This design comes from an exercise in tuning for small area, a short achievable clock period and few clock cycles on the open sky130 flow, not from production work.
Where RTL was checked, it was by simulation tests only, not by an equivalence proof against the original.
Some runs may be left out. An edit can pass the tests and still lose a function that they never use.
Function not checked in runs 7, 12 and 15: the RTL went through the layout flow alone.

## flow/config.mk

```make
export PLATFORM = sky130hd
export DESIGN_NAME = Mips_Top
export DESIGN_NICKNAME = Mips_Top
export VERILOG_FILES = /design/flow/design.v
export SDC_FILE = /design/flow/constraint.sdc
export NUM_CORES = 8
export LEC_CHECK = 0
export CAP_MARGIN = 20
export CORE_MARGIN = 2
export CORE_UTILIZATION = 40
export CTS_CLUSTER_DIAMETER = 100
export CTS_CLUSTER_SIZE = 20
export SLEW_MARGIN = 20
```

## flow/constraint.sdc

```tcl
create_clock -name core_clock -period 24.0 [get_ports {CLK}]
set_input_delay 4.8000 -clock core_clock [delete_from_list [all_inputs] [get_ports {CLK}]]
set_output_delay 4.8000 -clock core_clock [all_outputs]
set_load 0.01 [all_outputs]
```

## flow/design.v

```verilog
module Register_File (
  input  wire        CLK,
  input  wire        RST,
  input  wire [4:0]  RA1,
  input  wire [4:0]  RA2,
  input  wire        WE,
  input  wire [4:0]  WA,
  input  wire [31:0] WD,
  output wire [31:0] RD1,
  output wire [31:0] RD2);
  reg  [31:0] rf [0:31];
  wire [31:0] wsel;
  wire [31:0] wen = wsel | {32{~RST}};    
  wire [31:0] sel1, sel2;
  reg  [31:0] rd1, rd2;
  integer k;
  genvar i;
  generate for (i = 0; i < 32; i = i + 1) begin : g_r
    assign wsel[i] = WE & (WA == i);
    assign sel1[i] = (RA1 == i);
    assign sel2[i] = (RA2 == i);
    always @(posedge CLK) begin
      if (wen[i]) rf[i] <= WD;
    end
  end endgenerate
  always @(*) begin
    rd1 = 32'd0;
    rd2 = 32'd0;
    for (k = 0; k < 32; k = k + 1) begin
      rd1 = rd1 | (rf[k] & {32{sel1[k]}});
      rd2 = rd2 | (rf[k] & {32{sel2[k]}});
    end
  end
  assign RD1 = rd1;
  assign RD2 = rd2;
endmodule
module Mul_CSA (
  input  wire [31:0] A,
  input  wire [18:0] B,
  output wire [31:0] S,
  output wire [31:0] C);
  wire [31:0] pp [0:18];
  genvar j;
  generate for (j = 0; j < 19; j = j + 1) begin : g_pp
    assign pp[j] = A & {32{B[j]}};
  end endgenerate
  wire xs1 = pp[0][13] ^ pp[1][12];
  wire xc2 = pp[0][13] & pp[1][12];
  wire xs3 = pp[0][14] ^ pp[1][13] ^ pp[2][12];
  wire xc4 = (pp[0][14] & pp[1][13]) | (pp[0][14] & pp[2][12]) | (pp[1][13] & pp[2][12]);
  wire xs5 = pp[3][11] ^ pp[4][10];
  wire xc6 = pp[3][11] & pp[4][10];
  wire xs7 = pp[0][15] ^ pp[1][14] ^ pp[2][13];
  wire xc8 = (pp[0][15] & pp[1][14]) | (pp[0][15] & pp[2][13]) | (pp[1][14] & pp[2][13]);
  wire xs9 = pp[3][12] ^ pp[4][11] ^ pp[5][10];
  wire xc10 = (pp[3][12] & pp[4][11]) | (pp[3][12] & pp[5][10]) | (pp[4][11] & pp[5][10]);
  wire xs11 = pp[6][9] ^ pp[7][8];
  wire xc12 = pp[6][9] & pp[7][8];
  wire xs13 = pp[0][16] ^ pp[1][15] ^ pp[2][14];
  wire xc14 = (pp[0][16] & pp[1][15]) | (pp[0][16] & pp[2][14]) | (pp[1][15] & pp[2][14]);
  wire xs15 = pp[3][13] ^ pp[4][12] ^ pp[5][11];
  wire xc16 = (pp[3][13] & pp[4][12]) | (pp[3][13] & pp[5][11]) | (pp[4][12] & pp[5][11]);
  wire xs17 = pp[6][10] ^ pp[7][9] ^ pp[8][8];
  wire xc18 = (pp[6][10] & pp[7][9]) | (pp[6][10] & pp[8][8]) | (pp[7][9] & pp[8][8]);
  wire xs19 = pp[9][7] ^ pp[10][6];
  wire xc20 = pp[9][7] & pp[10][6];
  wire xs21 = pp[0][17] ^ pp[1][16] ^ pp[2][15];
  wire xc22 = (pp[0][17] & pp[1][16]) | (pp[0][17] & pp[2][15]) | (pp[1][16] & pp[2][15]);
  wire xs23 = pp[3][14] ^ pp[4][13] ^ pp[5][12];
  wire xc24 = (pp[3][14] & pp[4][13]) | (pp[3][14] & pp[5][12]) | (pp[4][13] & pp[5][12]);
  wire xs25 = pp[6][11] ^ pp[7][10] ^ pp[8][9];
  wire xc26 = (pp[6][11] & pp[7][10]) | (pp[6][11] & pp[8][9]) | (pp[7][10] & pp[8][9]);
  wire xs27 = pp[9][8] ^ pp[10][7] ^ pp[11][6];
  wire xc28 = (pp[9][8] & pp[10][7]) | (pp[9][8] & pp[11][6]) | (pp[10][7] & pp[11][6]);
  wire xs29 = pp[12][5] ^ pp[13][4];
  wire xc30 = pp[12][5] & pp[13][4];
  wire xs31 = pp[0][18] ^ pp[1][17] ^ pp[2][16];
  wire xc32 = (pp[0][18] & pp[1][17]) | (pp[0][18] & pp[2][16]) | (pp[1][17] & pp[2][16]);
  wire xs33 = pp[3][15] ^ pp[4][14] ^ pp[5][13];
  wire xc34 = (pp[3][15] & pp[4][14]) | (pp[3][15] & pp[5][13]) | (pp[4][14] & pp[5][13]);
  wire xs35 = pp[6][12] ^ pp[7][11] ^ pp[8][10];
  wire xc36 = (pp[6][12] & pp[7][11]) | (pp[6][12] & pp[8][10]) | (pp[7][11] & pp[8][10]);
  wire xs37 = pp[9][9] ^ pp[10][8] ^ pp[11][7];
  wire xc38 = (pp[9][9] & pp[10][8]) | (pp[9][9] & pp[11][7]) | (pp[10][8] & pp[11][7]);
  wire xs39 = pp[12][6] ^ pp[13][5] ^ pp[14][4];
  wire xc40 = (pp[12][6] & pp[13][5]) | (pp[12][6] & pp[14][4]) | (pp[13][5] & pp[14][4]);
  wire xs41 = pp[15][3] ^ pp[16][2];
  wire xc42 = pp[15][3] & pp[16][2];
  wire xs43 = pp[0][19] ^ pp[1][18] ^ pp[2][17];
  wire xc44 = (pp[0][19] & pp[1][18]) | (pp[0][19] & pp[2][17]) | (pp[1][18] & pp[2][17]);
  wire xs45 = pp[3][16] ^ pp[4][15] ^ pp[5][14];
  wire xc46 = (pp[3][16] & pp[4][15]) | (pp[3][16] & pp[5][14]) | (pp[4][15] & pp[5][14]);
  wire xs47 = pp[6][13] ^ pp[7][12] ^ pp[8][11];
  wire xc48 = (pp[6][13] & pp[7][12]) | (pp[6][13] & pp[8][11]) | (pp[7][12] & pp[8][11]);
  wire xs49 = pp[9][10] ^ pp[10][9] ^ pp[11][8];
  wire xc50 = (pp[9][10] & pp[10][9]) | (pp[9][10] & pp[11][8]) | (pp[10][9] & pp[11][8]);
  wire xs51 = pp[12][7] ^ pp[13][6] ^ pp[14][5];
  wire xc52 = (pp[12][7] & pp[13][6]) | (pp[12][7] & pp[14][5]) | (pp[13][6] & pp[14][5]);
  wire xs53 = pp[15][4] ^ pp[16][3] ^ pp[17][2];
  wire xc54 = (pp[15][4] & pp[16][3]) | (pp[15][4] & pp[17][2]) | (pp[16][3] & pp[17][2]);
  wire xs55 = pp[0][20] ^ pp[1][19] ^ pp[2][18];
  wire xc56 = (pp[0][20] & pp[1][19]) | (pp[0][20] & pp[2][18]) | (pp[1][19] & pp[2][18]);
  wire xs57 = pp[3][17] ^ pp[4][16] ^ pp[5][15];
  wire xc58 = (pp[3][17] & pp[4][16]) | (pp[3][17] & pp[5][15]) | (pp[4][16] & pp[5][15]);
  wire xs59 = pp[6][14] ^ pp[7][13] ^ pp[8][12];
  wire xc60 = (pp[6][14] & pp[7][13]) | (pp[6][14] & pp[8][12]) | (pp[7][13] & pp[8][12]);
  wire xs61 = pp[9][11] ^ pp[10][10] ^ pp[11][9];
  wire xc62 = (pp[9][11] & pp[10][10]) | (pp[9][11] & pp[11][9]) | (pp[10][10] & pp[11][9]);
  wire xs63 = pp[12][8] ^ pp[13][7] ^ pp[14][6];
  wire xc64 = (pp[12][8] & pp[13][7]) | (pp[12][8] & pp[14][6]) | (pp[13][7] & pp[14][6]);
  wire xs65 = pp[15][5] ^ pp[16][4] ^ pp[17][3];
  wire xc66 = (pp[15][5] & pp[16][4]) | (pp[15][5] & pp[17][3]) | (pp[16][4] & pp[17][3]);
  wire xs67 = pp[0][21] ^ pp[1][20] ^ pp[2][19];
  wire xc68 = (pp[0][21] & pp[1][20]) | (pp[0][21] & pp[2][19]) | (pp[1][20] & pp[2][19]);
  wire xs69 = pp[3][18] ^ pp[4][17] ^ pp[5][16];
  wire xc70 = (pp[3][18] & pp[4][17]) | (pp[3][18] & pp[5][16]) | (pp[4][17] & pp[5][16]);
  wire xs71 = pp[6][15] ^ pp[7][14] ^ pp[8][13];
  wire xc72 = (pp[6][15] & pp[7][14]) | (pp[6][15] & pp[8][13]) | (pp[7][14] & pp[8][13]);
  wire xs73 = pp[9][12] ^ pp[10][11] ^ pp[11][10];
  wire xc74 = (pp[9][12] & pp[10][11]) | (pp[9][12] & pp[11][10]) | (pp[10][11] & pp[11][10]);
  wire xs75 = pp[12][9] ^ pp[13][8] ^ pp[14][7];
  wire xc76 = (pp[12][9] & pp[13][8]) | (pp[12][9] & pp[14][7]) | (pp[13][8] & pp[14][7]);
  wire xs77 = pp[15][6] ^ pp[16][5] ^ pp[17][4];
  wire xc78 = (pp[15][6] & pp[16][5]) | (pp[15][6] & pp[17][4]) | (pp[16][5] & pp[17][4]);
  wire xs79 = pp[0][22] ^ pp[1][21] ^ pp[2][20];
  wire xc80 = (pp[0][22] & pp[1][21]) | (pp[0][22] & pp[2][20]) | (pp[1][21] & pp[2][20]);
  wire xs81 = pp[3][19] ^ pp[4][18] ^ pp[5][17];
  wire xc82 = (pp[3][19] & pp[4][18]) | (pp[3][19] & pp[5][17]) | (pp[4][18] & pp[5][17]);
  wire xs83 = pp[6][16] ^ pp[7][15] ^ pp[8][14];
  wire xc84 = (pp[6][16] & pp[7][15]) | (pp[6][16] & pp[8][14]) | (pp[7][15] & pp[8][14]);
  wire xs85 = pp[9][13] ^ pp[10][12] ^ pp[11][11];
  wire xc86 = (pp[9][13] & pp[10][12]) | (pp[9][13] & pp[11][11]) | (pp[10][12] & pp[11][11]);
  wire xs87 = pp[12][10] ^ pp[13][9] ^ pp[14][8];
  wire xc88 = (pp[12][10] & pp[13][9]) | (pp[12][10] & pp[14][8]) | (pp[13][9] & pp[14][8]);
  wire xs89 = pp[15][7] ^ pp[16][6] ^ pp[17][5];
  wire xc90 = (pp[15][7] & pp[16][6]) | (pp[15][7] & pp[17][5]) | (pp[16][6] & pp[17][5]);
  wire xs91 = pp[0][23] ^ pp[1][22] ^ pp[2][21];
  wire xc92 = (pp[0][23] & pp[1][22]) | (pp[0][23] & pp[2][21]) | (pp[1][22] & pp[2][21]);
  wire xs93 = pp[3][20] ^ pp[4][19] ^ pp[5][18];
  wire xc94 = (pp[3][20] & pp[4][19]) | (pp[3][20] & pp[5][18]) | (pp[4][19] & pp[5][18]);
  wire xs95 = pp[6][17] ^ pp[7][16] ^ pp[8][15];
  wire xc96 = (pp[6][17] & pp[7][16]) | (pp[6][17] & pp[8][15]) | (pp[7][16] & pp[8][15]);
  wire xs97 = pp[9][14] ^ pp[10][13] ^ pp[11][12];
  wire xc98 = (pp[9][14] & pp[10][13]) | (pp[9][14] & pp[11][12]) | (pp[10][13] & pp[11][12]);
  wire xs99 = pp[12][11] ^ pp[13][10] ^ pp[14][9];
  wire xc100 = (pp[12][11] & pp[13][10]) | (pp[12][11] & pp[14][9]) | (pp[13][10] & pp[14][9]);
  wire xs101 = pp[15][8] ^ pp[16][7] ^ pp[17][6];
  wire xc102 = (pp[15][8] & pp[16][7]) | (pp[15][8] & pp[17][6]) | (pp[16][7] & pp[17][6]);
  wire xs103 = pp[0][24] ^ pp[1][23] ^ pp[2][22];
  wire xc104 = (pp[0][24] & pp[1][23]) | (pp[0][24] & pp[2][22]) | (pp[1][23] & pp[2][22]);
  wire xs105 = pp[3][21] ^ pp[4][20] ^ pp[5][19];
  wire xc106 = (pp[3][21] & pp[4][20]) | (pp[3][21] & pp[5][19]) | (pp[4][20] & pp[5][19]);
  wire xs107 = pp[6][18] ^ pp[7][17] ^ pp[8][16];
  wire xc108 = (pp[6][18] & pp[7][17]) | (pp[6][18] & pp[8][16]) | (pp[7][17] & pp[8][16]);
  wire xs109 = pp[9][15] ^ pp[10][14] ^ pp[11][13];
  wire xc110 = (pp[9][15] & pp[10][14]) | (pp[9][15] & pp[11][13]) | (pp[10][14] & pp[11][13]);
  wire xs111 = pp[12][12] ^ pp[13][11] ^ pp[14][10];
  wire xc112 = (pp[12][12] & pp[13][11]) | (pp[12][12] & pp[14][10]) | (pp[13][11] & pp[14][10]);
  wire xs113 = pp[15][9] ^ pp[16][8] ^ pp[17][7];
  wire xc114 = (pp[15][9] & pp[16][8]) | (pp[15][9] & pp[17][7]) | (pp[16][8] & pp[17][7]);
  wire xs115 = pp[0][25] ^ pp[1][24] ^ pp[2][23];
  wire xc116 = (pp[0][25] & pp[1][24]) | (pp[0][25] & pp[2][23]) | (pp[1][24] & pp[2][23]);
  wire xs117 = pp[3][22] ^ pp[4][21] ^ pp[5][20];
  wire xc118 = (pp[3][22] & pp[4][21]) | (pp[3][22] & pp[5][20]) | (pp[4][21] & pp[5][20]);
  wire xs119 = pp[6][19] ^ pp[7][18] ^ pp[8][17];
  wire xc120 = (pp[6][19] & pp[7][18]) | (pp[6][19] & pp[8][17]) | (pp[7][18] & pp[8][17]);
  wire xs121 = pp[9][16] ^ pp[10][15] ^ pp[11][14];
  wire xc122 = (pp[9][16] & pp[10][15]) | (pp[9][16] & pp[11][14]) | (pp[10][15] & pp[11][14]);
  wire xs123 = pp[12][13] ^ pp[13][12] ^ pp[14][11];
  wire xc124 = (pp[12][13] & pp[13][12]) | (pp[12][13] & pp[14][11]) | (pp[13][12] & pp[14][11]);
  wire xs125 = pp[15][10] ^ pp[16][9] ^ pp[17][8];
  wire xc126 = (pp[15][10] & pp[16][9]) | (pp[15][10] & pp[17][8]) | (pp[16][9] & pp[17][8]);
  wire xs127 = pp[0][26] ^ pp[1][25] ^ pp[2][24];
  wire xc128 = (pp[0][26] & pp[1][25]) | (pp[0][26] & pp[2][24]) | (pp[1][25] & pp[2][24]);
  wire xs129 = pp[3][23] ^ pp[4][22] ^ pp[5][21];
  wire xc130 = (pp[3][23] & pp[4][22]) | (pp[3][23] & pp[5][21]) | (pp[4][22] & pp[5][21]);
  wire xs131 = pp[6][20] ^ pp[7][19] ^ pp[8][18];
  wire xc132 = (pp[6][20] & pp[7][19]) | (pp[6][20] & pp[8][18]) | (pp[7][19] & pp[8][18]);
  wire xs133 = pp[9][17] ^ pp[10][16] ^ pp[11][15];
  wire xc134 = (pp[9][17] & pp[10][16]) | (pp[9][17] & pp[11][15]) | (pp[10][16] & pp[11][15]);
  wire xs135 = pp[12][14] ^ pp[13][13] ^ pp[14][12];
  wire xc136 = (pp[12][14] & pp[13][13]) | (pp[12][14] & pp[14][12]) | (pp[13][13] & pp[14][12]);
  wire xs137 = pp[15][11] ^ pp[16][10] ^ pp[17][9];
  wire xc138 = (pp[15][11] & pp[16][10]) | (pp[15][11] & pp[17][9]) | (pp[16][10] & pp[17][9]);
  wire xs139 = pp[0][27] ^ pp[1][26] ^ pp[2][25];
  wire xc140 = (pp[0][27] & pp[1][26]) | (pp[0][27] & pp[2][25]) | (pp[1][26] & pp[2][25]);
  wire xs141 = pp[3][24] ^ pp[4][23] ^ pp[5][22];
  wire xc142 = (pp[3][24] & pp[4][23]) | (pp[3][24] & pp[5][22]) | (pp[4][23] & pp[5][22]);
  wire xs143 = pp[6][21] ^ pp[7][20] ^ pp[8][19];
  wire xc144 = (pp[6][21] & pp[7][20]) | (pp[6][21] & pp[8][19]) | (pp[7][20] & pp[8][19]);
  wire xs145 = pp[9][18] ^ pp[10][17] ^ pp[11][16];
  wire xc146 = (pp[9][18] & pp[10][17]) | (pp[9][18] & pp[11][16]) | (pp[10][17] & pp[11][16]);
  wire xs147 = pp[12][15] ^ pp[13][14] ^ pp[14][13];
  wire xc148 = (pp[12][15] & pp[13][14]) | (pp[12][15] & pp[14][13]) | (pp[13][14] & pp[14][13]);
  wire xs149 = pp[15][12] ^ pp[16][11] ^ pp[17][10];
  wire xc150 = (pp[15][12] & pp[16][11]) | (pp[15][12] & pp[17][10]) | (pp[16][11] & pp[17][10]);
  wire xs151 = pp[0][28] ^ pp[1][27] ^ pp[2][26];
  wire xc152 = (pp[0][28] & pp[1][27]) | (pp[0][28] & pp[2][26]) | (pp[1][27] & pp[2][26]);
  wire xs153 = pp[3][25] ^ pp[4][24] ^ pp[5][23];
  wire xc154 = (pp[3][25] & pp[4][24]) | (pp[3][25] & pp[5][23]) | (pp[4][24] & pp[5][23]);
  wire xs155 = pp[6][22] ^ pp[7][21] ^ pp[8][20];
  wire xc156 = (pp[6][22] & pp[7][21]) | (pp[6][22] & pp[8][20]) | (pp[7][21] & pp[8][20]);
  wire xs157 = pp[9][19] ^ pp[10][18] ^ pp[11][17];
  wire xc158 = (pp[9][19] & pp[10][18]) | (pp[9][19] & pp[11][17]) | (pp[10][18] & pp[11][17]);
  wire xs159 = pp[12][16] ^ pp[13][15] ^ pp[14][14];
  wire xc160 = (pp[12][16] & pp[13][15]) | (pp[12][16] & pp[14][14]) | (pp[13][15] & pp[14][14]);
  wire xs161 = pp[15][13] ^ pp[16][12] ^ pp[17][11];
  wire xc162 = (pp[15][13] & pp[16][12]) | (pp[15][13] & pp[17][11]) | (pp[16][12] & pp[17][11]);
  wire xs163 = pp[0][29] ^ pp[1][28] ^ pp[2][27];
  wire xc164 = (pp[0][29] & pp[1][28]) | (pp[0][29] & pp[2][27]) | (pp[1][28] & pp[2][27]);
  wire xs165 = pp[3][26] ^ pp[4][25] ^ pp[5][24];
  wire xc166 = (pp[3][26] & pp[4][25]) | (pp[3][26] & pp[5][24]) | (pp[4][25] & pp[5][24]);
  wire xs167 = pp[6][23] ^ pp[7][22] ^ pp[8][21];
  wire xc168 = (pp[6][23] & pp[7][22]) | (pp[6][23] & pp[8][21]) | (pp[7][22] & pp[8][21]);
  wire xs169 = pp[9][20] ^ pp[10][19] ^ pp[11][18];
  wire xc170 = (pp[9][20] & pp[10][19]) | (pp[9][20] & pp[11][18]) | (pp[10][19] & pp[11][18]);
  wire xs171 = pp[12][17] ^ pp[13][16] ^ pp[14][15];
  wire xc172 = (pp[12][17] & pp[13][16]) | (pp[12][17] & pp[14][15]) | (pp[13][16] & pp[14][15]);
  wire xs173 = pp[15][14] ^ pp[16][13] ^ pp[17][12];
  wire xc174 = (pp[15][14] & pp[16][13]) | (pp[15][14] & pp[17][12]) | (pp[16][13] & pp[17][12]);
  wire xs175 = pp[0][30] ^ pp[1][29] ^ pp[2][28];
  wire xc176 = (pp[0][30] & pp[1][29]) | (pp[0][30] & pp[2][28]) | (pp[1][29] & pp[2][28]);
  wire xs177 = pp[3][27] ^ pp[4][26] ^ pp[5][25];
  wire xc178 = (pp[3][27] & pp[4][26]) | (pp[3][27] & pp[5][25]) | (pp[4][26] & pp[5][25]);
  wire xs179 = pp[6][24] ^ pp[7][23] ^ pp[8][22];
  wire xc180 = (pp[6][24] & pp[7][23]) | (pp[6][24] & pp[8][22]) | (pp[7][23] & pp[8][22]);
  wire xs181 = pp[9][21] ^ pp[10][20] ^ pp[11][19];
  wire xc182 = (pp[9][21] & pp[10][20]) | (pp[9][21] & pp[11][19]) | (pp[10][20] & pp[11][19]);
  wire xs183 = pp[12][18] ^ pp[13][17] ^ pp[14][16];
  wire xc184 = (pp[12][18] & pp[13][17]) | (pp[12][18] & pp[14][16]) | (pp[13][17] & pp[14][16]);
  wire xs185 = pp[15][15] ^ pp[16][14] ^ pp[17][13];
  wire xc186 = (pp[15][15] & pp[16][14]) | (pp[15][15] & pp[17][13]) | (pp[16][14] & pp[17][13]);
  wire xs187 = pp[0][31] ^ pp[1][30] ^ pp[2][29];
  wire xs188 = pp[3][28] ^ pp[4][27] ^ pp[5][26];
  wire xs189 = pp[6][25] ^ pp[7][24] ^ pp[8][23];
  wire xs190 = pp[9][22] ^ pp[10][21] ^ pp[11][20];
  wire xs191 = pp[12][19] ^ pp[13][18] ^ pp[14][17];
  wire xs192 = pp[15][16] ^ pp[16][15] ^ pp[17][14];
  wire xs193 = pp[0][9] ^ pp[1][8];
  wire xc194 = pp[0][9] & pp[1][8];
  wire xs195 = pp[0][10] ^ pp[1][9] ^ pp[2][8];
  wire xc196 = (pp[0][10] & pp[1][9]) | (pp[0][10] & pp[2][8]) | (pp[1][9] & pp[2][8]);
  wire xs197 = pp[3][7] ^ pp[4][6];
  wire xc198 = pp[3][7] & pp[4][6];
  wire xs199 = pp[0][11] ^ pp[1][10] ^ pp[2][9];
  wire xc200 = (pp[0][11] & pp[1][10]) | (pp[0][11] & pp[2][9]) | (pp[1][10] & pp[2][9]);
  wire xs201 = pp[3][8] ^ pp[4][7] ^ pp[5][6];
  wire xc202 = (pp[3][8] & pp[4][7]) | (pp[3][8] & pp[5][6]) | (pp[4][7] & pp[5][6]);
  wire xs203 = pp[6][5] ^ pp[7][4];
  wire xc204 = pp[6][5] & pp[7][4];
  wire xs205 = pp[0][12] ^ pp[1][11] ^ pp[2][10];
  wire xc206 = (pp[0][12] & pp[1][11]) | (pp[0][12] & pp[2][10]) | (pp[1][11] & pp[2][10]);
  wire xs207 = pp[3][9] ^ pp[4][8] ^ pp[5][7];
  wire xc208 = (pp[3][9] & pp[4][8]) | (pp[3][9] & pp[5][7]) | (pp[4][8] & pp[5][7]);
  wire xs209 = pp[6][6] ^ pp[7][5] ^ pp[8][4];
  wire xc210 = (pp[6][6] & pp[7][5]) | (pp[6][6] & pp[8][4]) | (pp[7][5] & pp[8][4]);
  wire xs211 = pp[9][3] ^ pp[10][2];
  wire xc212 = pp[9][3] & pp[10][2];
  wire xs213 = xs1 ^ pp[2][11] ^ pp[3][10];
  wire xc214 = (xs1 & pp[2][11]) | (xs1 & pp[3][10]) | (pp[2][11] & pp[3][10]);
  wire xs215 = pp[4][9] ^ pp[5][8] ^ pp[6][7];
  wire xc216 = (pp[4][9] & pp[5][8]) | (pp[4][9] & pp[6][7]) | (pp[5][8] & pp[6][7]);
  wire xs217 = pp[7][6] ^ pp[8][5] ^ pp[9][4];
  wire xc218 = (pp[7][6] & pp[8][5]) | (pp[7][6] & pp[9][4]) | (pp[8][5] & pp[9][4]);
  wire xs219 = pp[10][3] ^ pp[11][2] ^ pp[12][1];
  wire xc220 = (pp[10][3] & pp[11][2]) | (pp[10][3] & pp[12][1]) | (pp[11][2] & pp[12][1]);
  wire xs221 = xc2 ^ xs3 ^ xs5;
  wire xc222 = (xc2 & xs3) | (xc2 & xs5) | (xs3 & xs5);
  wire xs223 = pp[5][9] ^ pp[6][8] ^ pp[7][7];
  wire xc224 = (pp[5][9] & pp[6][8]) | (pp[5][9] & pp[7][7]) | (pp[6][8] & pp[7][7]);
  wire xs225 = pp[8][6] ^ pp[9][5] ^ pp[10][4];
  wire xc226 = (pp[8][6] & pp[9][5]) | (pp[8][6] & pp[10][4]) | (pp[9][5] & pp[10][4]);
  wire xs227 = pp[11][3] ^ pp[12][2] ^ pp[13][1];
  wire xc228 = (pp[11][3] & pp[12][2]) | (pp[11][3] & pp[13][1]) | (pp[12][2] & pp[13][1]);
  wire xs229 = xc4 ^ xc6 ^ xs7;
  wire xc230 = (xc4 & xc6) | (xc4 & xs7) | (xc6 & xs7);
  wire xs231 = xs9 ^ xs11 ^ pp[8][7];
  wire xc232 = (xs9 & xs11) | (xs9 & pp[8][7]) | (xs11 & pp[8][7]);
  wire xs233 = pp[9][6] ^ pp[10][5] ^ pp[11][4];
  wire xc234 = (pp[9][6] & pp[10][5]) | (pp[9][6] & pp[11][4]) | (pp[10][5] & pp[11][4]);
  wire xs235 = pp[12][3] ^ pp[13][2] ^ pp[14][1];
  wire xc236 = (pp[12][3] & pp[13][2]) | (pp[12][3] & pp[14][1]) | (pp[13][2] & pp[14][1]);
  wire xs237 = xc8 ^ xc10 ^ xc12;
  wire xc238 = (xc8 & xc10) | (xc8 & xc12) | (xc10 & xc12);
  wire xs239 = xs13 ^ xs15 ^ xs17;
  wire xc240 = (xs13 & xs15) | (xs13 & xs17) | (xs15 & xs17);
  wire xs241 = xs19 ^ pp[11][5] ^ pp[12][4];
  wire xc242 = (xs19 & pp[11][5]) | (xs19 & pp[12][4]) | (pp[11][5] & pp[12][4]);
  wire xs243 = pp[13][3] ^ pp[14][2] ^ pp[15][1];
  wire xc244 = (pp[13][3] & pp[14][2]) | (pp[13][3] & pp[15][1]) | (pp[14][2] & pp[15][1]);
  wire xs245 = xc14 ^ xc16 ^ xc18;
  wire xc246 = (xc14 & xc16) | (xc14 & xc18) | (xc16 & xc18);
  wire xs247 = xc20 ^ xs21 ^ xs23;
  wire xc248 = (xc20 & xs21) | (xc20 & xs23) | (xs21 & xs23);
  wire xs249 = xs25 ^ xs27 ^ xs29;
  wire xc250 = (xs25 & xs27) | (xs25 & xs29) | (xs27 & xs29);
  wire xs251 = pp[14][3] ^ pp[15][2] ^ pp[16][1];
  wire xc252 = (pp[14][3] & pp[15][2]) | (pp[14][3] & pp[16][1]) | (pp[15][2] & pp[16][1]);
  wire xs253 = xc22 ^ xc24 ^ xc26;
  wire xc254 = (xc22 & xc24) | (xc22 & xc26) | (xc24 & xc26);
  wire xs255 = xc28 ^ xc30 ^ xs31;
  wire xc256 = (xc28 & xc30) | (xc28 & xs31) | (xc30 & xs31);
  wire xs257 = xs33 ^ xs35 ^ xs37;
  wire xc258 = (xs33 & xs35) | (xs33 & xs37) | (xs35 & xs37);
  wire xs259 = xs39 ^ xs41 ^ pp[17][1];
  wire xc260 = (xs39 & xs41) | (xs39 & pp[17][1]) | (xs41 & pp[17][1]);
  wire xs261 = xc32 ^ xc34 ^ xc36;
  wire xc262 = (xc32 & xc34) | (xc32 & xc36) | (xc34 & xc36);
  wire xs263 = xc38 ^ xc40 ^ xc42;
  wire xc264 = (xc38 & xc40) | (xc38 & xc42) | (xc40 & xc42);
  wire xs265 = xs43 ^ xs45 ^ xs47;
  wire xc266 = (xs43 & xs45) | (xs43 & xs47) | (xs45 & xs47);
  wire xs267 = xs49 ^ xs51 ^ xs53;
  wire xc268 = (xs49 & xs51) | (xs49 & xs53) | (xs51 & xs53);
  wire xs269 = xc44 ^ xc46 ^ xc48;
  wire xc270 = (xc44 & xc46) | (xc44 & xc48) | (xc46 & xc48);
  wire xs271 = xc50 ^ xc52 ^ xc54;
  wire xc272 = (xc50 & xc52) | (xc50 & xc54) | (xc52 & xc54);
  wire xs273 = xs55 ^ xs57 ^ xs59;
  wire xc274 = (xs55 & xs57) | (xs55 & xs59) | (xs57 & xs59);
  wire xs275 = xs61 ^ xs63 ^ xs65;
  wire xc276 = (xs61 & xs63) | (xs61 & xs65) | (xs63 & xs65);
  wire xs277 = xc56 ^ xc58 ^ xc60;
  wire xc278 = (xc56 & xc58) | (xc56 & xc60) | (xc58 & xc60);
  wire xs279 = xc62 ^ xc64 ^ xc66;
  wire xc280 = (xc62 & xc64) | (xc62 & xc66) | (xc64 & xc66);
  wire xs281 = xs67 ^ xs69 ^ xs71;
  wire xc282 = (xs67 & xs69) | (xs67 & xs71) | (xs69 & xs71);
  wire xs283 = xs73 ^ xs75 ^ xs77;
  wire xc284 = (xs73 & xs75) | (xs73 & xs77) | (xs75 & xs77);
  wire xs285 = xc68 ^ xc70 ^ xc72;
  wire xc286 = (xc68 & xc70) | (xc68 & xc72) | (xc70 & xc72);
  wire xs287 = xc74 ^ xc76 ^ xc78;
  wire xc288 = (xc74 & xc76) | (xc74 & xc78) | (xc76 & xc78);
  wire xs289 = xs79 ^ xs81 ^ xs83;
  wire xc290 = (xs79 & xs81) | (xs79 & xs83) | (xs81 & xs83);
  wire xs291 = xs85 ^ xs87 ^ xs89;
  wire xc292 = (xs85 & xs87) | (xs85 & xs89) | (xs87 & xs89);
  wire xs293 = xc80 ^ xc82 ^ xc84;
  wire xc294 = (xc80 & xc82) | (xc80 & xc84) | (xc82 & xc84);
  wire xs295 = xc86 ^ xc88 ^ xc90;
  wire xc296 = (xc86 & xc88) | (xc86 & xc90) | (xc88 & xc90);
  wire xs297 = xs91 ^ xs93 ^ xs95;
  wire xc298 = (xs91 & xs93) | (xs91 & xs95) | (xs93 & xs95);
  wire xs299 = xs97 ^ xs99 ^ xs101;
  wire xc300 = (xs97 & xs99) | (xs97 & xs101) | (xs99 & xs101);
  wire xs301 = xc92 ^ xc94 ^ xc96;
  wire xc302 = (xc92 & xc94) | (xc92 & xc96) | (xc94 & xc96);
  wire xs303 = xc98 ^ xc100 ^ xc102;
  wire xc304 = (xc98 & xc100) | (xc98 & xc102) | (xc100 & xc102);
  wire xs305 = xs103 ^ xs105 ^ xs107;
  wire xc306 = (xs103 & xs105) | (xs103 & xs107) | (xs105 & xs107);
  wire xs307 = xs109 ^ xs111 ^ xs113;
  wire xc308 = (xs109 & xs111) | (xs109 & xs113) | (xs111 & xs113);
  wire xs309 = xc104 ^ xc106 ^ xc108;
  wire xc310 = (xc104 & xc106) | (xc104 & xc108) | (xc106 & xc108);
  wire xs311 = xc110 ^ xc112 ^ xc114;
  wire xc312 = (xc110 & xc112) | (xc110 & xc114) | (xc112 & xc114);
  wire xs313 = xs115 ^ xs117 ^ xs119;
  wire xc314 = (xs115 & xs117) | (xs115 & xs119) | (xs117 & xs119);
  wire xs315 = xs121 ^ xs123 ^ xs125;
  wire xc316 = (xs121 & xs123) | (xs121 & xs125) | (xs123 & xs125);
  wire xs317 = xc116 ^ xc118 ^ xc120;
  wire xc318 = (xc116 & xc118) | (xc116 & xc120) | (xc118 & xc120);
  wire xs319 = xc122 ^ xc124 ^ xc126;
  wire xc320 = (xc122 & xc124) | (xc122 & xc126) | (xc124 & xc126);
  wire xs321 = xs127 ^ xs129 ^ xs131;
  wire xc322 = (xs127 & xs129) | (xs127 & xs131) | (xs129 & xs131);
  wire xs323 = xs133 ^ xs135 ^ xs137;
  wire xc324 = (xs133 & xs135) | (xs133 & xs137) | (xs135 & xs137);
  wire xs325 = xc128 ^ xc130 ^ xc132;
  wire xc326 = (xc128 & xc130) | (xc128 & xc132) | (xc130 & xc132);
  wire xs327 = xc134 ^ xc136 ^ xc138;
  wire xc328 = (xc134 & xc136) | (xc134 & xc138) | (xc136 & xc138);
  wire xs329 = xs139 ^ xs141 ^ xs143;
  wire xc330 = (xs139 & xs141) | (xs139 & xs143) | (xs141 & xs143);
  wire xs331 = xs145 ^ xs147 ^ xs149;
  wire xc332 = (xs145 & xs147) | (xs145 & xs149) | (xs147 & xs149);
  wire xs333 = xc140 ^ xc142 ^ xc144;
  wire xc334 = (xc140 & xc142) | (xc140 & xc144) | (xc142 & xc144);
  wire xs335 = xc146 ^ xc148 ^ xc150;
  wire xc336 = (xc146 & xc148) | (xc146 & xc150) | (xc148 & xc150);
  wire xs337 = xs151 ^ xs153 ^ xs155;
  wire xc338 = (xs151 & xs153) | (xs151 & xs155) | (xs153 & xs155);
  wire xs339 = xs157 ^ xs159 ^ xs161;
  wire xc340 = (xs157 & xs159) | (xs157 & xs161) | (xs159 & xs161);
  wire xs341 = xc152 ^ xc154 ^ xc156;
  wire xc342 = (xc152 & xc154) | (xc152 & xc156) | (xc154 & xc156);
  wire xs343 = xc158 ^ xc160 ^ xc162;
  wire xc344 = (xc158 & xc160) | (xc158 & xc162) | (xc160 & xc162);
  wire xs345 = xs163 ^ xs165 ^ xs167;
  wire xc346 = (xs163 & xs165) | (xs163 & xs167) | (xs165 & xs167);
  wire xs347 = xs169 ^ xs171 ^ xs173;
  wire xc348 = (xs169 & xs171) | (xs169 & xs173) | (xs171 & xs173);
  wire xs349 = xc164 ^ xc166 ^ xc168;
  wire xc350 = (xc164 & xc166) | (xc164 & xc168) | (xc166 & xc168);
  wire xs351 = xc170 ^ xc172 ^ xc174;
  wire xc352 = (xc170 & xc172) | (xc170 & xc174) | (xc172 & xc174);
  wire xs353 = xs175 ^ xs177 ^ xs179;
  wire xc354 = (xs175 & xs177) | (xs175 & xs179) | (xs177 & xs179);
  wire xs355 = xs181 ^ xs183 ^ xs185;
  wire xc356 = (xs181 & xs183) | (xs181 & xs185) | (xs183 & xs185);
  wire xs357 = xc176 ^ xc178 ^ xc180;
  wire xs358 = xc182 ^ xc184 ^ xc186;
  wire xs359 = xs187 ^ xs188 ^ xs189;
  wire xs360 = xs190 ^ xs191 ^ xs192;
  wire xs361 = pp[0][6] ^ pp[1][5];
  wire xc362 = pp[0][6] & pp[1][5];
  wire xs363 = pp[0][7] ^ pp[1][6] ^ pp[2][5];
  wire xc364 = (pp[0][7] & pp[1][6]) | (pp[0][7] & pp[2][5]) | (pp[1][6] & pp[2][5]);
  wire xs365 = pp[3][4] ^ pp[4][3];
  wire xc366 = pp[3][4] & pp[4][3];
  wire xs367 = pp[0][8] ^ pp[1][7] ^ pp[2][6];
  wire xc368 = (pp[0][8] & pp[1][7]) | (pp[0][8] & pp[2][6]) | (pp[1][7] & pp[2][6]);
  wire xs369 = pp[3][5] ^ pp[4][4] ^ pp[5][3];
  wire xc370 = (pp[3][5] & pp[4][4]) | (pp[3][5] & pp[5][3]) | (pp[4][4] & pp[5][3]);
  wire xs371 = pp[6][2] ^ pp[7][1];
  wire xc372 = pp[6][2] & pp[7][1];
  wire xs373 = xs193 ^ pp[2][7] ^ pp[3][6];
  wire xc374 = (xs193 & pp[2][7]) | (xs193 & pp[3][6]) | (pp[2][7] & pp[3][6]);
  wire xs375 = pp[4][5] ^ pp[5][4] ^ pp[6][3];
  wire xc376 = (pp[4][5] & pp[5][4]) | (pp[4][5] & pp[6][3]) | (pp[5][4] & pp[6][3]);
  wire xs377 = pp[7][2] ^ pp[8][1] ^ pp[9][0];
  wire xc378 = (pp[7][2] & pp[8][1]) | (pp[7][2] & pp[9][0]) | (pp[8][1] & pp[9][0]);
  wire xs379 = xc194 ^ xs195 ^ xs197;
  wire xc380 = (xc194 & xs195) | (xc194 & xs197) | (xs195 & xs197);
  wire xs381 = pp[5][5] ^ pp[6][4] ^ pp[7][3];
  wire xc382 = (pp[5][5] & pp[6][4]) | (pp[5][5] & pp[7][3]) | (pp[6][4] & pp[7][3]);
  wire xs383 = pp[8][2] ^ pp[9][1] ^ pp[10][0];
  wire xc384 = (pp[8][2] & pp[9][1]) | (pp[8][2] & pp[10][0]) | (pp[9][1] & pp[10][0]);
  wire xs385 = xc196 ^ xc198 ^ xs199;
  wire xc386 = (xc196 & xc198) | (xc196 & xs199) | (xc198 & xs199);
  wire xs387 = xs201 ^ xs203 ^ pp[8][3];
  wire xc388 = (xs201 & xs203) | (xs201 & pp[8][3]) | (xs203 & pp[8][3]);
  wire xs389 = pp[9][2] ^ pp[10][1] ^ pp[11][0];
  wire xc390 = (pp[9][2] & pp[10][1]) | (pp[9][2] & pp[11][0]) | (pp[10][1] & pp[11][0]);
  wire xs391 = xc200 ^ xc202 ^ xc204;
  wire xc392 = (xc200 & xc202) | (xc200 & xc204) | (xc202 & xc204);
  wire xs393 = xs205 ^ xs207 ^ xs209;
  wire xc394 = (xs205 & xs207) | (xs205 & xs209) | (xs207 & xs209);
  wire xs395 = xs211 ^ pp[11][1] ^ pp[12][0];
  wire xc396 = (xs211 & pp[11][1]) | (xs211 & pp[12][0]) | (pp[11][1] & pp[12][0]);
  wire xs397 = xc206 ^ xc208 ^ xc210;
  wire xc398 = (xc206 & xc208) | (xc206 & xc210) | (xc208 & xc210);
  wire xs399 = xc212 ^ xs213 ^ xs215;
  wire xc400 = (xc212 & xs213) | (xc212 & xs215) | (xs213 & xs215);
  wire xs401 = xs217 ^ xs219 ^ pp[13][0];
  wire xc402 = (xs217 & xs219) | (xs217 & pp[13][0]) | (xs219 & pp[13][0]);
  wire xs403 = xc214 ^ xc216 ^ xc218;
  wire xc404 = (xc214 & xc216) | (xc214 & xc218) | (xc216 & xc218);
  wire xs405 = xc220 ^ xs221 ^ xs223;
  wire xc406 = (xc220 & xs221) | (xc220 & xs223) | (xs221 & xs223);
  wire xs407 = xs225 ^ xs227 ^ pp[14][0];
  wire xc408 = (xs225 & xs227) | (xs225 & pp[14][0]) | (xs227 & pp[14][0]);
  wire xs409 = xc222 ^ xc224 ^ xc226;
  wire xc410 = (xc222 & xc224) | (xc222 & xc226) | (xc224 & xc226);
  wire xs411 = xc228 ^ xs229 ^ xs231;
  wire xc412 = (xc228 & xs229) | (xc228 & xs231) | (xs229 & xs231);
  wire xs413 = xs233 ^ xs235 ^ pp[15][0];
  wire xc414 = (xs233 & xs235) | (xs233 & pp[15][0]) | (xs235 & pp[15][0]);
  wire xs415 = xc230 ^ xc232 ^ xc234;
  wire xc416 = (xc230 & xc232) | (xc230 & xc234) | (xc232 & xc234);
  wire xs417 = xc236 ^ xs237 ^ xs239;
  wire xc418 = (xc236 & xs237) | (xc236 & xs239) | (xs237 & xs239);
  wire xs419 = xs241 ^ xs243 ^ pp[16][0];
  wire xc420 = (xs241 & xs243) | (xs241 & pp[16][0]) | (xs243 & pp[16][0]);
  wire xs421 = xc238 ^ xc240 ^ xc242;
  wire xc422 = (xc238 & xc240) | (xc238 & xc242) | (xc240 & xc242);
  wire xs423 = xc244 ^ xs245 ^ xs247;
  wire xc424 = (xc244 & xs245) | (xc244 & xs247) | (xs245 & xs247);
  wire xs425 = xs249 ^ xs251 ^ pp[17][0];
  wire xc426 = (xs249 & xs251) | (xs249 & pp[17][0]) | (xs251 & pp[17][0]);
  wire xs427 = xc246 ^ xc248 ^ xc250;
  wire xc428 = (xc246 & xc248) | (xc246 & xc250) | (xc248 & xc250);
  wire xs429 = xc252 ^ xs253 ^ xs255;
  wire xc430 = (xc252 & xs253) | (xc252 & xs255) | (xs253 & xs255);
  wire xs431 = xs257 ^ xs259 ^ pp[18][0];
  wire xc432 = (xs257 & xs259) | (xs257 & pp[18][0]) | (xs259 & pp[18][0]);
  wire xs433 = xc254 ^ xc256 ^ xc258;
  wire xc434 = (xc254 & xc256) | (xc254 & xc258) | (xc256 & xc258);
  wire xs435 = xc260 ^ xs261 ^ xs263;
  wire xc436 = (xc260 & xs261) | (xc260 & xs263) | (xs261 & xs263);
  wire xs437 = xs265 ^ xs267 ^ pp[18][1];
  wire xc438 = (xs265 & xs267) | (xs265 & pp[18][1]) | (xs267 & pp[18][1]);
  wire xs439 = xc262 ^ xc264 ^ xc266;
  wire xc440 = (xc262 & xc264) | (xc262 & xc266) | (xc264 & xc266);
  wire xs441 = xc268 ^ xs269 ^ xs271;
  wire xc442 = (xc268 & xs269) | (xc268 & xs271) | (xs269 & xs271);
  wire xs443 = xs273 ^ xs275 ^ pp[18][2];
  wire xc444 = (xs273 & xs275) | (xs273 & pp[18][2]) | (xs275 & pp[18][2]);
  wire xs445 = xc270 ^ xc272 ^ xc274;
  wire xc446 = (xc270 & xc272) | (xc270 & xc274) | (xc272 & xc274);
  wire xs447 = xc276 ^ xs277 ^ xs279;
  wire xc448 = (xc276 & xs277) | (xc276 & xs279) | (xs277 & xs279);
  wire xs449 = xs281 ^ xs283 ^ pp[18][3];
  wire xc450 = (xs281 & xs283) | (xs281 & pp[18][3]) | (xs283 & pp[18][3]);
  wire xs451 = xc278 ^ xc280 ^ xc282;
  wire xc452 = (xc278 & xc280) | (xc278 & xc282) | (xc280 & xc282);
  wire xs453 = xc284 ^ xs285 ^ xs287;
  wire xc454 = (xc284 & xs285) | (xc284 & xs287) | (xs285 & xs287);
  wire xs455 = xs289 ^ xs291 ^ pp[18][4];
  wire xc456 = (xs289 & xs291) | (xs289 & pp[18][4]) | (xs291 & pp[18][4]);
  wire xs457 = xc286 ^ xc288 ^ xc290;
  wire xc458 = (xc286 & xc288) | (xc286 & xc290) | (xc288 & xc290);
  wire xs459 = xc292 ^ xs293 ^ xs295;
  wire xc460 = (xc292 & xs293) | (xc292 & xs295) | (xs293 & xs295);
  wire xs461 = xs297 ^ xs299 ^ pp[18][5];
  wire xc462 = (xs297 & xs299) | (xs297 & pp[18][5]) | (xs299 & pp[18][5]);
  wire xs463 = xc294 ^ xc296 ^ xc298;
  wire xc464 = (xc294 & xc296) | (xc294 & xc298) | (xc296 & xc298);
  wire xs465 = xc300 ^ xs301 ^ xs303;
  wire xc466 = (xc300 & xs301) | (xc300 & xs303) | (xs301 & xs303);
  wire xs467 = xs305 ^ xs307 ^ pp[18][6];
  wire xc468 = (xs305 & xs307) | (xs305 & pp[18][6]) | (xs307 & pp[18][6]);
  wire xs469 = xc302 ^ xc304 ^ xc306;
  wire xc470 = (xc302 & xc304) | (xc302 & xc306) | (xc304 & xc306);
  wire xs471 = xc308 ^ xs309 ^ xs311;
  wire xc472 = (xc308 & xs309) | (xc308 & xs311) | (xs309 & xs311);
  wire xs473 = xs313 ^ xs315 ^ pp[18][7];
  wire xc474 = (xs313 & xs315) | (xs313 & pp[18][7]) | (xs315 & pp[18][7]);
  wire xs475 = xc310 ^ xc312 ^ xc314;
  wire xc476 = (xc310 & xc312) | (xc310 & xc314) | (xc312 & xc314);
  wire xs477 = xc316 ^ xs317 ^ xs319;
  wire xc478 = (xc316 & xs317) | (xc316 & xs319) | (xs317 & xs319);
  wire xs479 = xs321 ^ xs323 ^ pp[18][8];
  wire xc480 = (xs321 & xs323) | (xs321 & pp[18][8]) | (xs323 & pp[18][8]);
  wire xs481 = xc318 ^ xc320 ^ xc322;
  wire xc482 = (xc318 & xc320) | (xc318 & xc322) | (xc320 & xc322);
  wire xs483 = xc324 ^ xs325 ^ xs327;
  wire xc484 = (xc324 & xs325) | (xc324 & xs327) | (xs325 & xs327);
  wire xs485 = xs329 ^ xs331 ^ pp[18][9];
  wire xc486 = (xs329 & xs331) | (xs329 & pp[18][9]) | (xs331 & pp[18][9]);
  wire xs487 = xc326 ^ xc328 ^ xc330;
  wire xc488 = (xc326 & xc328) | (xc326 & xc330) | (xc328 & xc330);
  wire xs489 = xc332 ^ xs333 ^ xs335;
  wire xc490 = (xc332 & xs333) | (xc332 & xs335) | (xs333 & xs335);
  wire xs491 = xs337 ^ xs339 ^ pp[18][10];
  wire xc492 = (xs337 & xs339) | (xs337 & pp[18][10]) | (xs339 & pp[18][10]);
  wire xs493 = xc334 ^ xc336 ^ xc338;
  wire xc494 = (xc334 & xc336) | (xc334 & xc338) | (xc336 & xc338);
  wire xs495 = xc340 ^ xs341 ^ xs343;
  wire xc496 = (xc340 & xs341) | (xc340 & xs343) | (xs341 & xs343);
  wire xs497 = xs345 ^ xs347 ^ pp[18][11];
  wire xc498 = (xs345 & xs347) | (xs345 & pp[18][11]) | (xs347 & pp[18][11]);
  wire xs499 = xc342 ^ xc344 ^ xc346;
  wire xc500 = (xc342 & xc344) | (xc342 & xc346) | (xc344 & xc346);
  wire xs501 = xc348 ^ xs349 ^ xs351;
  wire xc502 = (xc348 & xs349) | (xc348 & xs351) | (xs349 & xs351);
  wire xs503 = xs353 ^ xs355 ^ pp[18][12];
  wire xc504 = (xs353 & xs355) | (xs353 & pp[18][12]) | (xs355 & pp[18][12]);
  wire xs505 = xc350 ^ xc352 ^ xc354;
  wire xs506 = xc356 ^ xs357 ^ xs358;
  wire xs507 = xs359 ^ xs360 ^ pp[18][13];
  wire xs508 = pp[0][4] ^ pp[1][3];
  wire xc509 = pp[0][4] & pp[1][3];
  wire xs510 = pp[0][5] ^ pp[1][4] ^ pp[2][3];
  wire xc511 = (pp[0][5] & pp[1][4]) | (pp[0][5] & pp[2][3]) | (pp[1][4] & pp[2][3]);
  wire xs512 = pp[3][2] ^ pp[4][1];
  wire xc513 = pp[3][2] & pp[4][1];
  wire xs514 = xs361 ^ pp[2][4] ^ pp[3][3];
  wire xc515 = (xs361 & pp[2][4]) | (xs361 & pp[3][3]) | (pp[2][4] & pp[3][3]);
  wire xs516 = pp[4][2] ^ pp[5][1] ^ pp[6][0];
  wire xc517 = (pp[4][2] & pp[5][1]) | (pp[4][2] & pp[6][0]) | (pp[5][1] & pp[6][0]);
  wire xs518 = xc362 ^ xs363 ^ xs365;
  wire xc519 = (xc362 & xs363) | (xc362 & xs365) | (xs363 & xs365);
  wire xs520 = pp[5][2] ^ pp[6][1] ^ pp[7][0];
  wire xc521 = (pp[5][2] & pp[6][1]) | (pp[5][2] & pp[7][0]) | (pp[6][1] & pp[7][0]);
  wire xs522 = xc364 ^ xc366 ^ xs367;
  wire xc523 = (xc364 & xc366) | (xc364 & xs367) | (xc366 & xs367);
  wire xs524 = xs369 ^ xs371 ^ pp[8][0];
  wire xc525 = (xs369 & xs371) | (xs369 & pp[8][0]) | (xs371 & pp[8][0]);
  wire xs526 = xc368 ^ xc370 ^ xc372;
  wire xc527 = (xc368 & xc370) | (xc368 & xc372) | (xc370 & xc372);
  wire xs528 = xs373 ^ xs375 ^ xs377;
  wire xc529 = (xs373 & xs375) | (xs373 & xs377) | (xs375 & xs377);
  wire xs530 = xc374 ^ xc376 ^ xc378;
  wire xc531 = (xc374 & xc376) | (xc374 & xc378) | (xc376 & xc378);
  wire xs532 = xs379 ^ xs381 ^ xs383;
  wire xc533 = (xs379 & xs381) | (xs379 & xs383) | (xs381 & xs383);
  wire xs534 = xc380 ^ xc382 ^ xc384;
  wire xc535 = (xc380 & xc382) | (xc380 & xc384) | (xc382 & xc384);
  wire xs536 = xs385 ^ xs387 ^ xs389;
  wire xc537 = (xs385 & xs387) | (xs385 & xs389) | (xs387 & xs389);
  wire xs538 = xc386 ^ xc388 ^ xc390;
  wire xc539 = (xc386 & xc388) | (xc386 & xc390) | (xc388 & xc390);
  wire xs540 = xs391 ^ xs393 ^ xs395;
  wire xc541 = (xs391 & xs393) | (xs391 & xs395) | (xs393 & xs395);
  wire xs542 = xc392 ^ xc394 ^ xc396;
  wire xc543 = (xc392 & xc394) | (xc392 & xc396) | (xc394 & xc396);
  wire xs544 = xs397 ^ xs399 ^ xs401;
  wire xc545 = (xs397 & xs399) | (xs397 & xs401) | (xs399 & xs401);
  wire xs546 = xc398 ^ xc400 ^ xc402;
  wire xc547 = (xc398 & xc400) | (xc398 & xc402) | (xc400 & xc402);
  wire xs548 = xs403 ^ xs405 ^ xs407;
  wire xc549 = (xs403 & xs405) | (xs403 & xs407) | (xs405 & xs407);
  wire xs550 = xc404 ^ xc406 ^ xc408;
  wire xc551 = (xc404 & xc406) | (xc404 & xc408) | (xc406 & xc408);
  wire xs552 = xs409 ^ xs411 ^ xs413;
  wire xc553 = (xs409 & xs411) | (xs409 & xs413) | (xs411 & xs413);
  wire xs554 = xc410 ^ xc412 ^ xc414;
  wire xc555 = (xc410 & xc412) | (xc410 & xc414) | (xc412 & xc414);
  wire xs556 = xs415 ^ xs417 ^ xs419;
  wire xc557 = (xs415 & xs417) | (xs415 & xs419) | (xs417 & xs419);
  wire xs558 = xc416 ^ xc418 ^ xc420;
  wire xc559 = (xc416 & xc418) | (xc416 & xc420) | (xc418 & xc420);
  wire xs560 = xs421 ^ xs423 ^ xs425;
  wire xc561 = (xs421 & xs423) | (xs421 & xs425) | (xs423 & xs425);
  wire xs562 = xc422 ^ xc424 ^ xc426;
  wire xc563 = (xc422 & xc424) | (xc422 & xc426) | (xc424 & xc426);
  wire xs564 = xs427 ^ xs429 ^ xs431;
  wire xc565 = (xs427 & xs429) | (xs427 & xs431) | (xs429 & xs431);
  wire xs566 = xc428 ^ xc430 ^ xc432;
  wire xc567 = (xc428 & xc430) | (xc428 & xc432) | (xc430 & xc432);
  wire xs568 = xs433 ^ xs435 ^ xs437;
  wire xc569 = (xs433 & xs435) | (xs433 & xs437) | (xs435 & xs437);
  wire xs570 = xc434 ^ xc436 ^ xc438;
  wire xc571 = (xc434 & xc436) | (xc434 & xc438) | (xc436 & xc438);
  wire xs572 = xs439 ^ xs441 ^ xs443;
  wire xc573 = (xs439 & xs441) | (xs439 & xs443) | (xs441 & xs443);
  wire xs574 = xc440 ^ xc442 ^ xc444;
  wire xc575 = (xc440 & xc442) | (xc440 & xc444) | (xc442 & xc444);
  wire xs576 = xs445 ^ xs447 ^ xs449;
  wire xc577 = (xs445 & xs447) | (xs445 & xs449) | (xs447 & xs449);
  wire xs578 = xc446 ^ xc448 ^ xc450;
  wire xc579 = (xc446 & xc448) | (xc446 & xc450) | (xc448 & xc450);
  wire xs580 = xs451 ^ xs453 ^ xs455;
  wire xc581 = (xs451 & xs453) | (xs451 & xs455) | (xs453 & xs455);
  wire xs582 = xc452 ^ xc454 ^ xc456;
  wire xc583 = (xc452 & xc454) | (xc452 & xc456) | (xc454 & xc456);
  wire xs584 = xs457 ^ xs459 ^ xs461;
  wire xc585 = (xs457 & xs459) | (xs457 & xs461) | (xs459 & xs461);
  wire xs586 = xc458 ^ xc460 ^ xc462;
  wire xc587 = (xc458 & xc460) | (xc458 & xc462) | (xc460 & xc462);
  wire xs588 = xs463 ^ xs465 ^ xs467;
  wire xc589 = (xs463 & xs465) | (xs463 & xs467) | (xs465 & xs467);
  wire xs590 = xc464 ^ xc466 ^ xc468;
  wire xc591 = (xc464 & xc466) | (xc464 & xc468) | (xc466 & xc468);
  wire xs592 = xs469 ^ xs471 ^ xs473;
  wire xc593 = (xs469 & xs471) | (xs469 & xs473) | (xs471 & xs473);
  wire xs594 = xc470 ^ xc472 ^ xc474;
  wire xc595 = (xc470 & xc472) | (xc470 & xc474) | (xc472 & xc474);
  wire xs596 = xs475 ^ xs477 ^ xs479;
  wire xc597 = (xs475 & xs477) | (xs475 & xs479) | (xs477 & xs479);
  wire xs598 = xc476 ^ xc478 ^ xc480;
  wire xc599 = (xc476 & xc478) | (xc476 & xc480) | (xc478 & xc480);
  wire xs600 = xs481 ^ xs483 ^ xs485;
  wire xc601 = (xs481 & xs483) | (xs481 & xs485) | (xs483 & xs485);
  wire xs602 = xc482 ^ xc484 ^ xc486;
  wire xc603 = (xc482 & xc484) | (xc482 & xc486) | (xc484 & xc486);
  wire xs604 = xs487 ^ xs489 ^ xs491;
  wire xc605 = (xs487 & xs489) | (xs487 & xs491) | (xs489 & xs491);
  wire xs606 = xc488 ^ xc490 ^ xc492;
  wire xc607 = (xc488 & xc490) | (xc488 & xc492) | (xc490 & xc492);
  wire xs608 = xs493 ^ xs495 ^ xs497;
  wire xc609 = (xs493 & xs495) | (xs493 & xs497) | (xs495 & xs497);
  wire xs610 = xc494 ^ xc496 ^ xc498;
  wire xc611 = (xc494 & xc496) | (xc494 & xc498) | (xc496 & xc498);
  wire xs612 = xs499 ^ xs501 ^ xs503;
  wire xc613 = (xs499 & xs501) | (xs499 & xs503) | (xs501 & xs503);
  wire xs614 = xc500 ^ xc502 ^ xc504;
  wire xs615 = xs505 ^ xs506 ^ xs507;
  wire xs616 = pp[0][3] ^ pp[1][2];
  wire xc617 = pp[0][3] & pp[1][2];
  wire xs618 = xs508 ^ pp[2][2] ^ pp[3][1];
  wire xc619 = (xs508 & pp[2][2]) | (xs508 & pp[3][1]) | (pp[2][2] & pp[3][1]);
  wire xs620 = xc509 ^ xs510 ^ xs512;
  wire xc621 = (xc509 & xs510) | (xc509 & xs512) | (xs510 & xs512);
  wire xs622 = xc511 ^ xc513 ^ xs514;
  wire xc623 = (xc511 & xc513) | (xc511 & xs514) | (xc513 & xs514);
  wire xs624 = xc515 ^ xc517 ^ xs518;
  wire xc625 = (xc515 & xc517) | (xc515 & xs518) | (xc517 & xs518);
  wire xs626 = xc519 ^ xc521 ^ xs522;
  wire xc627 = (xc519 & xc521) | (xc519 & xs522) | (xc521 & xs522);
  wire xs628 = xc523 ^ xc525 ^ xs526;
  wire xc629 = (xc523 & xc525) | (xc523 & xs526) | (xc525 & xs526);
  wire xs630 = xc527 ^ xc529 ^ xs530;
  wire xc631 = (xc527 & xc529) | (xc527 & xs530) | (xc529 & xs530);
  wire xs632 = xc531 ^ xc533 ^ xs534;
  wire xc633 = (xc531 & xc533) | (xc531 & xs534) | (xc533 & xs534);
  wire xs634 = xc535 ^ xc537 ^ xs538;
  wire xc635 = (xc535 & xc537) | (xc535 & xs538) | (xc537 & xs538);
  wire xs636 = xc539 ^ xc541 ^ xs542;
  wire xc637 = (xc539 & xc541) | (xc539 & xs542) | (xc541 & xs542);
  wire xs638 = xc543 ^ xc545 ^ xs546;
  wire xc639 = (xc543 & xc545) | (xc543 & xs546) | (xc545 & xs546);
  wire xs640 = xc547 ^ xc549 ^ xs550;
  wire xc641 = (xc547 & xc549) | (xc547 & xs550) | (xc549 & xs550);
  wire xs642 = xc551 ^ xc553 ^ xs554;
  wire xc643 = (xc551 & xc553) | (xc551 & xs554) | (xc553 & xs554);
  wire xs644 = xc555 ^ xc557 ^ xs558;
  wire xc645 = (xc555 & xc557) | (xc555 & xs558) | (xc557 & xs558);
  wire xs646 = xc559 ^ xc561 ^ xs562;
  wire xc647 = (xc559 & xc561) | (xc559 & xs562) | (xc561 & xs562);
  wire xs648 = xc563 ^ xc565 ^ xs566;
  wire xc649 = (xc563 & xc565) | (xc563 & xs566) | (xc565 & xs566);
  wire xs650 = xc567 ^ xc569 ^ xs570;
  wire xc651 = (xc567 & xc569) | (xc567 & xs570) | (xc569 & xs570);
  wire xs652 = xc571 ^ xc573 ^ xs574;
  wire xc653 = (xc571 & xc573) | (xc571 & xs574) | (xc573 & xs574);
  wire xs654 = xc575 ^ xc577 ^ xs578;
  wire xc655 = (xc575 & xc577) | (xc575 & xs578) | (xc577 & xs578);
  wire xs656 = xc579 ^ xc581 ^ xs582;
  wire xc657 = (xc579 & xc581) | (xc579 & xs582) | (xc581 & xs582);
  wire xs658 = xc583 ^ xc585 ^ xs586;
  wire xc659 = (xc583 & xc585) | (xc583 & xs586) | (xc585 & xs586);
  wire xs660 = xc587 ^ xc589 ^ xs590;
  wire xc661 = (xc587 & xc589) | (xc587 & xs590) | (xc589 & xs590);
  wire xs662 = xc591 ^ xc593 ^ xs594;
  wire xc663 = (xc591 & xc593) | (xc591 & xs594) | (xc593 & xs594);
  wire xs664 = xc595 ^ xc597 ^ xs598;
  wire xc665 = (xc595 & xc597) | (xc595 & xs598) | (xc597 & xs598);
  wire xs666 = xc599 ^ xc601 ^ xs602;
  wire xc667 = (xc599 & xc601) | (xc599 & xs602) | (xc601 & xs602);
  wire xs668 = xc603 ^ xc605 ^ xs606;
  wire xc669 = (xc603 & xc605) | (xc603 & xs606) | (xc605 & xs606);
  wire xs670 = xc607 ^ xc609 ^ xs610;
  wire xc671 = (xc607 & xc609) | (xc607 & xs610) | (xc609 & xs610);
  wire xs672 = xc611 ^ xc613 ^ xs614;
  wire xs673 = pp[0][2] ^ pp[1][1];
  wire xc674 = pp[0][2] & pp[1][1];
  wire xs675 = xs616 ^ pp[2][1] ^ pp[3][0];
  wire xc676 = (xs616 & pp[2][1]) | (xs616 & pp[3][0]) | (pp[2][1] & pp[3][0]);
  wire xs677 = xc617 ^ xs618 ^ pp[4][0];
  wire xc678 = (xc617 & xs618) | (xc617 & pp[4][0]) | (xs618 & pp[4][0]);
  wire xs679 = xc619 ^ xs620 ^ pp[5][0];
  wire xc680 = (xc619 & xs620) | (xc619 & pp[5][0]) | (xs620 & pp[5][0]);
  wire xs681 = xc621 ^ xs622 ^ xs516;
  wire xc682 = (xc621 & xs622) | (xc621 & xs516) | (xs622 & xs516);
  wire xs683 = xc623 ^ xs624 ^ xs520;
  wire xc684 = (xc623 & xs624) | (xc623 & xs520) | (xs624 & xs520);
  wire xs685 = xc625 ^ xs626 ^ xs524;
  wire xc686 = (xc625 & xs626) | (xc625 & xs524) | (xs626 & xs524);
  wire xs687 = xc627 ^ xs628 ^ xs528;
  wire xc688 = (xc627 & xs628) | (xc627 & xs528) | (xs628 & xs528);
  wire xs689 = xc629 ^ xs630 ^ xs532;
  wire xc690 = (xc629 & xs630) | (xc629 & xs532) | (xs630 & xs532);
  wire xs691 = xc631 ^ xs632 ^ xs536;
  wire xc692 = (xc631 & xs632) | (xc631 & xs536) | (xs632 & xs536);
  wire xs693 = xc633 ^ xs634 ^ xs540;
  wire xc694 = (xc633 & xs634) | (xc633 & xs540) | (xs634 & xs540);
  wire xs695 = xc635 ^ xs636 ^ xs544;
  wire xc696 = (xc635 & xs636) | (xc635 & xs544) | (xs636 & xs544);
  wire xs697 = xc637 ^ xs638 ^ xs548;
  wire xc698 = (xc637 & xs638) | (xc637 & xs548) | (xs638 & xs548);
  wire xs699 = xc639 ^ xs640 ^ xs552;
  wire xc700 = (xc639 & xs640) | (xc639 & xs552) | (xs640 & xs552);
  wire xs701 = xc641 ^ xs642 ^ xs556;
  wire xc702 = (xc641 & xs642) | (xc641 & xs556) | (xs642 & xs556);
  wire xs703 = xc643 ^ xs644 ^ xs560;
  wire xc704 = (xc643 & xs644) | (xc643 & xs560) | (xs644 & xs560);
  wire xs705 = xc645 ^ xs646 ^ xs564;
  wire xc706 = (xc645 & xs646) | (xc645 & xs564) | (xs646 & xs564);
  wire xs707 = xc647 ^ xs648 ^ xs568;
  wire xc708 = (xc647 & xs648) | (xc647 & xs568) | (xs648 & xs568);
  wire xs709 = xc649 ^ xs650 ^ xs572;
  wire xc710 = (xc649 & xs650) | (xc649 & xs572) | (xs650 & xs572);
  wire xs711 = xc651 ^ xs652 ^ xs576;
  wire xc712 = (xc651 & xs652) | (xc651 & xs576) | (xs652 & xs576);
  wire xs713 = xc653 ^ xs654 ^ xs580;
  wire xc714 = (xc653 & xs654) | (xc653 & xs580) | (xs654 & xs580);
  wire xs715 = xc655 ^ xs656 ^ xs584;
  wire xc716 = (xc655 & xs656) | (xc655 & xs584) | (xs656 & xs584);
  wire xs717 = xc657 ^ xs658 ^ xs588;
  wire xc718 = (xc657 & xs658) | (xc657 & xs588) | (xs658 & xs588);
  wire xs719 = xc659 ^ xs660 ^ xs592;
  wire xc720 = (xc659 & xs660) | (xc659 & xs592) | (xs660 & xs592);
  wire xs721 = xc661 ^ xs662 ^ xs596;
  wire xc722 = (xc661 & xs662) | (xc661 & xs596) | (xs662 & xs596);
  wire xs723 = xc663 ^ xs664 ^ xs600;
  wire xc724 = (xc663 & xs664) | (xc663 & xs600) | (xs664 & xs600);
  wire xs725 = xc665 ^ xs666 ^ xs604;
  wire xc726 = (xc665 & xs666) | (xc665 & xs604) | (xs666 & xs604);
  wire xs727 = xc667 ^ xs668 ^ xs608;
  wire xc728 = (xc667 & xs668) | (xc667 & xs608) | (xs668 & xs608);
  wire xs729 = xc669 ^ xs670 ^ xs612;
  wire xc730 = (xc669 & xs670) | (xc669 & xs612) | (xs670 & xs612);
  wire xs731 = xc671 ^ xs672 ^ xs615;
  assign S[0] = pp[0][0];
  assign C[0] = 1'b0;
  assign S[1] = pp[0][1];
  assign C[1] = pp[1][0];
  assign S[2] = xs673;
  assign C[2] = pp[2][0];
  assign S[3] = xc674;
  assign C[3] = xs675;
  assign S[4] = xc676;
  assign C[4] = xs677;
  assign S[5] = xc678;
  assign C[5] = xs679;
  assign S[6] = xc680;
  assign C[6] = xs681;
  assign S[7] = xc682;
  assign C[7] = xs683;
  assign S[8] = xc684;
  assign C[8] = xs685;
  assign S[9] = xc686;
  assign C[9] = xs687;
  assign S[10] = xc688;
  assign C[10] = xs689;
  assign S[11] = xc690;
  assign C[11] = xs691;
  assign S[12] = xc692;
  assign C[12] = xs693;
  assign S[13] = xc694;
  assign C[13] = xs695;
  assign S[14] = xc696;
  assign C[14] = xs697;
  assign S[15] = xc698;
  assign C[15] = xs699;
  assign S[16] = xc700;
  assign C[16] = xs701;
  assign S[17] = xc702;
  assign C[17] = xs703;
  assign S[18] = xc704;
  assign C[18] = xs705;
  assign S[19] = xc706;
  assign C[19] = xs707;
  assign S[20] = xc708;
  assign C[20] = xs709;
  assign S[21] = xc710;
  assign C[21] = xs711;
  assign S[22] = xc712;
  assign C[22] = xs713;
  assign S[23] = xc714;
  assign C[23] = xs715;
  assign S[24] = xc716;
  assign C[24] = xs717;
  assign S[25] = xc718;
  assign C[25] = xs719;
  assign S[26] = xc720;
  assign C[26] = xs721;
  assign S[27] = xc722;
  assign C[27] = xs723;
  assign S[28] = xc724;
  assign C[28] = xs725;
  assign S[29] = xc726;
  assign C[29] = xs727;
  assign S[30] = xc728;
  assign C[30] = xs729;
  assign S[31] = xc730;
  assign C[31] = xs731;
endmodule
module Mul_CSA2 (
  input  wire [31:0] S,
  input  wire [31:0] C,
  input  wire [12:0] A,
  input  wire [12:0] B,
  output wire [31:0] S2,
  output wire [31:0] C2);
  wire [12:0] pp [0:12];
  genvar j;
  generate for (j = 0; j < 13; j = j + 1) begin : g_pp
    assign pp[j] = A & {13{B[j]}};
  end endgenerate
  wire ys1 = S[30] ^ C[30];
  wire yc2 = S[30] & C[30];
  wire ys3 = S[31] ^ C[31] ^ pp[0][12];
  wire ys4 = pp[1][11] ^ pp[2][10];
  wire ys5 = S[26] ^ C[26];
  wire yc6 = S[26] & C[26];
  wire ys7 = S[27] ^ C[27] ^ pp[0][8];
  wire yc8 = (S[27] & C[27]) | (S[27] & pp[0][8]) | (C[27] & pp[0][8]);
  wire ys9 = pp[1][7] ^ pp[2][6];
  wire yc10 = pp[1][7] & pp[2][6];
  wire ys11 = S[28] ^ C[28] ^ pp[0][9];
  wire yc12 = (S[28] & C[28]) | (S[28] & pp[0][9]) | (C[28] & pp[0][9]);
  wire ys13 = pp[1][8] ^ pp[2][7] ^ pp[3][6];
  wire yc14 = (pp[1][8] & pp[2][7]) | (pp[1][8] & pp[3][6]) | (pp[2][7] & pp[3][6]);
  wire ys15 = pp[4][5] ^ pp[5][4];
  wire yc16 = pp[4][5] & pp[5][4];
  wire ys17 = S[29] ^ C[29] ^ pp[0][10];
  wire yc18 = (S[29] & C[29]) | (S[29] & pp[0][10]) | (C[29] & pp[0][10]);
  wire ys19 = pp[1][9] ^ pp[2][8] ^ pp[3][7];
  wire yc20 = (pp[1][9] & pp[2][8]) | (pp[1][9] & pp[3][7]) | (pp[2][8] & pp[3][7]);
  wire ys21 = pp[4][6] ^ pp[5][5] ^ pp[6][4];
  wire yc22 = (pp[4][6] & pp[5][5]) | (pp[4][6] & pp[6][4]) | (pp[5][5] & pp[6][4]);
  wire ys23 = pp[7][3] ^ pp[8][2];
  wire yc24 = pp[7][3] & pp[8][2];
  wire ys25 = ys1 ^ pp[0][11] ^ pp[1][10];
  wire yc26 = (ys1 & pp[0][11]) | (ys1 & pp[1][10]) | (pp[0][11] & pp[1][10]);
  wire ys27 = pp[2][9] ^ pp[3][8] ^ pp[4][7];
  wire yc28 = (pp[2][9] & pp[3][8]) | (pp[2][9] & pp[4][7]) | (pp[3][8] & pp[4][7]);
  wire ys29 = pp[5][6] ^ pp[6][5] ^ pp[7][4];
  wire yc30 = (pp[5][6] & pp[6][5]) | (pp[5][6] & pp[7][4]) | (pp[6][5] & pp[7][4]);
  wire ys31 = pp[8][3] ^ pp[9][2] ^ pp[10][1];
  wire yc32 = (pp[8][3] & pp[9][2]) | (pp[8][3] & pp[10][1]) | (pp[9][2] & pp[10][1]);
  wire ys33 = yc2 ^ ys3 ^ ys4;
  wire ys34 = pp[3][9] ^ pp[4][8] ^ pp[5][7];
  wire ys35 = pp[6][6] ^ pp[7][5] ^ pp[8][4];
  wire ys36 = pp[9][3] ^ pp[10][2] ^ pp[11][1];
  wire ys37 = S[23] ^ C[23];
  wire yc38 = S[23] & C[23];
  wire ys39 = S[24] ^ C[24] ^ pp[0][5];
  wire yc40 = (S[24] & C[24]) | (S[24] & pp[0][5]) | (C[24] & pp[0][5]);
  wire ys41 = pp[1][4] ^ pp[2][3];
  wire yc42 = pp[1][4] & pp[2][3];
  wire ys43 = S[25] ^ C[25] ^ pp[0][6];
  wire yc44 = (S[25] & C[25]) | (S[25] & pp[0][6]) | (C[25] & pp[0][6]);
  wire ys45 = pp[1][5] ^ pp[2][4] ^ pp[3][3];
  wire yc46 = (pp[1][5] & pp[2][4]) | (pp[1][5] & pp[3][3]) | (pp[2][4] & pp[3][3]);
  wire ys47 = pp[4][2] ^ pp[5][1];
  wire yc48 = pp[4][2] & pp[5][1];
  wire ys49 = ys5 ^ pp[0][7] ^ pp[1][6];
  wire yc50 = (ys5 & pp[0][7]) | (ys5 & pp[1][6]) | (pp[0][7] & pp[1][6]);
  wire ys51 = pp[2][5] ^ pp[3][4] ^ pp[4][3];
  wire yc52 = (pp[2][5] & pp[3][4]) | (pp[2][5] & pp[4][3]) | (pp[3][4] & pp[4][3]);
  wire ys53 = pp[5][2] ^ pp[6][1] ^ pp[7][0];
  wire yc54 = (pp[5][2] & pp[6][1]) | (pp[5][2] & pp[7][0]) | (pp[6][1] & pp[7][0]);
  wire ys55 = yc6 ^ ys7 ^ ys9;
  wire yc56 = (yc6 & ys7) | (yc6 & ys9) | (ys7 & ys9);
  wire ys57 = pp[3][5] ^ pp[4][4] ^ pp[5][3];
  wire yc58 = (pp[3][5] & pp[4][4]) | (pp[3][5] & pp[5][3]) | (pp[4][4] & pp[5][3]);
  wire ys59 = pp[6][2] ^ pp[7][1] ^ pp[8][0];
  wire yc60 = (pp[6][2] & pp[7][1]) | (pp[6][2] & pp[8][0]) | (pp[7][1] & pp[8][0]);
  wire ys61 = yc8 ^ yc10 ^ ys11;
  wire yc62 = (yc8 & yc10) | (yc8 & ys11) | (yc10 & ys11);
  wire ys63 = ys13 ^ ys15 ^ pp[6][3];
  wire yc64 = (ys13 & ys15) | (ys13 & pp[6][3]) | (ys15 & pp[6][3]);
  wire ys65 = pp[7][2] ^ pp[8][1] ^ pp[9][0];
  wire yc66 = (pp[7][2] & pp[8][1]) | (pp[7][2] & pp[9][0]) | (pp[8][1] & pp[9][0]);
  wire ys67 = yc12 ^ yc14 ^ yc16;
  wire yc68 = (yc12 & yc14) | (yc12 & yc16) | (yc14 & yc16);
  wire ys69 = ys17 ^ ys19 ^ ys21;
  wire yc70 = (ys17 & ys19) | (ys17 & ys21) | (ys19 & ys21);
  wire ys71 = ys23 ^ pp[9][1] ^ pp[10][0];
  wire yc72 = (ys23 & pp[9][1]) | (ys23 & pp[10][0]) | (pp[9][1] & pp[10][0]);
  wire ys73 = yc18 ^ yc20 ^ yc22;
  wire yc74 = (yc18 & yc20) | (yc18 & yc22) | (yc20 & yc22);
  wire ys75 = yc24 ^ ys25 ^ ys27;
  wire yc76 = (yc24 & ys25) | (yc24 & ys27) | (ys25 & ys27);
  wire ys77 = ys29 ^ ys31 ^ pp[11][0];
  wire yc78 = (ys29 & ys31) | (ys29 & pp[11][0]) | (ys31 & pp[11][0]);
  wire ys79 = yc26 ^ yc28 ^ yc30;
  wire ys80 = yc32 ^ ys33 ^ ys34;
  wire ys81 = ys35 ^ ys36 ^ pp[12][0];
  wire ys82 = S[21] ^ C[21];
  wire yc83 = S[21] & C[21];
  wire ys84 = S[22] ^ C[22] ^ pp[0][3];
  wire yc85 = (S[22] & C[22]) | (S[22] & pp[0][3]) | (C[22] & pp[0][3]);
  wire ys86 = pp[1][2] ^ pp[2][1];
  wire yc87 = pp[1][2] & pp[2][1];
  wire ys88 = ys37 ^ pp[0][4] ^ pp[1][3];
  wire yc89 = (ys37 & pp[0][4]) | (ys37 & pp[1][3]) | (pp[0][4] & pp[1][3]);
  wire ys90 = pp[2][2] ^ pp[3][1] ^ pp[4][0];
  wire yc91 = (pp[2][2] & pp[3][1]) | (pp[2][2] & pp[4][0]) | (pp[3][1] & pp[4][0]);
  wire ys92 = yc38 ^ ys39 ^ ys41;
  wire yc93 = (yc38 & ys39) | (yc38 & ys41) | (ys39 & ys41);
  wire ys94 = pp[3][2] ^ pp[4][1] ^ pp[5][0];
  wire yc95 = (pp[3][2] & pp[4][1]) | (pp[3][2] & pp[5][0]) | (pp[4][1] & pp[5][0]);
  wire ys96 = yc40 ^ yc42 ^ ys43;
  wire yc97 = (yc40 & yc42) | (yc40 & ys43) | (yc42 & ys43);
  wire ys98 = ys45 ^ ys47 ^ pp[6][0];
  wire yc99 = (ys45 & ys47) | (ys45 & pp[6][0]) | (ys47 & pp[6][0]);
  wire ys100 = yc44 ^ yc46 ^ yc48;
  wire yc101 = (yc44 & yc46) | (yc44 & yc48) | (yc46 & yc48);
  wire ys102 = ys49 ^ ys51 ^ ys53;
  wire yc103 = (ys49 & ys51) | (ys49 & ys53) | (ys51 & ys53);
  wire ys104 = yc50 ^ yc52 ^ yc54;
  wire yc105 = (yc50 & yc52) | (yc50 & yc54) | (yc52 & yc54);
  wire ys106 = ys55 ^ ys57 ^ ys59;
  wire yc107 = (ys55 & ys57) | (ys55 & ys59) | (ys57 & ys59);
  wire ys108 = yc56 ^ yc58 ^ yc60;
  wire yc109 = (yc56 & yc58) | (yc56 & yc60) | (yc58 & yc60);
  wire ys110 = ys61 ^ ys63 ^ ys65;
  wire yc111 = (ys61 & ys63) | (ys61 & ys65) | (ys63 & ys65);
  wire ys112 = yc62 ^ yc64 ^ yc66;
  wire yc113 = (yc62 & yc64) | (yc62 & yc66) | (yc64 & yc66);
  wire ys114 = ys67 ^ ys69 ^ ys71;
  wire yc115 = (ys67 & ys69) | (ys67 & ys71) | (ys69 & ys71);
  wire ys116 = yc68 ^ yc70 ^ yc72;
  wire yc117 = (yc68 & yc70) | (yc68 & yc72) | (yc70 & yc72);
  wire ys118 = ys73 ^ ys75 ^ ys77;
  wire yc119 = (ys73 & ys75) | (ys73 & ys77) | (ys75 & ys77);
  wire ys120 = yc74 ^ yc76 ^ yc78;
  wire ys121 = ys79 ^ ys80 ^ ys81;
  wire ys122 = S[20] ^ C[20];
  wire yc123 = S[20] & C[20];
  wire ys124 = ys82 ^ pp[0][2] ^ pp[1][1];
  wire yc125 = (ys82 & pp[0][2]) | (ys82 & pp[1][1]) | (pp[0][2] & pp[1][1]);
  wire ys126 = yc83 ^ ys84 ^ ys86;
  wire yc127 = (yc83 & ys84) | (yc83 & ys86) | (ys84 & ys86);
  wire ys128 = yc85 ^ yc87 ^ ys88;
  wire yc129 = (yc85 & yc87) | (yc85 & ys88) | (yc87 & ys88);
  wire ys130 = yc89 ^ yc91 ^ ys92;
  wire yc131 = (yc89 & yc91) | (yc89 & ys92) | (yc91 & ys92);
  wire ys132 = yc93 ^ yc95 ^ ys96;
  wire yc133 = (yc93 & yc95) | (yc93 & ys96) | (yc95 & ys96);
  wire ys134 = yc97 ^ yc99 ^ ys100;
  wire yc135 = (yc97 & yc99) | (yc97 & ys100) | (yc99 & ys100);
  wire ys136 = yc101 ^ yc103 ^ ys104;
  wire yc137 = (yc101 & yc103) | (yc101 & ys104) | (yc103 & ys104);
  wire ys138 = yc105 ^ yc107 ^ ys108;
  wire yc139 = (yc105 & yc107) | (yc105 & ys108) | (yc107 & ys108);
  wire ys140 = yc109 ^ yc111 ^ ys112;
  wire yc141 = (yc109 & yc111) | (yc109 & ys112) | (yc111 & ys112);
  wire ys142 = yc113 ^ yc115 ^ ys116;
  wire yc143 = (yc113 & yc115) | (yc113 & ys116) | (yc115 & ys116);
  wire ys144 = yc117 ^ yc119 ^ ys120;
  wire ys145 = S[19] ^ C[19];
  wire yc146 = S[19] & C[19];
  wire ys147 = ys122 ^ pp[0][1] ^ pp[1][0];
  wire yc148 = (ys122 & pp[0][1]) | (ys122 & pp[1][0]) | (pp[0][1] & pp[1][0]);
  wire ys149 = yc123 ^ ys124 ^ pp[2][0];
  wire yc150 = (yc123 & ys124) | (yc123 & pp[2][0]) | (ys124 & pp[2][0]);
  wire ys151 = yc125 ^ ys126 ^ pp[3][0];
  wire yc152 = (yc125 & ys126) | (yc125 & pp[3][0]) | (ys126 & pp[3][0]);
  wire ys153 = yc127 ^ ys128 ^ ys90;
  wire yc154 = (yc127 & ys128) | (yc127 & ys90) | (ys128 & ys90);
  wire ys155 = yc129 ^ ys130 ^ ys94;
  wire yc156 = (yc129 & ys130) | (yc129 & ys94) | (ys130 & ys94);
  wire ys157 = yc131 ^ ys132 ^ ys98;
  wire yc158 = (yc131 & ys132) | (yc131 & ys98) | (ys132 & ys98);
  wire ys159 = yc133 ^ ys134 ^ ys102;
  wire yc160 = (yc133 & ys134) | (yc133 & ys102) | (ys134 & ys102);
  wire ys161 = yc135 ^ ys136 ^ ys106;
  wire yc162 = (yc135 & ys136) | (yc135 & ys106) | (ys136 & ys106);
  wire ys163 = yc137 ^ ys138 ^ ys110;
  wire yc164 = (yc137 & ys138) | (yc137 & ys110) | (ys138 & ys110);
  wire ys165 = yc139 ^ ys140 ^ ys114;
  wire yc166 = (yc139 & ys140) | (yc139 & ys114) | (ys140 & ys114);
  wire ys167 = yc141 ^ ys142 ^ ys118;
  wire yc168 = (yc141 & ys142) | (yc141 & ys118) | (ys142 & ys118);
  wire ys169 = yc143 ^ ys144 ^ ys121;
  assign S2[0] = S[0];
  assign C2[0] = C[0];
  assign S2[1] = S[1];
  assign C2[1] = C[1];
  assign S2[2] = S[2];
  assign C2[2] = C[2];
  assign S2[3] = S[3];
  assign C2[3] = C[3];
  assign S2[4] = S[4];
  assign C2[4] = C[4];
  assign S2[5] = S[5];
  assign C2[5] = C[5];
  assign S2[6] = S[6];
  assign C2[6] = C[6];
  assign S2[7] = S[7];
  assign C2[7] = C[7];
  assign S2[8] = S[8];
  assign C2[8] = C[8];
  assign S2[9] = S[9];
  assign C2[9] = C[9];
  assign S2[10] = S[10];
  assign C2[10] = C[10];
  assign S2[11] = S[11];
  assign C2[11] = C[11];
  assign S2[12] = S[12];
  assign C2[12] = C[12];
  assign S2[13] = S[13];
  assign C2[13] = C[13];
  assign S2[14] = S[14];
  assign C2[14] = C[14];
  assign S2[15] = S[15];
  assign C2[15] = C[15];
  assign S2[16] = S[16];
  assign C2[16] = C[16];
  assign S2[17] = S[17];
  assign C2[17] = C[17];
  assign S2[18] = S[18];
  assign C2[18] = C[18];
  assign S2[19] = ys145;
  assign C2[19] = pp[0][0];
  assign S2[20] = yc146;
  assign C2[20] = ys147;
  assign S2[21] = yc148;
  assign C2[21] = ys149;
  assign S2[22] = yc150;
  assign C2[22] = ys151;
  assign S2[23] = yc152;
  assign C2[23] = ys153;
  assign S2[24] = yc154;
  assign C2[24] = ys155;
  assign S2[25] = yc156;
  assign C2[25] = ys157;
  assign S2[26] = yc158;
  assign C2[26] = ys159;
  assign S2[27] = yc160;
  assign C2[27] = ys161;
  assign S2[28] = yc162;
  assign C2[28] = ys163;
  assign S2[29] = yc164;
  assign C2[29] = ys165;
  assign S2[30] = yc166;
  assign C2[30] = ys167;
  assign S2[31] = yc168;
  assign C2[31] = ys169;
endmodule
module Mips_Top (
  input     wire              CLK,
  input     wire              RST,
  output    wire    [31:0]    PC,
  input     wire    [31:0]    Instr,
  output    wire    [31:0]    DataAddr,
  output    wire    [31:0]    WriteData,
  output    wire              MemWrite,
  input     wire    [31:0]    ReadData);
  localparam [5:0] OP_R    = 6'b000000;
  localparam [5:0] OP_ADDI = 6'b001000;
  localparam [5:0] OP_LW   = 6'b100011;
  localparam [5:0] OP_SW   = 6'b101011;
  localparam [5:0] OP_BEQ  = 6'b000100;
  localparam [5:0] OP_J    = 6'b000010;
  localparam [2:0] ALU_ADD = 3'd0;
  localparam [2:0] ALU_SUB = 3'd1;
  localparam [2:0] ALU_AND = 3'd2;
  localparam [2:0] ALU_OR  = 3'd3;
  localparam [2:0] ALU_SLT = 3'd4;
  localparam [2:0] ALU_MUL = 3'd5;
  reg  [31:0] pc_q;
  reg         e_valid;
  reg         e_we, e_lw, e_sw, e_beq, e_mul, e_imm;
  reg  [2:0]  e_op;
  reg  [4:0]  e_dst;
  reg  [15:0] e_immv;
  reg  [31:0] e_A, e_B;
  reg         e_fam, e_faw, e_fbm, e_fbw;    
  reg         m_valid;
  reg         m_we, m_lw, m_mul;
  reg  [4:0]  m_dst;
  reg  [31:0] m_alu, m_c;
  reg  [12:0] m_ah, m_bh;
  reg  [31:0] da_q, wd_q;
  reg         mw_q;
  reg         w_valid;
  reg  [4:0]  w_dst;
  reg  [31:0] w_data;
  wire [31:0] rf_rd1, rf_rd2;
  Register_File U_Register_File (
    .CLK(CLK), .RST(RST),
    .RA1(Instr[25:21]), .RA2(Instr[20:16]),
    .WE(m_wen), .WA(m_dst), .WD(m_res),
    .RD1(rf_rd1), .RD2(rf_rd2));
  wire [5:0]  f_op  = Instr[31:26];
  wire [4:0]  f_rs  = Instr[25:21];
  wire [4:0]  f_rt  = Instr[20:16];
  wire [4:0]  f_rd  = Instr[15:11];
  wire [5:0]  f_fn  = Instr[5:0];
  wire f_isr    = (f_op == OP_R);
  wire f_isaddi = (f_op == OP_ADDI);
  wire f_islw   = (f_op == OP_LW);
  wire f_issw   = (f_op == OP_SW);
  wire f_isbeq  = (f_op == OP_BEQ);
  wire f_isj    = (f_op == OP_J);
  wire [5:0] f_blo = {1'b0, pc_q[6:2]} + 6'd1 + {1'b0, Instr[4:0]};
  wire f_isbu   = f_isbeq & (f_rs == f_rt) & (Instr[15:5] == 11'd0) & ~f_blo[5];
  wire f_isbc   = f_isbeq & ~f_isbu;
  wire f_use_rs = f_isr | f_isaddi | f_islw | f_issw | f_isbc;
  wire f_use_rt = f_isr | f_issw | f_isbc;
  reg  [2:0] f_aluop;
  always @(*) begin
    f_aluop = ALU_ADD;
    if (f_isr) begin
      case (f_fn)
        6'b100010: f_aluop = ALU_SUB;
        6'b100100: f_aluop = ALU_AND;
        6'b100101: f_aluop = ALU_OR;
        6'b101010: f_aluop = ALU_SLT;
        6'b011100: f_aluop = ALU_MUL;
        default:   f_aluop = ALU_ADD;
      endcase
    end
  end
  wire e_late  = e_valid & (e_lw | e_mul);
  wire f_may_rt = (f_op[5] & f_op[3]) | (~f_op[5] & ~f_op[3] & ~f_op[1]);
  wire f_stall  = e_late & ((f_rs == e_dst) | (f_may_rt & (f_rt == e_dst)));
  wire [31:0] srcA = e_fam ? m_alu : e_faw ? w_data : e_A;
  wire [31:0] rtv  = e_fbm ? m_alu : e_fbw ? w_data : e_B;
  wire [31:0] sext = {{16{e_immv[15]}}, e_immv};
  wire [31:0] srcB = e_imm ? sext : rtv;
  wire        is_sub = (e_op == ALU_SUB) | (e_op == ALU_SLT);
  wire [32:0] sum    = {1'b0, srcA} + {1'b0, is_sub ? ~srcB : srcB} + {32'd0, is_sub};
  wire        ltu    = ~sum[32];
  wire [31:0] mul_s, mul_c;
  Mul_CSA U_Mul_CSA (.A(srcA), .B(rtv[18:0]), .S(mul_s), .C(mul_c));
  reg  [31:0] alu;
  always @(*) begin
    case (e_op)
      ALU_AND: alu = srcA & srcB;
      ALU_OR:  alu = srcA | srcB;
      ALU_SLT: alu = {31'd0, ltu};
      ALU_MUL: alu = mul_s;
      default: alu = sum[31:0];
    endcase
  end
  wire        e_taken = e_valid & e_beq & (srcA == rtv);
  wire [29:0] e_tgt   = pc_q[31:2] + {{14{e_immv[15]}}, e_immv};
  wire [31:0] mul_s2, mul_c2;
  Mul_CSA2 U_Mul_CSA2 (.S(m_alu), .C(m_c), .A(m_ah), .B(m_bh), .S2(mul_s2), .C2(mul_c2));
  wire [31:0] mulres = mul_s2 + mul_c2;
  wire [31:0] m_res  = m_lw ? ReadData : (m_mul ? mulres : m_alu);
  wire        m_wen  = m_valid & m_we;
  assign PC        = pc_q;
  assign DataAddr  = da_q;
  assign WriteData = wd_q;
  assign MemWrite  = mw_q;
  wire [31:0] pc4   = pc_q + 32'd4;
  wire [29:0] f_btg   = {pc4[31:7], f_blo[4:0]};
  wire        s_e  = RST & e_taken;
  wire        s_h  = RST & ~e_taken & f_stall;
  wire        s_j  = RST & ~e_taken & ~f_stall & f_isj;
  wire        s_b  = RST & ~e_taken & ~f_stall & f_isbu;
  wire        s_s  = RST & ~e_taken & ~f_stall & ~f_isj & ~f_isbu;
  wire [31:0] pc_n = ({32{s_e}} & {e_tgt, 2'b00}) |
                     ({32{s_h}} & pc_q) |
                     ({32{s_j}} & {pc4[31:28], Instr[25:0], 2'b00}) |
                     ({32{s_b}} & {f_btg, 2'b00}) |
                     ({32{s_s}} & pc4);
  always @(posedge CLK) begin
    pc_q <= pc_n;
  end
  always @(posedge CLK or negedge RST) begin
    if (!RST) begin
      e_valid <= 1'b0;
      m_valid <= 1'b0;
      w_valid <= 1'b0;
      m_lw    <= 1'b0;
      m_mul   <= 1'b0;
      m_alu   <= 32'd0;
      mw_q    <= 1'b0;
    end else begin
      e_valid <= ~e_taken & ~f_stall & f_use_rs;
      m_valid <= e_valid;
      w_valid <= m_wen;
      m_lw    <= e_lw;
      m_mul   <= e_mul;
      m_alu   <= alu;
      mw_q    <= e_valid & e_sw;
    end
  end
  always @(posedge CLK) begin
    e_we   <= f_isr | f_isaddi | f_islw;
    e_lw   <= f_islw;
    e_sw   <= f_issw;
    e_beq  <= f_isbc;
    e_mul  <= f_isr & (f_fn == 6'b011100);
    e_imm  <= f_isaddi | f_islw | f_issw;
    e_op   <= f_aluop;
    e_dst  <= f_isr ? f_rd : f_rt;
    e_immv <= Instr[15:0];
    e_A    <= rf_rd1;
    e_B    <= rf_rd2;
    e_fam  <= e_valid & e_we & ~e_lw & ~e_mul & (f_rs == e_dst);
    e_fbm  <= e_valid & e_we & ~e_lw & ~e_mul & (f_rt == e_dst);
    e_faw  <= m_wen & (f_rs == m_dst);
    e_fbw  <= m_wen & (f_rt == m_dst);
    m_we   <= e_we;
    m_dst  <= e_dst;
    m_c    <= mul_c;
    m_ah   <= srcA[12:0];
    m_bh   <= srcB[31:19];      
    da_q   <= sum[31:0];
    wd_q   <= rtv;
    w_dst  <= m_dst;
    w_data <= m_res;
  end
endmodule
```

## flow/flow/run.sh

```bash
#!/bin/bash
# The standard ORFS layout, with repair_timing asked for setup slack
# margin: the design is laid out and signed off at the design's clock and
# constraints, and the repair steps aim at a shorter achieved period.
set -euo pipefail
bash standard.sh SETUP_SLACK_MARGIN=17.9 finish > standard.log 2>&1
```

## flow/standard.sh

```bash
#!/bin/bash
# synth_recipe.tcl (not shown) runs the flow's synth.tcl, then flattens the netlist and writes it again
# the make line also repeats each setting of config.mk as NAME=value (left out here)
make -C /OpenROAD-flow-scripts/flow DESIGN_CONFIG=/design/flow/config.mk WORK_HOME=/design/flow/orfs CLKGATE_MAP_FILE= SYNTH_SCRIPT=/design/flow/synth_recipe.tcl "${@:-finish}"
```

run_1/port_nets.png
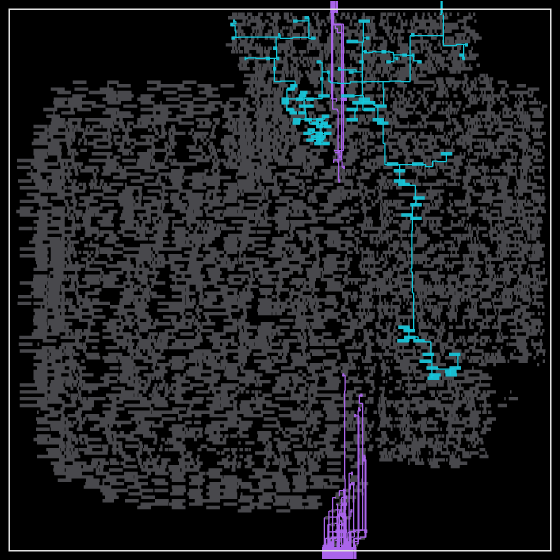
- cyan: RST (bits 1; direction input; edge north; end cells 99; buffers 2; wire 1,240 µm)
- purple: ReadData (bits 32; direction input; edge 27 south, 5 north; end cells 32; buffers 32; wire 1,960 µm)

run_1/met3.png
Bar = 100 µm.
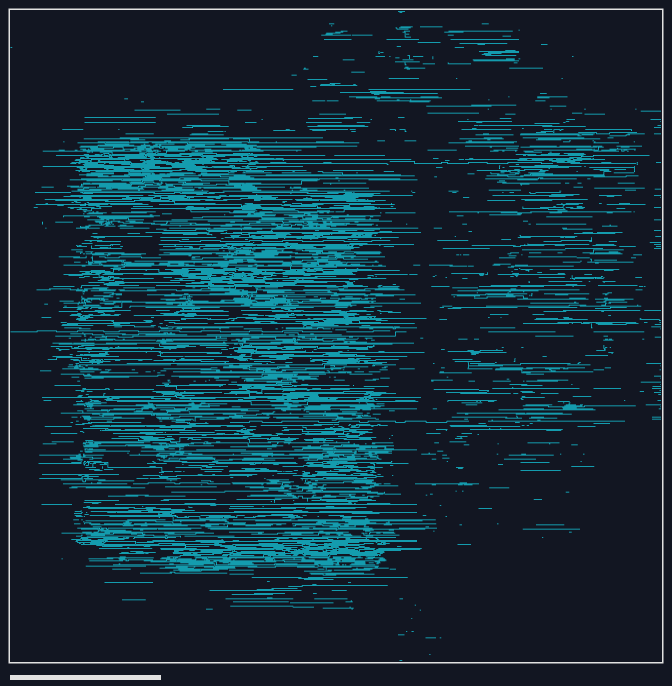
- main direction: horizontal
- wire length on this layer: 50.5 mm
- share of all routed wire: 15%

==> flow_metrics.env, run 1 <==
export IMPL_placed_cells=8633
export IMPL_busiest_layer="met2"
export IMPL_dp_hpwl_mm=192
export IMPL_grtUsageMet2_pct=52.0
export IMPL_rr_startpoint="e_fbw"
export IMPL_multi_input_gates=3990
export IMPL_drv_slew=0
export IMPL_ioPinCount=163
export IMPL_path_delay_family="simple AND/OR/NAND/NOR gates"
export IMPL_grt_pass1_vias=58703
export IMPL_r2r_end="m_alu[17]"
export IMPL_htree_levels=3
export IMPL_drt_iter0_markers=10112
export IMPL_totalWireLength_mm=342
export IMPL_synth_mux_area_share_pct=1.27
export IMPL_cts_resized=664
export IMPL_top_layer_used="met5"
export IMPL_die_w_um=432
export IMPL_largestClassByArea="registers"
export IMPL_fin_crit_ps=6180
export IMPL_place_ws_ps=15860
export IMPL_fin_skew_ps=72.1
export IMPL_post_route_period_util_pct=25.8
export IMPL_netlist_area_um2=73200
export IMPL_clk_share_pct=2.99
export IMPL_synthSimpleGateAreaFrac_pct=9.34
export IMPL_synth_async_reset_ratio_pct=2.74
export IMPL_cp_end_kind="register"
export IMPL_antenna_found_initial=20
export IMPL_synth_xor_area_share_pct=2.57
export IMPL_cp_num_buf_inv=3
export IMPL_arrival_ps=6790
export IMPL_setup_worst_path_end="e_A[11]"
export IMPL_fmax_ghz=0.162
export IMPL_clk_latency_ps=810
export IMPL_min_path_type="register to register"
export IMPL_drt_met1_wl_mm=118
export IMPL_route_detailed_drc=0
export IMPL_synth_compound_area_share_pct=16.7
export IMPL_n_tap_cell=2385
export IMPL_wl_met2_mm=142
export IMPL_cp_slowest_cell="or4_1"
export IMPL_grt_max_degree=65
export IMPL_final_common_cell="edfxtp_1"
export IMPL_clkSlewWorstSetupHoldPaths_ps=90
export IMPL_rows=157
export IMPL_max_stage_delay_ps=540
export IMPL_core_um2=182000
export IMPL_inverters=556
export IMPL_startpoint_type="input pin"
export IMPL_via_per_inst=6.82
export IMPL_met3_usage_pct=13.6
export IMPL_wl_per_cell_um=38.3
export IMPL_vias=60940
export IMPL_avgSynthCellArea_um2=11.7
export IMPL_seq_cells=1350
export IMPL_synthAdderAreaFrac_pct=14.0
export IMPL_grt_setup_unrepaired="true"
export IMPL_synth_top_family_by_area="compound AO/OA/AOI/OAI gates"
export IMPL_gr_usage_met1_pct=44.1
export IMPL_wl_met3_mm=50.5
export IMPL_gp_congestion=1.00
export IMPL_synth_most_common_cell="edfxtp_1"
export IMPL_seq_share_pct=44.2
export IMPL_largest_reg_flops=1024
export IMPL_synth_common_cells="edfxtp_1, a22oi_1, nor2_1"
export IMPL_cts_root_buf="clkbuf_16"
export IMPL_yosys_most_used_dff="edfxtp_1"
export IMPL_cts_setup_buffers=89
export IMPL_cpMostUsedCell="buf_6"
export IMPL_synth_top_area_cell="edfxtp_1"
export IMPL_synth_top_area_share_pct=42.0
export IMPL_status="no timing/DRC/antenna violations"
export IMPL_clock_sinks=1350
export IMPL_cp_max_fo=32
export IMPL_die_y_um=432
export IMPL_ant_nets=0
export IMPL_crit_type="input pin to register"
export IMPL_hold_viol=0
export IMPL_yosys_warnings=5
export IMPL_netlist_top_cells_area="edfxtp_1, fa_1, dfxtp_1, a22oi_1, nor2_1"
export IMPL_place_area_um2=80500
export IMPL_worstSetupPathDepth=8
export IMPL_setup_viol=0
export IMPL_crit_chain="buf_6 -> or2_4 -> buf_12 -> nor2_4 -> buf_6 -> a221oi_2 -> nand3_1 -> or4_1"
export IMPL_multi_input_area_share_pct=41.3
Testbench counts for the RTL of run 1, summed over its fixed seeds: cycles 35,985.
run_1/final_worst_path.png
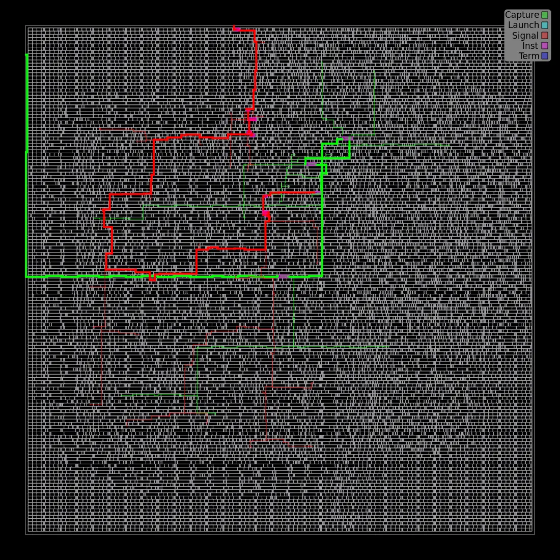
TNS Setup: 0 ps
final core occ: 46.6%
fin worst setup slack: 17,820 ps

==> run 2: changes to the inputs <==
--- a/flow/config.mk
+++ b/flow/config.mk
@@ -9,5 +9,5 @@
 export CORE_MARGIN = 2
-export CORE_UTILIZATION = 40
+export CORE_UTILIZATION = 34
 export CTS_CLUSTER_DIAMETER = 100
-export CTS_CLUSTER_SIZE = 20
+export CTS_CLUSTER_SIZE = 25
 export SLEW_MARGIN = 20
run_2/final_worst_path.png
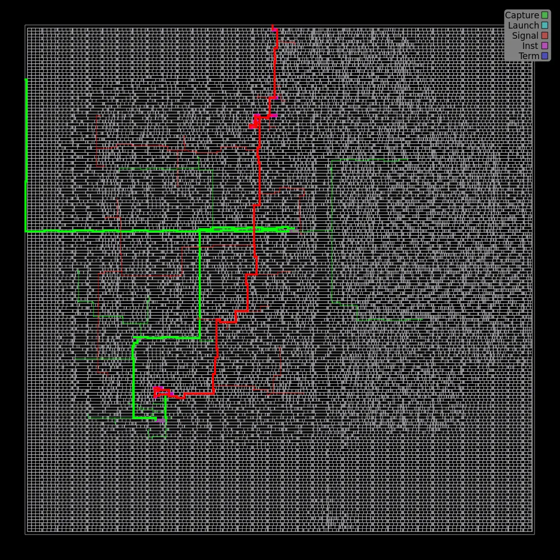
fin worst setup slack: 17,830 ps
final core occ: 39.9%
Post-Layout Cell Count: 9,376
Tmin final: 6170 ps

run_2/port_nets.png
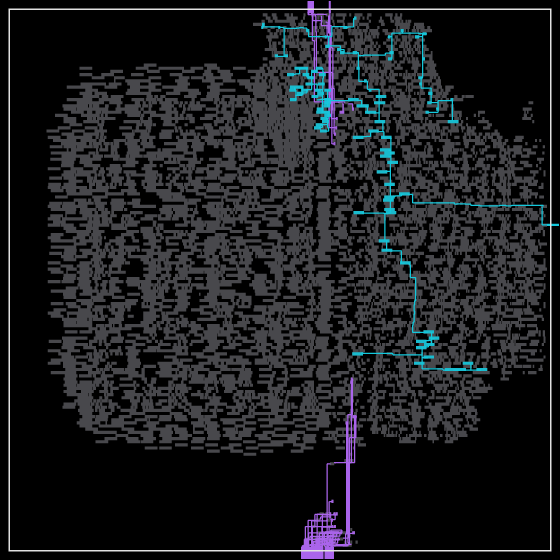
- cyan: RST (bits 1; direction input; edge east; end cells 99; buffers 2; wire 1,350 µm)
- purple: ReadData (bits 32; direction input; edge 26 south, 6 north; end cells 32; buffers 32; wire 2,150 µm)

==> flow_metrics.env, run 2 <==
export IMPL_cts_tree="yes"
export IMPL_cp_num_buf_inv=4
export IMPL_synth_async_reset_ratio_pct=2.74
export IMPL_yosys_warnings=5
export IMPL_inverters=555
export IMPL_multiInputGateArea_um2=35200
export IMPL_nets=7087
export IMPL_crit_start="Instr[22]"
export IMPL_gp_congestion=0.964
export IMPL_core_um2=214000
export IMPL_fin_skew_ps=72.6
export IMPL_crit_required_ps=24610
export IMPL_setup_worst_path_end="e_A[27]"
export IMPL_postLayoutCellArea_um2=85500
export IMPL_largestClassByArea="registers"
export IMPL_ioPinCount=163
export IMPL_die_w_um=468
export IMPL_synth_compound_area_share_pct=16.7
export IMPL_cap_violations=0
export IMPL_diodes=12
export IMPL_netlist_area_um2=73200
export IMPL_synth_top_area_cell="edfxtp_1"
export IMPL_clock_path_buffers=3
export IMPL_dp_hpwl_mm=188
export IMPL_synth_xor_area_share_pct=2.57
export IMPL_r2r_cells=19
export IMPL_wl_met2_mm=138
export IMPL_max_stage_delay_ps=480
export IMPL_netlist_instances=6267
export IMPL_die_y_um=468
export IMPL_clkSlewWorstSetupHoldPaths_ps=90
export IMPL_grt_max_degree=69
export IMPL_min_path_type="register to register"
export IMPL_synth_mux_area_share_pct=1.27
export IMPL_wl_per_cell_um=35.6
export IMPL_nClkBuffers=109
export IMPL_fmax_ghz=0.162
export IMPL_grt_setup_unrepaired="true"
export IMPL_synthSimpleGateAreaFrac_pct=9.34
export IMPL_cts_resized=641
export IMPL_busiest_layer="met2"
export IMPL_avgSynthCellArea_um2=11.7
export IMPL_cp_max_fo=32
export IMPL_post_route_period_util_pct=25.7
export IMPL_place_area_um2=81000
export IMPL_htree_levels=3
export IMPL_arrival_ps=6770
export IMPL_totalWireLength_mm=334
export IMPL_worstHoldEndpoint="m_we"
export IMPL_buf_share_pct=5.66
export IMPL_synth_net_count=6884
export IMPL_drv_slew=0
export IMPL_clock_sinks=1350
export IMPL_ant_nets=0
export IMPL_path_delay_family="simple AND/OR/NAND/NOR gates"
export IMPL_rows=170
export IMPL_clk_share_pct=2.55
export IMPL_worstSetupPathDepth=10
export IMPL_multi_input_area_share_pct=41.1
export IMPL_cts_root_buf="clkbuf_16"
export IMPL_drt_iter0_markers=11108
export IMPL_port_buffers=162
export IMPL_first_pass_iters=11
export IMPL_synthAdderAreaFrac_pct=14.0
export IMPL_worst_pin_slew_ps=1150
export IMPL_gr_usage_met1_pct=36.6
export IMPL_yosys_most_used_dff="edfxtp_1"
export IMPL_synth_most_common_cell="edfxtp_1"
export IMPL_status="no timing/DRC/antenna violations"
export IMPL_initial_core_util_pct=34.1
export IMPL_synth_edf_count=1024
export IMPL_seqCellArea_um2=37600
export IMPL_seq_share_pct=44.0
export IMPL_grtUsageMet2_pct=43.1
export IMPL_final_common_cell="edfxtp_1"
export IMPL_multi_input_gates=3990
export IMPL_wl_met3_mm=54.2
export IMPL_synth_common_cells="edfxtp_1, a22oi_1, nor2_1"
export IMPL_top_layer_used="met5"
export IMPL_place_ws_ps=15920
export IMPL_regMostFlops="U_Register_File.rf"
export IMPL_hold_viol=0
export IMPL_met3_usage_pct=11.9
export IMPL_grt_pass1_vias=58374
export IMPL_layout_common_cells="edfxtp_1, inv_1, a22oi_1"
export IMPL_netlist_top_cells_area="edfxtp_1, fa_1, dfxtp_1, a22oi_1, nor2_1"
export IMPL_groute_usage_overall_pct=29.4
export IMPL_ys_seq_area_share_pct=51.2
export IMPL_route_detailed_drc=0
export IMPL_clk_latency_ps=750
export IMPL_slew_headroom_pct=22.8
export IMPL_cts_setup_buffers=85
export IMPL_seq_cells=1350
export IMPL_min_path_cells=0
export IMPL_via_per_inst=6.50
export IMPL_cp_end_kind="register"
export IMPL_die_area_um2=219000
export IMPL_grt_overflow=0
export IMPL_yosys_register_bits=1350
export IMPL_r2r_end="m_alu[22]"
export IMPL_cts_buffers=68
export IMPL_antenna_found_initial=15
export IMPL_ctsHoldBuffers=0
export IMPL_syn2layout_area_growth_pct=16.8
export IMPL_startpoint_type="input pin"
export IMPL_synth_top_area_share_pct=42.0
export IMPL_cp_slowest_cell="or4_1"
export IMPL_drt_met1_wl_mm=114
export IMPL_synth_top_family_by_area="compound AO/OA/AOI/OAI gates"
export IMPL_tns_ps=0
export IMPL_largest_reg_flops=1024
export IMPL_crit_chain="buf_6 -> nand2b_4 -> buf_12 -> buf_4 -> nor2_4 -> buf_8 -> a22o_1 -> a221oi_2 -> nand3_1 -> or4_1"
export IMPL_grt_pass1_wl_mm=454
export IMPL_buffers=505
export IMPL_reg2reg_slack_ps=18000
export IMPL_synth_cell_types=80
export IMPL_vias=60978
export IMPL_drive_gt1_share_pct=17.0
export IMPL_hold_ws_ps=362
export IMPL_n_tap_cell=2838
export IMPL_rr_startpoint="e_faw"
export IMPL_worstHoldStart="e_we"
export IMPL_placed_cells=9081
export IMPL_crit_type="input pin to register"
export IMPL_fillers=20279
export IMPL_setup_viol=0
run_2/met3.png
Bar = 100 µm.
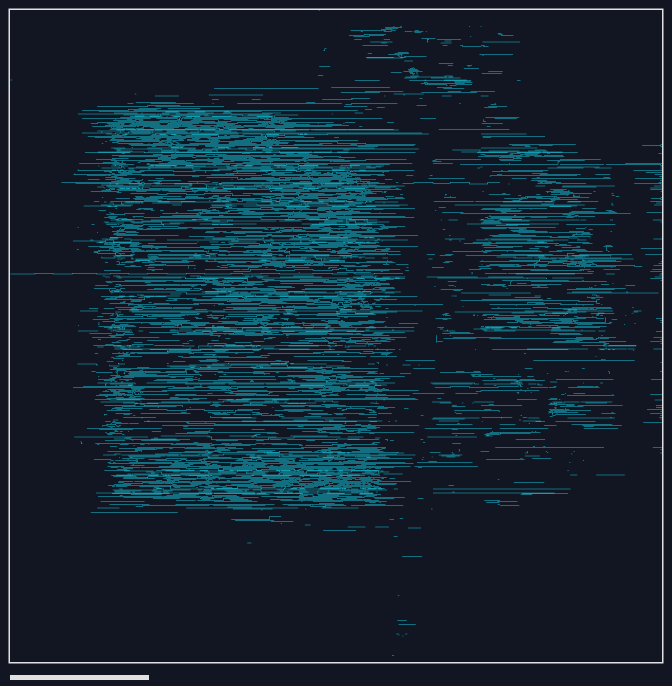
- main direction: horizontal
- nets with wire on the layer: 1,004
- longest straight run: 208 µm
- share of all routed wire: 16%
- wire length on this layer: 54.2 mm

==> run 3: changes to the inputs <==
--- a/flow/config.mk
+++ b/flow/config.mk
@@ -9,3 +9,3 @@
 export CORE_MARGIN = 2
-export CORE_UTILIZATION = 34
+export CORE_UTILIZATION = 47
 export CTS_CLUSTER_DIAMETER = 100
run_3/met3.png
Bar = 100 µm.
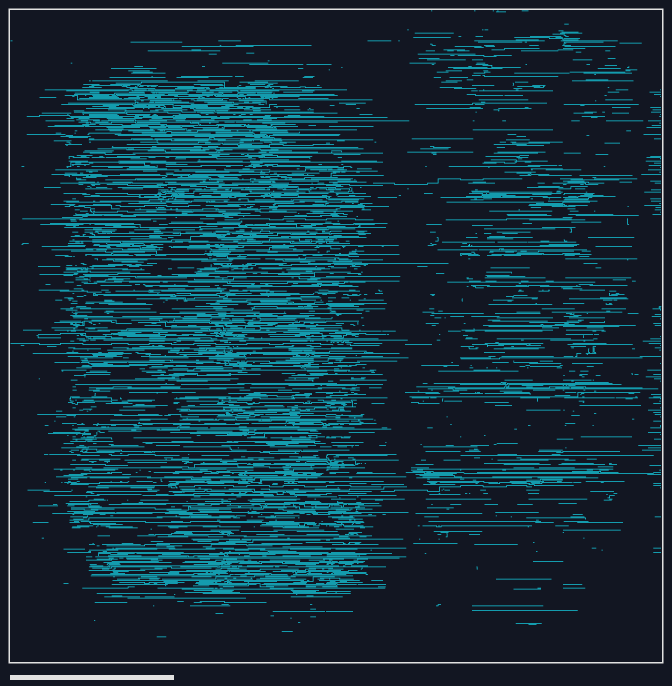
- wire length on this layer: 51.4 mm
- nets with wire on the layer: 987

run_3/port_nets.png
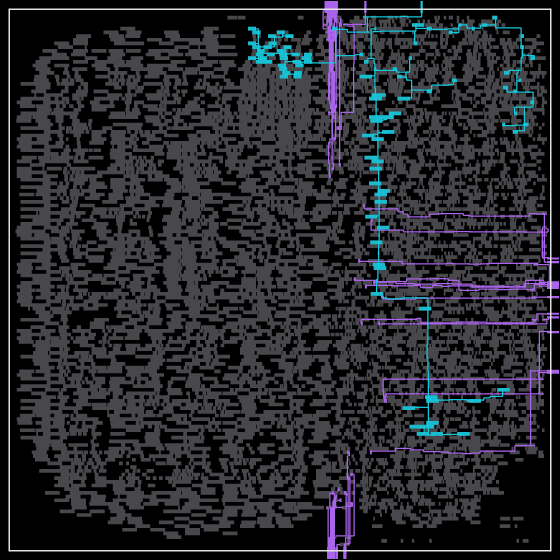
- cyan: RST (bits 1; direction input; edge north; end cells 99; buffers 2; wire 1,280 µm)
- purple: ReadData (bits 32; direction input; edge 12 east, 11 north, 9 south; end cells 32; buffers 32; wire 3,360 µm)

==> flow_metrics.env, run 3 <==
export IMPL_postLayoutCellArea_um2=84900
export IMPL_cts_setup_buffers=107
export IMPL_placed_cells=8296
export IMPL_fin_skew_ps=52.6
export IMPL_nets=7115
export IMPL_worstHoldStart="e_lw"
export IMPL_first_pass_iters=8
export IMPL_min_path_cells=0
export IMPL_grt_pass1_wl_mm=452
export IMPL_crit_type="input pin to register"
export IMPL_cap_violations=0
export IMPL_grt_setup_unrepaired="true"
export IMPL_layout_setup_ws_ps=17800
export IMPL_stdcell_count=8606
export IMPL_totalWireLength_mm=337
export IMPL_cts_buffers=68
export IMPL_clock_path_buffers=3
export IMPL_synth_top_area_cell="edfxtp_1"
export IMPL_synth_edf_count=1024
export IMPL_drive_gt1_share_pct=17.3
export IMPL_seq_cells=1350
export IMPL_multi_input_gates=3990
export IMPL_reg2reg_slack_ps=18030
export IMPL_seq_share_pct=44.3
export IMPL_worstHoldEndpoint="m_lw"
export IMPL_synth_mux_area_share_pct=1.27
export IMPL_cp_slowest_cell="a22o_1"
export IMPL_status="no timing/DRC/antenna violations"
export IMPL_groute_usage_overall_pct=40.9
export IMPL_netlist_area_um2=73200
export IMPL_clk_share_pct=2.54
export IMPL_core_um2=154000
export IMPL_met3_usage_pct=14.2
export IMPL_dp_hpwl_mm=186
export IMPL_multiInputGateArea_um2=35200
export IMPL_clock_sinks=1350
export IMPL_rr_startpoint="e_faw"
export IMPL_port_buffers=162
export IMPL_synth_async_reset_ratio_pct=2.74
export IMPL_yosys_register_bits=1350
export IMPL_drv_slew=0
export IMPL_place_ws_ps=15750
export IMPL_die_area_um2=159000
export IMPL_worst_pin_slew_ps=1220
export IMPL_ys_seq_area_share_pct=51.2
export IMPL_crit_required_ps=24620
export IMPL_synthSimpleGateAreaFrac_pct=9.34
export IMPL_r2r_end="m_alu[22]"
export IMPL_regMostFlops="U_Register_File.rf"
export IMPL_synth_top_area_share_pct=42.0
export IMPL_netlist_top_cells_area="edfxtp_1, fa_1, dfxtp_1, a22oi_1, nor2_1"
export IMPL_gp_congestion=0.985
export IMPL_synth_net_count=6884
export IMPL_synth_cell_types=80
export IMPL_setup_worst_path_end="e_A[17]"
export IMPL_fillers=12905
export IMPL_route_detailed_drc=0
export IMPL_ioPinCount=163
export IMPL_gr_usage_met1_pct=52.2
export IMPL_grtUsageMet2_pct=59.7
export IMPL_synth_top_family_by_area="compound AO/OA/AOI/OAI gates"
export IMPL_htree_levels=3
export IMPL_arrival_ps=6820
export IMPL_yosys_warnings=5
export IMPL_drt_met1_wl_mm=117
export IMPL_hold_viol=0
export IMPL_path_delay_family="simple AND/OR/NAND/NOR gates"
export IMPL_r2r_cells=19
export IMPL_diodes=9
export IMPL_wl_met3_mm=51.4
export IMPL_antenna_found_initial=15
export IMPL_initial_core_util_pct=47.4
export IMPL_synth_most_common_cell="edfxtp_1"
export IMPL_cts_tree="yes"
export IMPL_synth_compound_area_share_pct=16.7
export IMPL_multi_input_area_share_pct=41.5
export IMPL_slew_headroom_pct=18.7
export IMPL_cts_resized=680
export IMPL_die_w_um=399
export IMPL_place_area_um2=80100
export IMPL_fin_crit_ps=6200
export IMPL_cp_num_buf_inv=2
export IMPL_rows=144
export IMPL_ctsHoldBuffers=0
export IMPL_seqCellArea_um2=37600
export IMPL_cts_root_buf="clkbuf_16"
export IMPL_synth_xor_area_share_pct=2.57
export IMPL_startpoint_type="input pin"
export IMPL_ant_nets=0
export IMPL_clkSlewWorstSetupHoldPaths_ps=110
export IMPL_fin_util_pct=55.0
export IMPL_crit_start="Instr[25]"
export IMPL_top_layer_used="met5"
export IMPL_layout_common_cells="edfxtp_1, inv_1, a22oi_1"
export IMPL_min_path_type="register to register"
export IMPL_buffers=533
export IMPL_cp_end_kind="register"
export IMPL_n_tap_cell=2044
export IMPL_fmax_ghz=0.161
export IMPL_buf_share_pct=6.21
export IMPL_max_stage_delay_ps=350
export IMPL_hold_ws_ps=358
export IMPL_synthAdderAreaFrac_pct=14.0
export IMPL_clk_latency_ps=760
export IMPL_post_route_period_util_pct=25.8
export IMPL_crit_chain="buf_6 -> or3_4 -> nor2_4 -> buf_6 -> a22o_1 -> a221oi_1 -> nand4_1 -> or3_1"
export IMPL_yosys_most_used_dff="edfxtp_1"
export IMPL_drt_iter0_markers=10401
export IMPL_vias=60824
export IMPL_setup_viol=0
export IMPL_via_per_inst=7.07
export IMPL_largestClassByArea="registers"
run_3/metal_stack.png
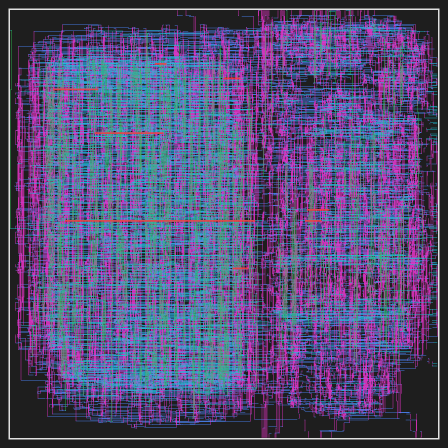
- cyan: met3 (wire length 51.4 mm)
- green: met4 (wire length 29.9 mm)
- red: met5 (wire length 348 µm)
- blue: met1 (wire length 117 mm)
- magenta: met2 (wire length 139 mm)

==> run 4: changes to the inputs <==
--- a/flow/config.mk
+++ b/flow/config.mk
@@ -9,3 +9,3 @@
 export CORE_MARGIN = 2
-export CORE_UTILIZATION = 47
+export CORE_UTILIZATION = 40
 export CTS_CLUSTER_DIAMETER = 100
run_4/wire_density.png
The die is cut into 22 by 22 equal tiles; black is low, pale yellow is high, scaled to the fullest tile. Values are wire area over tile area, all layers added.
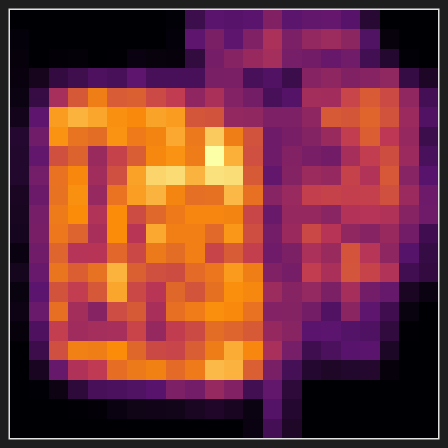
- fullest tile: 0.93
- emptiest ninth of the die: south-east
- densest ninth of the die: center

run_4/met3.png
Bar = 100 µm.
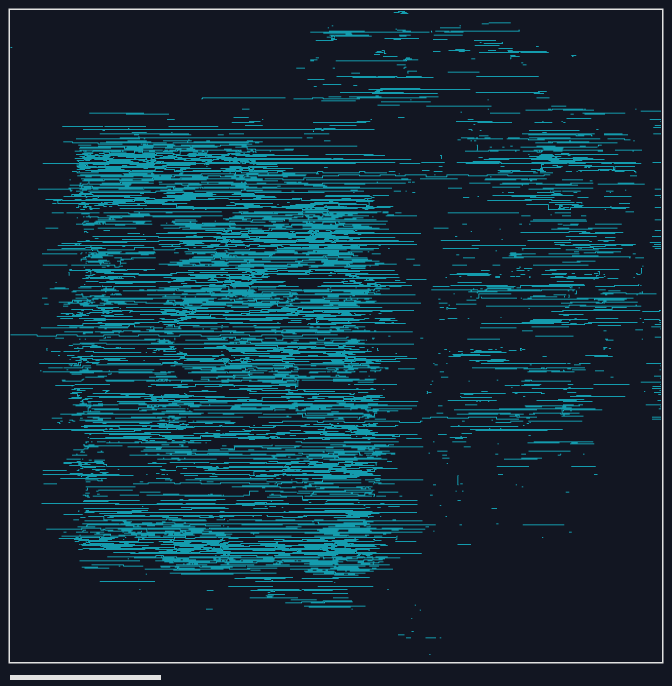
- share of all routed wire: 15%
- longest straight run: 204 µm
- wire length on this layer: 49.6 mm

==> flow_metrics.env, run 4 <==
export IMPL_status="no timing/DRC/antenna violations"
export IMPL_yosys_warnings=5
export IMPL_cts_root_buf="clkbuf_16"
export IMPL_path_delay_family="simple AND/OR/NAND/NOR gates"
export IMPL_cp_slowest_cell="or3_1"
export IMPL_drt_iter0_markers=9573
export IMPL_synth_net_count=6884
export IMPL_worstHoldStart="e_lw"
export IMPL_initial_core_util_pct=40.1
export IMPL_core_um2=182000
export IMPL_clk_share_pct=2.67
export IMPL_clock_path_buffers=3
export IMPL_max_stage_delay_ps=350
export IMPL_startpoint_type="input pin"
export IMPL_cts_setup_buffers=106
export IMPL_post_route_period_util_pct=25.7
export IMPL_seq_cells=1350
export IMPL_die_w_um=432
export IMPL_arrival_ps=6830
export IMPL_placed_cells=8633
export IMPL_worstHoldEndpoint="m_lw"
export IMPL_synth_top_area_cell="edfxtp_1"
export IMPL_met3_usage_pct=13.4
export IMPL_wl_met3_mm=49.6
export IMPL_ys_seq_area_share_pct=51.2
export IMPL_cts_resized=688
export IMPL_netlist_top_cells_area="edfxtp_1, fa_1, dfxtp_1, a22oi_1, nor2_1"
export IMPL_cap_violations=0
export IMPL_stdcell_count=8901
export IMPL_synth_mux_area_share_pct=1.27
export IMPL_synth_cell_types=80
export IMPL_clk_latency_ps=800
export IMPL_synth_top_family_by_area="compound AO/OA/AOI/OAI gates"
export IMPL_cts_buffers=70
export IMPL_postLayoutCellArea_um2=84700
export IMPL_min_path_type="register to register"
export IMPL_layout_common_cells="edfxtp_1, inv_1, a22oi_1"
export IMPL_synth_most_common_cell="edfxtp_1"
export IMPL_groute_usage_overall_pct=35.6
export IMPL_synth_top_area_share_pct=42.0
export IMPL_setup_worst_path_end="e_A[30]"
export IMPL_synthSimpleGateAreaFrac_pct=9.34
export IMPL_crit_chain="buf_6 -> nand2b_4 -> buf_4 -> buf_4 -> nor2_4 -> buf_12 -> a22o_1 -> a221oi_2 -> nand4_1 -> or3_1"
export IMPL_die_area_um2=186000
export IMPL_nets=7068
export IMPL_yosys_most_used_dff="edfxtp_1"
export IMPL_rr_startpoint="e_fbw"
export IMPL_regMostFlops="U_Register_File.rf"
export IMPL_hold_ws_ps=365
export IMPL_gp_congestion=1.00
export IMPL_synth_compound_area_share_pct=16.7
export IMPL_fin_util_pct=46.4
export IMPL_buf_share_pct=5.43
export IMPL_totalWireLength_mm=339
export IMPL_multi_input_area_share_pct=41.5
export IMPL_crit_required_ps=24670
export IMPL_diodes=9
export IMPL_vias=60763
export IMPL_rows=157
export IMPL_port_buffers=162
export IMPL_synth_async_reset_ratio_pct=2.74
export IMPL_grt_pass1_wl_mm=463
export IMPL_n_tap_cell=2385
export IMPL_seqCellArea_um2=37600
export IMPL_antenna_found_initial=18
export IMPL_setup_viol=0
export IMPL_reg2reg_slack_ps=17990
export IMPL_first_pass_iters=9
export IMPL_r2r_end="m_alu[22]"
export IMPL_buffers=484
export IMPL_fin_crit_ps=6160
export IMPL_grtUsageMet2_pct=51.7
export IMPL_synthAdderAreaFrac_pct=14.0
export IMPL_layout_setup_ws_ps=17840
export IMPL_drv_slew=0
export IMPL_hold_viol=0
export IMPL_dp_hpwl_mm=192
export IMPL_synth_xor_area_share_pct=2.57
export IMPL_place_area_um2=80500
export IMPL_largestClassByArea="registers"
export IMPL_drive_gt1_share_pct=16.7
export IMPL_via_per_inst=6.83
export IMPL_multi_input_gates=3990
export IMPL_netlist_area_um2=73200
export IMPL_place_ws_ps=15860
run_4/metal_stack.png
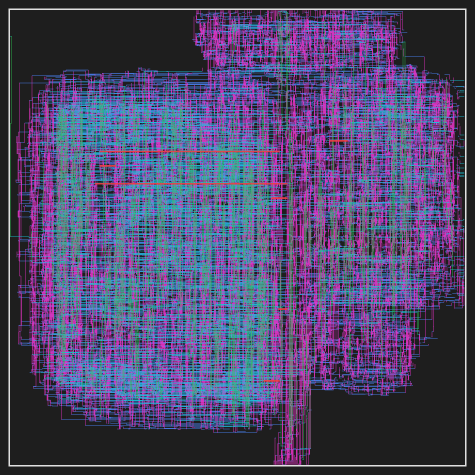
- cyan: met3 (wire length 49.6 mm)
- blue: met1 (wire length 118 mm)
- red: met5 (wire length 415 µm)
- green: met4 (wire length 31.1 mm)
- magenta: met2 (wire length 140 mm)

==> run 5: changes to the inputs <==
==> flow/flow/run.sh (replaced) <==
#!/bin/bash
# The standard ORFS layout (standard.sh), in two calls:
#  1. synthesis and floorplan with no setup margin, so the floorplan's
#     timing repair (which sees no wires yet) leaves the netlist alone;
#  2. the rest, with repair_timing asked for a setup slack margin, so the
#     placed design is repaired towards a shorter achieved period.
# The design is laid out and signed off at the design's clock and
# constraints throughout.
set -euo pipefail
bash standard.sh SETUP_SLACK_MARGIN=0 floorplan > standard_floorplan.log 2>&1
bash standard.sh SETUP_SLACK_MARGIN=18.0 finish > standard.log 2>&1
run_5/final_worst_path.png
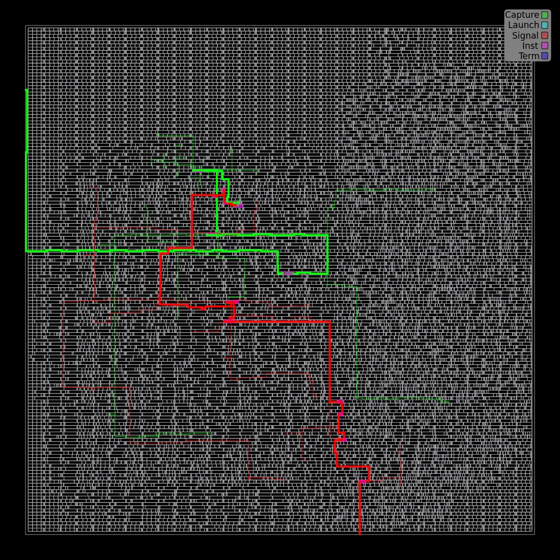
fin worst setup slack: 17,780 ps
Tmin final: 6220 ps
Post-Layout Cell Count: 9,044
final core occ: 47.5%

run_5/wire_density.png
The die is cut into 22 by 22 equal tiles; black is low, pale yellow is high, scaled to the fullest tile. Values are wire area over tile area, all layers added.
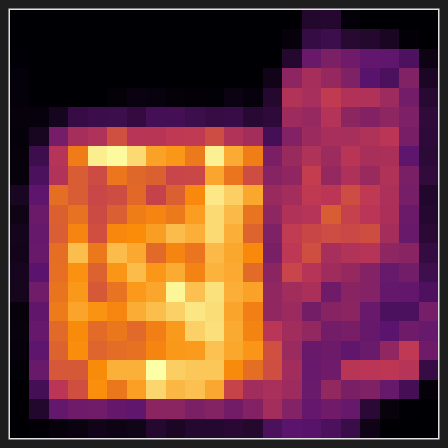
- tiles over half the peak: 33%
- nearly empty tiles: 19%
- fullest tile: 1.0
- emptiest ninth of the die: north-west
- mean over tiles: 0.39
- densest ninth of the die: center

==> flow_metrics.env, run 5 <==
export IMPL_cts_setup_buffers=108
export IMPL_crit_required_ps=24740
export IMPL_antenna_found_initial=39
export IMPL_seq_cells=1350
export IMPL_clock_path_buffers=3
export IMPL_hold_ws_ps=373
export IMPL_die_area_um2=186000
export IMPL_synthAdderAreaFrac_pct=14.0
export IMPL_wl_met3_mm=61.2
export IMPL_clk_share_pct=2.64
export IMPL_max_stage_delay_ps=490
export IMPL_synthSimpleGateAreaFrac_pct=9.34
export IMPL_groute_usage_overall_pct=37.0
export IMPL_synth_compound_area_share_pct=16.7
export IMPL_port_buffers=162
export IMPL_setup_worst_path_end="e_B[22]"
export IMPL_synth_cell_types=80
export IMPL_synth_net_count=6884
export IMPL_drive_gt1_share_pct=15.9
export IMPL_largestClassByArea="registers"
export IMPL_worstHoldStart="e_mul"
export IMPL_rows=157
export IMPL_gp_congestion=0.983
export IMPL_rr_startpoint="e_B[2]"
export IMPL_clk_latency_ps=790
export IMPL_reg2reg_slack_ps=18020
export IMPL_dp_hpwl_mm=196
export IMPL_min_path_type="register to register"
export IMPL_arrival_ps=6950
export IMPL_multi_input_area_share_pct=39.6
export IMPL_n_tap_cell=2385
export IMPL_drv_slew=0
export IMPL_seqCellArea_um2=37600
export IMPL_hold_viol=0
export IMPL_status="no timing/DRC/antenna violations"
export IMPL_path_delay_family="simple AND/OR/NAND/NOR gates"
export IMPL_worstHoldEndpoint="m_mul"
export IMPL_buffers=596
export IMPL_die_w_um=432
export IMPL_crit_chain="buf_8 -> or3b_4 -> buf_6 -> nor2_4 -> clkbuf_16 -> buf_16 -> a22oi_1 -> nand4_1 -> or3_1"
export IMPL_cts_resized=890
export IMPL_regMostFlops="U_Register_File.rf"
export IMPL_nets=7182
export IMPL_postLayoutCellArea_um2=86700
export IMPL_grt_pass1_wl_mm=479
export IMPL_synth_top_area_share_pct=42.0
export IMPL_netlist_top_cells_area="edfxtp_1, fa_1, dfxtp_1, a22oi_1, nor2_1"
export IMPL_setup_viol=0
export IMPL_first_pass_iters=9
export IMPL_synth_async_reset_ratio_pct=2.74
export IMPL_synth_xor_area_share_pct=2.57
export IMPL_ys_seq_area_share_pct=51.2
export IMPL_core_um2=182000
export IMPL_synth_top_area_cell="edfxtp_1"
export IMPL_via_per_inst=7.13
export IMPL_cts_root_buf="clkbuf_16"
export IMPL_yosys_warnings=5
export IMPL_diodes=37
export IMPL_grtUsageMet2_pct=53.1
run_5/port_nets.png
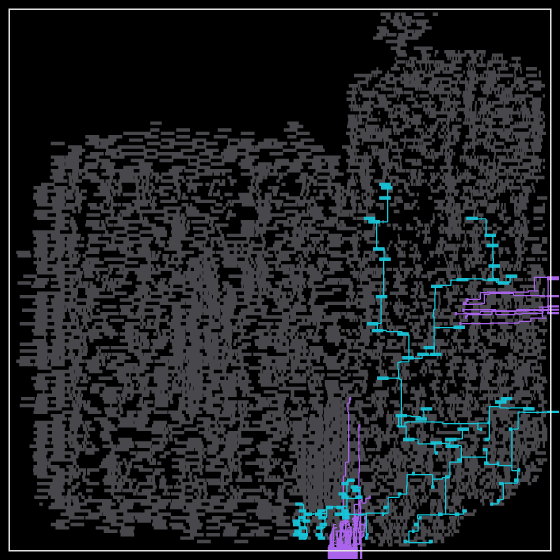
- purple: ReadData (bits 32; direction input; edge 26 south, 6 east; end cells 32; buffers 32; wire 1,350 µm)
- cyan: RST (bits 1; direction input; edge east; end cells 99; buffers 3; wire 1,450 µm)

==> run 6: changes to the inputs <==
--- a/flow/flow/run.sh
+++ b/flow/flow/run.sh
@@ -10,2 +10,2 @@
 bash standard.sh SETUP_SLACK_MARGIN=0 floorplan > standard_floorplan.log 2>&1
-bash standard.sh SETUP_SLACK_MARGIN=18.0 finish > standard.log 2>&1
+bash standard.sh SETUP_SLACK_MARGIN=17.9 finish > standard.log 2>&1
run_6/port_nets.png
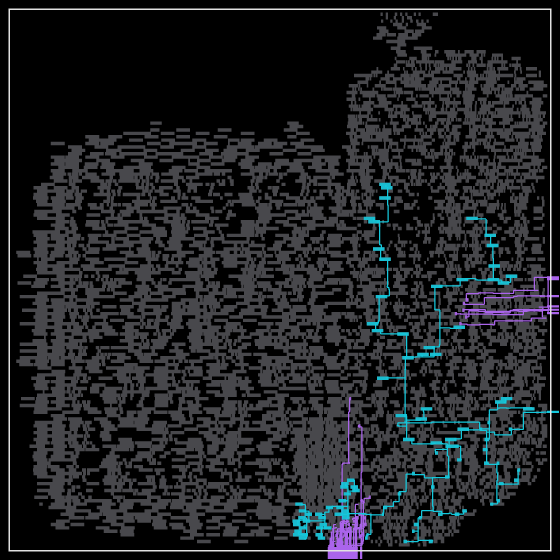
- cyan: RST (bits 1; direction input; edge east; end cells 99; buffers 3; wire 1,460 µm)
- purple: ReadData (bits 32; direction input; edge 26 south, 6 east; end cells 32; buffers 32; wire 1,360 µm)

run_6/final_worst_path.png
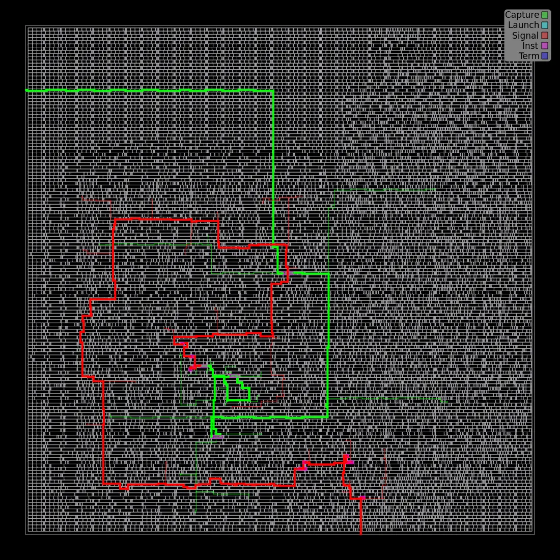
Tmin final: 6260 ps
final core occ: 45.7%
Post-Layout Cell Count: 8,868

==> flow_metrics.env, run 6 <==
export IMPL_synth_top_area_cell="edfxtp_1"
export IMPL_synth_mux_area_share_pct=1.27
export IMPL_max_stage_delay_ps=520
export IMPL_synth_xor_area_share_pct=2.57
export IMPL_drt_iter0_markers=11257
export IMPL_first_pass_iters=12
export IMPL_netlist_top_cells_area="edfxtp_1, fa_1, dfxtp_1, a22oi_1, nor2_1"
export IMPL_yosys_warnings=5
export IMPL_synthAdderAreaFrac_pct=14.0
export IMPL_dp_hpwl_mm=196
export IMPL_worstSetupPathDepth=9
export IMPL_syn2layout_area_growth_pct=13.9
export IMPL_cts_root_buf="clkbuf_16"
export IMPL_setup_viol=0
export IMPL_synth_async_reset_ratio_pct=2.74
export IMPL_synth_top_area_share_pct=42.0
export IMPL_grt_max_degree=65
export IMPL_busiest_layer="met2"
export IMPL_cp_num_buf_inv=3
export IMPL_r2r_cells=18
export IMPL_synth_edf_count=1024
export IMPL_place_area_um2=78900
export IMPL_synth_top_family_by_area="compound AO/OA/AOI/OAI gates"
export IMPL_grt_pass1_wl_mm=466
export IMPL_route_detailed_drc=0
export IMPL_gp_congestion=0.983
export IMPL_worstHoldEndpoint="m_mul"
export IMPL_seqCellArea_um2=37600
export IMPL_avgSynthCellArea_um2=11.7
export IMPL_antenna_found_initial=16
export IMPL_wl_met2_mm=142
export IMPL_via_per_inst=6.90
export IMPL_ctsHoldBuffers=0
export IMPL_nets=7034
export IMPL_ioPinCount=163
export IMPL_seq_cells=1350
export IMPL_hold_ws_ps=374
export IMPL_nClkBuffers=112
export IMPL_rows=157
export IMPL_fin_skew_ps=58.4
export IMPL_hold_viol=0
export IMPL_synth_compound_area_share_pct=16.7
export IMPL_cts_buffers=70
export IMPL_met3_usage_pct=13.8
export IMPL_yosys_most_used_dff="edfxtp_1"
export IMPL_htree_levels=3
export IMPL_vias=61157
export IMPL_yosys_register_bits=1350
export IMPL_postLayoutCellArea_um2=83400
export IMPL_path_delay_family="simple AND/OR/NAND/NOR gates"
export IMPL_clk_latency_ps=760
export IMPL_cap_violations=0
export IMPL_crit_type="input pin to register"
export IMPL_placed_cells=8633
export IMPL_min_path_cells=0
export IMPL_cp_end_kind="register"
export IMPL_startpoint_type="input pin"
export IMPL_cts_tree="yes"
export IMPL_min_path_type="register to register"
export IMPL_rr_startpoint="e_faw"
export IMPL_synth_cell_types=80
export IMPL_layout_setup_ws_ps=17740
export IMPL_place_ws_ps=15560
export IMPL_grt_pass1_vias=58679
export IMPL_fmax_ghz=0.160
export IMPL_cp_max_fo=32
export IMPL_grt_overflow=0
export IMPL_status="no timing/DRC/antenna violations"
export IMPL_clock_sinks=1350
export IMPL_buf_share_pct=5.45
export IMPL_die_area_um2=186000
export IMPL_buffers=450
export IMPL_n_tap_cell=2385
export IMPL_synthSimpleGateAreaFrac_pct=9.34
export IMPL_r2r_end="m_alu[19]"
export IMPL_arrival_ps=6910
export IMPL_drive_gt1_share_pct=12.5
export IMPL_regMostFlops="U_Register_File.rf"
export IMPL_gr_usage_met1_pct=44.2
export IMPL_inverters=555
export IMPL_multi_input_area_share_pct=40.6
export IMPL_final_common_cell="edfxtp_1"
export IMPL_crit_chain="buf_6 -> nand3b_1 -> buf_12 -> nor2_4 -> buf_12 -> a22o_1 -> a221oi_1 -> nand3_1 -> or4_1"
export IMPL_top_layer_used="met5"
export IMPL_die_y_um=432
export IMPL_reg2reg_slack_ps=18040
export IMPL_cts_resized=656
export IMPL_ys_seq_area_share_pct=51.2
export IMPL_tns_ps=0
export IMPL_netlist_area_um2=73200
export IMPL_ant_nets=0
export IMPL_multi_input_gates=3990
export IMPL_synth_net_count=6884
export IMPL_grtUsageMet2_pct=52.2
export IMPL_clock_path_buffers=3
export IMPL_layout_common_cells="edfxtp_1, a22oi_1, inv_1"
export IMPL_netlist_instances=6267
export IMPL_wl_per_cell_um=39.0
export IMPL_die_w_um=432
export IMPL_seq_share_pct=45.1
export IMPL_core_um2=182000
export IMPL_initial_core_util_pct=40.1
export IMPL_clkSlewWorstSetupHoldPaths_ps=110
export IMPL_totalWireLength_mm=346
export IMPL_fillers=16395
export IMPL_synth_common_cells="edfxtp_1, a22oi_1, nor2_1"
export IMPL_largest_reg_flops=1024
export IMPL_multiInputGateArea_um2=33800
export IMPL_slew_headroom_pct=21.9
export IMPL_post_route_period_util_pct=26.1
export IMPL_crit_required_ps=24650
export IMPL_crit_start="Instr[25]"
export IMPL_cp_slowest_cell="or4_1"
export IMPL_setup_worst_path_end="e_A[26]"
export IMPL_grt_setup_unrepaired="true"
export IMPL_cpMostUsedCell="buf_12"
export IMPL_wl_met3_mm=53.0
export IMPL_cts_setup_buffers=61
export IMPL_port_buffers=162
export IMPL_worst_pin_slew_ps=1170
export IMPL_largestClassByArea="registers"
export IMPL_clk_share_pct=2.74
export IMPL_groute_usage_overall_pct=35.8
export IMPL_diodes=9
export IMPL_worstHoldStart="e_mul"
export IMPL_drt_met1_wl_mm=118
export IMPL_synth_most_common_cell="edfxtp_1"
export IMPL_drv_slew=0
run_6/wire_density.png
The die is cut into 22 by 22 equal tiles; black is low, pale yellow is high, scaled to the fullest tile. Values are wire area over tile area, all layers added.
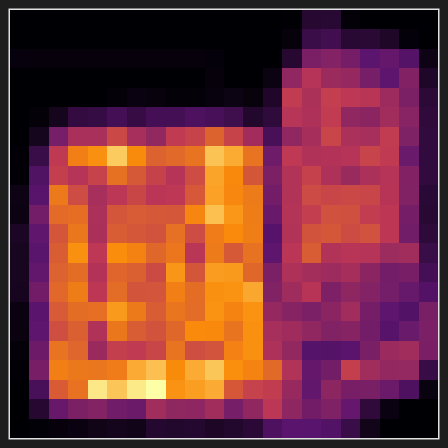
- nearly empty tiles: 19%
- densest ninth of the die: center
- fullest tile: 0.96
- mean over tiles: 0.35
- emptiest ninth of the die: north-west
- tiles over half the peak: 33%

==> run 7: too many edits to list; what changed since run 6 <==
flow/design.v: 1257 -> 1180 lines; modules unchanged: 1
  Mul_CSA: edited, 806 -> 631 lines
  Mul_CSA2: edited, 246 -> 343 lines
  Mips_Top: edited, 169 -> 170 lines
==> module Mips_Top as of run 7 <==
module Mips_Top (
  input     wire              CLK,
  input     wire              RST,
  output    wire    [31:0]    PC,
  input     wire    [31:0]    Instr,
  output    wire    [31:0]    DataAddr,
  output    wire    [31:0]    WriteData,
  output    wire              MemWrite,
  input     wire    [31:0]    ReadData);
  localparam [5:0] OP_R    = 6'b000000;
  localparam [5:0] OP_ADDI = 6'b001000;
  localparam [5:0] OP_LW   = 6'b100011;
  localparam [5:0] OP_SW   = 6'b101011;
  localparam [5:0] OP_BEQ  = 6'b000100;
  localparam [5:0] OP_J    = 6'b000010;
  localparam [2:0] ALU_ADD = 3'd0;
  localparam [2:0] ALU_SUB = 3'd1;
  localparam [2:0] ALU_AND = 3'd2;
  localparam [2:0] ALU_OR  = 3'd3;
  localparam [2:0] ALU_SLT = 3'd4;
  localparam [2:0] ALU_MUL = 3'd5;
  reg  [31:0] pc_q;
  reg         e_valid;
  reg         e_we, e_lw, e_sw, e_beq, e_mul, e_imm;
  reg  [2:0]  e_op;
  reg  [4:0]  e_dst;
  reg  [15:0] e_immv;
  reg  [31:0] e_A, e_B;
  reg         e_fam, e_faw, e_fbm, e_fbw;    
  reg         m_valid;
  reg         m_we, m_lw, m_mul;
  reg  [4:0]  m_dst;
  reg  [31:0] m_alu, m_c;
  reg  [15:0] m_ah;
  reg  [16:0] m_bh;
  reg  [31:0] da_q, wd_q;
  reg         mw_q;
  reg         w_valid;
  reg  [4:0]  w_dst;
  reg  [31:0] w_data;
  wire [31:0] rf_rd1, rf_rd2;
  Register_File U_Register_File (
    .CLK(CLK), .RST(RST),
    .RA1(Instr[25:21]), .RA2(Instr[20:16]),
    .WE(m_wen), .WA(m_dst), .WD(m_res),
    .RD1(rf_rd1), .RD2(rf_rd2));
  wire [5:0]  f_op  = Instr[31:26];
  wire [4:0]  f_rs  = Instr[25:21];
  wire [4:0]  f_rt  = Instr[20:16];
  wire [4:0]  f_rd  = Instr[15:11];
  wire [5:0]  f_fn  = Instr[5:0];
  wire f_isr    = (f_op == OP_R);
  wire f_isaddi = (f_op == OP_ADDI);
  wire f_islw   = (f_op == OP_LW);
  wire f_issw   = (f_op == OP_SW);
  wire f_isbeq  = (f_op == OP_BEQ);
  wire f_isj    = (f_op == OP_J);
  wire [5:0] f_blo = {1'b0, pc_q[6:2]} + 6'd1 + {1'b0, Instr[4:0]};
  wire f_isbu   = f_isbeq & (f_rs == f_rt) & (Instr[15:5] == 11'd0) & ~f_blo[5];
  wire f_isbc   = f_isbeq & ~f_isbu;
  wire f_use_rs = f_isr | f_isaddi | f_islw | f_issw | f_isbc;
  wire f_use_rt = f_isr | f_issw | f_isbc;
  reg  [2:0] f_aluop;
  always @(*) begin
    f_aluop = ALU_ADD;
    if (f_isr) begin
      case (f_fn)
        6'b100010: f_aluop = ALU_SUB;
        6'b100100: f_aluop = ALU_AND;
        6'b100101: f_aluop = ALU_OR;
        6'b101010: f_aluop = ALU_SLT;
        6'b011100: f_aluop = ALU_MUL;
        default:   f_aluop = ALU_ADD;
      endcase
    end
  end
  wire e_late  = e_valid & (e_lw | e_mul);
  wire f_may_rt = (f_op[5] & f_op[3]) | (~f_op[5] & ~f_op[3] & ~f_op[1]);
  wire f_stall  = e_late & ((f_rs == e_dst) | (f_may_rt & (f_rt == e_dst)));
  wire [31:0] srcA = e_fam ? m_alu : e_faw ? w_data : e_A;
  wire [31:0] rtv  = e_fbm ? m_alu : e_fbw ? w_data : e_B;
  wire [31:0] sext = {{16{e_immv[15]}}, e_immv};
  wire [31:0] srcB = e_imm ? sext : rtv;
  wire        is_sub = (e_op == ALU_SUB) | (e_op == ALU_SLT);
  wire [32:0] sum    = {1'b0, srcA} + {1'b0, is_sub ? ~srcB : srcB} + {32'd0, is_sub};
  wire        ltu    = ~sum[32];
  wire [31:0] mul_s, mul_c;
  Mul_CSA U_Mul_CSA (.A(srcA), .B(rtv[15:0]), .S(mul_s), .C(mul_c));
  reg  [31:0] alu;
  always @(*) begin
    case (e_op)
      ALU_AND: alu = srcA & srcB;
      ALU_OR:  alu = srcA | srcB;
      ALU_SLT: alu = {31'd0, ltu};
      ALU_MUL: alu = mul_s;
      default: alu = sum[31:0];
    endcase
  end
  wire        e_taken = e_valid & e_beq & (srcA == rtv);
  wire [29:0] e_tgt   = pc_q[31:2] + {{14{e_immv[15]}}, e_immv};
  wire [31:0] mul_s2, mul_c2;
  Mul_CSA2 U_Mul_CSA2 (.S(m_alu), .C(m_c), .A(m_ah), .B(m_bh), .S2(mul_s2), .C2(mul_c2));
  wire [31:0] mulres = mul_s2 + mul_c2;
  wire [31:0] m_res  = m_lw ? ReadData : (m_mul ? mulres : m_alu);
  wire        m_wen  = m_valid & m_we;
  assign PC        = pc_q;
  assign DataAddr  = da_q;
  assign WriteData = wd_q;
  assign MemWrite  = mw_q;
  wire [31:0] pc4   = pc_q + 32'd4;
  wire [29:0] f_btg   = {pc4[31:7], f_blo[4:0]};
  wire        s_e  = RST & e_taken;
  wire        s_h  = RST & ~e_taken & f_stall;
  wire        s_j  = RST & ~e_taken & ~f_stall & f_isj;
  wire        s_b  = RST & ~e_taken & ~f_stall & f_isbu;
  wire        s_s  = RST & ~e_taken & ~f_stall & ~f_isj & ~f_isbu;
  wire [31:0] pc_n = ({32{s_e}} & {e_tgt, 2'b00}) |
                     ({32{s_h}} & pc_q) |
                     ({32{s_j}} & {pc4[31:28], Instr[25:0], 2'b00}) |
                     ({32{s_b}} & {f_btg, 2'b00}) |
                     ({32{s_s}} & pc4);
  always @(posedge CLK) begin
    pc_q <= pc_n;
  end
  always @(posedge CLK or negedge RST) begin
    if (!RST) begin
      e_valid <= 1'b0;
      m_valid <= 1'b0;
      w_valid <= 1'b0;
      m_lw    <= 1'b0;
      m_mul   <= 1'b0;
      m_alu   <= 32'd0;
      mw_q    <= 1'b0;
    end else begin
      e_valid <= ~e_taken & ~f_stall & f_use_rs;
      m_valid <= e_valid;
      w_valid <= m_wen;
      m_lw    <= e_lw;
      m_mul   <= e_mul;
      m_alu   <= alu;
      mw_q    <= e_valid & e_sw;
    end
  end
  always @(posedge CLK) begin
    e_we   <= f_isr | f_isaddi | f_islw;
    e_lw   <= f_islw;
    e_sw   <= f_issw;
    e_beq  <= f_isbc;
    e_mul  <= f_isr & (f_fn == 6'b011100);
    e_imm  <= f_isaddi | f_islw | f_issw;
    e_op   <= f_aluop;
    e_dst  <= f_isr ? f_rd : f_rt;
    e_immv <= Instr[15:0];
    e_A    <= rf_rd1;
    e_B    <= rf_rd2;
    e_fam  <= e_valid & e_we & ~e_lw & ~e_mul & (f_rs == e_dst);
    e_fbm  <= e_valid & e_we & ~e_lw & ~e_mul & (f_rt == e_dst);
    e_faw  <= m_wen & (f_rs == m_dst);
    e_fbw  <= m_wen & (f_rt == m_dst);
    m_we   <= e_we;
    m_dst  <= e_dst;
    m_c    <= mul_c;
    m_ah   <= srcA[15:0];
    m_bh   <= srcB[31:15];      
    da_q   <= sum[31:0];
    wd_q   <= rtv;
    w_dst  <= m_dst;
    w_data <= m_res;
  end
endmodule
run_7/metal_stack.png
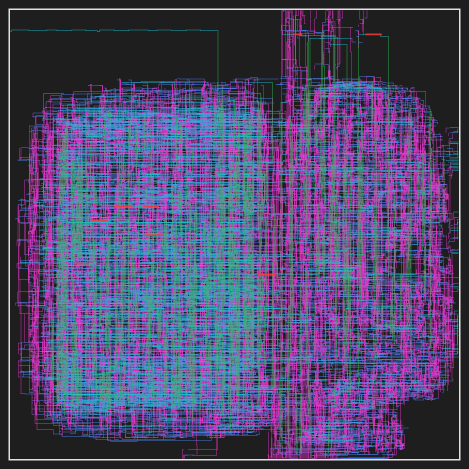
- cyan: met3 (wire length 51.5 mm)
- blue: met1 (wire length 117 mm)
- red: met5 (wire length 110 µm)
- green: met4 (wire length 33.2 mm)
- magenta: met2 (wire length 141 mm)

run_7/wire_density.png
The die is cut into 21 by 21 equal tiles; black is low, pale yellow is high, scaled to the fullest tile. Values are wire area over tile area, all layers added.
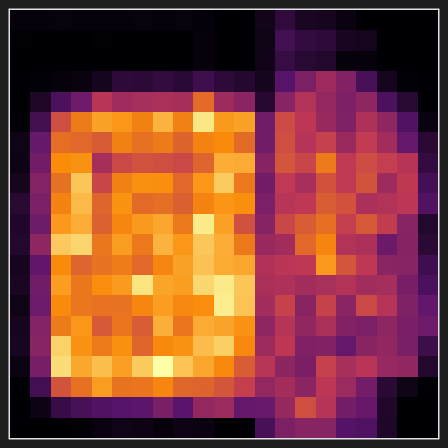
- tiles over half the peak: 39%
- nearly empty tiles: 16%
- densest ninth of the die: center
- mean over tiles: 0.35

==> flow_metrics.env, run 7 <==
export IMPL_inverters=341
export IMPL_cts_setup_buffers=104
export IMPL_tns_ps=0
export IMPL_diodes=19
export IMPL_clk_share_pct=2.68
export IMPL_synthSimpleGateAreaFrac_pct=7.03
export IMPL_synth_cell_types=92
export IMPL_netlist_area_um2=71200
export IMPL_status="no timing/DRC/antenna violations"
export IMPL_drv_slew=0
export IMPL_fmax_ghz=0.162
export IMPL_crit_start="Instr[22]"
export IMPL_placed_cells=8231
export IMPL_worstSetupPathDepth=9
export IMPL_yosys_register_bits=1356
export IMPL_synth_compound_area_share_pct=19.8
export IMPL_cap_violations=0
export IMPL_startpoint_type="input pin"
export IMPL_gr_usage_met1_pct=44.1
export IMPL_fillers=15972
export IMPL_cts_buffers=69
export IMPL_cp_max_fo=32
export IMPL_syn2layout_area_growth_pct=15.7
export IMPL_seq_share_pct=45.8
export IMPL_post_route_period_util_pct=25.8
export IMPL_antenna_found_initial=23
export IMPL_cts_resized=739
export IMPL_fin_skew_ps=61.9
export IMPL_layout_setup_ws_ps=17810
export IMPL_synth_top_area_cell="edfxtp_1"
export IMPL_synth_net_count=6347
export IMPL_via_per_inst=7.09
export IMPL_busiest_layer="met2"
export IMPL_buffers=526
export IMPL_groute_usage_overall_pct=36.2
export IMPL_worstHoldStart="e_lw"
export IMPL_totalWireLength_mm=344
export IMPL_synth_most_common_cell="edfxtp_1"
export IMPL_drt_met1_wl_mm=117
export IMPL_multiInputGateArea_um2=32900
export IMPL_avgSynthCellArea_um2=12.0
export IMPL_clkSlewWorstSetupHoldPaths_ps=110
export IMPL_die_w_um=426
export IMPL_seq_cells=1356
export IMPL_clock_path_buffers=3
export IMPL_wl_per_cell_um=40.2
export IMPL_nClkBuffers=108
export IMPL_htree_levels=3
export IMPL_top_layer_used="met5"
export IMPL_dp_hpwl_mm=193
export IMPL_ant_nets=0
export IMPL_clock_sinks=1356
export IMPL_route_detailed_drc=0
export IMPL_cts_tree="yes"
export IMPL_netlist_top_cells_area="edfxtp_1, dfxtp_1, a22oi_1, fa_1, xnor2_1"
export IMPL_yosys_most_used_dff="edfxtp_1"
run_7/met3.png
Bar = 100 µm.
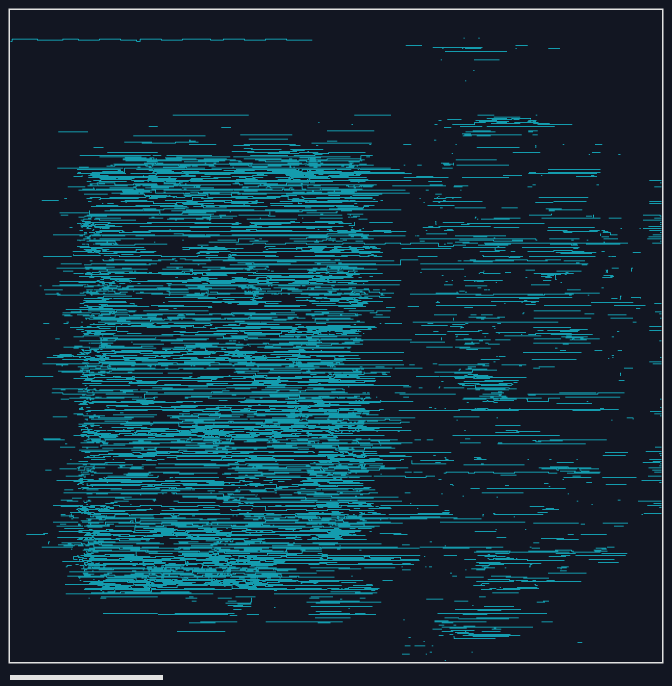
- share of all routed wire: 15%
- main direction: horizontal
- nets with wire on the layer: 1,044

==> run 8: changes to the inputs <==
--- a/flow/design.v
+++ b/flow/design.v
@@ -1050,2 +1050,4 @@
   reg  [31:0] w_data;
+  wire        m_wen;           
+  wire [31:0] m_res;           
   wire [31:0] rf_rd1, rf_rd2;
@@ -1071,3 +1073,2 @@
   wire f_use_rs = f_isr | f_isaddi | f_islw | f_issw | f_isbc;
-  wire f_use_rt = f_isr | f_issw | f_isbc;
   reg  [2:0] f_aluop;
@@ -1113,4 +1114,4 @@
   wire [31:0] mulres = mul_s2 + mul_c2;
-  wire [31:0] m_res  = m_lw ? ReadData : (m_mul ? mulres : m_alu);
-  wire        m_wen  = m_valid & m_we;
+  assign m_res = m_lw ? ReadData : (m_mul ? mulres : m_alu);
+  assign m_wen = m_valid & m_we;
   assign PC        = pc_q;
--- a/flow/flow/run.sh
+++ b/flow/flow/run.sh
@@ -10,2 +10,2 @@
 bash standard.sh SETUP_SLACK_MARGIN=0 floorplan > standard_floorplan.log 2>&1
-bash standard.sh SETUP_SLACK_MARGIN=17.9 finish > standard.log 2>&1
+bash standard.sh SETUP_SLACK_MARGIN=17.85 finish > standard.log 2>&1
run_8/wire_density.png
The die is cut into 21 by 21 equal tiles; black is low, pale yellow is high, scaled to the fullest tile. Values are wire area over tile area, all layers added.
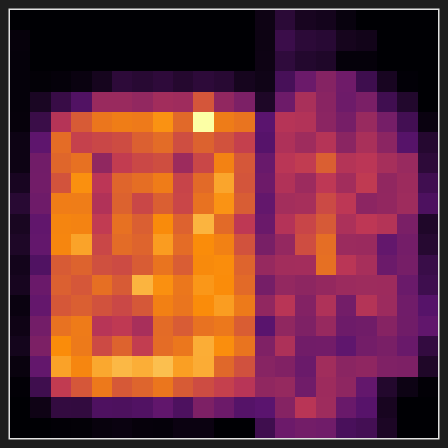
- densest ninth of the die: center
- fullest tile: 0.98
- tiles over half the peak: 33%
- mean over tiles: 0.35

run_8/final_worst_path.png
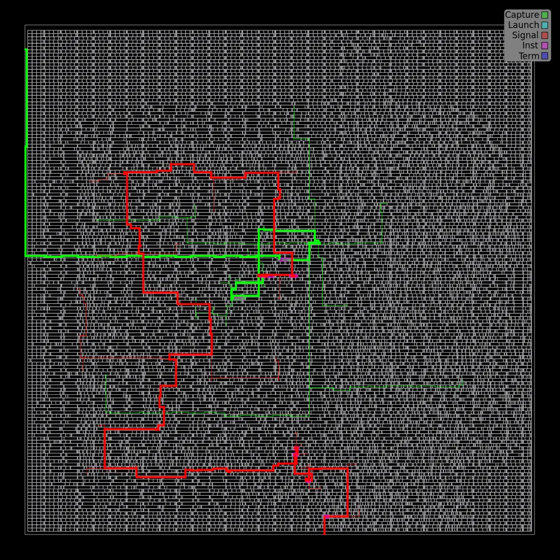
final core occ: 46.3%
fin worst setup slack: 17,740 ps
Tmin final: 6260 ps
Post-Layout Cell Count: 8,508

==> flow_metrics.env, run 8 <==
export IMPL_wl_per_cell_um=40.0
export IMPL_final_common_cell="edfxtp_1"
export IMPL_ant_nets=0
export IMPL_n_tap_cell=2340
export IMPL_drive_gt1_share_pct=14.6
export IMPL_wl_met2_mm=140
export IMPL_cp_slowest_cell="or3_1"
export IMPL_busiest_layer="met2"
export IMPL_synth_async_reset_ratio_pct=2.73
export IMPL_inverters=341
export IMPL_rr_startpoint="m_bh[1]"
export IMPL_groute_usage_overall_pct=36.1
export IMPL_placed_cells=8231
export IMPL_setup_worst_path_end="e_B[26]"
export IMPL_via_per_inst=7.07
export IMPL_setup_viol=0
export IMPL_cp_end_kind="register"
export IMPL_cts_buffers=69
export IMPL_tns_ps=0
export IMPL_core_um2=176000
export IMPL_postLayoutCellArea_um2=81700
export IMPL_place_area_um2=76800
export IMPL_htree_levels=3
export IMPL_status="no timing/DRC/antenna violations"
export IMPL_clkSlewWorstSetupHoldPaths_ps=110
export IMPL_route_detailed_drc=0
export IMPL_slew_headroom_pct=20.0
export IMPL_cap_violations=0
export IMPL_clock_sinks=1356
export IMPL_dp_hpwl_mm=193
export IMPL_clock_path_buffers=3
export IMPL_synth_net_count=6347
export IMPL_clk_latency_ps=790
export IMPL_cp_max_fo=32
export IMPL_totalWireLength_mm=340
export IMPL_top_layer_used="met5"
export IMPL_port_buffers=162
export IMPL_ioPinCount=163
export IMPL_post_route_period_util_pct=26.1
export IMPL_fmax_ghz=0.160
export IMPL_seq_share_pct=46.2
export IMPL_synth_top_family_by_area="compound AO/OA/AOI/OAI gates"
export IMPL_clk_share_pct=2.70
export IMPL_synth_top_area_share_pct=43.2
export IMPL_avgSynthCellArea_um2=12.0
export IMPL_hold_viol=0
export IMPL_crit_start="Instr[20]"
export IMPL_crit_chain="buf_6 -> nor2_1 -> nand2_2 -> nor2_4 -> buf_6 -> a22o_1 -> a221oi_1 -> nand4_1 -> or3_1"
export IMPL_layout_common_cells="edfxtp_1, a22oi_1, xnor2_1"
export IMPL_hold_ws_ps=352
export IMPL_seq_cells=1356
export IMPL_crit_type="input pin to register"
export IMPL_synth_xor_area_share_pct=5.49
export IMPL_diodes=18
export IMPL_multi_input_area_share_pct=39.9
export IMPL_largestClassByArea="registers"
export IMPL_ctsHoldBuffers=0
export IMPL_nClkBuffers=108
export IMPL_nets=6516
export IMPL_cp_num_buf_inv=2
export IMPL_die_w_um=426
export IMPL_yosys_warnings=3
export IMPL_fin_skew_ps=62.3
export IMPL_synth_compound_area_share_pct=19.8
export IMPL_grt_overflow=0
export IMPL_r2r_cells=17
export IMPL_cts_root_buf="clkbuf_16"
export IMPL_drt_iter0_markers=11493
export IMPL_drt_met1_wl_mm=116
export IMPL_min_path_cells=0
export IMPL_worstSetupPathDepth=9
export IMPL_grt_max_degree=67
export IMPL_grt_setup_unrepaired="true"
export IMPL_rows=154
export IMPL_met3_usage_pct=13.6
export IMPL_startpoint_type="input pin"
export IMPL_gp_congestion=0.980
export IMPL_initial_core_util_pct=40.4
export IMPL_grt_pass1_vias=56775
export IMPL_place_ws_ps=15720
export IMPL_synth_mux_area_share_pct=2.21
export IMPL_min_path_type="register to register"
export IMPL_max_stage_delay_ps=370
export IMPL_netlist_instances=5926
export IMPL_buffers=485
export IMPL_die_area_um2=182000
export IMPL_gr_usage_met1_pct=44.0
export IMPL_synth_common_cells="edfxtp_1, a22oi_1, xnor2_1"
export IMPL_multiInputGateArea_um2=32600
export IMPL_syn2layout_area_growth_pct=14.6
export IMPL_synth_most_common_cell="edfxtp_1"
export IMPL_r2r_end="U_Register_File.rf[17][31]"
export IMPL_netlist_top_cells_area="edfxtp_1, dfxtp_1, a22oi_1, fa_1, xnor2_1"
export IMPL_multi_input_gates=3842
export IMPL_cpMostUsedCell="buf_6"
export IMPL_wl_met3_mm=51.4
export IMPL_netlist_area_um2=71200
export IMPL_synthAdderAreaFrac_pct=8.74
export IMPL_synth_cell_types=92
export IMPL_yosys_most_used_dff="edfxtp_1"
export IMPL_arrival_ps=6930
export IMPL_synthSimpleGateAreaFrac_pct=7.03
export IMPL_regMostFlops="U_Register_File.rf"
export IMPL_worstHoldEndpoint="m_lw"
export IMPL_worstHoldStart="e_lw"
export IMPL_fillers=16080
export IMPL_first_pass_iters=10
export IMPL_die_y_um=426
export IMPL_yosys_register_bits=1356
export IMPL_drv_slew=0
export IMPL_grt_pass1_wl_mm=457
export IMPL_seqCellArea_um2=37700
export IMPL_vias=60135
export IMPL_synth_top_area_cell="edfxtp_1"
export IMPL_worst_pin_slew_ps=1190
export IMPL_reg2reg_slack_ps=18020
export IMPL_grtUsageMet2_pct=52.7
export IMPL_cts_setup_buffers=97
export IMPL_cts_resized=612
export IMPL_crit_required_ps=24660
export IMPL_largest_reg_flops=1024
export IMPL_cts_tree="yes"
export IMPL_antenna_found_initial=25
Testbench counts for the RTL of run 8, summed over its fixed seeds: cycles 35,985.
run_8/met3.png
Bar = 100 µm.
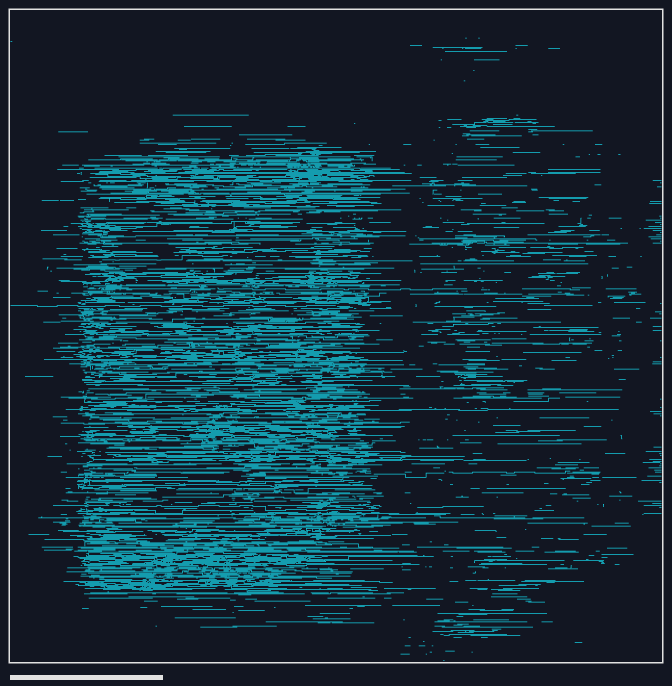
- wire length on this layer: 51.4 mm
- nets with wire on the layer: 1,029

==> run 9: changes to the inputs <==
--- a/flow/flow/run.sh
+++ b/flow/flow/run.sh
@@ -10,2 +10,2 @@
 bash standard.sh SETUP_SLACK_MARGIN=0 floorplan > standard_floorplan.log 2>&1
-bash standard.sh SETUP_SLACK_MARGIN=17.85 finish > standard.log 2>&1
+bash standard.sh SETUP_SLACK_MARGIN=17.95 finish > standard.log 2>&1
run_9/metal_stack.png
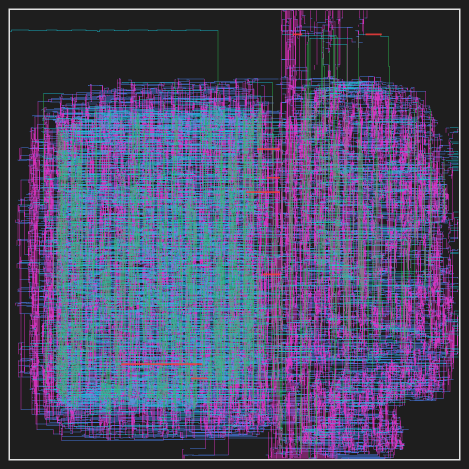
- blue: met1 (wire length 119 mm)
- green: met4 (wire length 36.3 mm)
- cyan: met3 (wire length 55.4 mm)
- red: met5 (wire length 187 µm)
- magenta: met2 (wire length 144 mm)

run_9/met3.png
Bar = 100 µm.
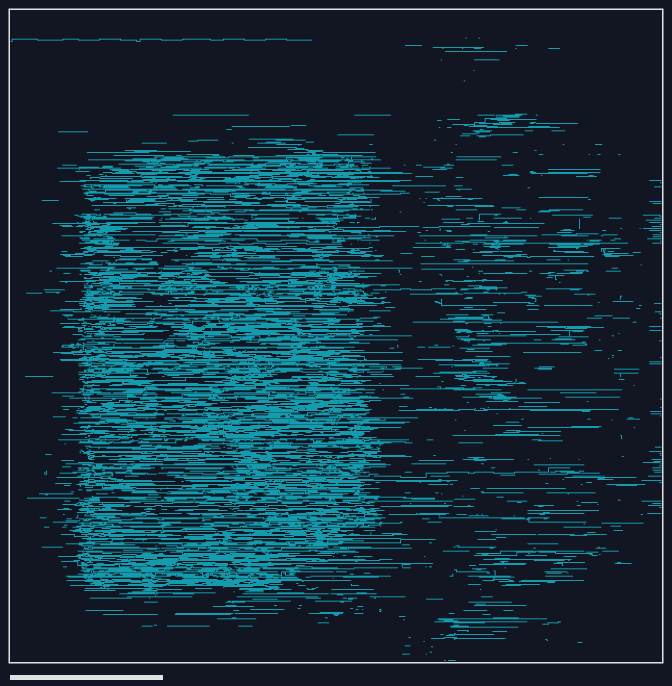
- nets with wire on the layer: 1,145
- longest straight run: 187 µm

==> flow_metrics.env, run 9 <==
export IMPL_min_path_cells=0
export IMPL_multi_input_gates=3842
export IMPL_synth_compound_area_share_pct=19.8
export IMPL_first_pass_iters=10
export IMPL_totalWireLength_mm=355
export IMPL_synth_mux_area_share_pct=2.21
export IMPL_worstHoldStart="e_lw"
export IMPL_synth_top_family_by_area="compound AO/OA/AOI/OAI gates"
export IMPL_grt_pass1_wl_mm=463
export IMPL_cts_setup_buffers=115
export IMPL_clock_sinks=1356
export IMPL_ioPinCount=163
export IMPL_synth_net_count=6347
export IMPL_ctsHoldBuffers=0
export IMPL_diodes=41
export IMPL_fin_util_pct=47.5
export IMPL_route_detailed_drc=0
export IMPL_fin_crit_ps=6160
export IMPL_cp_slowest_cell="or3_1"
export IMPL_port_buffers=162
export IMPL_setup_viol=0
export IMPL_crit_required_ps=24640
export IMPL_synth_most_common_cell="edfxtp_1"
export IMPL_die_w_um=426
export IMPL_clk_latency_ps=790
export IMPL_fin_skew_ps=63.8
export IMPL_wl_per_cell_um=41.1
export IMPL_postLayoutCellArea_um2=83900
export IMPL_seq_cells=1356
export IMPL_max_stage_delay_ps=410
export IMPL_synth_cell_types=92
export IMPL_gp_congestion=0.980
export IMPL_wl_met2_mm=144
export IMPL_setup_worst_path_end="e_B[13]"
export IMPL_cp_end_kind="register"
export IMPL_grt_overflow=0
export IMPL_regMostFlops="U_Register_File.rf"
export IMPL_cp_max_fo=32
export IMPL_synth_xor_area_share_pct=5.49
export IMPL_startpoint_type="input pin"
export IMPL_synth_common_cells="edfxtp_1, a22oi_1, xnor2_1"
export IMPL_hold_ws_ps=351
export IMPL_post_route_period_util_pct=25.7
export IMPL_stdcell_count=8639
export IMPL_initial_core_util_pct=40.4
export IMPL_synthSimpleGateAreaFrac_pct=7.03
export IMPL_inverters=341
export IMPL_grt_pass1_vias=56958
export IMPL_buffers=593
export IMPL_die_y_um=426
export IMPL_cts_resized=864
export IMPL_groute_usage_overall_pct=36.6
export IMPL_netlist_top_cells_area="edfxtp_1, dfxtp_1, a22oi_1, fa_1, xnor2_1"
export IMPL_grt_max_degree=68
export IMPL_multi_input_area_share_pct=39.4
export IMPL_placed_cells=8231
export IMPL_core_um2=176000
export IMPL_layout_setup_ws_ps=17840
export IMPL_reg2reg_slack_ps=18150
export IMPL_cap_violations=0
export IMPL_drive_gt1_share_pct=17.6
export IMPL_grtUsageMet2_pct=52.8
export IMPL_check_failures="antenna rules"
export IMPL_multiInputGateArea_um2=33000
export IMPL_ant_nets=1
export IMPL_crit_type="input pin to register"
export IMPL_rr_startpoint="m_bh[1]"
export IMPL_busiest_layer="met2"
export IMPL_synth_top_area_cell="edfxtp_1"
export IMPL_fillers=15806
export IMPL_worstSetupPathDepth=8
export IMPL_nets=6624
export IMPL_largestClassByArea="registers"
export IMPL_place_area_um2=76800
export IMPL_status="finished with violations"
export IMPL_final_common_cell="edfxtp_1"
export IMPL_grt_setup_unrepaired="true"
export IMPL_r2r_cells=17
export IMPL_hold_viol=0
export IMPL_seq_share_pct=45.0
export IMPL_min_path_type="register to register"
export IMPL_place_ws_ps=15720
export IMPL_tns_ps=0
export IMPL_seqCellArea_um2=37700
export IMPL_die_area_um2=182000
export IMPL_cts_tree="yes"
export IMPL_synth_top_area_share_pct=43.2
export IMPL_antenna_found_initial=33
export IMPL_top_layer_used="met5"
export IMPL_slew_headroom_pct=18.6
export IMPL_yosys_warnings=3
export IMPL_worstHoldEndpoint="m_lw"
export IMPL_vias=62376
export IMPL_nClkBuffers=108
export IMPL_cts_root_buf="clkbuf_16"
export IMPL_clock_path_buffers=3
export IMPL_rows=154
run_9/wire_density.png
The die is cut into 21 by 21 equal tiles; black is low, pale yellow is high, scaled to the fullest tile. Values are wire area over tile area, all layers added.
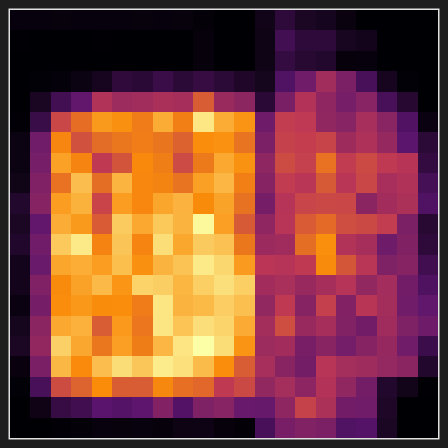
- densest ninth of the die: center
- nearly empty tiles: 16%
- mean over tiles: 0.37

==> run 10: changes to the inputs <==
--- a/flow/flow/run.sh
+++ b/flow/flow/run.sh
@@ -10,2 +10,2 @@
 bash standard.sh SETUP_SLACK_MARGIN=0 floorplan > standard_floorplan.log 2>&1
-bash standard.sh SETUP_SLACK_MARGIN=17.95 finish > standard.log 2>&1
+bash standard.sh SETUP_SLACK_MARGIN=17.9 finish > standard.log 2>&1
run_10/final_worst_path.png
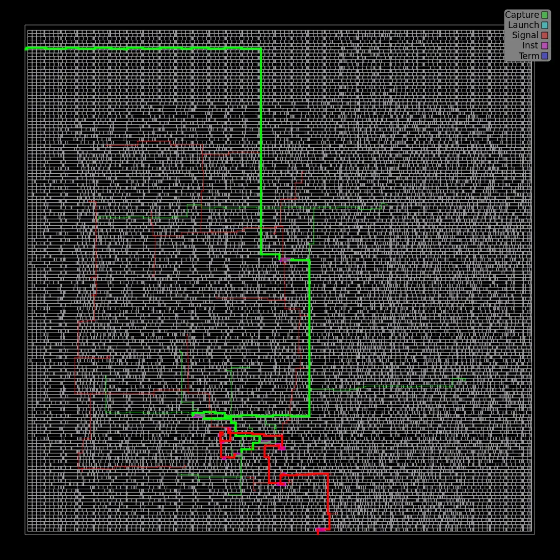
final core occ: 46.7%
Tmin final: 6190 ps
Post-Layout Cell Count: 8,551
fin worst setup slack: 17,810 ps

==> flow_metrics.env, run 10 <==
export IMPL_min_path_cells=0
export IMPL_synth_net_count=6347
export IMPL_cts_root_buf="clkbuf_16"
export IMPL_worstSetupPathDepth=9
export IMPL_port_buffers=162
export IMPL_setup_worst_path_end="e_A[27]"
export IMPL_drive_gt1_share_pct=15.9
export IMPL_first_pass_iters=9
export IMPL_grt_pass1_vias=56847
export IMPL_die_w_um=426
export IMPL_max_stage_delay_ps=530
export IMPL_synth_top_area_cell="edfxtp_1"
export IMPL_grt_max_degree=67
export IMPL_place_area_um2=76800
export IMPL_route_detailed_drc=0
export IMPL_synth_top_family_by_area="compound AO/OA/AOI/OAI gates"
export IMPL_cts_resized=739
export IMPL_buffers=526
export IMPL_synth_mux_area_share_pct=2.21
export IMPL_netlist_top_cells_area="edfxtp_1, dfxtp_1, a22oi_1, fa_1, xnor2_1"
export IMPL_ctsHoldBuffers=0
export IMPL_cp_slowest_cell="or4_1"
export IMPL_vias=60617
export IMPL_grt_overflow=0
export IMPL_yosys_warnings=3
export IMPL_r2r_cells=19
export IMPL_top_layer_used="met5"
export IMPL_multi_input_area_share_pct=39.9
export IMPL_grt_setup_unrepaired="true"
export IMPL_hold_viol=0
export IMPL_hold_ws_ps=351
export IMPL_core_um2=176000
export IMPL_busiest_layer="met2"
export IMPL_diodes=19
export IMPL_final_common_cell="edfxtp_1"
export IMPL_seq_cells=1356
export IMPL_fillers=15972
export IMPL_status="no timing/DRC/antenna violations"
export IMPL_regMostFlops="U_Register_File.rf"
export IMPL_cts_setup_buffers=104
export IMPL_synth_top_area_share_pct=43.2
export IMPL_synth_xor_area_share_pct=5.49
export IMPL_rows=154
export IMPL_clock_path_buffers=3
export IMPL_slew_headroom_pct=20.1
export IMPL_clk_latency_ps=790
export IMPL_synthSimpleGateAreaFrac_pct=7.03
export IMPL_cts_tree="yes"
export IMPL_min_path_type="register to register"
export IMPL_clock_sinks=1356
export IMPL_reg2reg_slack_ps=18090
export IMPL_worstHoldStart="e_lw"
export IMPL_inverters=341
export IMPL_crit_type="input pin to register"
export IMPL_nets=6558
export IMPL_wl_met2_mm=141
export IMPL_totalWireLength_mm=344
export IMPL_tns_ps=0
export IMPL_grt_pass1_wl_mm=459
run_10/port_nets.png
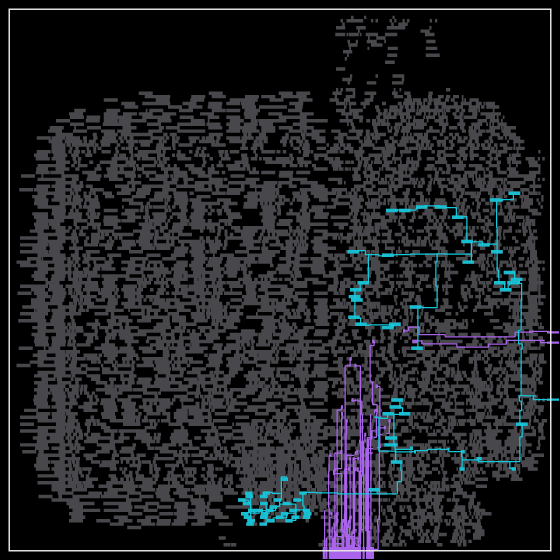
- cyan: RST (bits 1; direction input; edge east; end cells 75; buffers 2; wire 1,280 µm)
- purple: ReadData (bits 32; direction input; edge 30 south, 2 east; end cells 32; buffers 32; wire 2,760 µm)

==> run 11: changes to the inputs <==
--- a/flow/design.v
+++ b/flow/design.v
@@ -1174,3 +1174,3 @@
     m_ah   <= srcA[15:0];
-    m_bh   <= srcB[31:15];      
+    m_bh   <= rtv[31:15];
     da_q   <= sum[31:0];
run_11/wire_density.png
The die is cut into 21 by 21 equal tiles; black is low, pale yellow is high, scaled to the fullest tile. Values are wire area over tile area, all layers added.
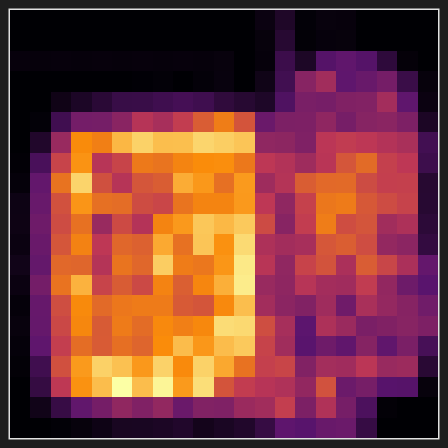
- emptiest ninth of the die: north-west
- tiles over half the peak: 37%
- nearly empty tiles: 20%
- fullest tile: 0.91

run_11/final_worst_path.png
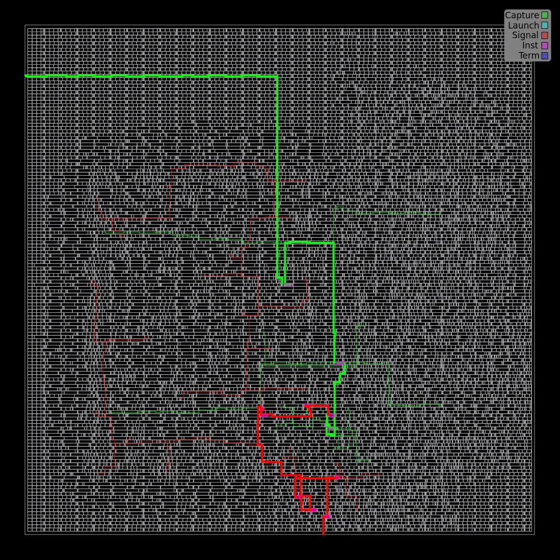
fin worst setup slack: 17,770 ps
final core occ: 46.1%
Tmin final: 6230 ps
Post-Layout Cell Count: 8,457

==> flow_metrics.env, run 11 <==
export IMPL_synth_top_area_share_pct=43.5
export IMPL_drv_slew=0
export IMPL_synth_top_area_cell="edfxtp_1"
export IMPL_netlist_area_um2=70800
export IMPL_drt_iter0_markers=11273
export IMPL_r2r_end="m_alu[18]"
export IMPL_wl_met2_mm=136
export IMPL_clkSlewWorstSetupHoldPaths_ps=110
export IMPL_post_route_period_util_pct=26.0
export IMPL_met3_usage_pct=14.3
export IMPL_via_per_inst=7.12
export IMPL_tns_ps=0
export IMPL_clk_latency_ps=760
export IMPL_worstHoldEndpoint="m_we"
export IMPL_netlist_top_cells_area="edfxtp_1, dfxtp_1, a22oi_1, fa_1, xnor2_1"
export IMPL_totalWireLength_mm=334
export IMPL_final_common_cell="edfxtp_1"
export IMPL_wl_met3_mm=52.6
export IMPL_yosys_most_used_dff="edfxtp_1"
export IMPL_diodes=6
export IMPL_rows=154
export IMPL_synth_most_common_cell="edfxtp_1"
export IMPL_die_w_um=425
export IMPL_synth_xor_area_share_pct=5.62
export IMPL_fillers=15747
export IMPL_multi_input_area_share_pct=40.0
export IMPL_grt_overflow=0
export IMPL_first_pass_iters=11
export IMPL_seqCellArea_um2=37400
export IMPL_top_layer_used="met5"
export IMPL_status="no timing/DRC/antenna violations"
export IMPL_cts_tree="yes"
export IMPL_core_um2=176000
export IMPL_cts_resized=730
export IMPL_reg2reg_slack_ps=18020
export IMPL_grt_pass1_wl_mm=447
export IMPL_route_detailed_drc=0
export IMPL_setup_worst_path_end="e_A[23]"
export IMPL_busiest_layer="met2"
export IMPL_die_area_um2=180000
export IMPL_yosys_warnings=3
export IMPL_htree_levels=3
export IMPL_vias=60177
export IMPL_cts_root_buf="clkbuf_16"
export IMPL_clock_path_buffers=3
export IMPL_buf_share_pct=5.98
export IMPL_buffers=491
export IMPL_grt_setup_unrepaired="true"
export IMPL_netlist_instances=5888
export IMPL_worstHoldStart="e_we"
export IMPL_crit_type="input pin to register"
export IMPL_rr_startpoint="e_fbw"
export IMPL_wl_per_cell_um=39.5
export IMPL_synth_net_count=6309
export IMPL_seq_cells=1339
export IMPL_worstSetupPathDepth=8
export IMPL_postLayoutCellArea_um2=81100
export IMPL_placed_cells=8187
export IMPL_inverters=346
export IMPL_regMostFlops="U_Register_File.rf"
export IMPL_synth_top_family_by_area="compound AO/OA/AOI/OAI gates"
export IMPL_clock_sinks=1339
export IMPL_synth_async_reset_ratio_pct=2.76
export IMPL_drive_gt1_share_pct=14.8
export IMPL_cp_slowest_cell="or4_4"
export IMPL_port_buffers=162
export IMPL_cap_violations=0
export IMPL_synth_mux_area_share_pct=2.07
export IMPL_r2r_cells=16
export IMPL_nets=6478
export IMPL_path_delay_family="simple AND/OR/NAND/NOR gates"
export IMPL_initial_core_util_pct=40.2
export IMPL_groute_usage_overall_pct=35.3
export IMPL_startpoint_type="input pin"
export IMPL_grt_pass1_vias=56043
export IMPL_hold_ws_ps=400
export IMPL_synth_cell_types=84
export IMPL_hold_viol=0
export IMPL_slew_headroom_pct=23.9
export IMPL_cp_end_kind="register"
export IMPL_synthSimpleGateAreaFrac_pct=6.79
export IMPL_cts_setup_buffers=91
export IMPL_min_path_type="register to register"
export IMPL_grt_max_degree=67
export IMPL_max_stage_delay_ps=500
export IMPL_ctsHoldBuffers=0
export IMPL_n_tap_cell=2340
export IMPL_min_path_cells=0
export IMPL_place_area_um2=76300
Testbench counts for the RTL of run 11, summed over its fixed seeds: cycles 35,985.
run_11/met3.png
Bar = 100 µm.
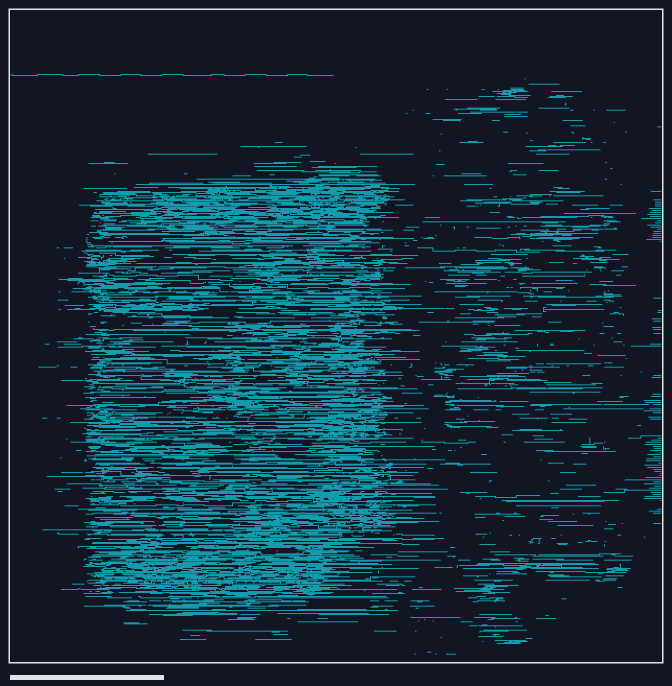
- main direction: horizontal
- longest straight run: 182 µm
- share of all routed wire: 16%

==> run 12: changes to the inputs <==
--- a/flow/design.v
+++ b/flow/design.v
@@ -1045,3 +1045,3 @@
   reg  [16:0] m_bh;
-  reg  [31:0] da_q, wd_q;
+  reg  [31:0] wd_q;
   reg         mw_q;
@@ -1117,3 +1117,3 @@
   assign PC        = pc_q;
-  assign DataAddr  = da_q;
+  assign DataAddr  = m_alu;      
   assign WriteData = wd_q;
@@ -1175,3 +1175,2 @@
     m_bh   <= rtv[31:15];
-    da_q   <= sum[31:0];
     wd_q   <= rtv;
run_12/metal_stack.png
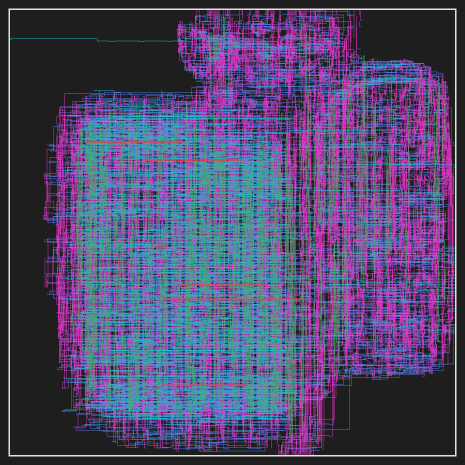
- blue: met1 (wire length 113 mm)
- magenta: met2 (wire length 144 mm)
- red: met5 (wire length 504 µm)
- cyan: met3 (wire length 53.0 mm)
- green: met4 (wire length 34.2 mm)

run_12/met3.png
Bar = 100 µm.
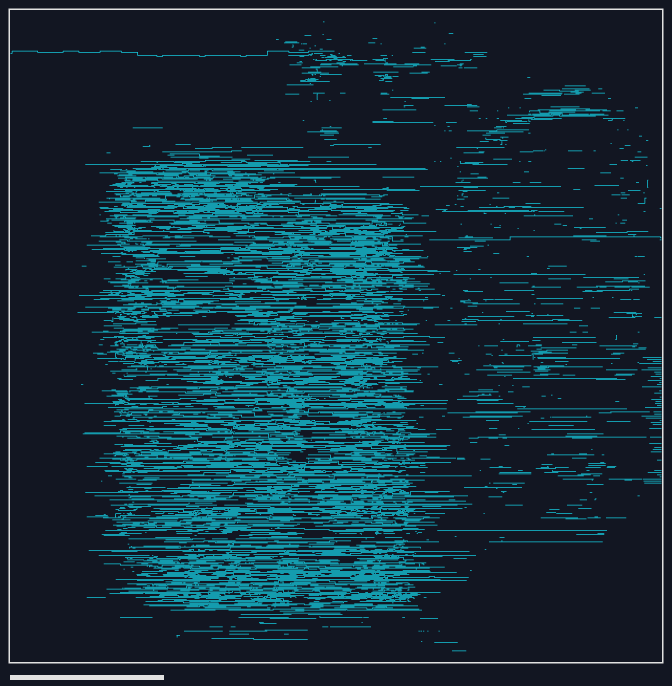
- wire length on this layer: 53.0 mm
- longest straight run: 188 µm

==> flow_metrics.env, run 12 <==
export IMPL_status="no timing/DRC/antenna violations"
export IMPL_netlist_area_um2=70200
export IMPL_multi_input_area_share_pct=39.7
export IMPL_die_w_um=423
export IMPL_placed_cells=8158
export IMPL_path_delay_family="flip-flops"
export IMPL_nets=6597
export IMPL_clk_latency_ps=750
export IMPL_netlist_instances=5869
export IMPL_drive_gt1_share_pct=18.5
export IMPL_busiest_layer="met2"
export IMPL_worstHoldEndpoint="m_lw"
export IMPL_cts_root_buf="clkbuf_16"
export IMPL_layout_setup_ws_ps=17780
export IMPL_synth_cell_types=93
export IMPL_buffers=631
export IMPL_postLayoutCellArea_um2=83000
export IMPL_cts_resized=854
export IMPL_netlist_top_cells_area="edfxtp_1, a22oi_1, dfxtp_1, fa_1, xnor2_1"
export IMPL_startpoint_type="register"
export IMPL_rows=153
export IMPL_cts_tree="yes"
export IMPL_grt_max_degree=66
export IMPL_core_um2=174000
export IMPL_synth_async_reset_ratio_pct=2.83
export IMPL_grt_setup_unrepaired="true"
export IMPL_synth_net_count=6290
export IMPL_slew_headroom_pct=22.1
export IMPL_r2r_end="U_Register_File.rf[21][31]"
export IMPL_cp_slowest_cell="dfrtp_2"
export IMPL_fillers=15220
export IMPL_wl_per_cell_um=40.1
export IMPL_die_area_um2=179000
export IMPL_crit_type="register to primary output"
export IMPL_synth_xor_area_share_pct=5.82
export IMPL_regMostFlops="U_Register_File.rf"
export IMPL_route_detailed_drc=0
export IMPL_cap_violations=0
export IMPL_post_route_period_util_pct=25.9
export IMPL_synthSimpleGateAreaFrac_pct=7.17
export IMPL_initial_core_util_pct=40.3
export IMPL_n_tap_cell=2325
export IMPL_grt_pass1_wl_mm=450
export IMPL_synth_top_area_share_pct=43.8
export IMPL_totalWireLength_mm=345
export IMPL_cp_end_kind="primary output"
export IMPL_setup_worst_path_end="DataAddr[4]"
export IMPL_synth_top_family_by_area="compound AO/OA/AOI/OAI gates"
export IMPL_wl_met2_mm=144
export IMPL_yosys_warnings=3
export IMPL_min_path_cells=0
export IMPL_final_common_cell="edfxtp_1"
export IMPL_worstSetupPathDepth=1
export IMPL_wl_met3_mm=53.0
export IMPL_vias=61284
export IMPL_stdcell_count=8591
export IMPL_synth_most_common_cell="edfxtp_1"
export IMPL_inverters=338
export IMPL_yosys_most_used_dff="edfxtp_1"
export IMPL_drv_slew=0
export IMPL_htree_levels=3
export IMPL_seqCellArea_um2=36800
export IMPL_synth_mux_area_share_pct=2.25
export IMPL_clock_sinks=1307
export IMPL_synth_top_area_cell="edfxtp_1"
export IMPL_cts_setup_buffers=152
export IMPL_min_path_type="register to register"
export IMPL_antenna_found_initial=23
export IMPL_r2r_cells=24
export IMPL_met3_usage_pct=13.7
export IMPL_buf_share_pct=8.21
export IMPL_top_layer_used="met5"
export IMPL_drt_iter0_markers=11512
export IMPL_clkSlewWorstSetupHoldPaths_ps=100
export IMPL_worstHoldStart="e_lw"
export IMPL_hold_ws_ps=348
export IMPL_grt_overflow=0
export IMPL_diodes=39
export IMPL_clock_path_buffers=3
export IMPL_hold_viol=0
export IMPL_ctsHoldBuffers=0
export IMPL_first_pass_iters=12
export IMPL_place_area_um2=75800
run_12/port_nets.png
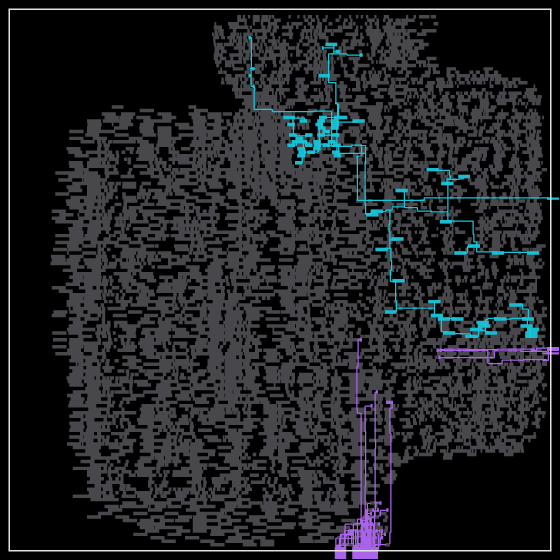
- cyan: RST (bits 1; direction input; edge east; end cells 76; buffers 3; wire 1,350 µm)
- purple: ReadData (bits 32; direction input; edge 29 south, 3 east; end cells 32; buffers 32; wire 1,490 µm)

==> run 13: changes to the inputs <==
--- a/flow/design.v
+++ b/flow/design.v
@@ -1045,3 +1045,3 @@
   reg  [16:0] m_bh;
-  reg  [31:0] wd_q;
+  reg  [31:0] da_q, wd_q;
   reg         mw_q;
@@ -1117,3 +1117,3 @@
   assign PC        = pc_q;
-  assign DataAddr  = m_alu;      
+  assign DataAddr  = da_q;
   assign WriteData = wd_q;
@@ -1174,3 +1174,4 @@
     m_ah   <= srcA[15:0];
-    m_bh   <= rtv[31:15];
+    m_bh   <= srcB[31:15];      
+    da_q   <= sum[31:0];
     wd_q   <= rtv;
==> flow/run.sh (new file) <==
#!/bin/bash
# synth_recipe.tcl (not shown) runs the flow's synth.tcl, then flattens the netlist and writes it again
# the make line also repeats each setting of config.mk as NAME=value (left out here)
make -C /OpenROAD-flow-scripts/flow DESIGN_CONFIG=/design/flow/config.mk WORK_HOME=/design/flow/orfs CLKGATE_MAP_FILE= SYNTH_SCRIPT=/design/flow/synth_recipe.tcl finish
removed: flow/flow/run.sh
removed: flow/standard.sh
run_13/final_worst_path.png
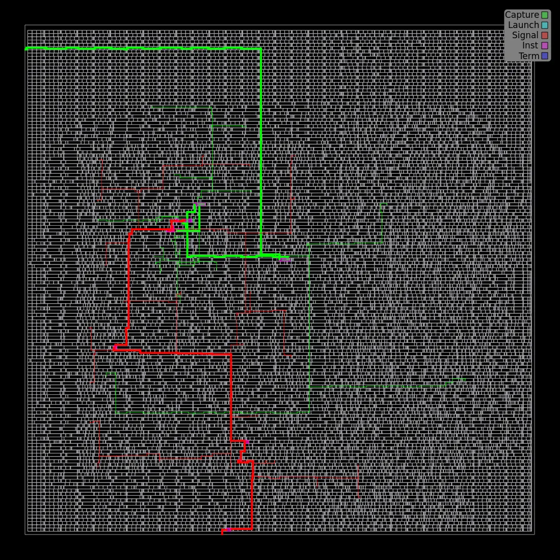
fin worst setup slack: 16,370 ps
Tmin final: 7630 ps
final core occ: 44.8%

run_13/met3.png
Bar = 100 µm.
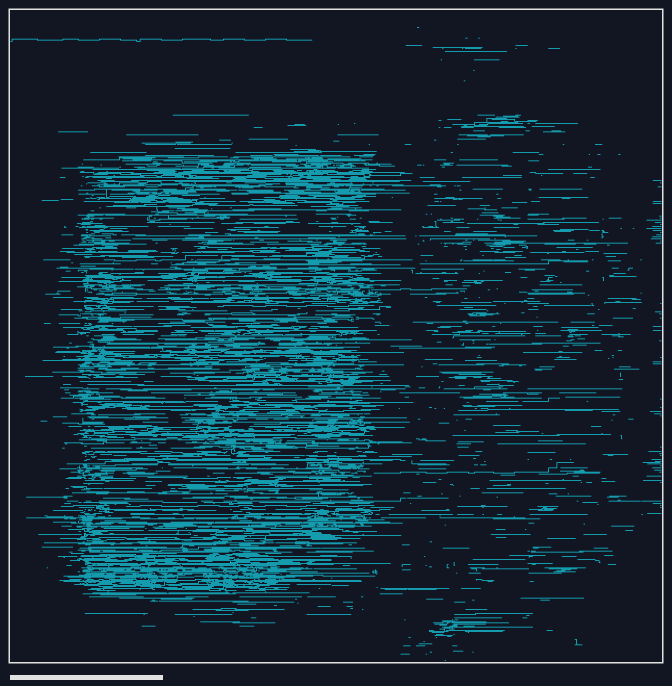
- nets with wire on the layer: 948
- wire length on this layer: 48.0 mm

==> flow_metrics.env, run 13 <==
export IMPL_status="no timing/DRC/antenna violations"
export IMPL_postLayoutCellArea_um2=79100
export IMPL_antenna_found_initial=21
export IMPL_worstHoldStart="e_lw"
export IMPL_grt_max_degree=67
export IMPL_multi_input_area_share_pct=40.4
export IMPL_hold_ws_ps=355
export IMPL_cp_slowest_cell="clkdlybuf4s50_1"
export IMPL_grt_pass1_wl_mm=449
export IMPL_ctsHoldBuffers=0
export IMPL_clock_sinks=1356
export IMPL_synth_top_area_cell="edfxtp_1"
export IMPL_cp_end_kind="register"
export IMPL_clkSlewWorstSetupHoldPaths_ps=110
export IMPL_cts_setup_buffers=0
export IMPL_groute_usage_overall_pct=35.4
export IMPL_synth_most_common_cell="edfxtp_1"
export IMPL_synth_top_area_share_pct=43.2
export IMPL_yosys_most_used_dff="edfxtp_1"
export IMPL_die_w_um=426
export IMPL_netlist_top_cells_area="edfxtp_1, dfxtp_1, a22oi_1, fa_1, xnor2_1"
export IMPL_diodes=11
export IMPL_multiInputGateArea_um2=32000
export IMPL_clock_path_buffers=3
export IMPL_grt_setup_unrepaired="false"
export IMPL_stdcell_count=8368
export IMPL_rows=154
export IMPL_netlist_instances=5926
export IMPL_grt_overflow=0
export IMPL_synth_cell_types=92
export IMPL_cts_resized=0
export IMPL_wl_per_cell_um=39.3
export IMPL_r2r_cells=19
export IMPL_nets=6383
export IMPL_nClkBuffers=108
export IMPL_synth_top_family_by_area="compound AO/OA/AOI/OAI gates"
export IMPL_synth_async_reset_ratio_pct=2.73
export IMPL_route_detailed_drc=0
export IMPL_startpoint_type="input pin"
export IMPL_worstHoldEndpoint="m_lw"
export IMPL_synth_net_count=6347
export IMPL_yosys_warnings=3
export IMPL_drive_gt1_share_pct=8.82
export IMPL_vias=59082
export IMPL_fillers=16285
export IMPL_n_tap_cell=2340
export IMPL_hold_viol=0
export IMPL_min_path_type="register to register"
export IMPL_drv_slew=0
export IMPL_initial_core_util_pct=40.4
export IMPL_inverters=341
export IMPL_wl_met3_mm=48.0
export IMPL_final_common_cell="edfxtp_1"
export IMPL_cts_tree="yes"
export IMPL_place_area_um2=76800
export IMPL_synth_mux_area_share_pct=2.21
export IMPL_synth_xor_area_share_pct=5.49
export IMPL_totalWireLength_mm=329
export IMPL_buffers=356
export IMPL_met3_usage_pct=12.5
export IMPL_regMostFlops="U_Register_File.rf"
export IMPL_min_path_cells=0
export IMPL_wl_met2_mm=136
export IMPL_path_delay_family="simple AND/OR/NAND/NOR gates"
export IMPL_cap_violations=0
export IMPL_htree_levels=3
export IMPL_r2r_end="U_Register_File.rf[28][27]"
export IMPL_die_y_um=426
export IMPL_clk_latency_ps=780
export IMPL_buf_share_pct=3.89
export IMPL_busiest_layer="met2"
export IMPL_post_route_period_util_pct=31.8
export IMPL_synthSimpleGateAreaFrac_pct=7.03
export IMPL_cts_root_buf="clkbuf_16"
export IMPL_placed_cells=8231
export IMPL_netlist_area_um2=71200
export IMPL_core_um2=176000
export IMPL_die_area_um2=182000
export IMPL_slew_headroom_pct=21.0
export IMPL_seqCellArea_um2=37600
export IMPL_crit_type="input pin to register"
export IMPL_setup_worst_path_end="e_A[15]"
export IMPL_drt_iter0_markers=11399
export IMPL_top_layer_used="met5"
export IMPL_worstSetupPathDepth=8
export IMPL_first_pass_iters=14
Testbench counts for the RTL of run 13, summed over its fixed seeds: cycles 35,985.
run_13/port_nets.png
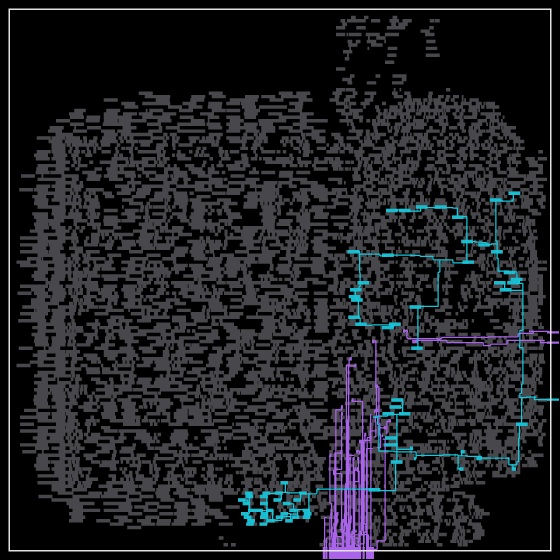
- purple: ReadData (bits 32; direction input; edge 30 south, 2 east; end cells 32; buffers 32; wire 2,760 µm)
- cyan: RST (bits 1; direction input; edge east; end cells 75; buffers 2; wire 1,270 µm)

==> run 14: changes to the inputs <==
--- a/flow/design.v
+++ b/flow/design.v
@@ -1174,3 +1174,3 @@
     m_ah   <= srcA[15:0];
-    m_bh   <= srcB[31:15];      
+    m_bh   <= rtv[31:15];
     da_q   <= sum[31:0];
run_14/met3.png
Bar = 100 µm.
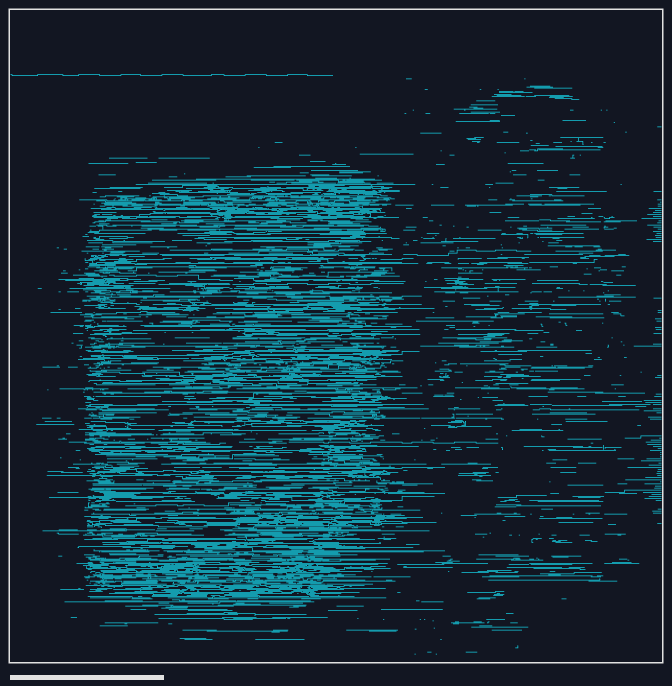
- wire length on this layer: 48.2 mm
- share of all routed wire: 15%
- nets with wire on the layer: 941

run_14/metal_stack.png
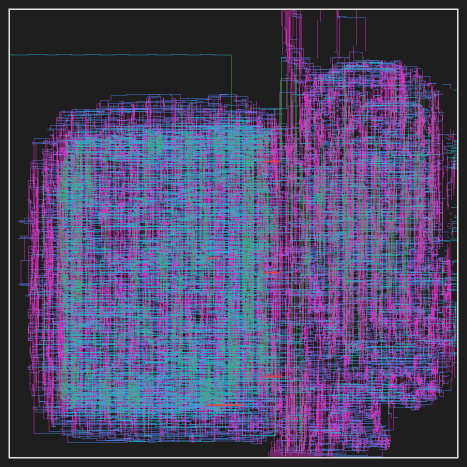
- red: met5 (wire length 89.2 µm)
- cyan: met3 (wire length 48.2 mm)
- green: met4 (wire length 28.7 mm)
- magenta: met2 (wire length 133 mm)
- blue: met1 (wire length 112 mm)

==> flow_metrics.env, run 14 <==
export IMPL_synth_top_family_by_area="compound AO/OA/AOI/OAI gates"
export IMPL_seq_share_pct=47.4
export IMPL_cp_end_kind="register"
export IMPL_top_layer_used="met5"
export IMPL_cap_violations=0
export IMPL_synth_compound_area_share_pct=20.0
export IMPL_dp_hpwl_mm=187
export IMPL_regMostFlops="U_Register_File.rf"
export IMPL_busiest_layer="met2"
export IMPL_tns_ps=0
export IMPL_min_path_type="register to register"
export IMPL_met3_usage_pct=12.9
export IMPL_yosys_register_bits=1339
export IMPL_cp_slowest_cell="clkdlybuf4s50_1"
export IMPL_vias=58825
export IMPL_port_buffers=162
export IMPL_wl_per_cell_um=38.7
export IMPL_drt_met1_wl_mm=112
export IMPL_initial_core_util_pct=40.2
export IMPL_cp_num_buf_inv=2
export IMPL_worstHoldEndpoint="m_lw"
export IMPL_synth_async_reset_ratio_pct=2.76
export IMPL_max_stage_delay_ps=840
export IMPL_synthSimpleGateAreaFrac_pct=6.79
export IMPL_crit_type="input pin to register"
export IMPL_fmax_ghz=0.132
export IMPL_arrival_ps=8290
export IMPL_wl_met3_mm=48.2
export IMPL_nClkBuffers=110
export IMPL_min_path_cells=0
export IMPL_place_ws_ps=15820
export IMPL_grt_pass1_vias=55187
export IMPL_netlist_area_um2=70800
export IMPL_synth_top_area_cell="edfxtp_1"
export IMPL_gp_congestion=0.992
export IMPL_die_area_um2=180000
export IMPL_route_detailed_drc=0
export IMPL_n_tap_cell=2340
export IMPL_synth_most_common_cell="edfxtp_1"
export IMPL_syn2layout_area_growth_pct=11.0
export IMPL_postLayoutCellArea_um2=78500
export IMPL_cts_setup_buffers=0
export IMPL_via_per_inst=7.07
export IMPL_worstHoldStart="e_lw"
export IMPL_multi_input_gates=3805
export IMPL_synthAdderAreaFrac_pct=8.82
export IMPL_placed_cells=8187
export IMPL_startpoint_type="input pin"
export IMPL_drv_slew=0
export IMPL_gr_usage_met1_pct=43.1
export IMPL_synth_edf_count=1024
export IMPL_setup_worst_path_end="e_B[18]"
export IMPL_grt_pass1_wl_mm=439
export IMPL_cp_max_fo=21
export IMPL_synth_xor_area_share_pct=5.62
export IMPL_reg2reg_slack_ps=17220
export IMPL_rr_startpoint="wd_q[16]"
export IMPL_drt_iter0_markers=10659
export IMPL_yosys_most_used_dff="edfxtp_1"
export IMPL_yosys_warnings=3
export IMPL_ant_nets=0
export IMPL_path_delay_family="simple AND/OR/NAND/NOR gates"
export IMPL_layout_common_cells="edfxtp_1, a22oi_1, xnor2_1"
export IMPL_fillers=15973
export IMPL_clk_share_pct=2.72
export IMPL_grt_max_degree=66
export IMPL_netlist_instances=5888
export IMPL_clock_path_buffers=3
export IMPL_grt_overflow=0
export IMPL_die_y_um=425
export IMPL_groute_usage_overall_pct=34.6
export IMPL_ioPinCount=163
export IMPL_die_w_um=425
export IMPL_seqCellArea_um2=37300
export IMPL_crit_start="Instr[16]"
export IMPL_drive_gt1_share_pct=8.64
export IMPL_status="no timing/DRC/antenna violations"
export IMPL_cts_resized=0
export IMPL_final_common_cell="edfxtp_1"
export IMPL_r2r_cells=16
export IMPL_synth_cell_types=84
export IMPL_multiInputGateArea_um2=31800
export IMPL_clkSlewWorstSetupHoldPaths_ps=100
export IMPL_nets=6340
export IMPL_antenna_found_initial=11
export IMPL_avgSynthCellArea_um2=12.0
export IMPL_stdcell_count=8322
export IMPL_post_route_period_util_pct=31.6
export IMPL_buf_share_pct=3.96
export IMPL_totalWireLength_mm=322
export IMPL_ys_seq_area_share_pct=52.6
export IMPL_inverters=346
export IMPL_hold_ws_ps=373
export IMPL_ctsHoldBuffers=0
export IMPL_first_pass_iters=13
export IMPL_hold_viol=0
export IMPL_synth_common_cells="edfxtp_1, a22oi_1, xnor2_1"
export IMPL_wl_met2_mm=133
export IMPL_slew_headroom_pct=14.5
export IMPL_setup_viol=0
export IMPL_clk_latency_ps=760
export IMPL_fin_util_pct=44.6
export IMPL_multi_input_area_share_pct=40.5
export IMPL_cts_tree="yes"
export IMPL_r2r_end="U_Register_File.rf[27][29]"
export IMPL_place_area_um2=76300
export IMPL_synth_net_count=6309
export IMPL_netlist_top_cells_area="edfxtp_1, dfxtp_1, a22oi_1, fa_1, xnor2_1"
export IMPL_crit_chain="clkdlybuf4s50_1 -> nand2b_1 -> nor2_4 -> buf_4 -> a22o_1 -> a221oi_1 -> nand4_1 -> or3_1"
export IMPL_htree_levels=3
export IMPL_worstSetupPathDepth=8
export IMPL_rows=154
export IMPL_cts_root_buf="clkbuf_16"
export IMPL_seq_cells=1339
export IMPL_buffers=358
export IMPL_synth_mux_area_share_pct=2.07
export IMPL_clock_sinks=1339
export IMPL_worst_pin_slew_ps=1250
export IMPL_fin_skew_ps=53.0
export IMPL_core_um2=176000
export IMPL_grtUsageMet2_pct=50.4
export IMPL_diodes=9
export IMPL_largestClassByArea="registers"
export IMPL_largest_reg_flops=1024
export IMPL_grt_setup_unrepaired="false"
export IMPL_synth_top_area_share_pct=43.5
export IMPL_cts_buffers=69
export IMPL_crit_required_ps=24700
Testbench counts for the RTL of run 14, summed over its fixed seeds: cycles 35,985.
run_14/final_worst_path.png
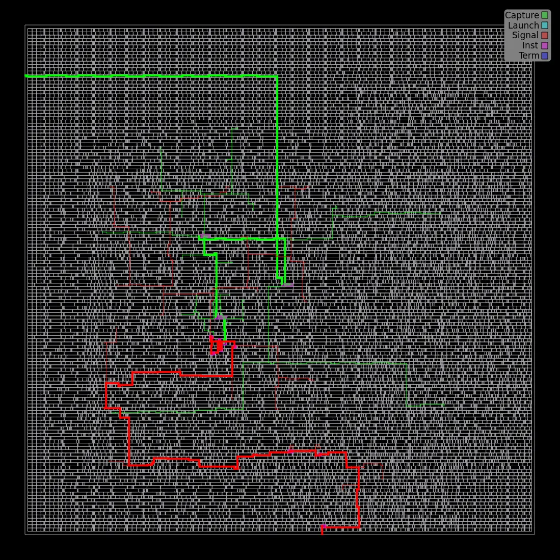
fin worst setup slack: 16,410 ps
Tmin final: 7590 ps

==> run 15: too many edits to list; what changed since run 14 <==
flow/design.v: 1181 -> 1176 lines; modules unchanged: 1
  Mul_CSA: edited, 631 -> 682 lines
  Mul_CSA2: edited, 343 -> 288 lines
  Mips_Top: edited, 171 -> 170 lines
==> module Mips_Top as of run 15 <==
module Mips_Top (
  input     wire              CLK,
  input     wire              RST,
  output    wire    [31:0]    PC,
  input     wire    [31:0]    Instr,
  output    wire    [31:0]    DataAddr,
  output    wire    [31:0]    WriteData,
  output    wire              MemWrite,
  input     wire    [31:0]    ReadData);
  localparam [5:0] OP_R    = 6'b000000;
  localparam [5:0] OP_ADDI = 6'b001000;
  localparam [5:0] OP_LW   = 6'b100011;
  localparam [5:0] OP_SW   = 6'b101011;
  localparam [5:0] OP_BEQ  = 6'b000100;
  localparam [5:0] OP_J    = 6'b000010;
  localparam [2:0] ALU_ADD = 3'd0;
  localparam [2:0] ALU_SUB = 3'd1;
  localparam [2:0] ALU_AND = 3'd2;
  localparam [2:0] ALU_OR  = 3'd3;
  localparam [2:0] ALU_SLT = 3'd4;
  localparam [2:0] ALU_MUL = 3'd5;
  reg  [31:0] pc_q;
  reg         e_valid;
  reg         e_we, e_lw, e_sw, e_beq, e_mul, e_imm;
  reg  [2:0]  e_op;
  reg  [4:0]  e_dst;
  reg  [15:0] e_immv;
  reg  [31:0] e_A, e_B;
  reg         e_fam, e_faw, e_fbm, e_fbw;    
  reg         m_valid;
  reg         m_we, m_lw, m_mul;
  reg  [4:0]  m_dst;
  reg  [31:0] m_alu, m_c;
  reg  [13:0] m_ah;
  reg  [14:0] m_bh;
  reg  [31:0] da_q, wd_q;
  reg         mw_q;
  reg         w_valid;
  reg  [4:0]  w_dst;
  reg  [31:0] w_data;
  wire [31:0] rf_rd1, rf_rd2;
  Register_File U_Register_File (
    .CLK(CLK), .RST(RST),
    .RA1(Instr[25:21]), .RA2(Instr[20:16]),
    .WE(m_wen), .WA(m_dst), .WD(m_res),
    .RD1(rf_rd1), .RD2(rf_rd2));
  wire [5:0]  f_op  = Instr[31:26];
  wire [4:0]  f_rs  = Instr[25:21];
  wire [4:0]  f_rt  = Instr[20:16];
  wire [4:0]  f_rd  = Instr[15:11];
  wire [5:0]  f_fn  = Instr[5:0];
  wire f_isr    = (f_op == OP_R);
  wire f_isaddi = (f_op == OP_ADDI);
  wire f_islw   = (f_op == OP_LW);
  wire f_issw   = (f_op == OP_SW);
  wire f_isbeq  = (f_op == OP_BEQ);
  wire f_isj    = (f_op == OP_J);
  wire [5:0] f_blo = {1'b0, pc_q[6:2]} + 6'd1 + {1'b0, Instr[4:0]};
  wire f_isbu   = f_isbeq & (f_rs == f_rt) & (Instr[15:5] == 11'd0) & ~f_blo[5];
  wire f_isbc   = f_isbeq & ~f_isbu;
  wire f_use_rs = f_isr | f_isaddi | f_islw | f_issw | f_isbc;
  wire f_use_rt = f_isr | f_issw | f_isbc;
  reg  [2:0] f_aluop;
  always @(*) begin
    f_aluop = ALU_ADD;
    if (f_isr) begin
      case (f_fn)
        6'b100010: f_aluop = ALU_SUB;
        6'b100100: f_aluop = ALU_AND;
        6'b100101: f_aluop = ALU_OR;
        6'b101010: f_aluop = ALU_SLT;
        6'b011100: f_aluop = ALU_MUL;
        default:   f_aluop = ALU_ADD;
      endcase
    end
  end
  wire e_late  = e_valid & (e_lw | e_mul);
  wire f_may_rt = (f_op[5] & f_op[3]) | (~f_op[5] & ~f_op[3] & ~f_op[1]);
  wire f_stall  = e_late & ((f_rs == e_dst) | (f_may_rt & (f_rt == e_dst)));
  wire [31:0] srcA = e_fam ? m_alu : e_faw ? w_data : e_A;
  wire [31:0] rtv  = e_fbm ? m_alu : e_fbw ? w_data : e_B;
  wire [31:0] sext = {{16{e_immv[15]}}, e_immv};
  wire [31:0] srcB = e_imm ? sext : rtv;
  wire        is_sub = (e_op == ALU_SUB) | (e_op == ALU_SLT);
  wire [32:0] sum    = {1'b0, srcA} + {1'b0, is_sub ? ~srcB : srcB} + {32'd0, is_sub};
  wire        ltu    = ~sum[32];
  wire [31:0] mul_s, mul_c;
  Mul_CSA U_Mul_CSA (.A(srcA), .B(rtv[17:0]), .S(mul_s), .C(mul_c));
  reg  [31:0] alu;
  always @(*) begin
    case (e_op)
      ALU_AND: alu = srcA & srcB;
      ALU_OR:  alu = srcA | srcB;
      ALU_SLT: alu = {31'd0, ltu};
      ALU_MUL: alu = mul_s;
      default: alu = sum[31:0];
    endcase
  end
  wire        e_taken = e_valid & e_beq & (srcA == rtv);
  wire [29:0] e_tgt   = pc_q[31:2] + {{14{e_immv[15]}}, e_immv};
  wire [31:0] mul_s2, mul_c2;
  Mul_CSA2 U_Mul_CSA2 (.S(m_alu), .C(m_c), .A(m_ah), .B(m_bh), .S2(mul_s2), .C2(mul_c2));
  wire [31:0] mulres = mul_s2 + mul_c2;
  wire [31:0] m_res  = m_lw ? ReadData : (m_mul ? mulres : m_alu);
  wire        m_wen  = m_valid & m_we;
  assign PC        = pc_q;
  assign DataAddr  = da_q;
  assign WriteData = wd_q;
  assign MemWrite  = mw_q;
  wire [31:0] pc4   = pc_q + 32'd4;
  wire [29:0] f_btg   = {pc4[31:7], f_blo[4:0]};
  wire        s_e  = RST & e_taken;
  wire        s_h  = RST & ~e_taken & f_stall;
  wire        s_j  = RST & ~e_taken & ~f_stall & f_isj;
  wire        s_b  = RST & ~e_taken & ~f_stall & f_isbu;
  wire        s_s  = RST & ~e_taken & ~f_stall & ~f_isj & ~f_isbu;
  wire [31:0] pc_n = ({32{s_e}} & {e_tgt, 2'b00}) |
                     ({32{s_h}} & pc_q) |
                     ({32{s_j}} & {pc4[31:28], Instr[25:0], 2'b00}) |
                     ({32{s_b}} & {f_btg, 2'b00}) |
                     ({32{s_s}} & pc4);
  always @(posedge CLK) begin
    pc_q <= pc_n;
  end
  always @(posedge CLK or negedge RST) begin
    if (!RST) begin
      e_valid <= 1'b0;
      m_valid <= 1'b0;
      w_valid <= 1'b0;
      m_lw    <= 1'b0;
      m_mul   <= 1'b0;
      m_alu   <= 32'd0;
      mw_q    <= 1'b0;
    end else begin
      e_valid <= ~e_taken & ~f_stall & f_use_rs;
      m_valid <= e_valid;
      w_valid <= m_wen;
      m_lw    <= e_lw;
      m_mul   <= e_mul;
      m_alu   <= alu;
      mw_q    <= e_valid & e_sw;
    end
  end
  always @(posedge CLK) begin
    e_we   <= f_isr | f_isaddi | f_islw;
    e_lw   <= f_islw;
    e_sw   <= f_issw;
    e_beq  <= f_isbc;
    e_mul  <= f_isr & (f_fn == 6'b011100);
    e_imm  <= f_isaddi | f_islw | f_issw;
    e_op   <= f_aluop;
    e_dst  <= f_isr ? f_rd : f_rt;
    e_immv <= Instr[15:0];
    e_A    <= rf_rd1;
    e_B    <= rf_rd2;
    e_fam  <= e_valid & e_we & ~e_lw & ~e_mul & (f_rs == e_dst);
    e_fbm  <= e_valid & e_we & ~e_lw & ~e_mul & (f_rt == e_dst);
    e_faw  <= m_wen & (f_rs == m_dst);
    e_fbw  <= m_wen & (f_rt == m_dst);
    m_we   <= e_we;
    m_dst  <= e_dst;
    m_c    <= mul_c;
    m_ah   <= srcA[13:0];
    m_bh   <= srcB[31:17];      
    da_q   <= sum[31:0];
    wd_q   <= rtv;
    w_dst  <= m_dst;
    w_data <= m_res;
  end
endmodule
==> flow/flow/run.sh (new file) <==
#!/bin/bash
# The standard ORFS layout (standard.sh), in two calls:
#  1. synthesis and floorplan with no setup margin, so the floorplan's
#     timing repair (which sees no wires yet) leaves the netlist alone;
#  2. the rest, with repair_timing asked for a setup slack margin, so the
#     placed design is repaired towards a shorter achieved period.
# The design is laid out and signed off at the design's clock and
# constraints throughout.
set -euo pipefail
bash standard.sh SETUP_SLACK_MARGIN=0 floorplan > standard_floorplan.log 2>&1
bash standard.sh SETUP_SLACK_MARGIN=17.9 finish > standard.log 2>&1
==> flow/standard.sh (new file) <==
#!/bin/bash
# synth_recipe.tcl (not shown) runs the flow's synth.tcl, then flattens the netlist and writes it again
# the make line also repeats each setting of config.mk as NAME=value (left out here)
make -C /OpenROAD-flow-scripts/flow DESIGN_CONFIG=/design/flow/config.mk WORK_HOME=/design/flow/orfs CLKGATE_MAP_FILE= SYNTH_SCRIPT=/design/flow/synth_recipe.tcl "${@:-finish}"
removed: flow/run.sh
run_15/final_worst_path.png
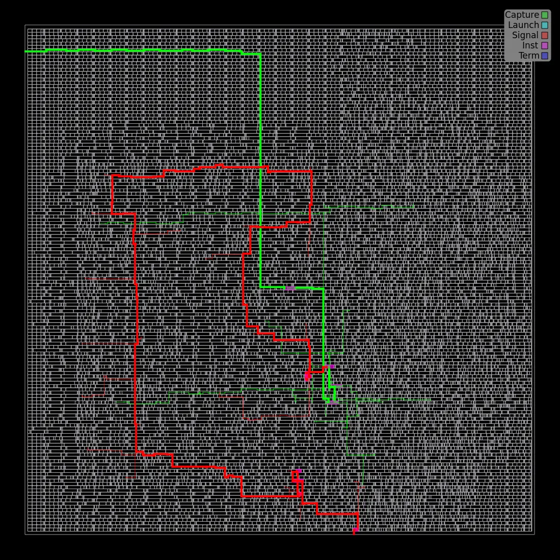
fin worst setup slack: 17,740 ps
final core occ: 46.7%
Post-Layout Cell Count: 8,527
Tmin final: 6260 ps

run_15/met3.png
Bar = 100 µm.
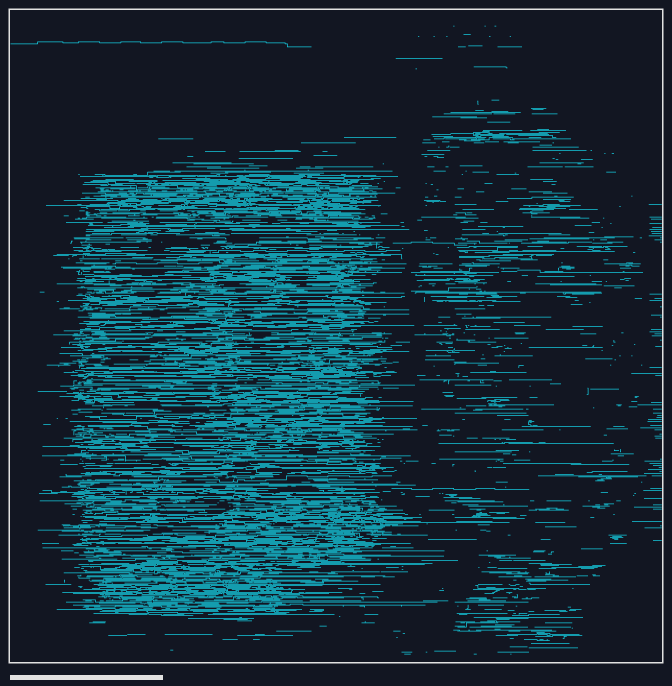
- nets with wire on the layer: 1,087
- main direction: horizontal

==> flow_metrics.env, run 15 <==
export IMPL_status="no timing/DRC/antenna violations"
export IMPL_clock_sinks=1352
export IMPL_groute_usage_overall_pct=35.8
export IMPL_drive_gt1_share_pct=15.7
export IMPL_worst_pin_slew_ps=1120
export IMPL_drv_slew=0
export IMPL_clk_latency_ps=780
export IMPL_r2r_cells=16
export IMPL_cts_resized=733
export IMPL_cp_end_kind="register"
export IMPL_yosys_warnings=3
export IMPL_die_area_um2=181000
export IMPL_synth_top_family_by_area="compound AO/OA/AOI/OAI gates"
export IMPL_synth_most_common_cell="edfxtp_1"
export IMPL_startpoint_type="input pin"
export IMPL_wl_per_cell_um=40.4
export IMPL_slew_headroom_pct=25.0
export IMPL_synthAdderAreaFrac_pct=8.77
export IMPL_synth_xor_area_share_pct=5.81
export IMPL_nets=6518
export IMPL_grt_overflow=0
export IMPL_synth_async_reset_ratio_pct=2.74
export IMPL_postLayoutCellArea_um2=82200
export IMPL_rows=154
export IMPL_diodes=33
export IMPL_synthSimpleGateAreaFrac_pct=6.95
export IMPL_clock_path_buffers=3
export IMPL_synth_edf_count=1024
export IMPL_port_buffers=162
export IMPL_cap_violations=0
export IMPL_die_y_um=425
export IMPL_hold_viol=0
export IMPL_gp_congestion=0.969
export IMPL_avgSynthCellArea_um2=12.0
export IMPL_placed_cells=8185
export IMPL_regMostFlops="U_Register_File.rf"
export IMPL_reg2reg_slack_ps=18030
export IMPL_drt_met1_wl_mm=116
export IMPL_clkSlewWorstSetupHoldPaths_ps=110
export IMPL_crit_required_ps=24630
export IMPL_ioPinCount=163
export IMPL_largest_reg_flops=1024
export IMPL_drt_iter0_markers=11933
export IMPL_netlist_top_cells_area="edfxtp_1, dfxtp_1, a22oi_1, fa_1, xnor2_1"
export IMPL_cp_slowest_cell="or4_1"
export IMPL_seqCellArea_um2=37600
export IMPL_wl_met3_mm=55.7
export IMPL_r2r_end="m_alu[27]"
export IMPL_antenna_found_initial=26
export IMPL_synth_mux_area_share_pct=1.98
export IMPL_grt_setup_unrepaired="true"
export IMPL_largestClassByArea="registers"
export IMPL_dp_hpwl_mm=189
export IMPL_crit_chain="buf_6 -> nand2b_4 -> buf_4 -> nor2_4 -> buf_6 -> a221oi_2 -> nand3_1 -> or4_1"
export IMPL_netlist_area_um2=70900
export IMPL_wl_met2_mm=139
export IMPL_max_stage_delay_ps=500
export IMPL_cts_root_buf="clkbuf_16"
export IMPL_syn2layout_area_growth_pct=15.9
export IMPL_fillers=15822
export IMPL_multiInputGateArea_um2=32600
export IMPL_fmax_ghz=0.160
export IMPL_via_per_inst=7.23
export IMPL_die_w_um=425
export IMPL_cp_num_buf_inv=3
export IMPL_fin_skew_ps=65.5
export IMPL_worstSetupPathDepth=8
export IMPL_min_path_type="register to register"
export IMPL_post_route_period_util_pct=26.1
export IMPL_yosys_register_bits=1352
export IMPL_ant_nets=0
export IMPL_place_ws_ps=15640
export IMPL_path_delay_family="simple AND/OR/NAND/NOR gates"
export IMPL_nClkBuffers=106
export IMPL_grt_pass1_vias=56682
export IMPL_synth_net_count=6305
export IMPL_cp_max_fo=32
export IMPL_synth_cell_types=88
export IMPL_synth_common_cells="edfxtp_1, a22oi_1, xnor2_1"
export IMPL_grtUsageMet2_pct=51.6
export IMPL_synth_compound_area_share_pct=19.7
export IMPL_synth_top_area_share_pct=43.4
export IMPL_cts_buffers=71
export IMPL_buf_share_pct=6.66
export IMPL_ys_seq_area_share_pct=52.9
export IMPL_cts_setup_buffers=98
export IMPL_inverters=319
export IMPL_seq_share_pct=45.8
export IMPL_arrival_ps=6890
export IMPL_vias=61621
export IMPL_ctsHoldBuffers=0
export IMPL_route_detailed_drc=0
export IMPL_busiest_layer="met2"
export IMPL_met3_usage_pct=14.6
export IMPL_min_path_cells=0
export IMPL_yosys_most_used_dff="edfxtp_1"
export IMPL_totalWireLength_mm=344
export IMPL_place_area_um2=76500
export IMPL_tns_ps=0
export IMPL_clk_share_pct=2.80
export IMPL_netlist_instances=5886
export IMPL_n_tap_cell=2340
export IMPL_crit_start="Instr[21]"
export IMPL_worstHoldEndpoint="m_we"
export IMPL_buffers=537
export IMPL_cts_tree="yes"
export IMPL_worstHoldStart="e_we"
export IMPL_multi_input_area_share_pct=39.6
export IMPL_crit_type="input pin to register"
export IMPL_multi_input_gates=3818
export IMPL_first_pass_iters=9
export IMPL_htree_levels=3
export IMPL_initial_core_util_pct=40.2
export IMPL_seq_cells=1352
export IMPL_synth_top_area_cell="edfxtp_1"
export IMPL_core_um2=176000
run_15/port_nets.png
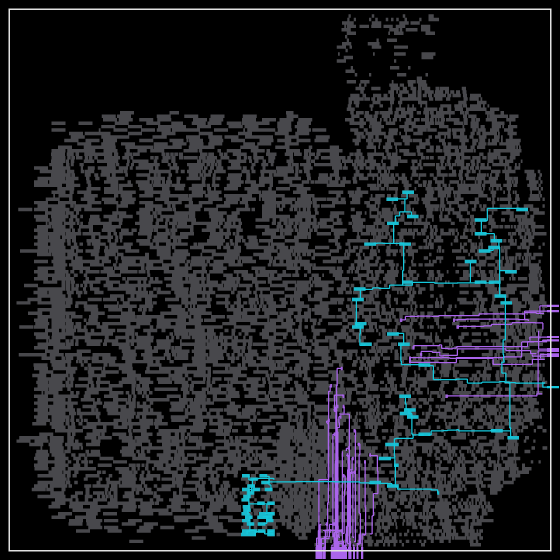
- purple: ReadData (bits 32; direction input; edge 24 south, 8 east; end cells 32; buffers 32; wire 2,840 µm)
- cyan: RST (bits 1; direction input; edge east; end cells 72; buffers 3; wire 1,220 µm)

==> afterwards: timing with drivers on the ports <==
In the flow no input, the clock included, has a driving cell. The finished layouts below were timed again as built, in two steps. Step 1, drivers: a clkbuf_16 drives CLK and a buf_2 each remaining input, both assumed. Step 2 adds t to the input delays and takes it off the output delays; t is the mean of the earliest and latest rising clock arrival at the registers after step 1. Input paths then give back, and output paths get back, about the clock's delay inside the block. a / b / c = no drivers / after step 1 / after step 2; a / b = the first two.
run	t, ns	slack for setup (ns)	worst hold slack (ns)	worst slew at a driven data input, ns	pins driven straight from the clock port
run 1	0.855	17.815 / 17.843 / 17.007	0.360 / 0.360 / 0.360	0.13	1
run 2	0.799	17.832 / 17.792 / 17.031	0.362 / 0.362 / 0.362	0.11	1
run 3	0.816	17.796 / 17.834 / 17.018	0.358 / 0.358 / 0.358	0.08	1
run 4	0.844	17.837 / 17.814 / 17.036	0.365 / 0.365 / 0.365	0.14	1
run 5	0.838	17.784 / 17.779 / 16.941	0.373 / 0.373 / 0.373	0.18	1
run 6	0.808	17.736 / 17.729 / 16.921	0.374 / 0.374 / 0.374	0.17	1
run 7	0.837	17.814 / 17.831 / 16.995	0.351 / 0.351 / 0.351	0.11	1
run 8	0.843	17.738 / 17.773 / 16.931	0.352 / 0.352 / 0.352	0.11	1
run 9	0.836	17.837 / 17.845 / 17.020	0.351 / 0.351 / 0.351	0.12	1
run 10	0.837	17.814 / 17.831 / 16.995	0.351 / 0.351 / 0.351	0.11	1
run 11	0.810	17.772 / 17.816 / 17.006	0.400 / 0.400 / 0.400	0.07	1
run 12	0.807	17.780 / 17.689 / 16.950	0.348 / 0.348 / 0.348	0.19	1
run 13	0.831	16.367 / 16.420 / 15.590	0.355 / 0.355 / 0.355	0.10	1
run 14	0.808	16.409 / 16.464 / 15.656	0.373 / 0.373 / 0.373	0.08	1
run 15	0.824	17.743 / 17.790 / 16.966	0.372 / 0.372 / 0.372	0.10	1
The setup slack of run 5, which loses most, moves by -0.005 ns with the drivers and by -0.843 ns with both steps.
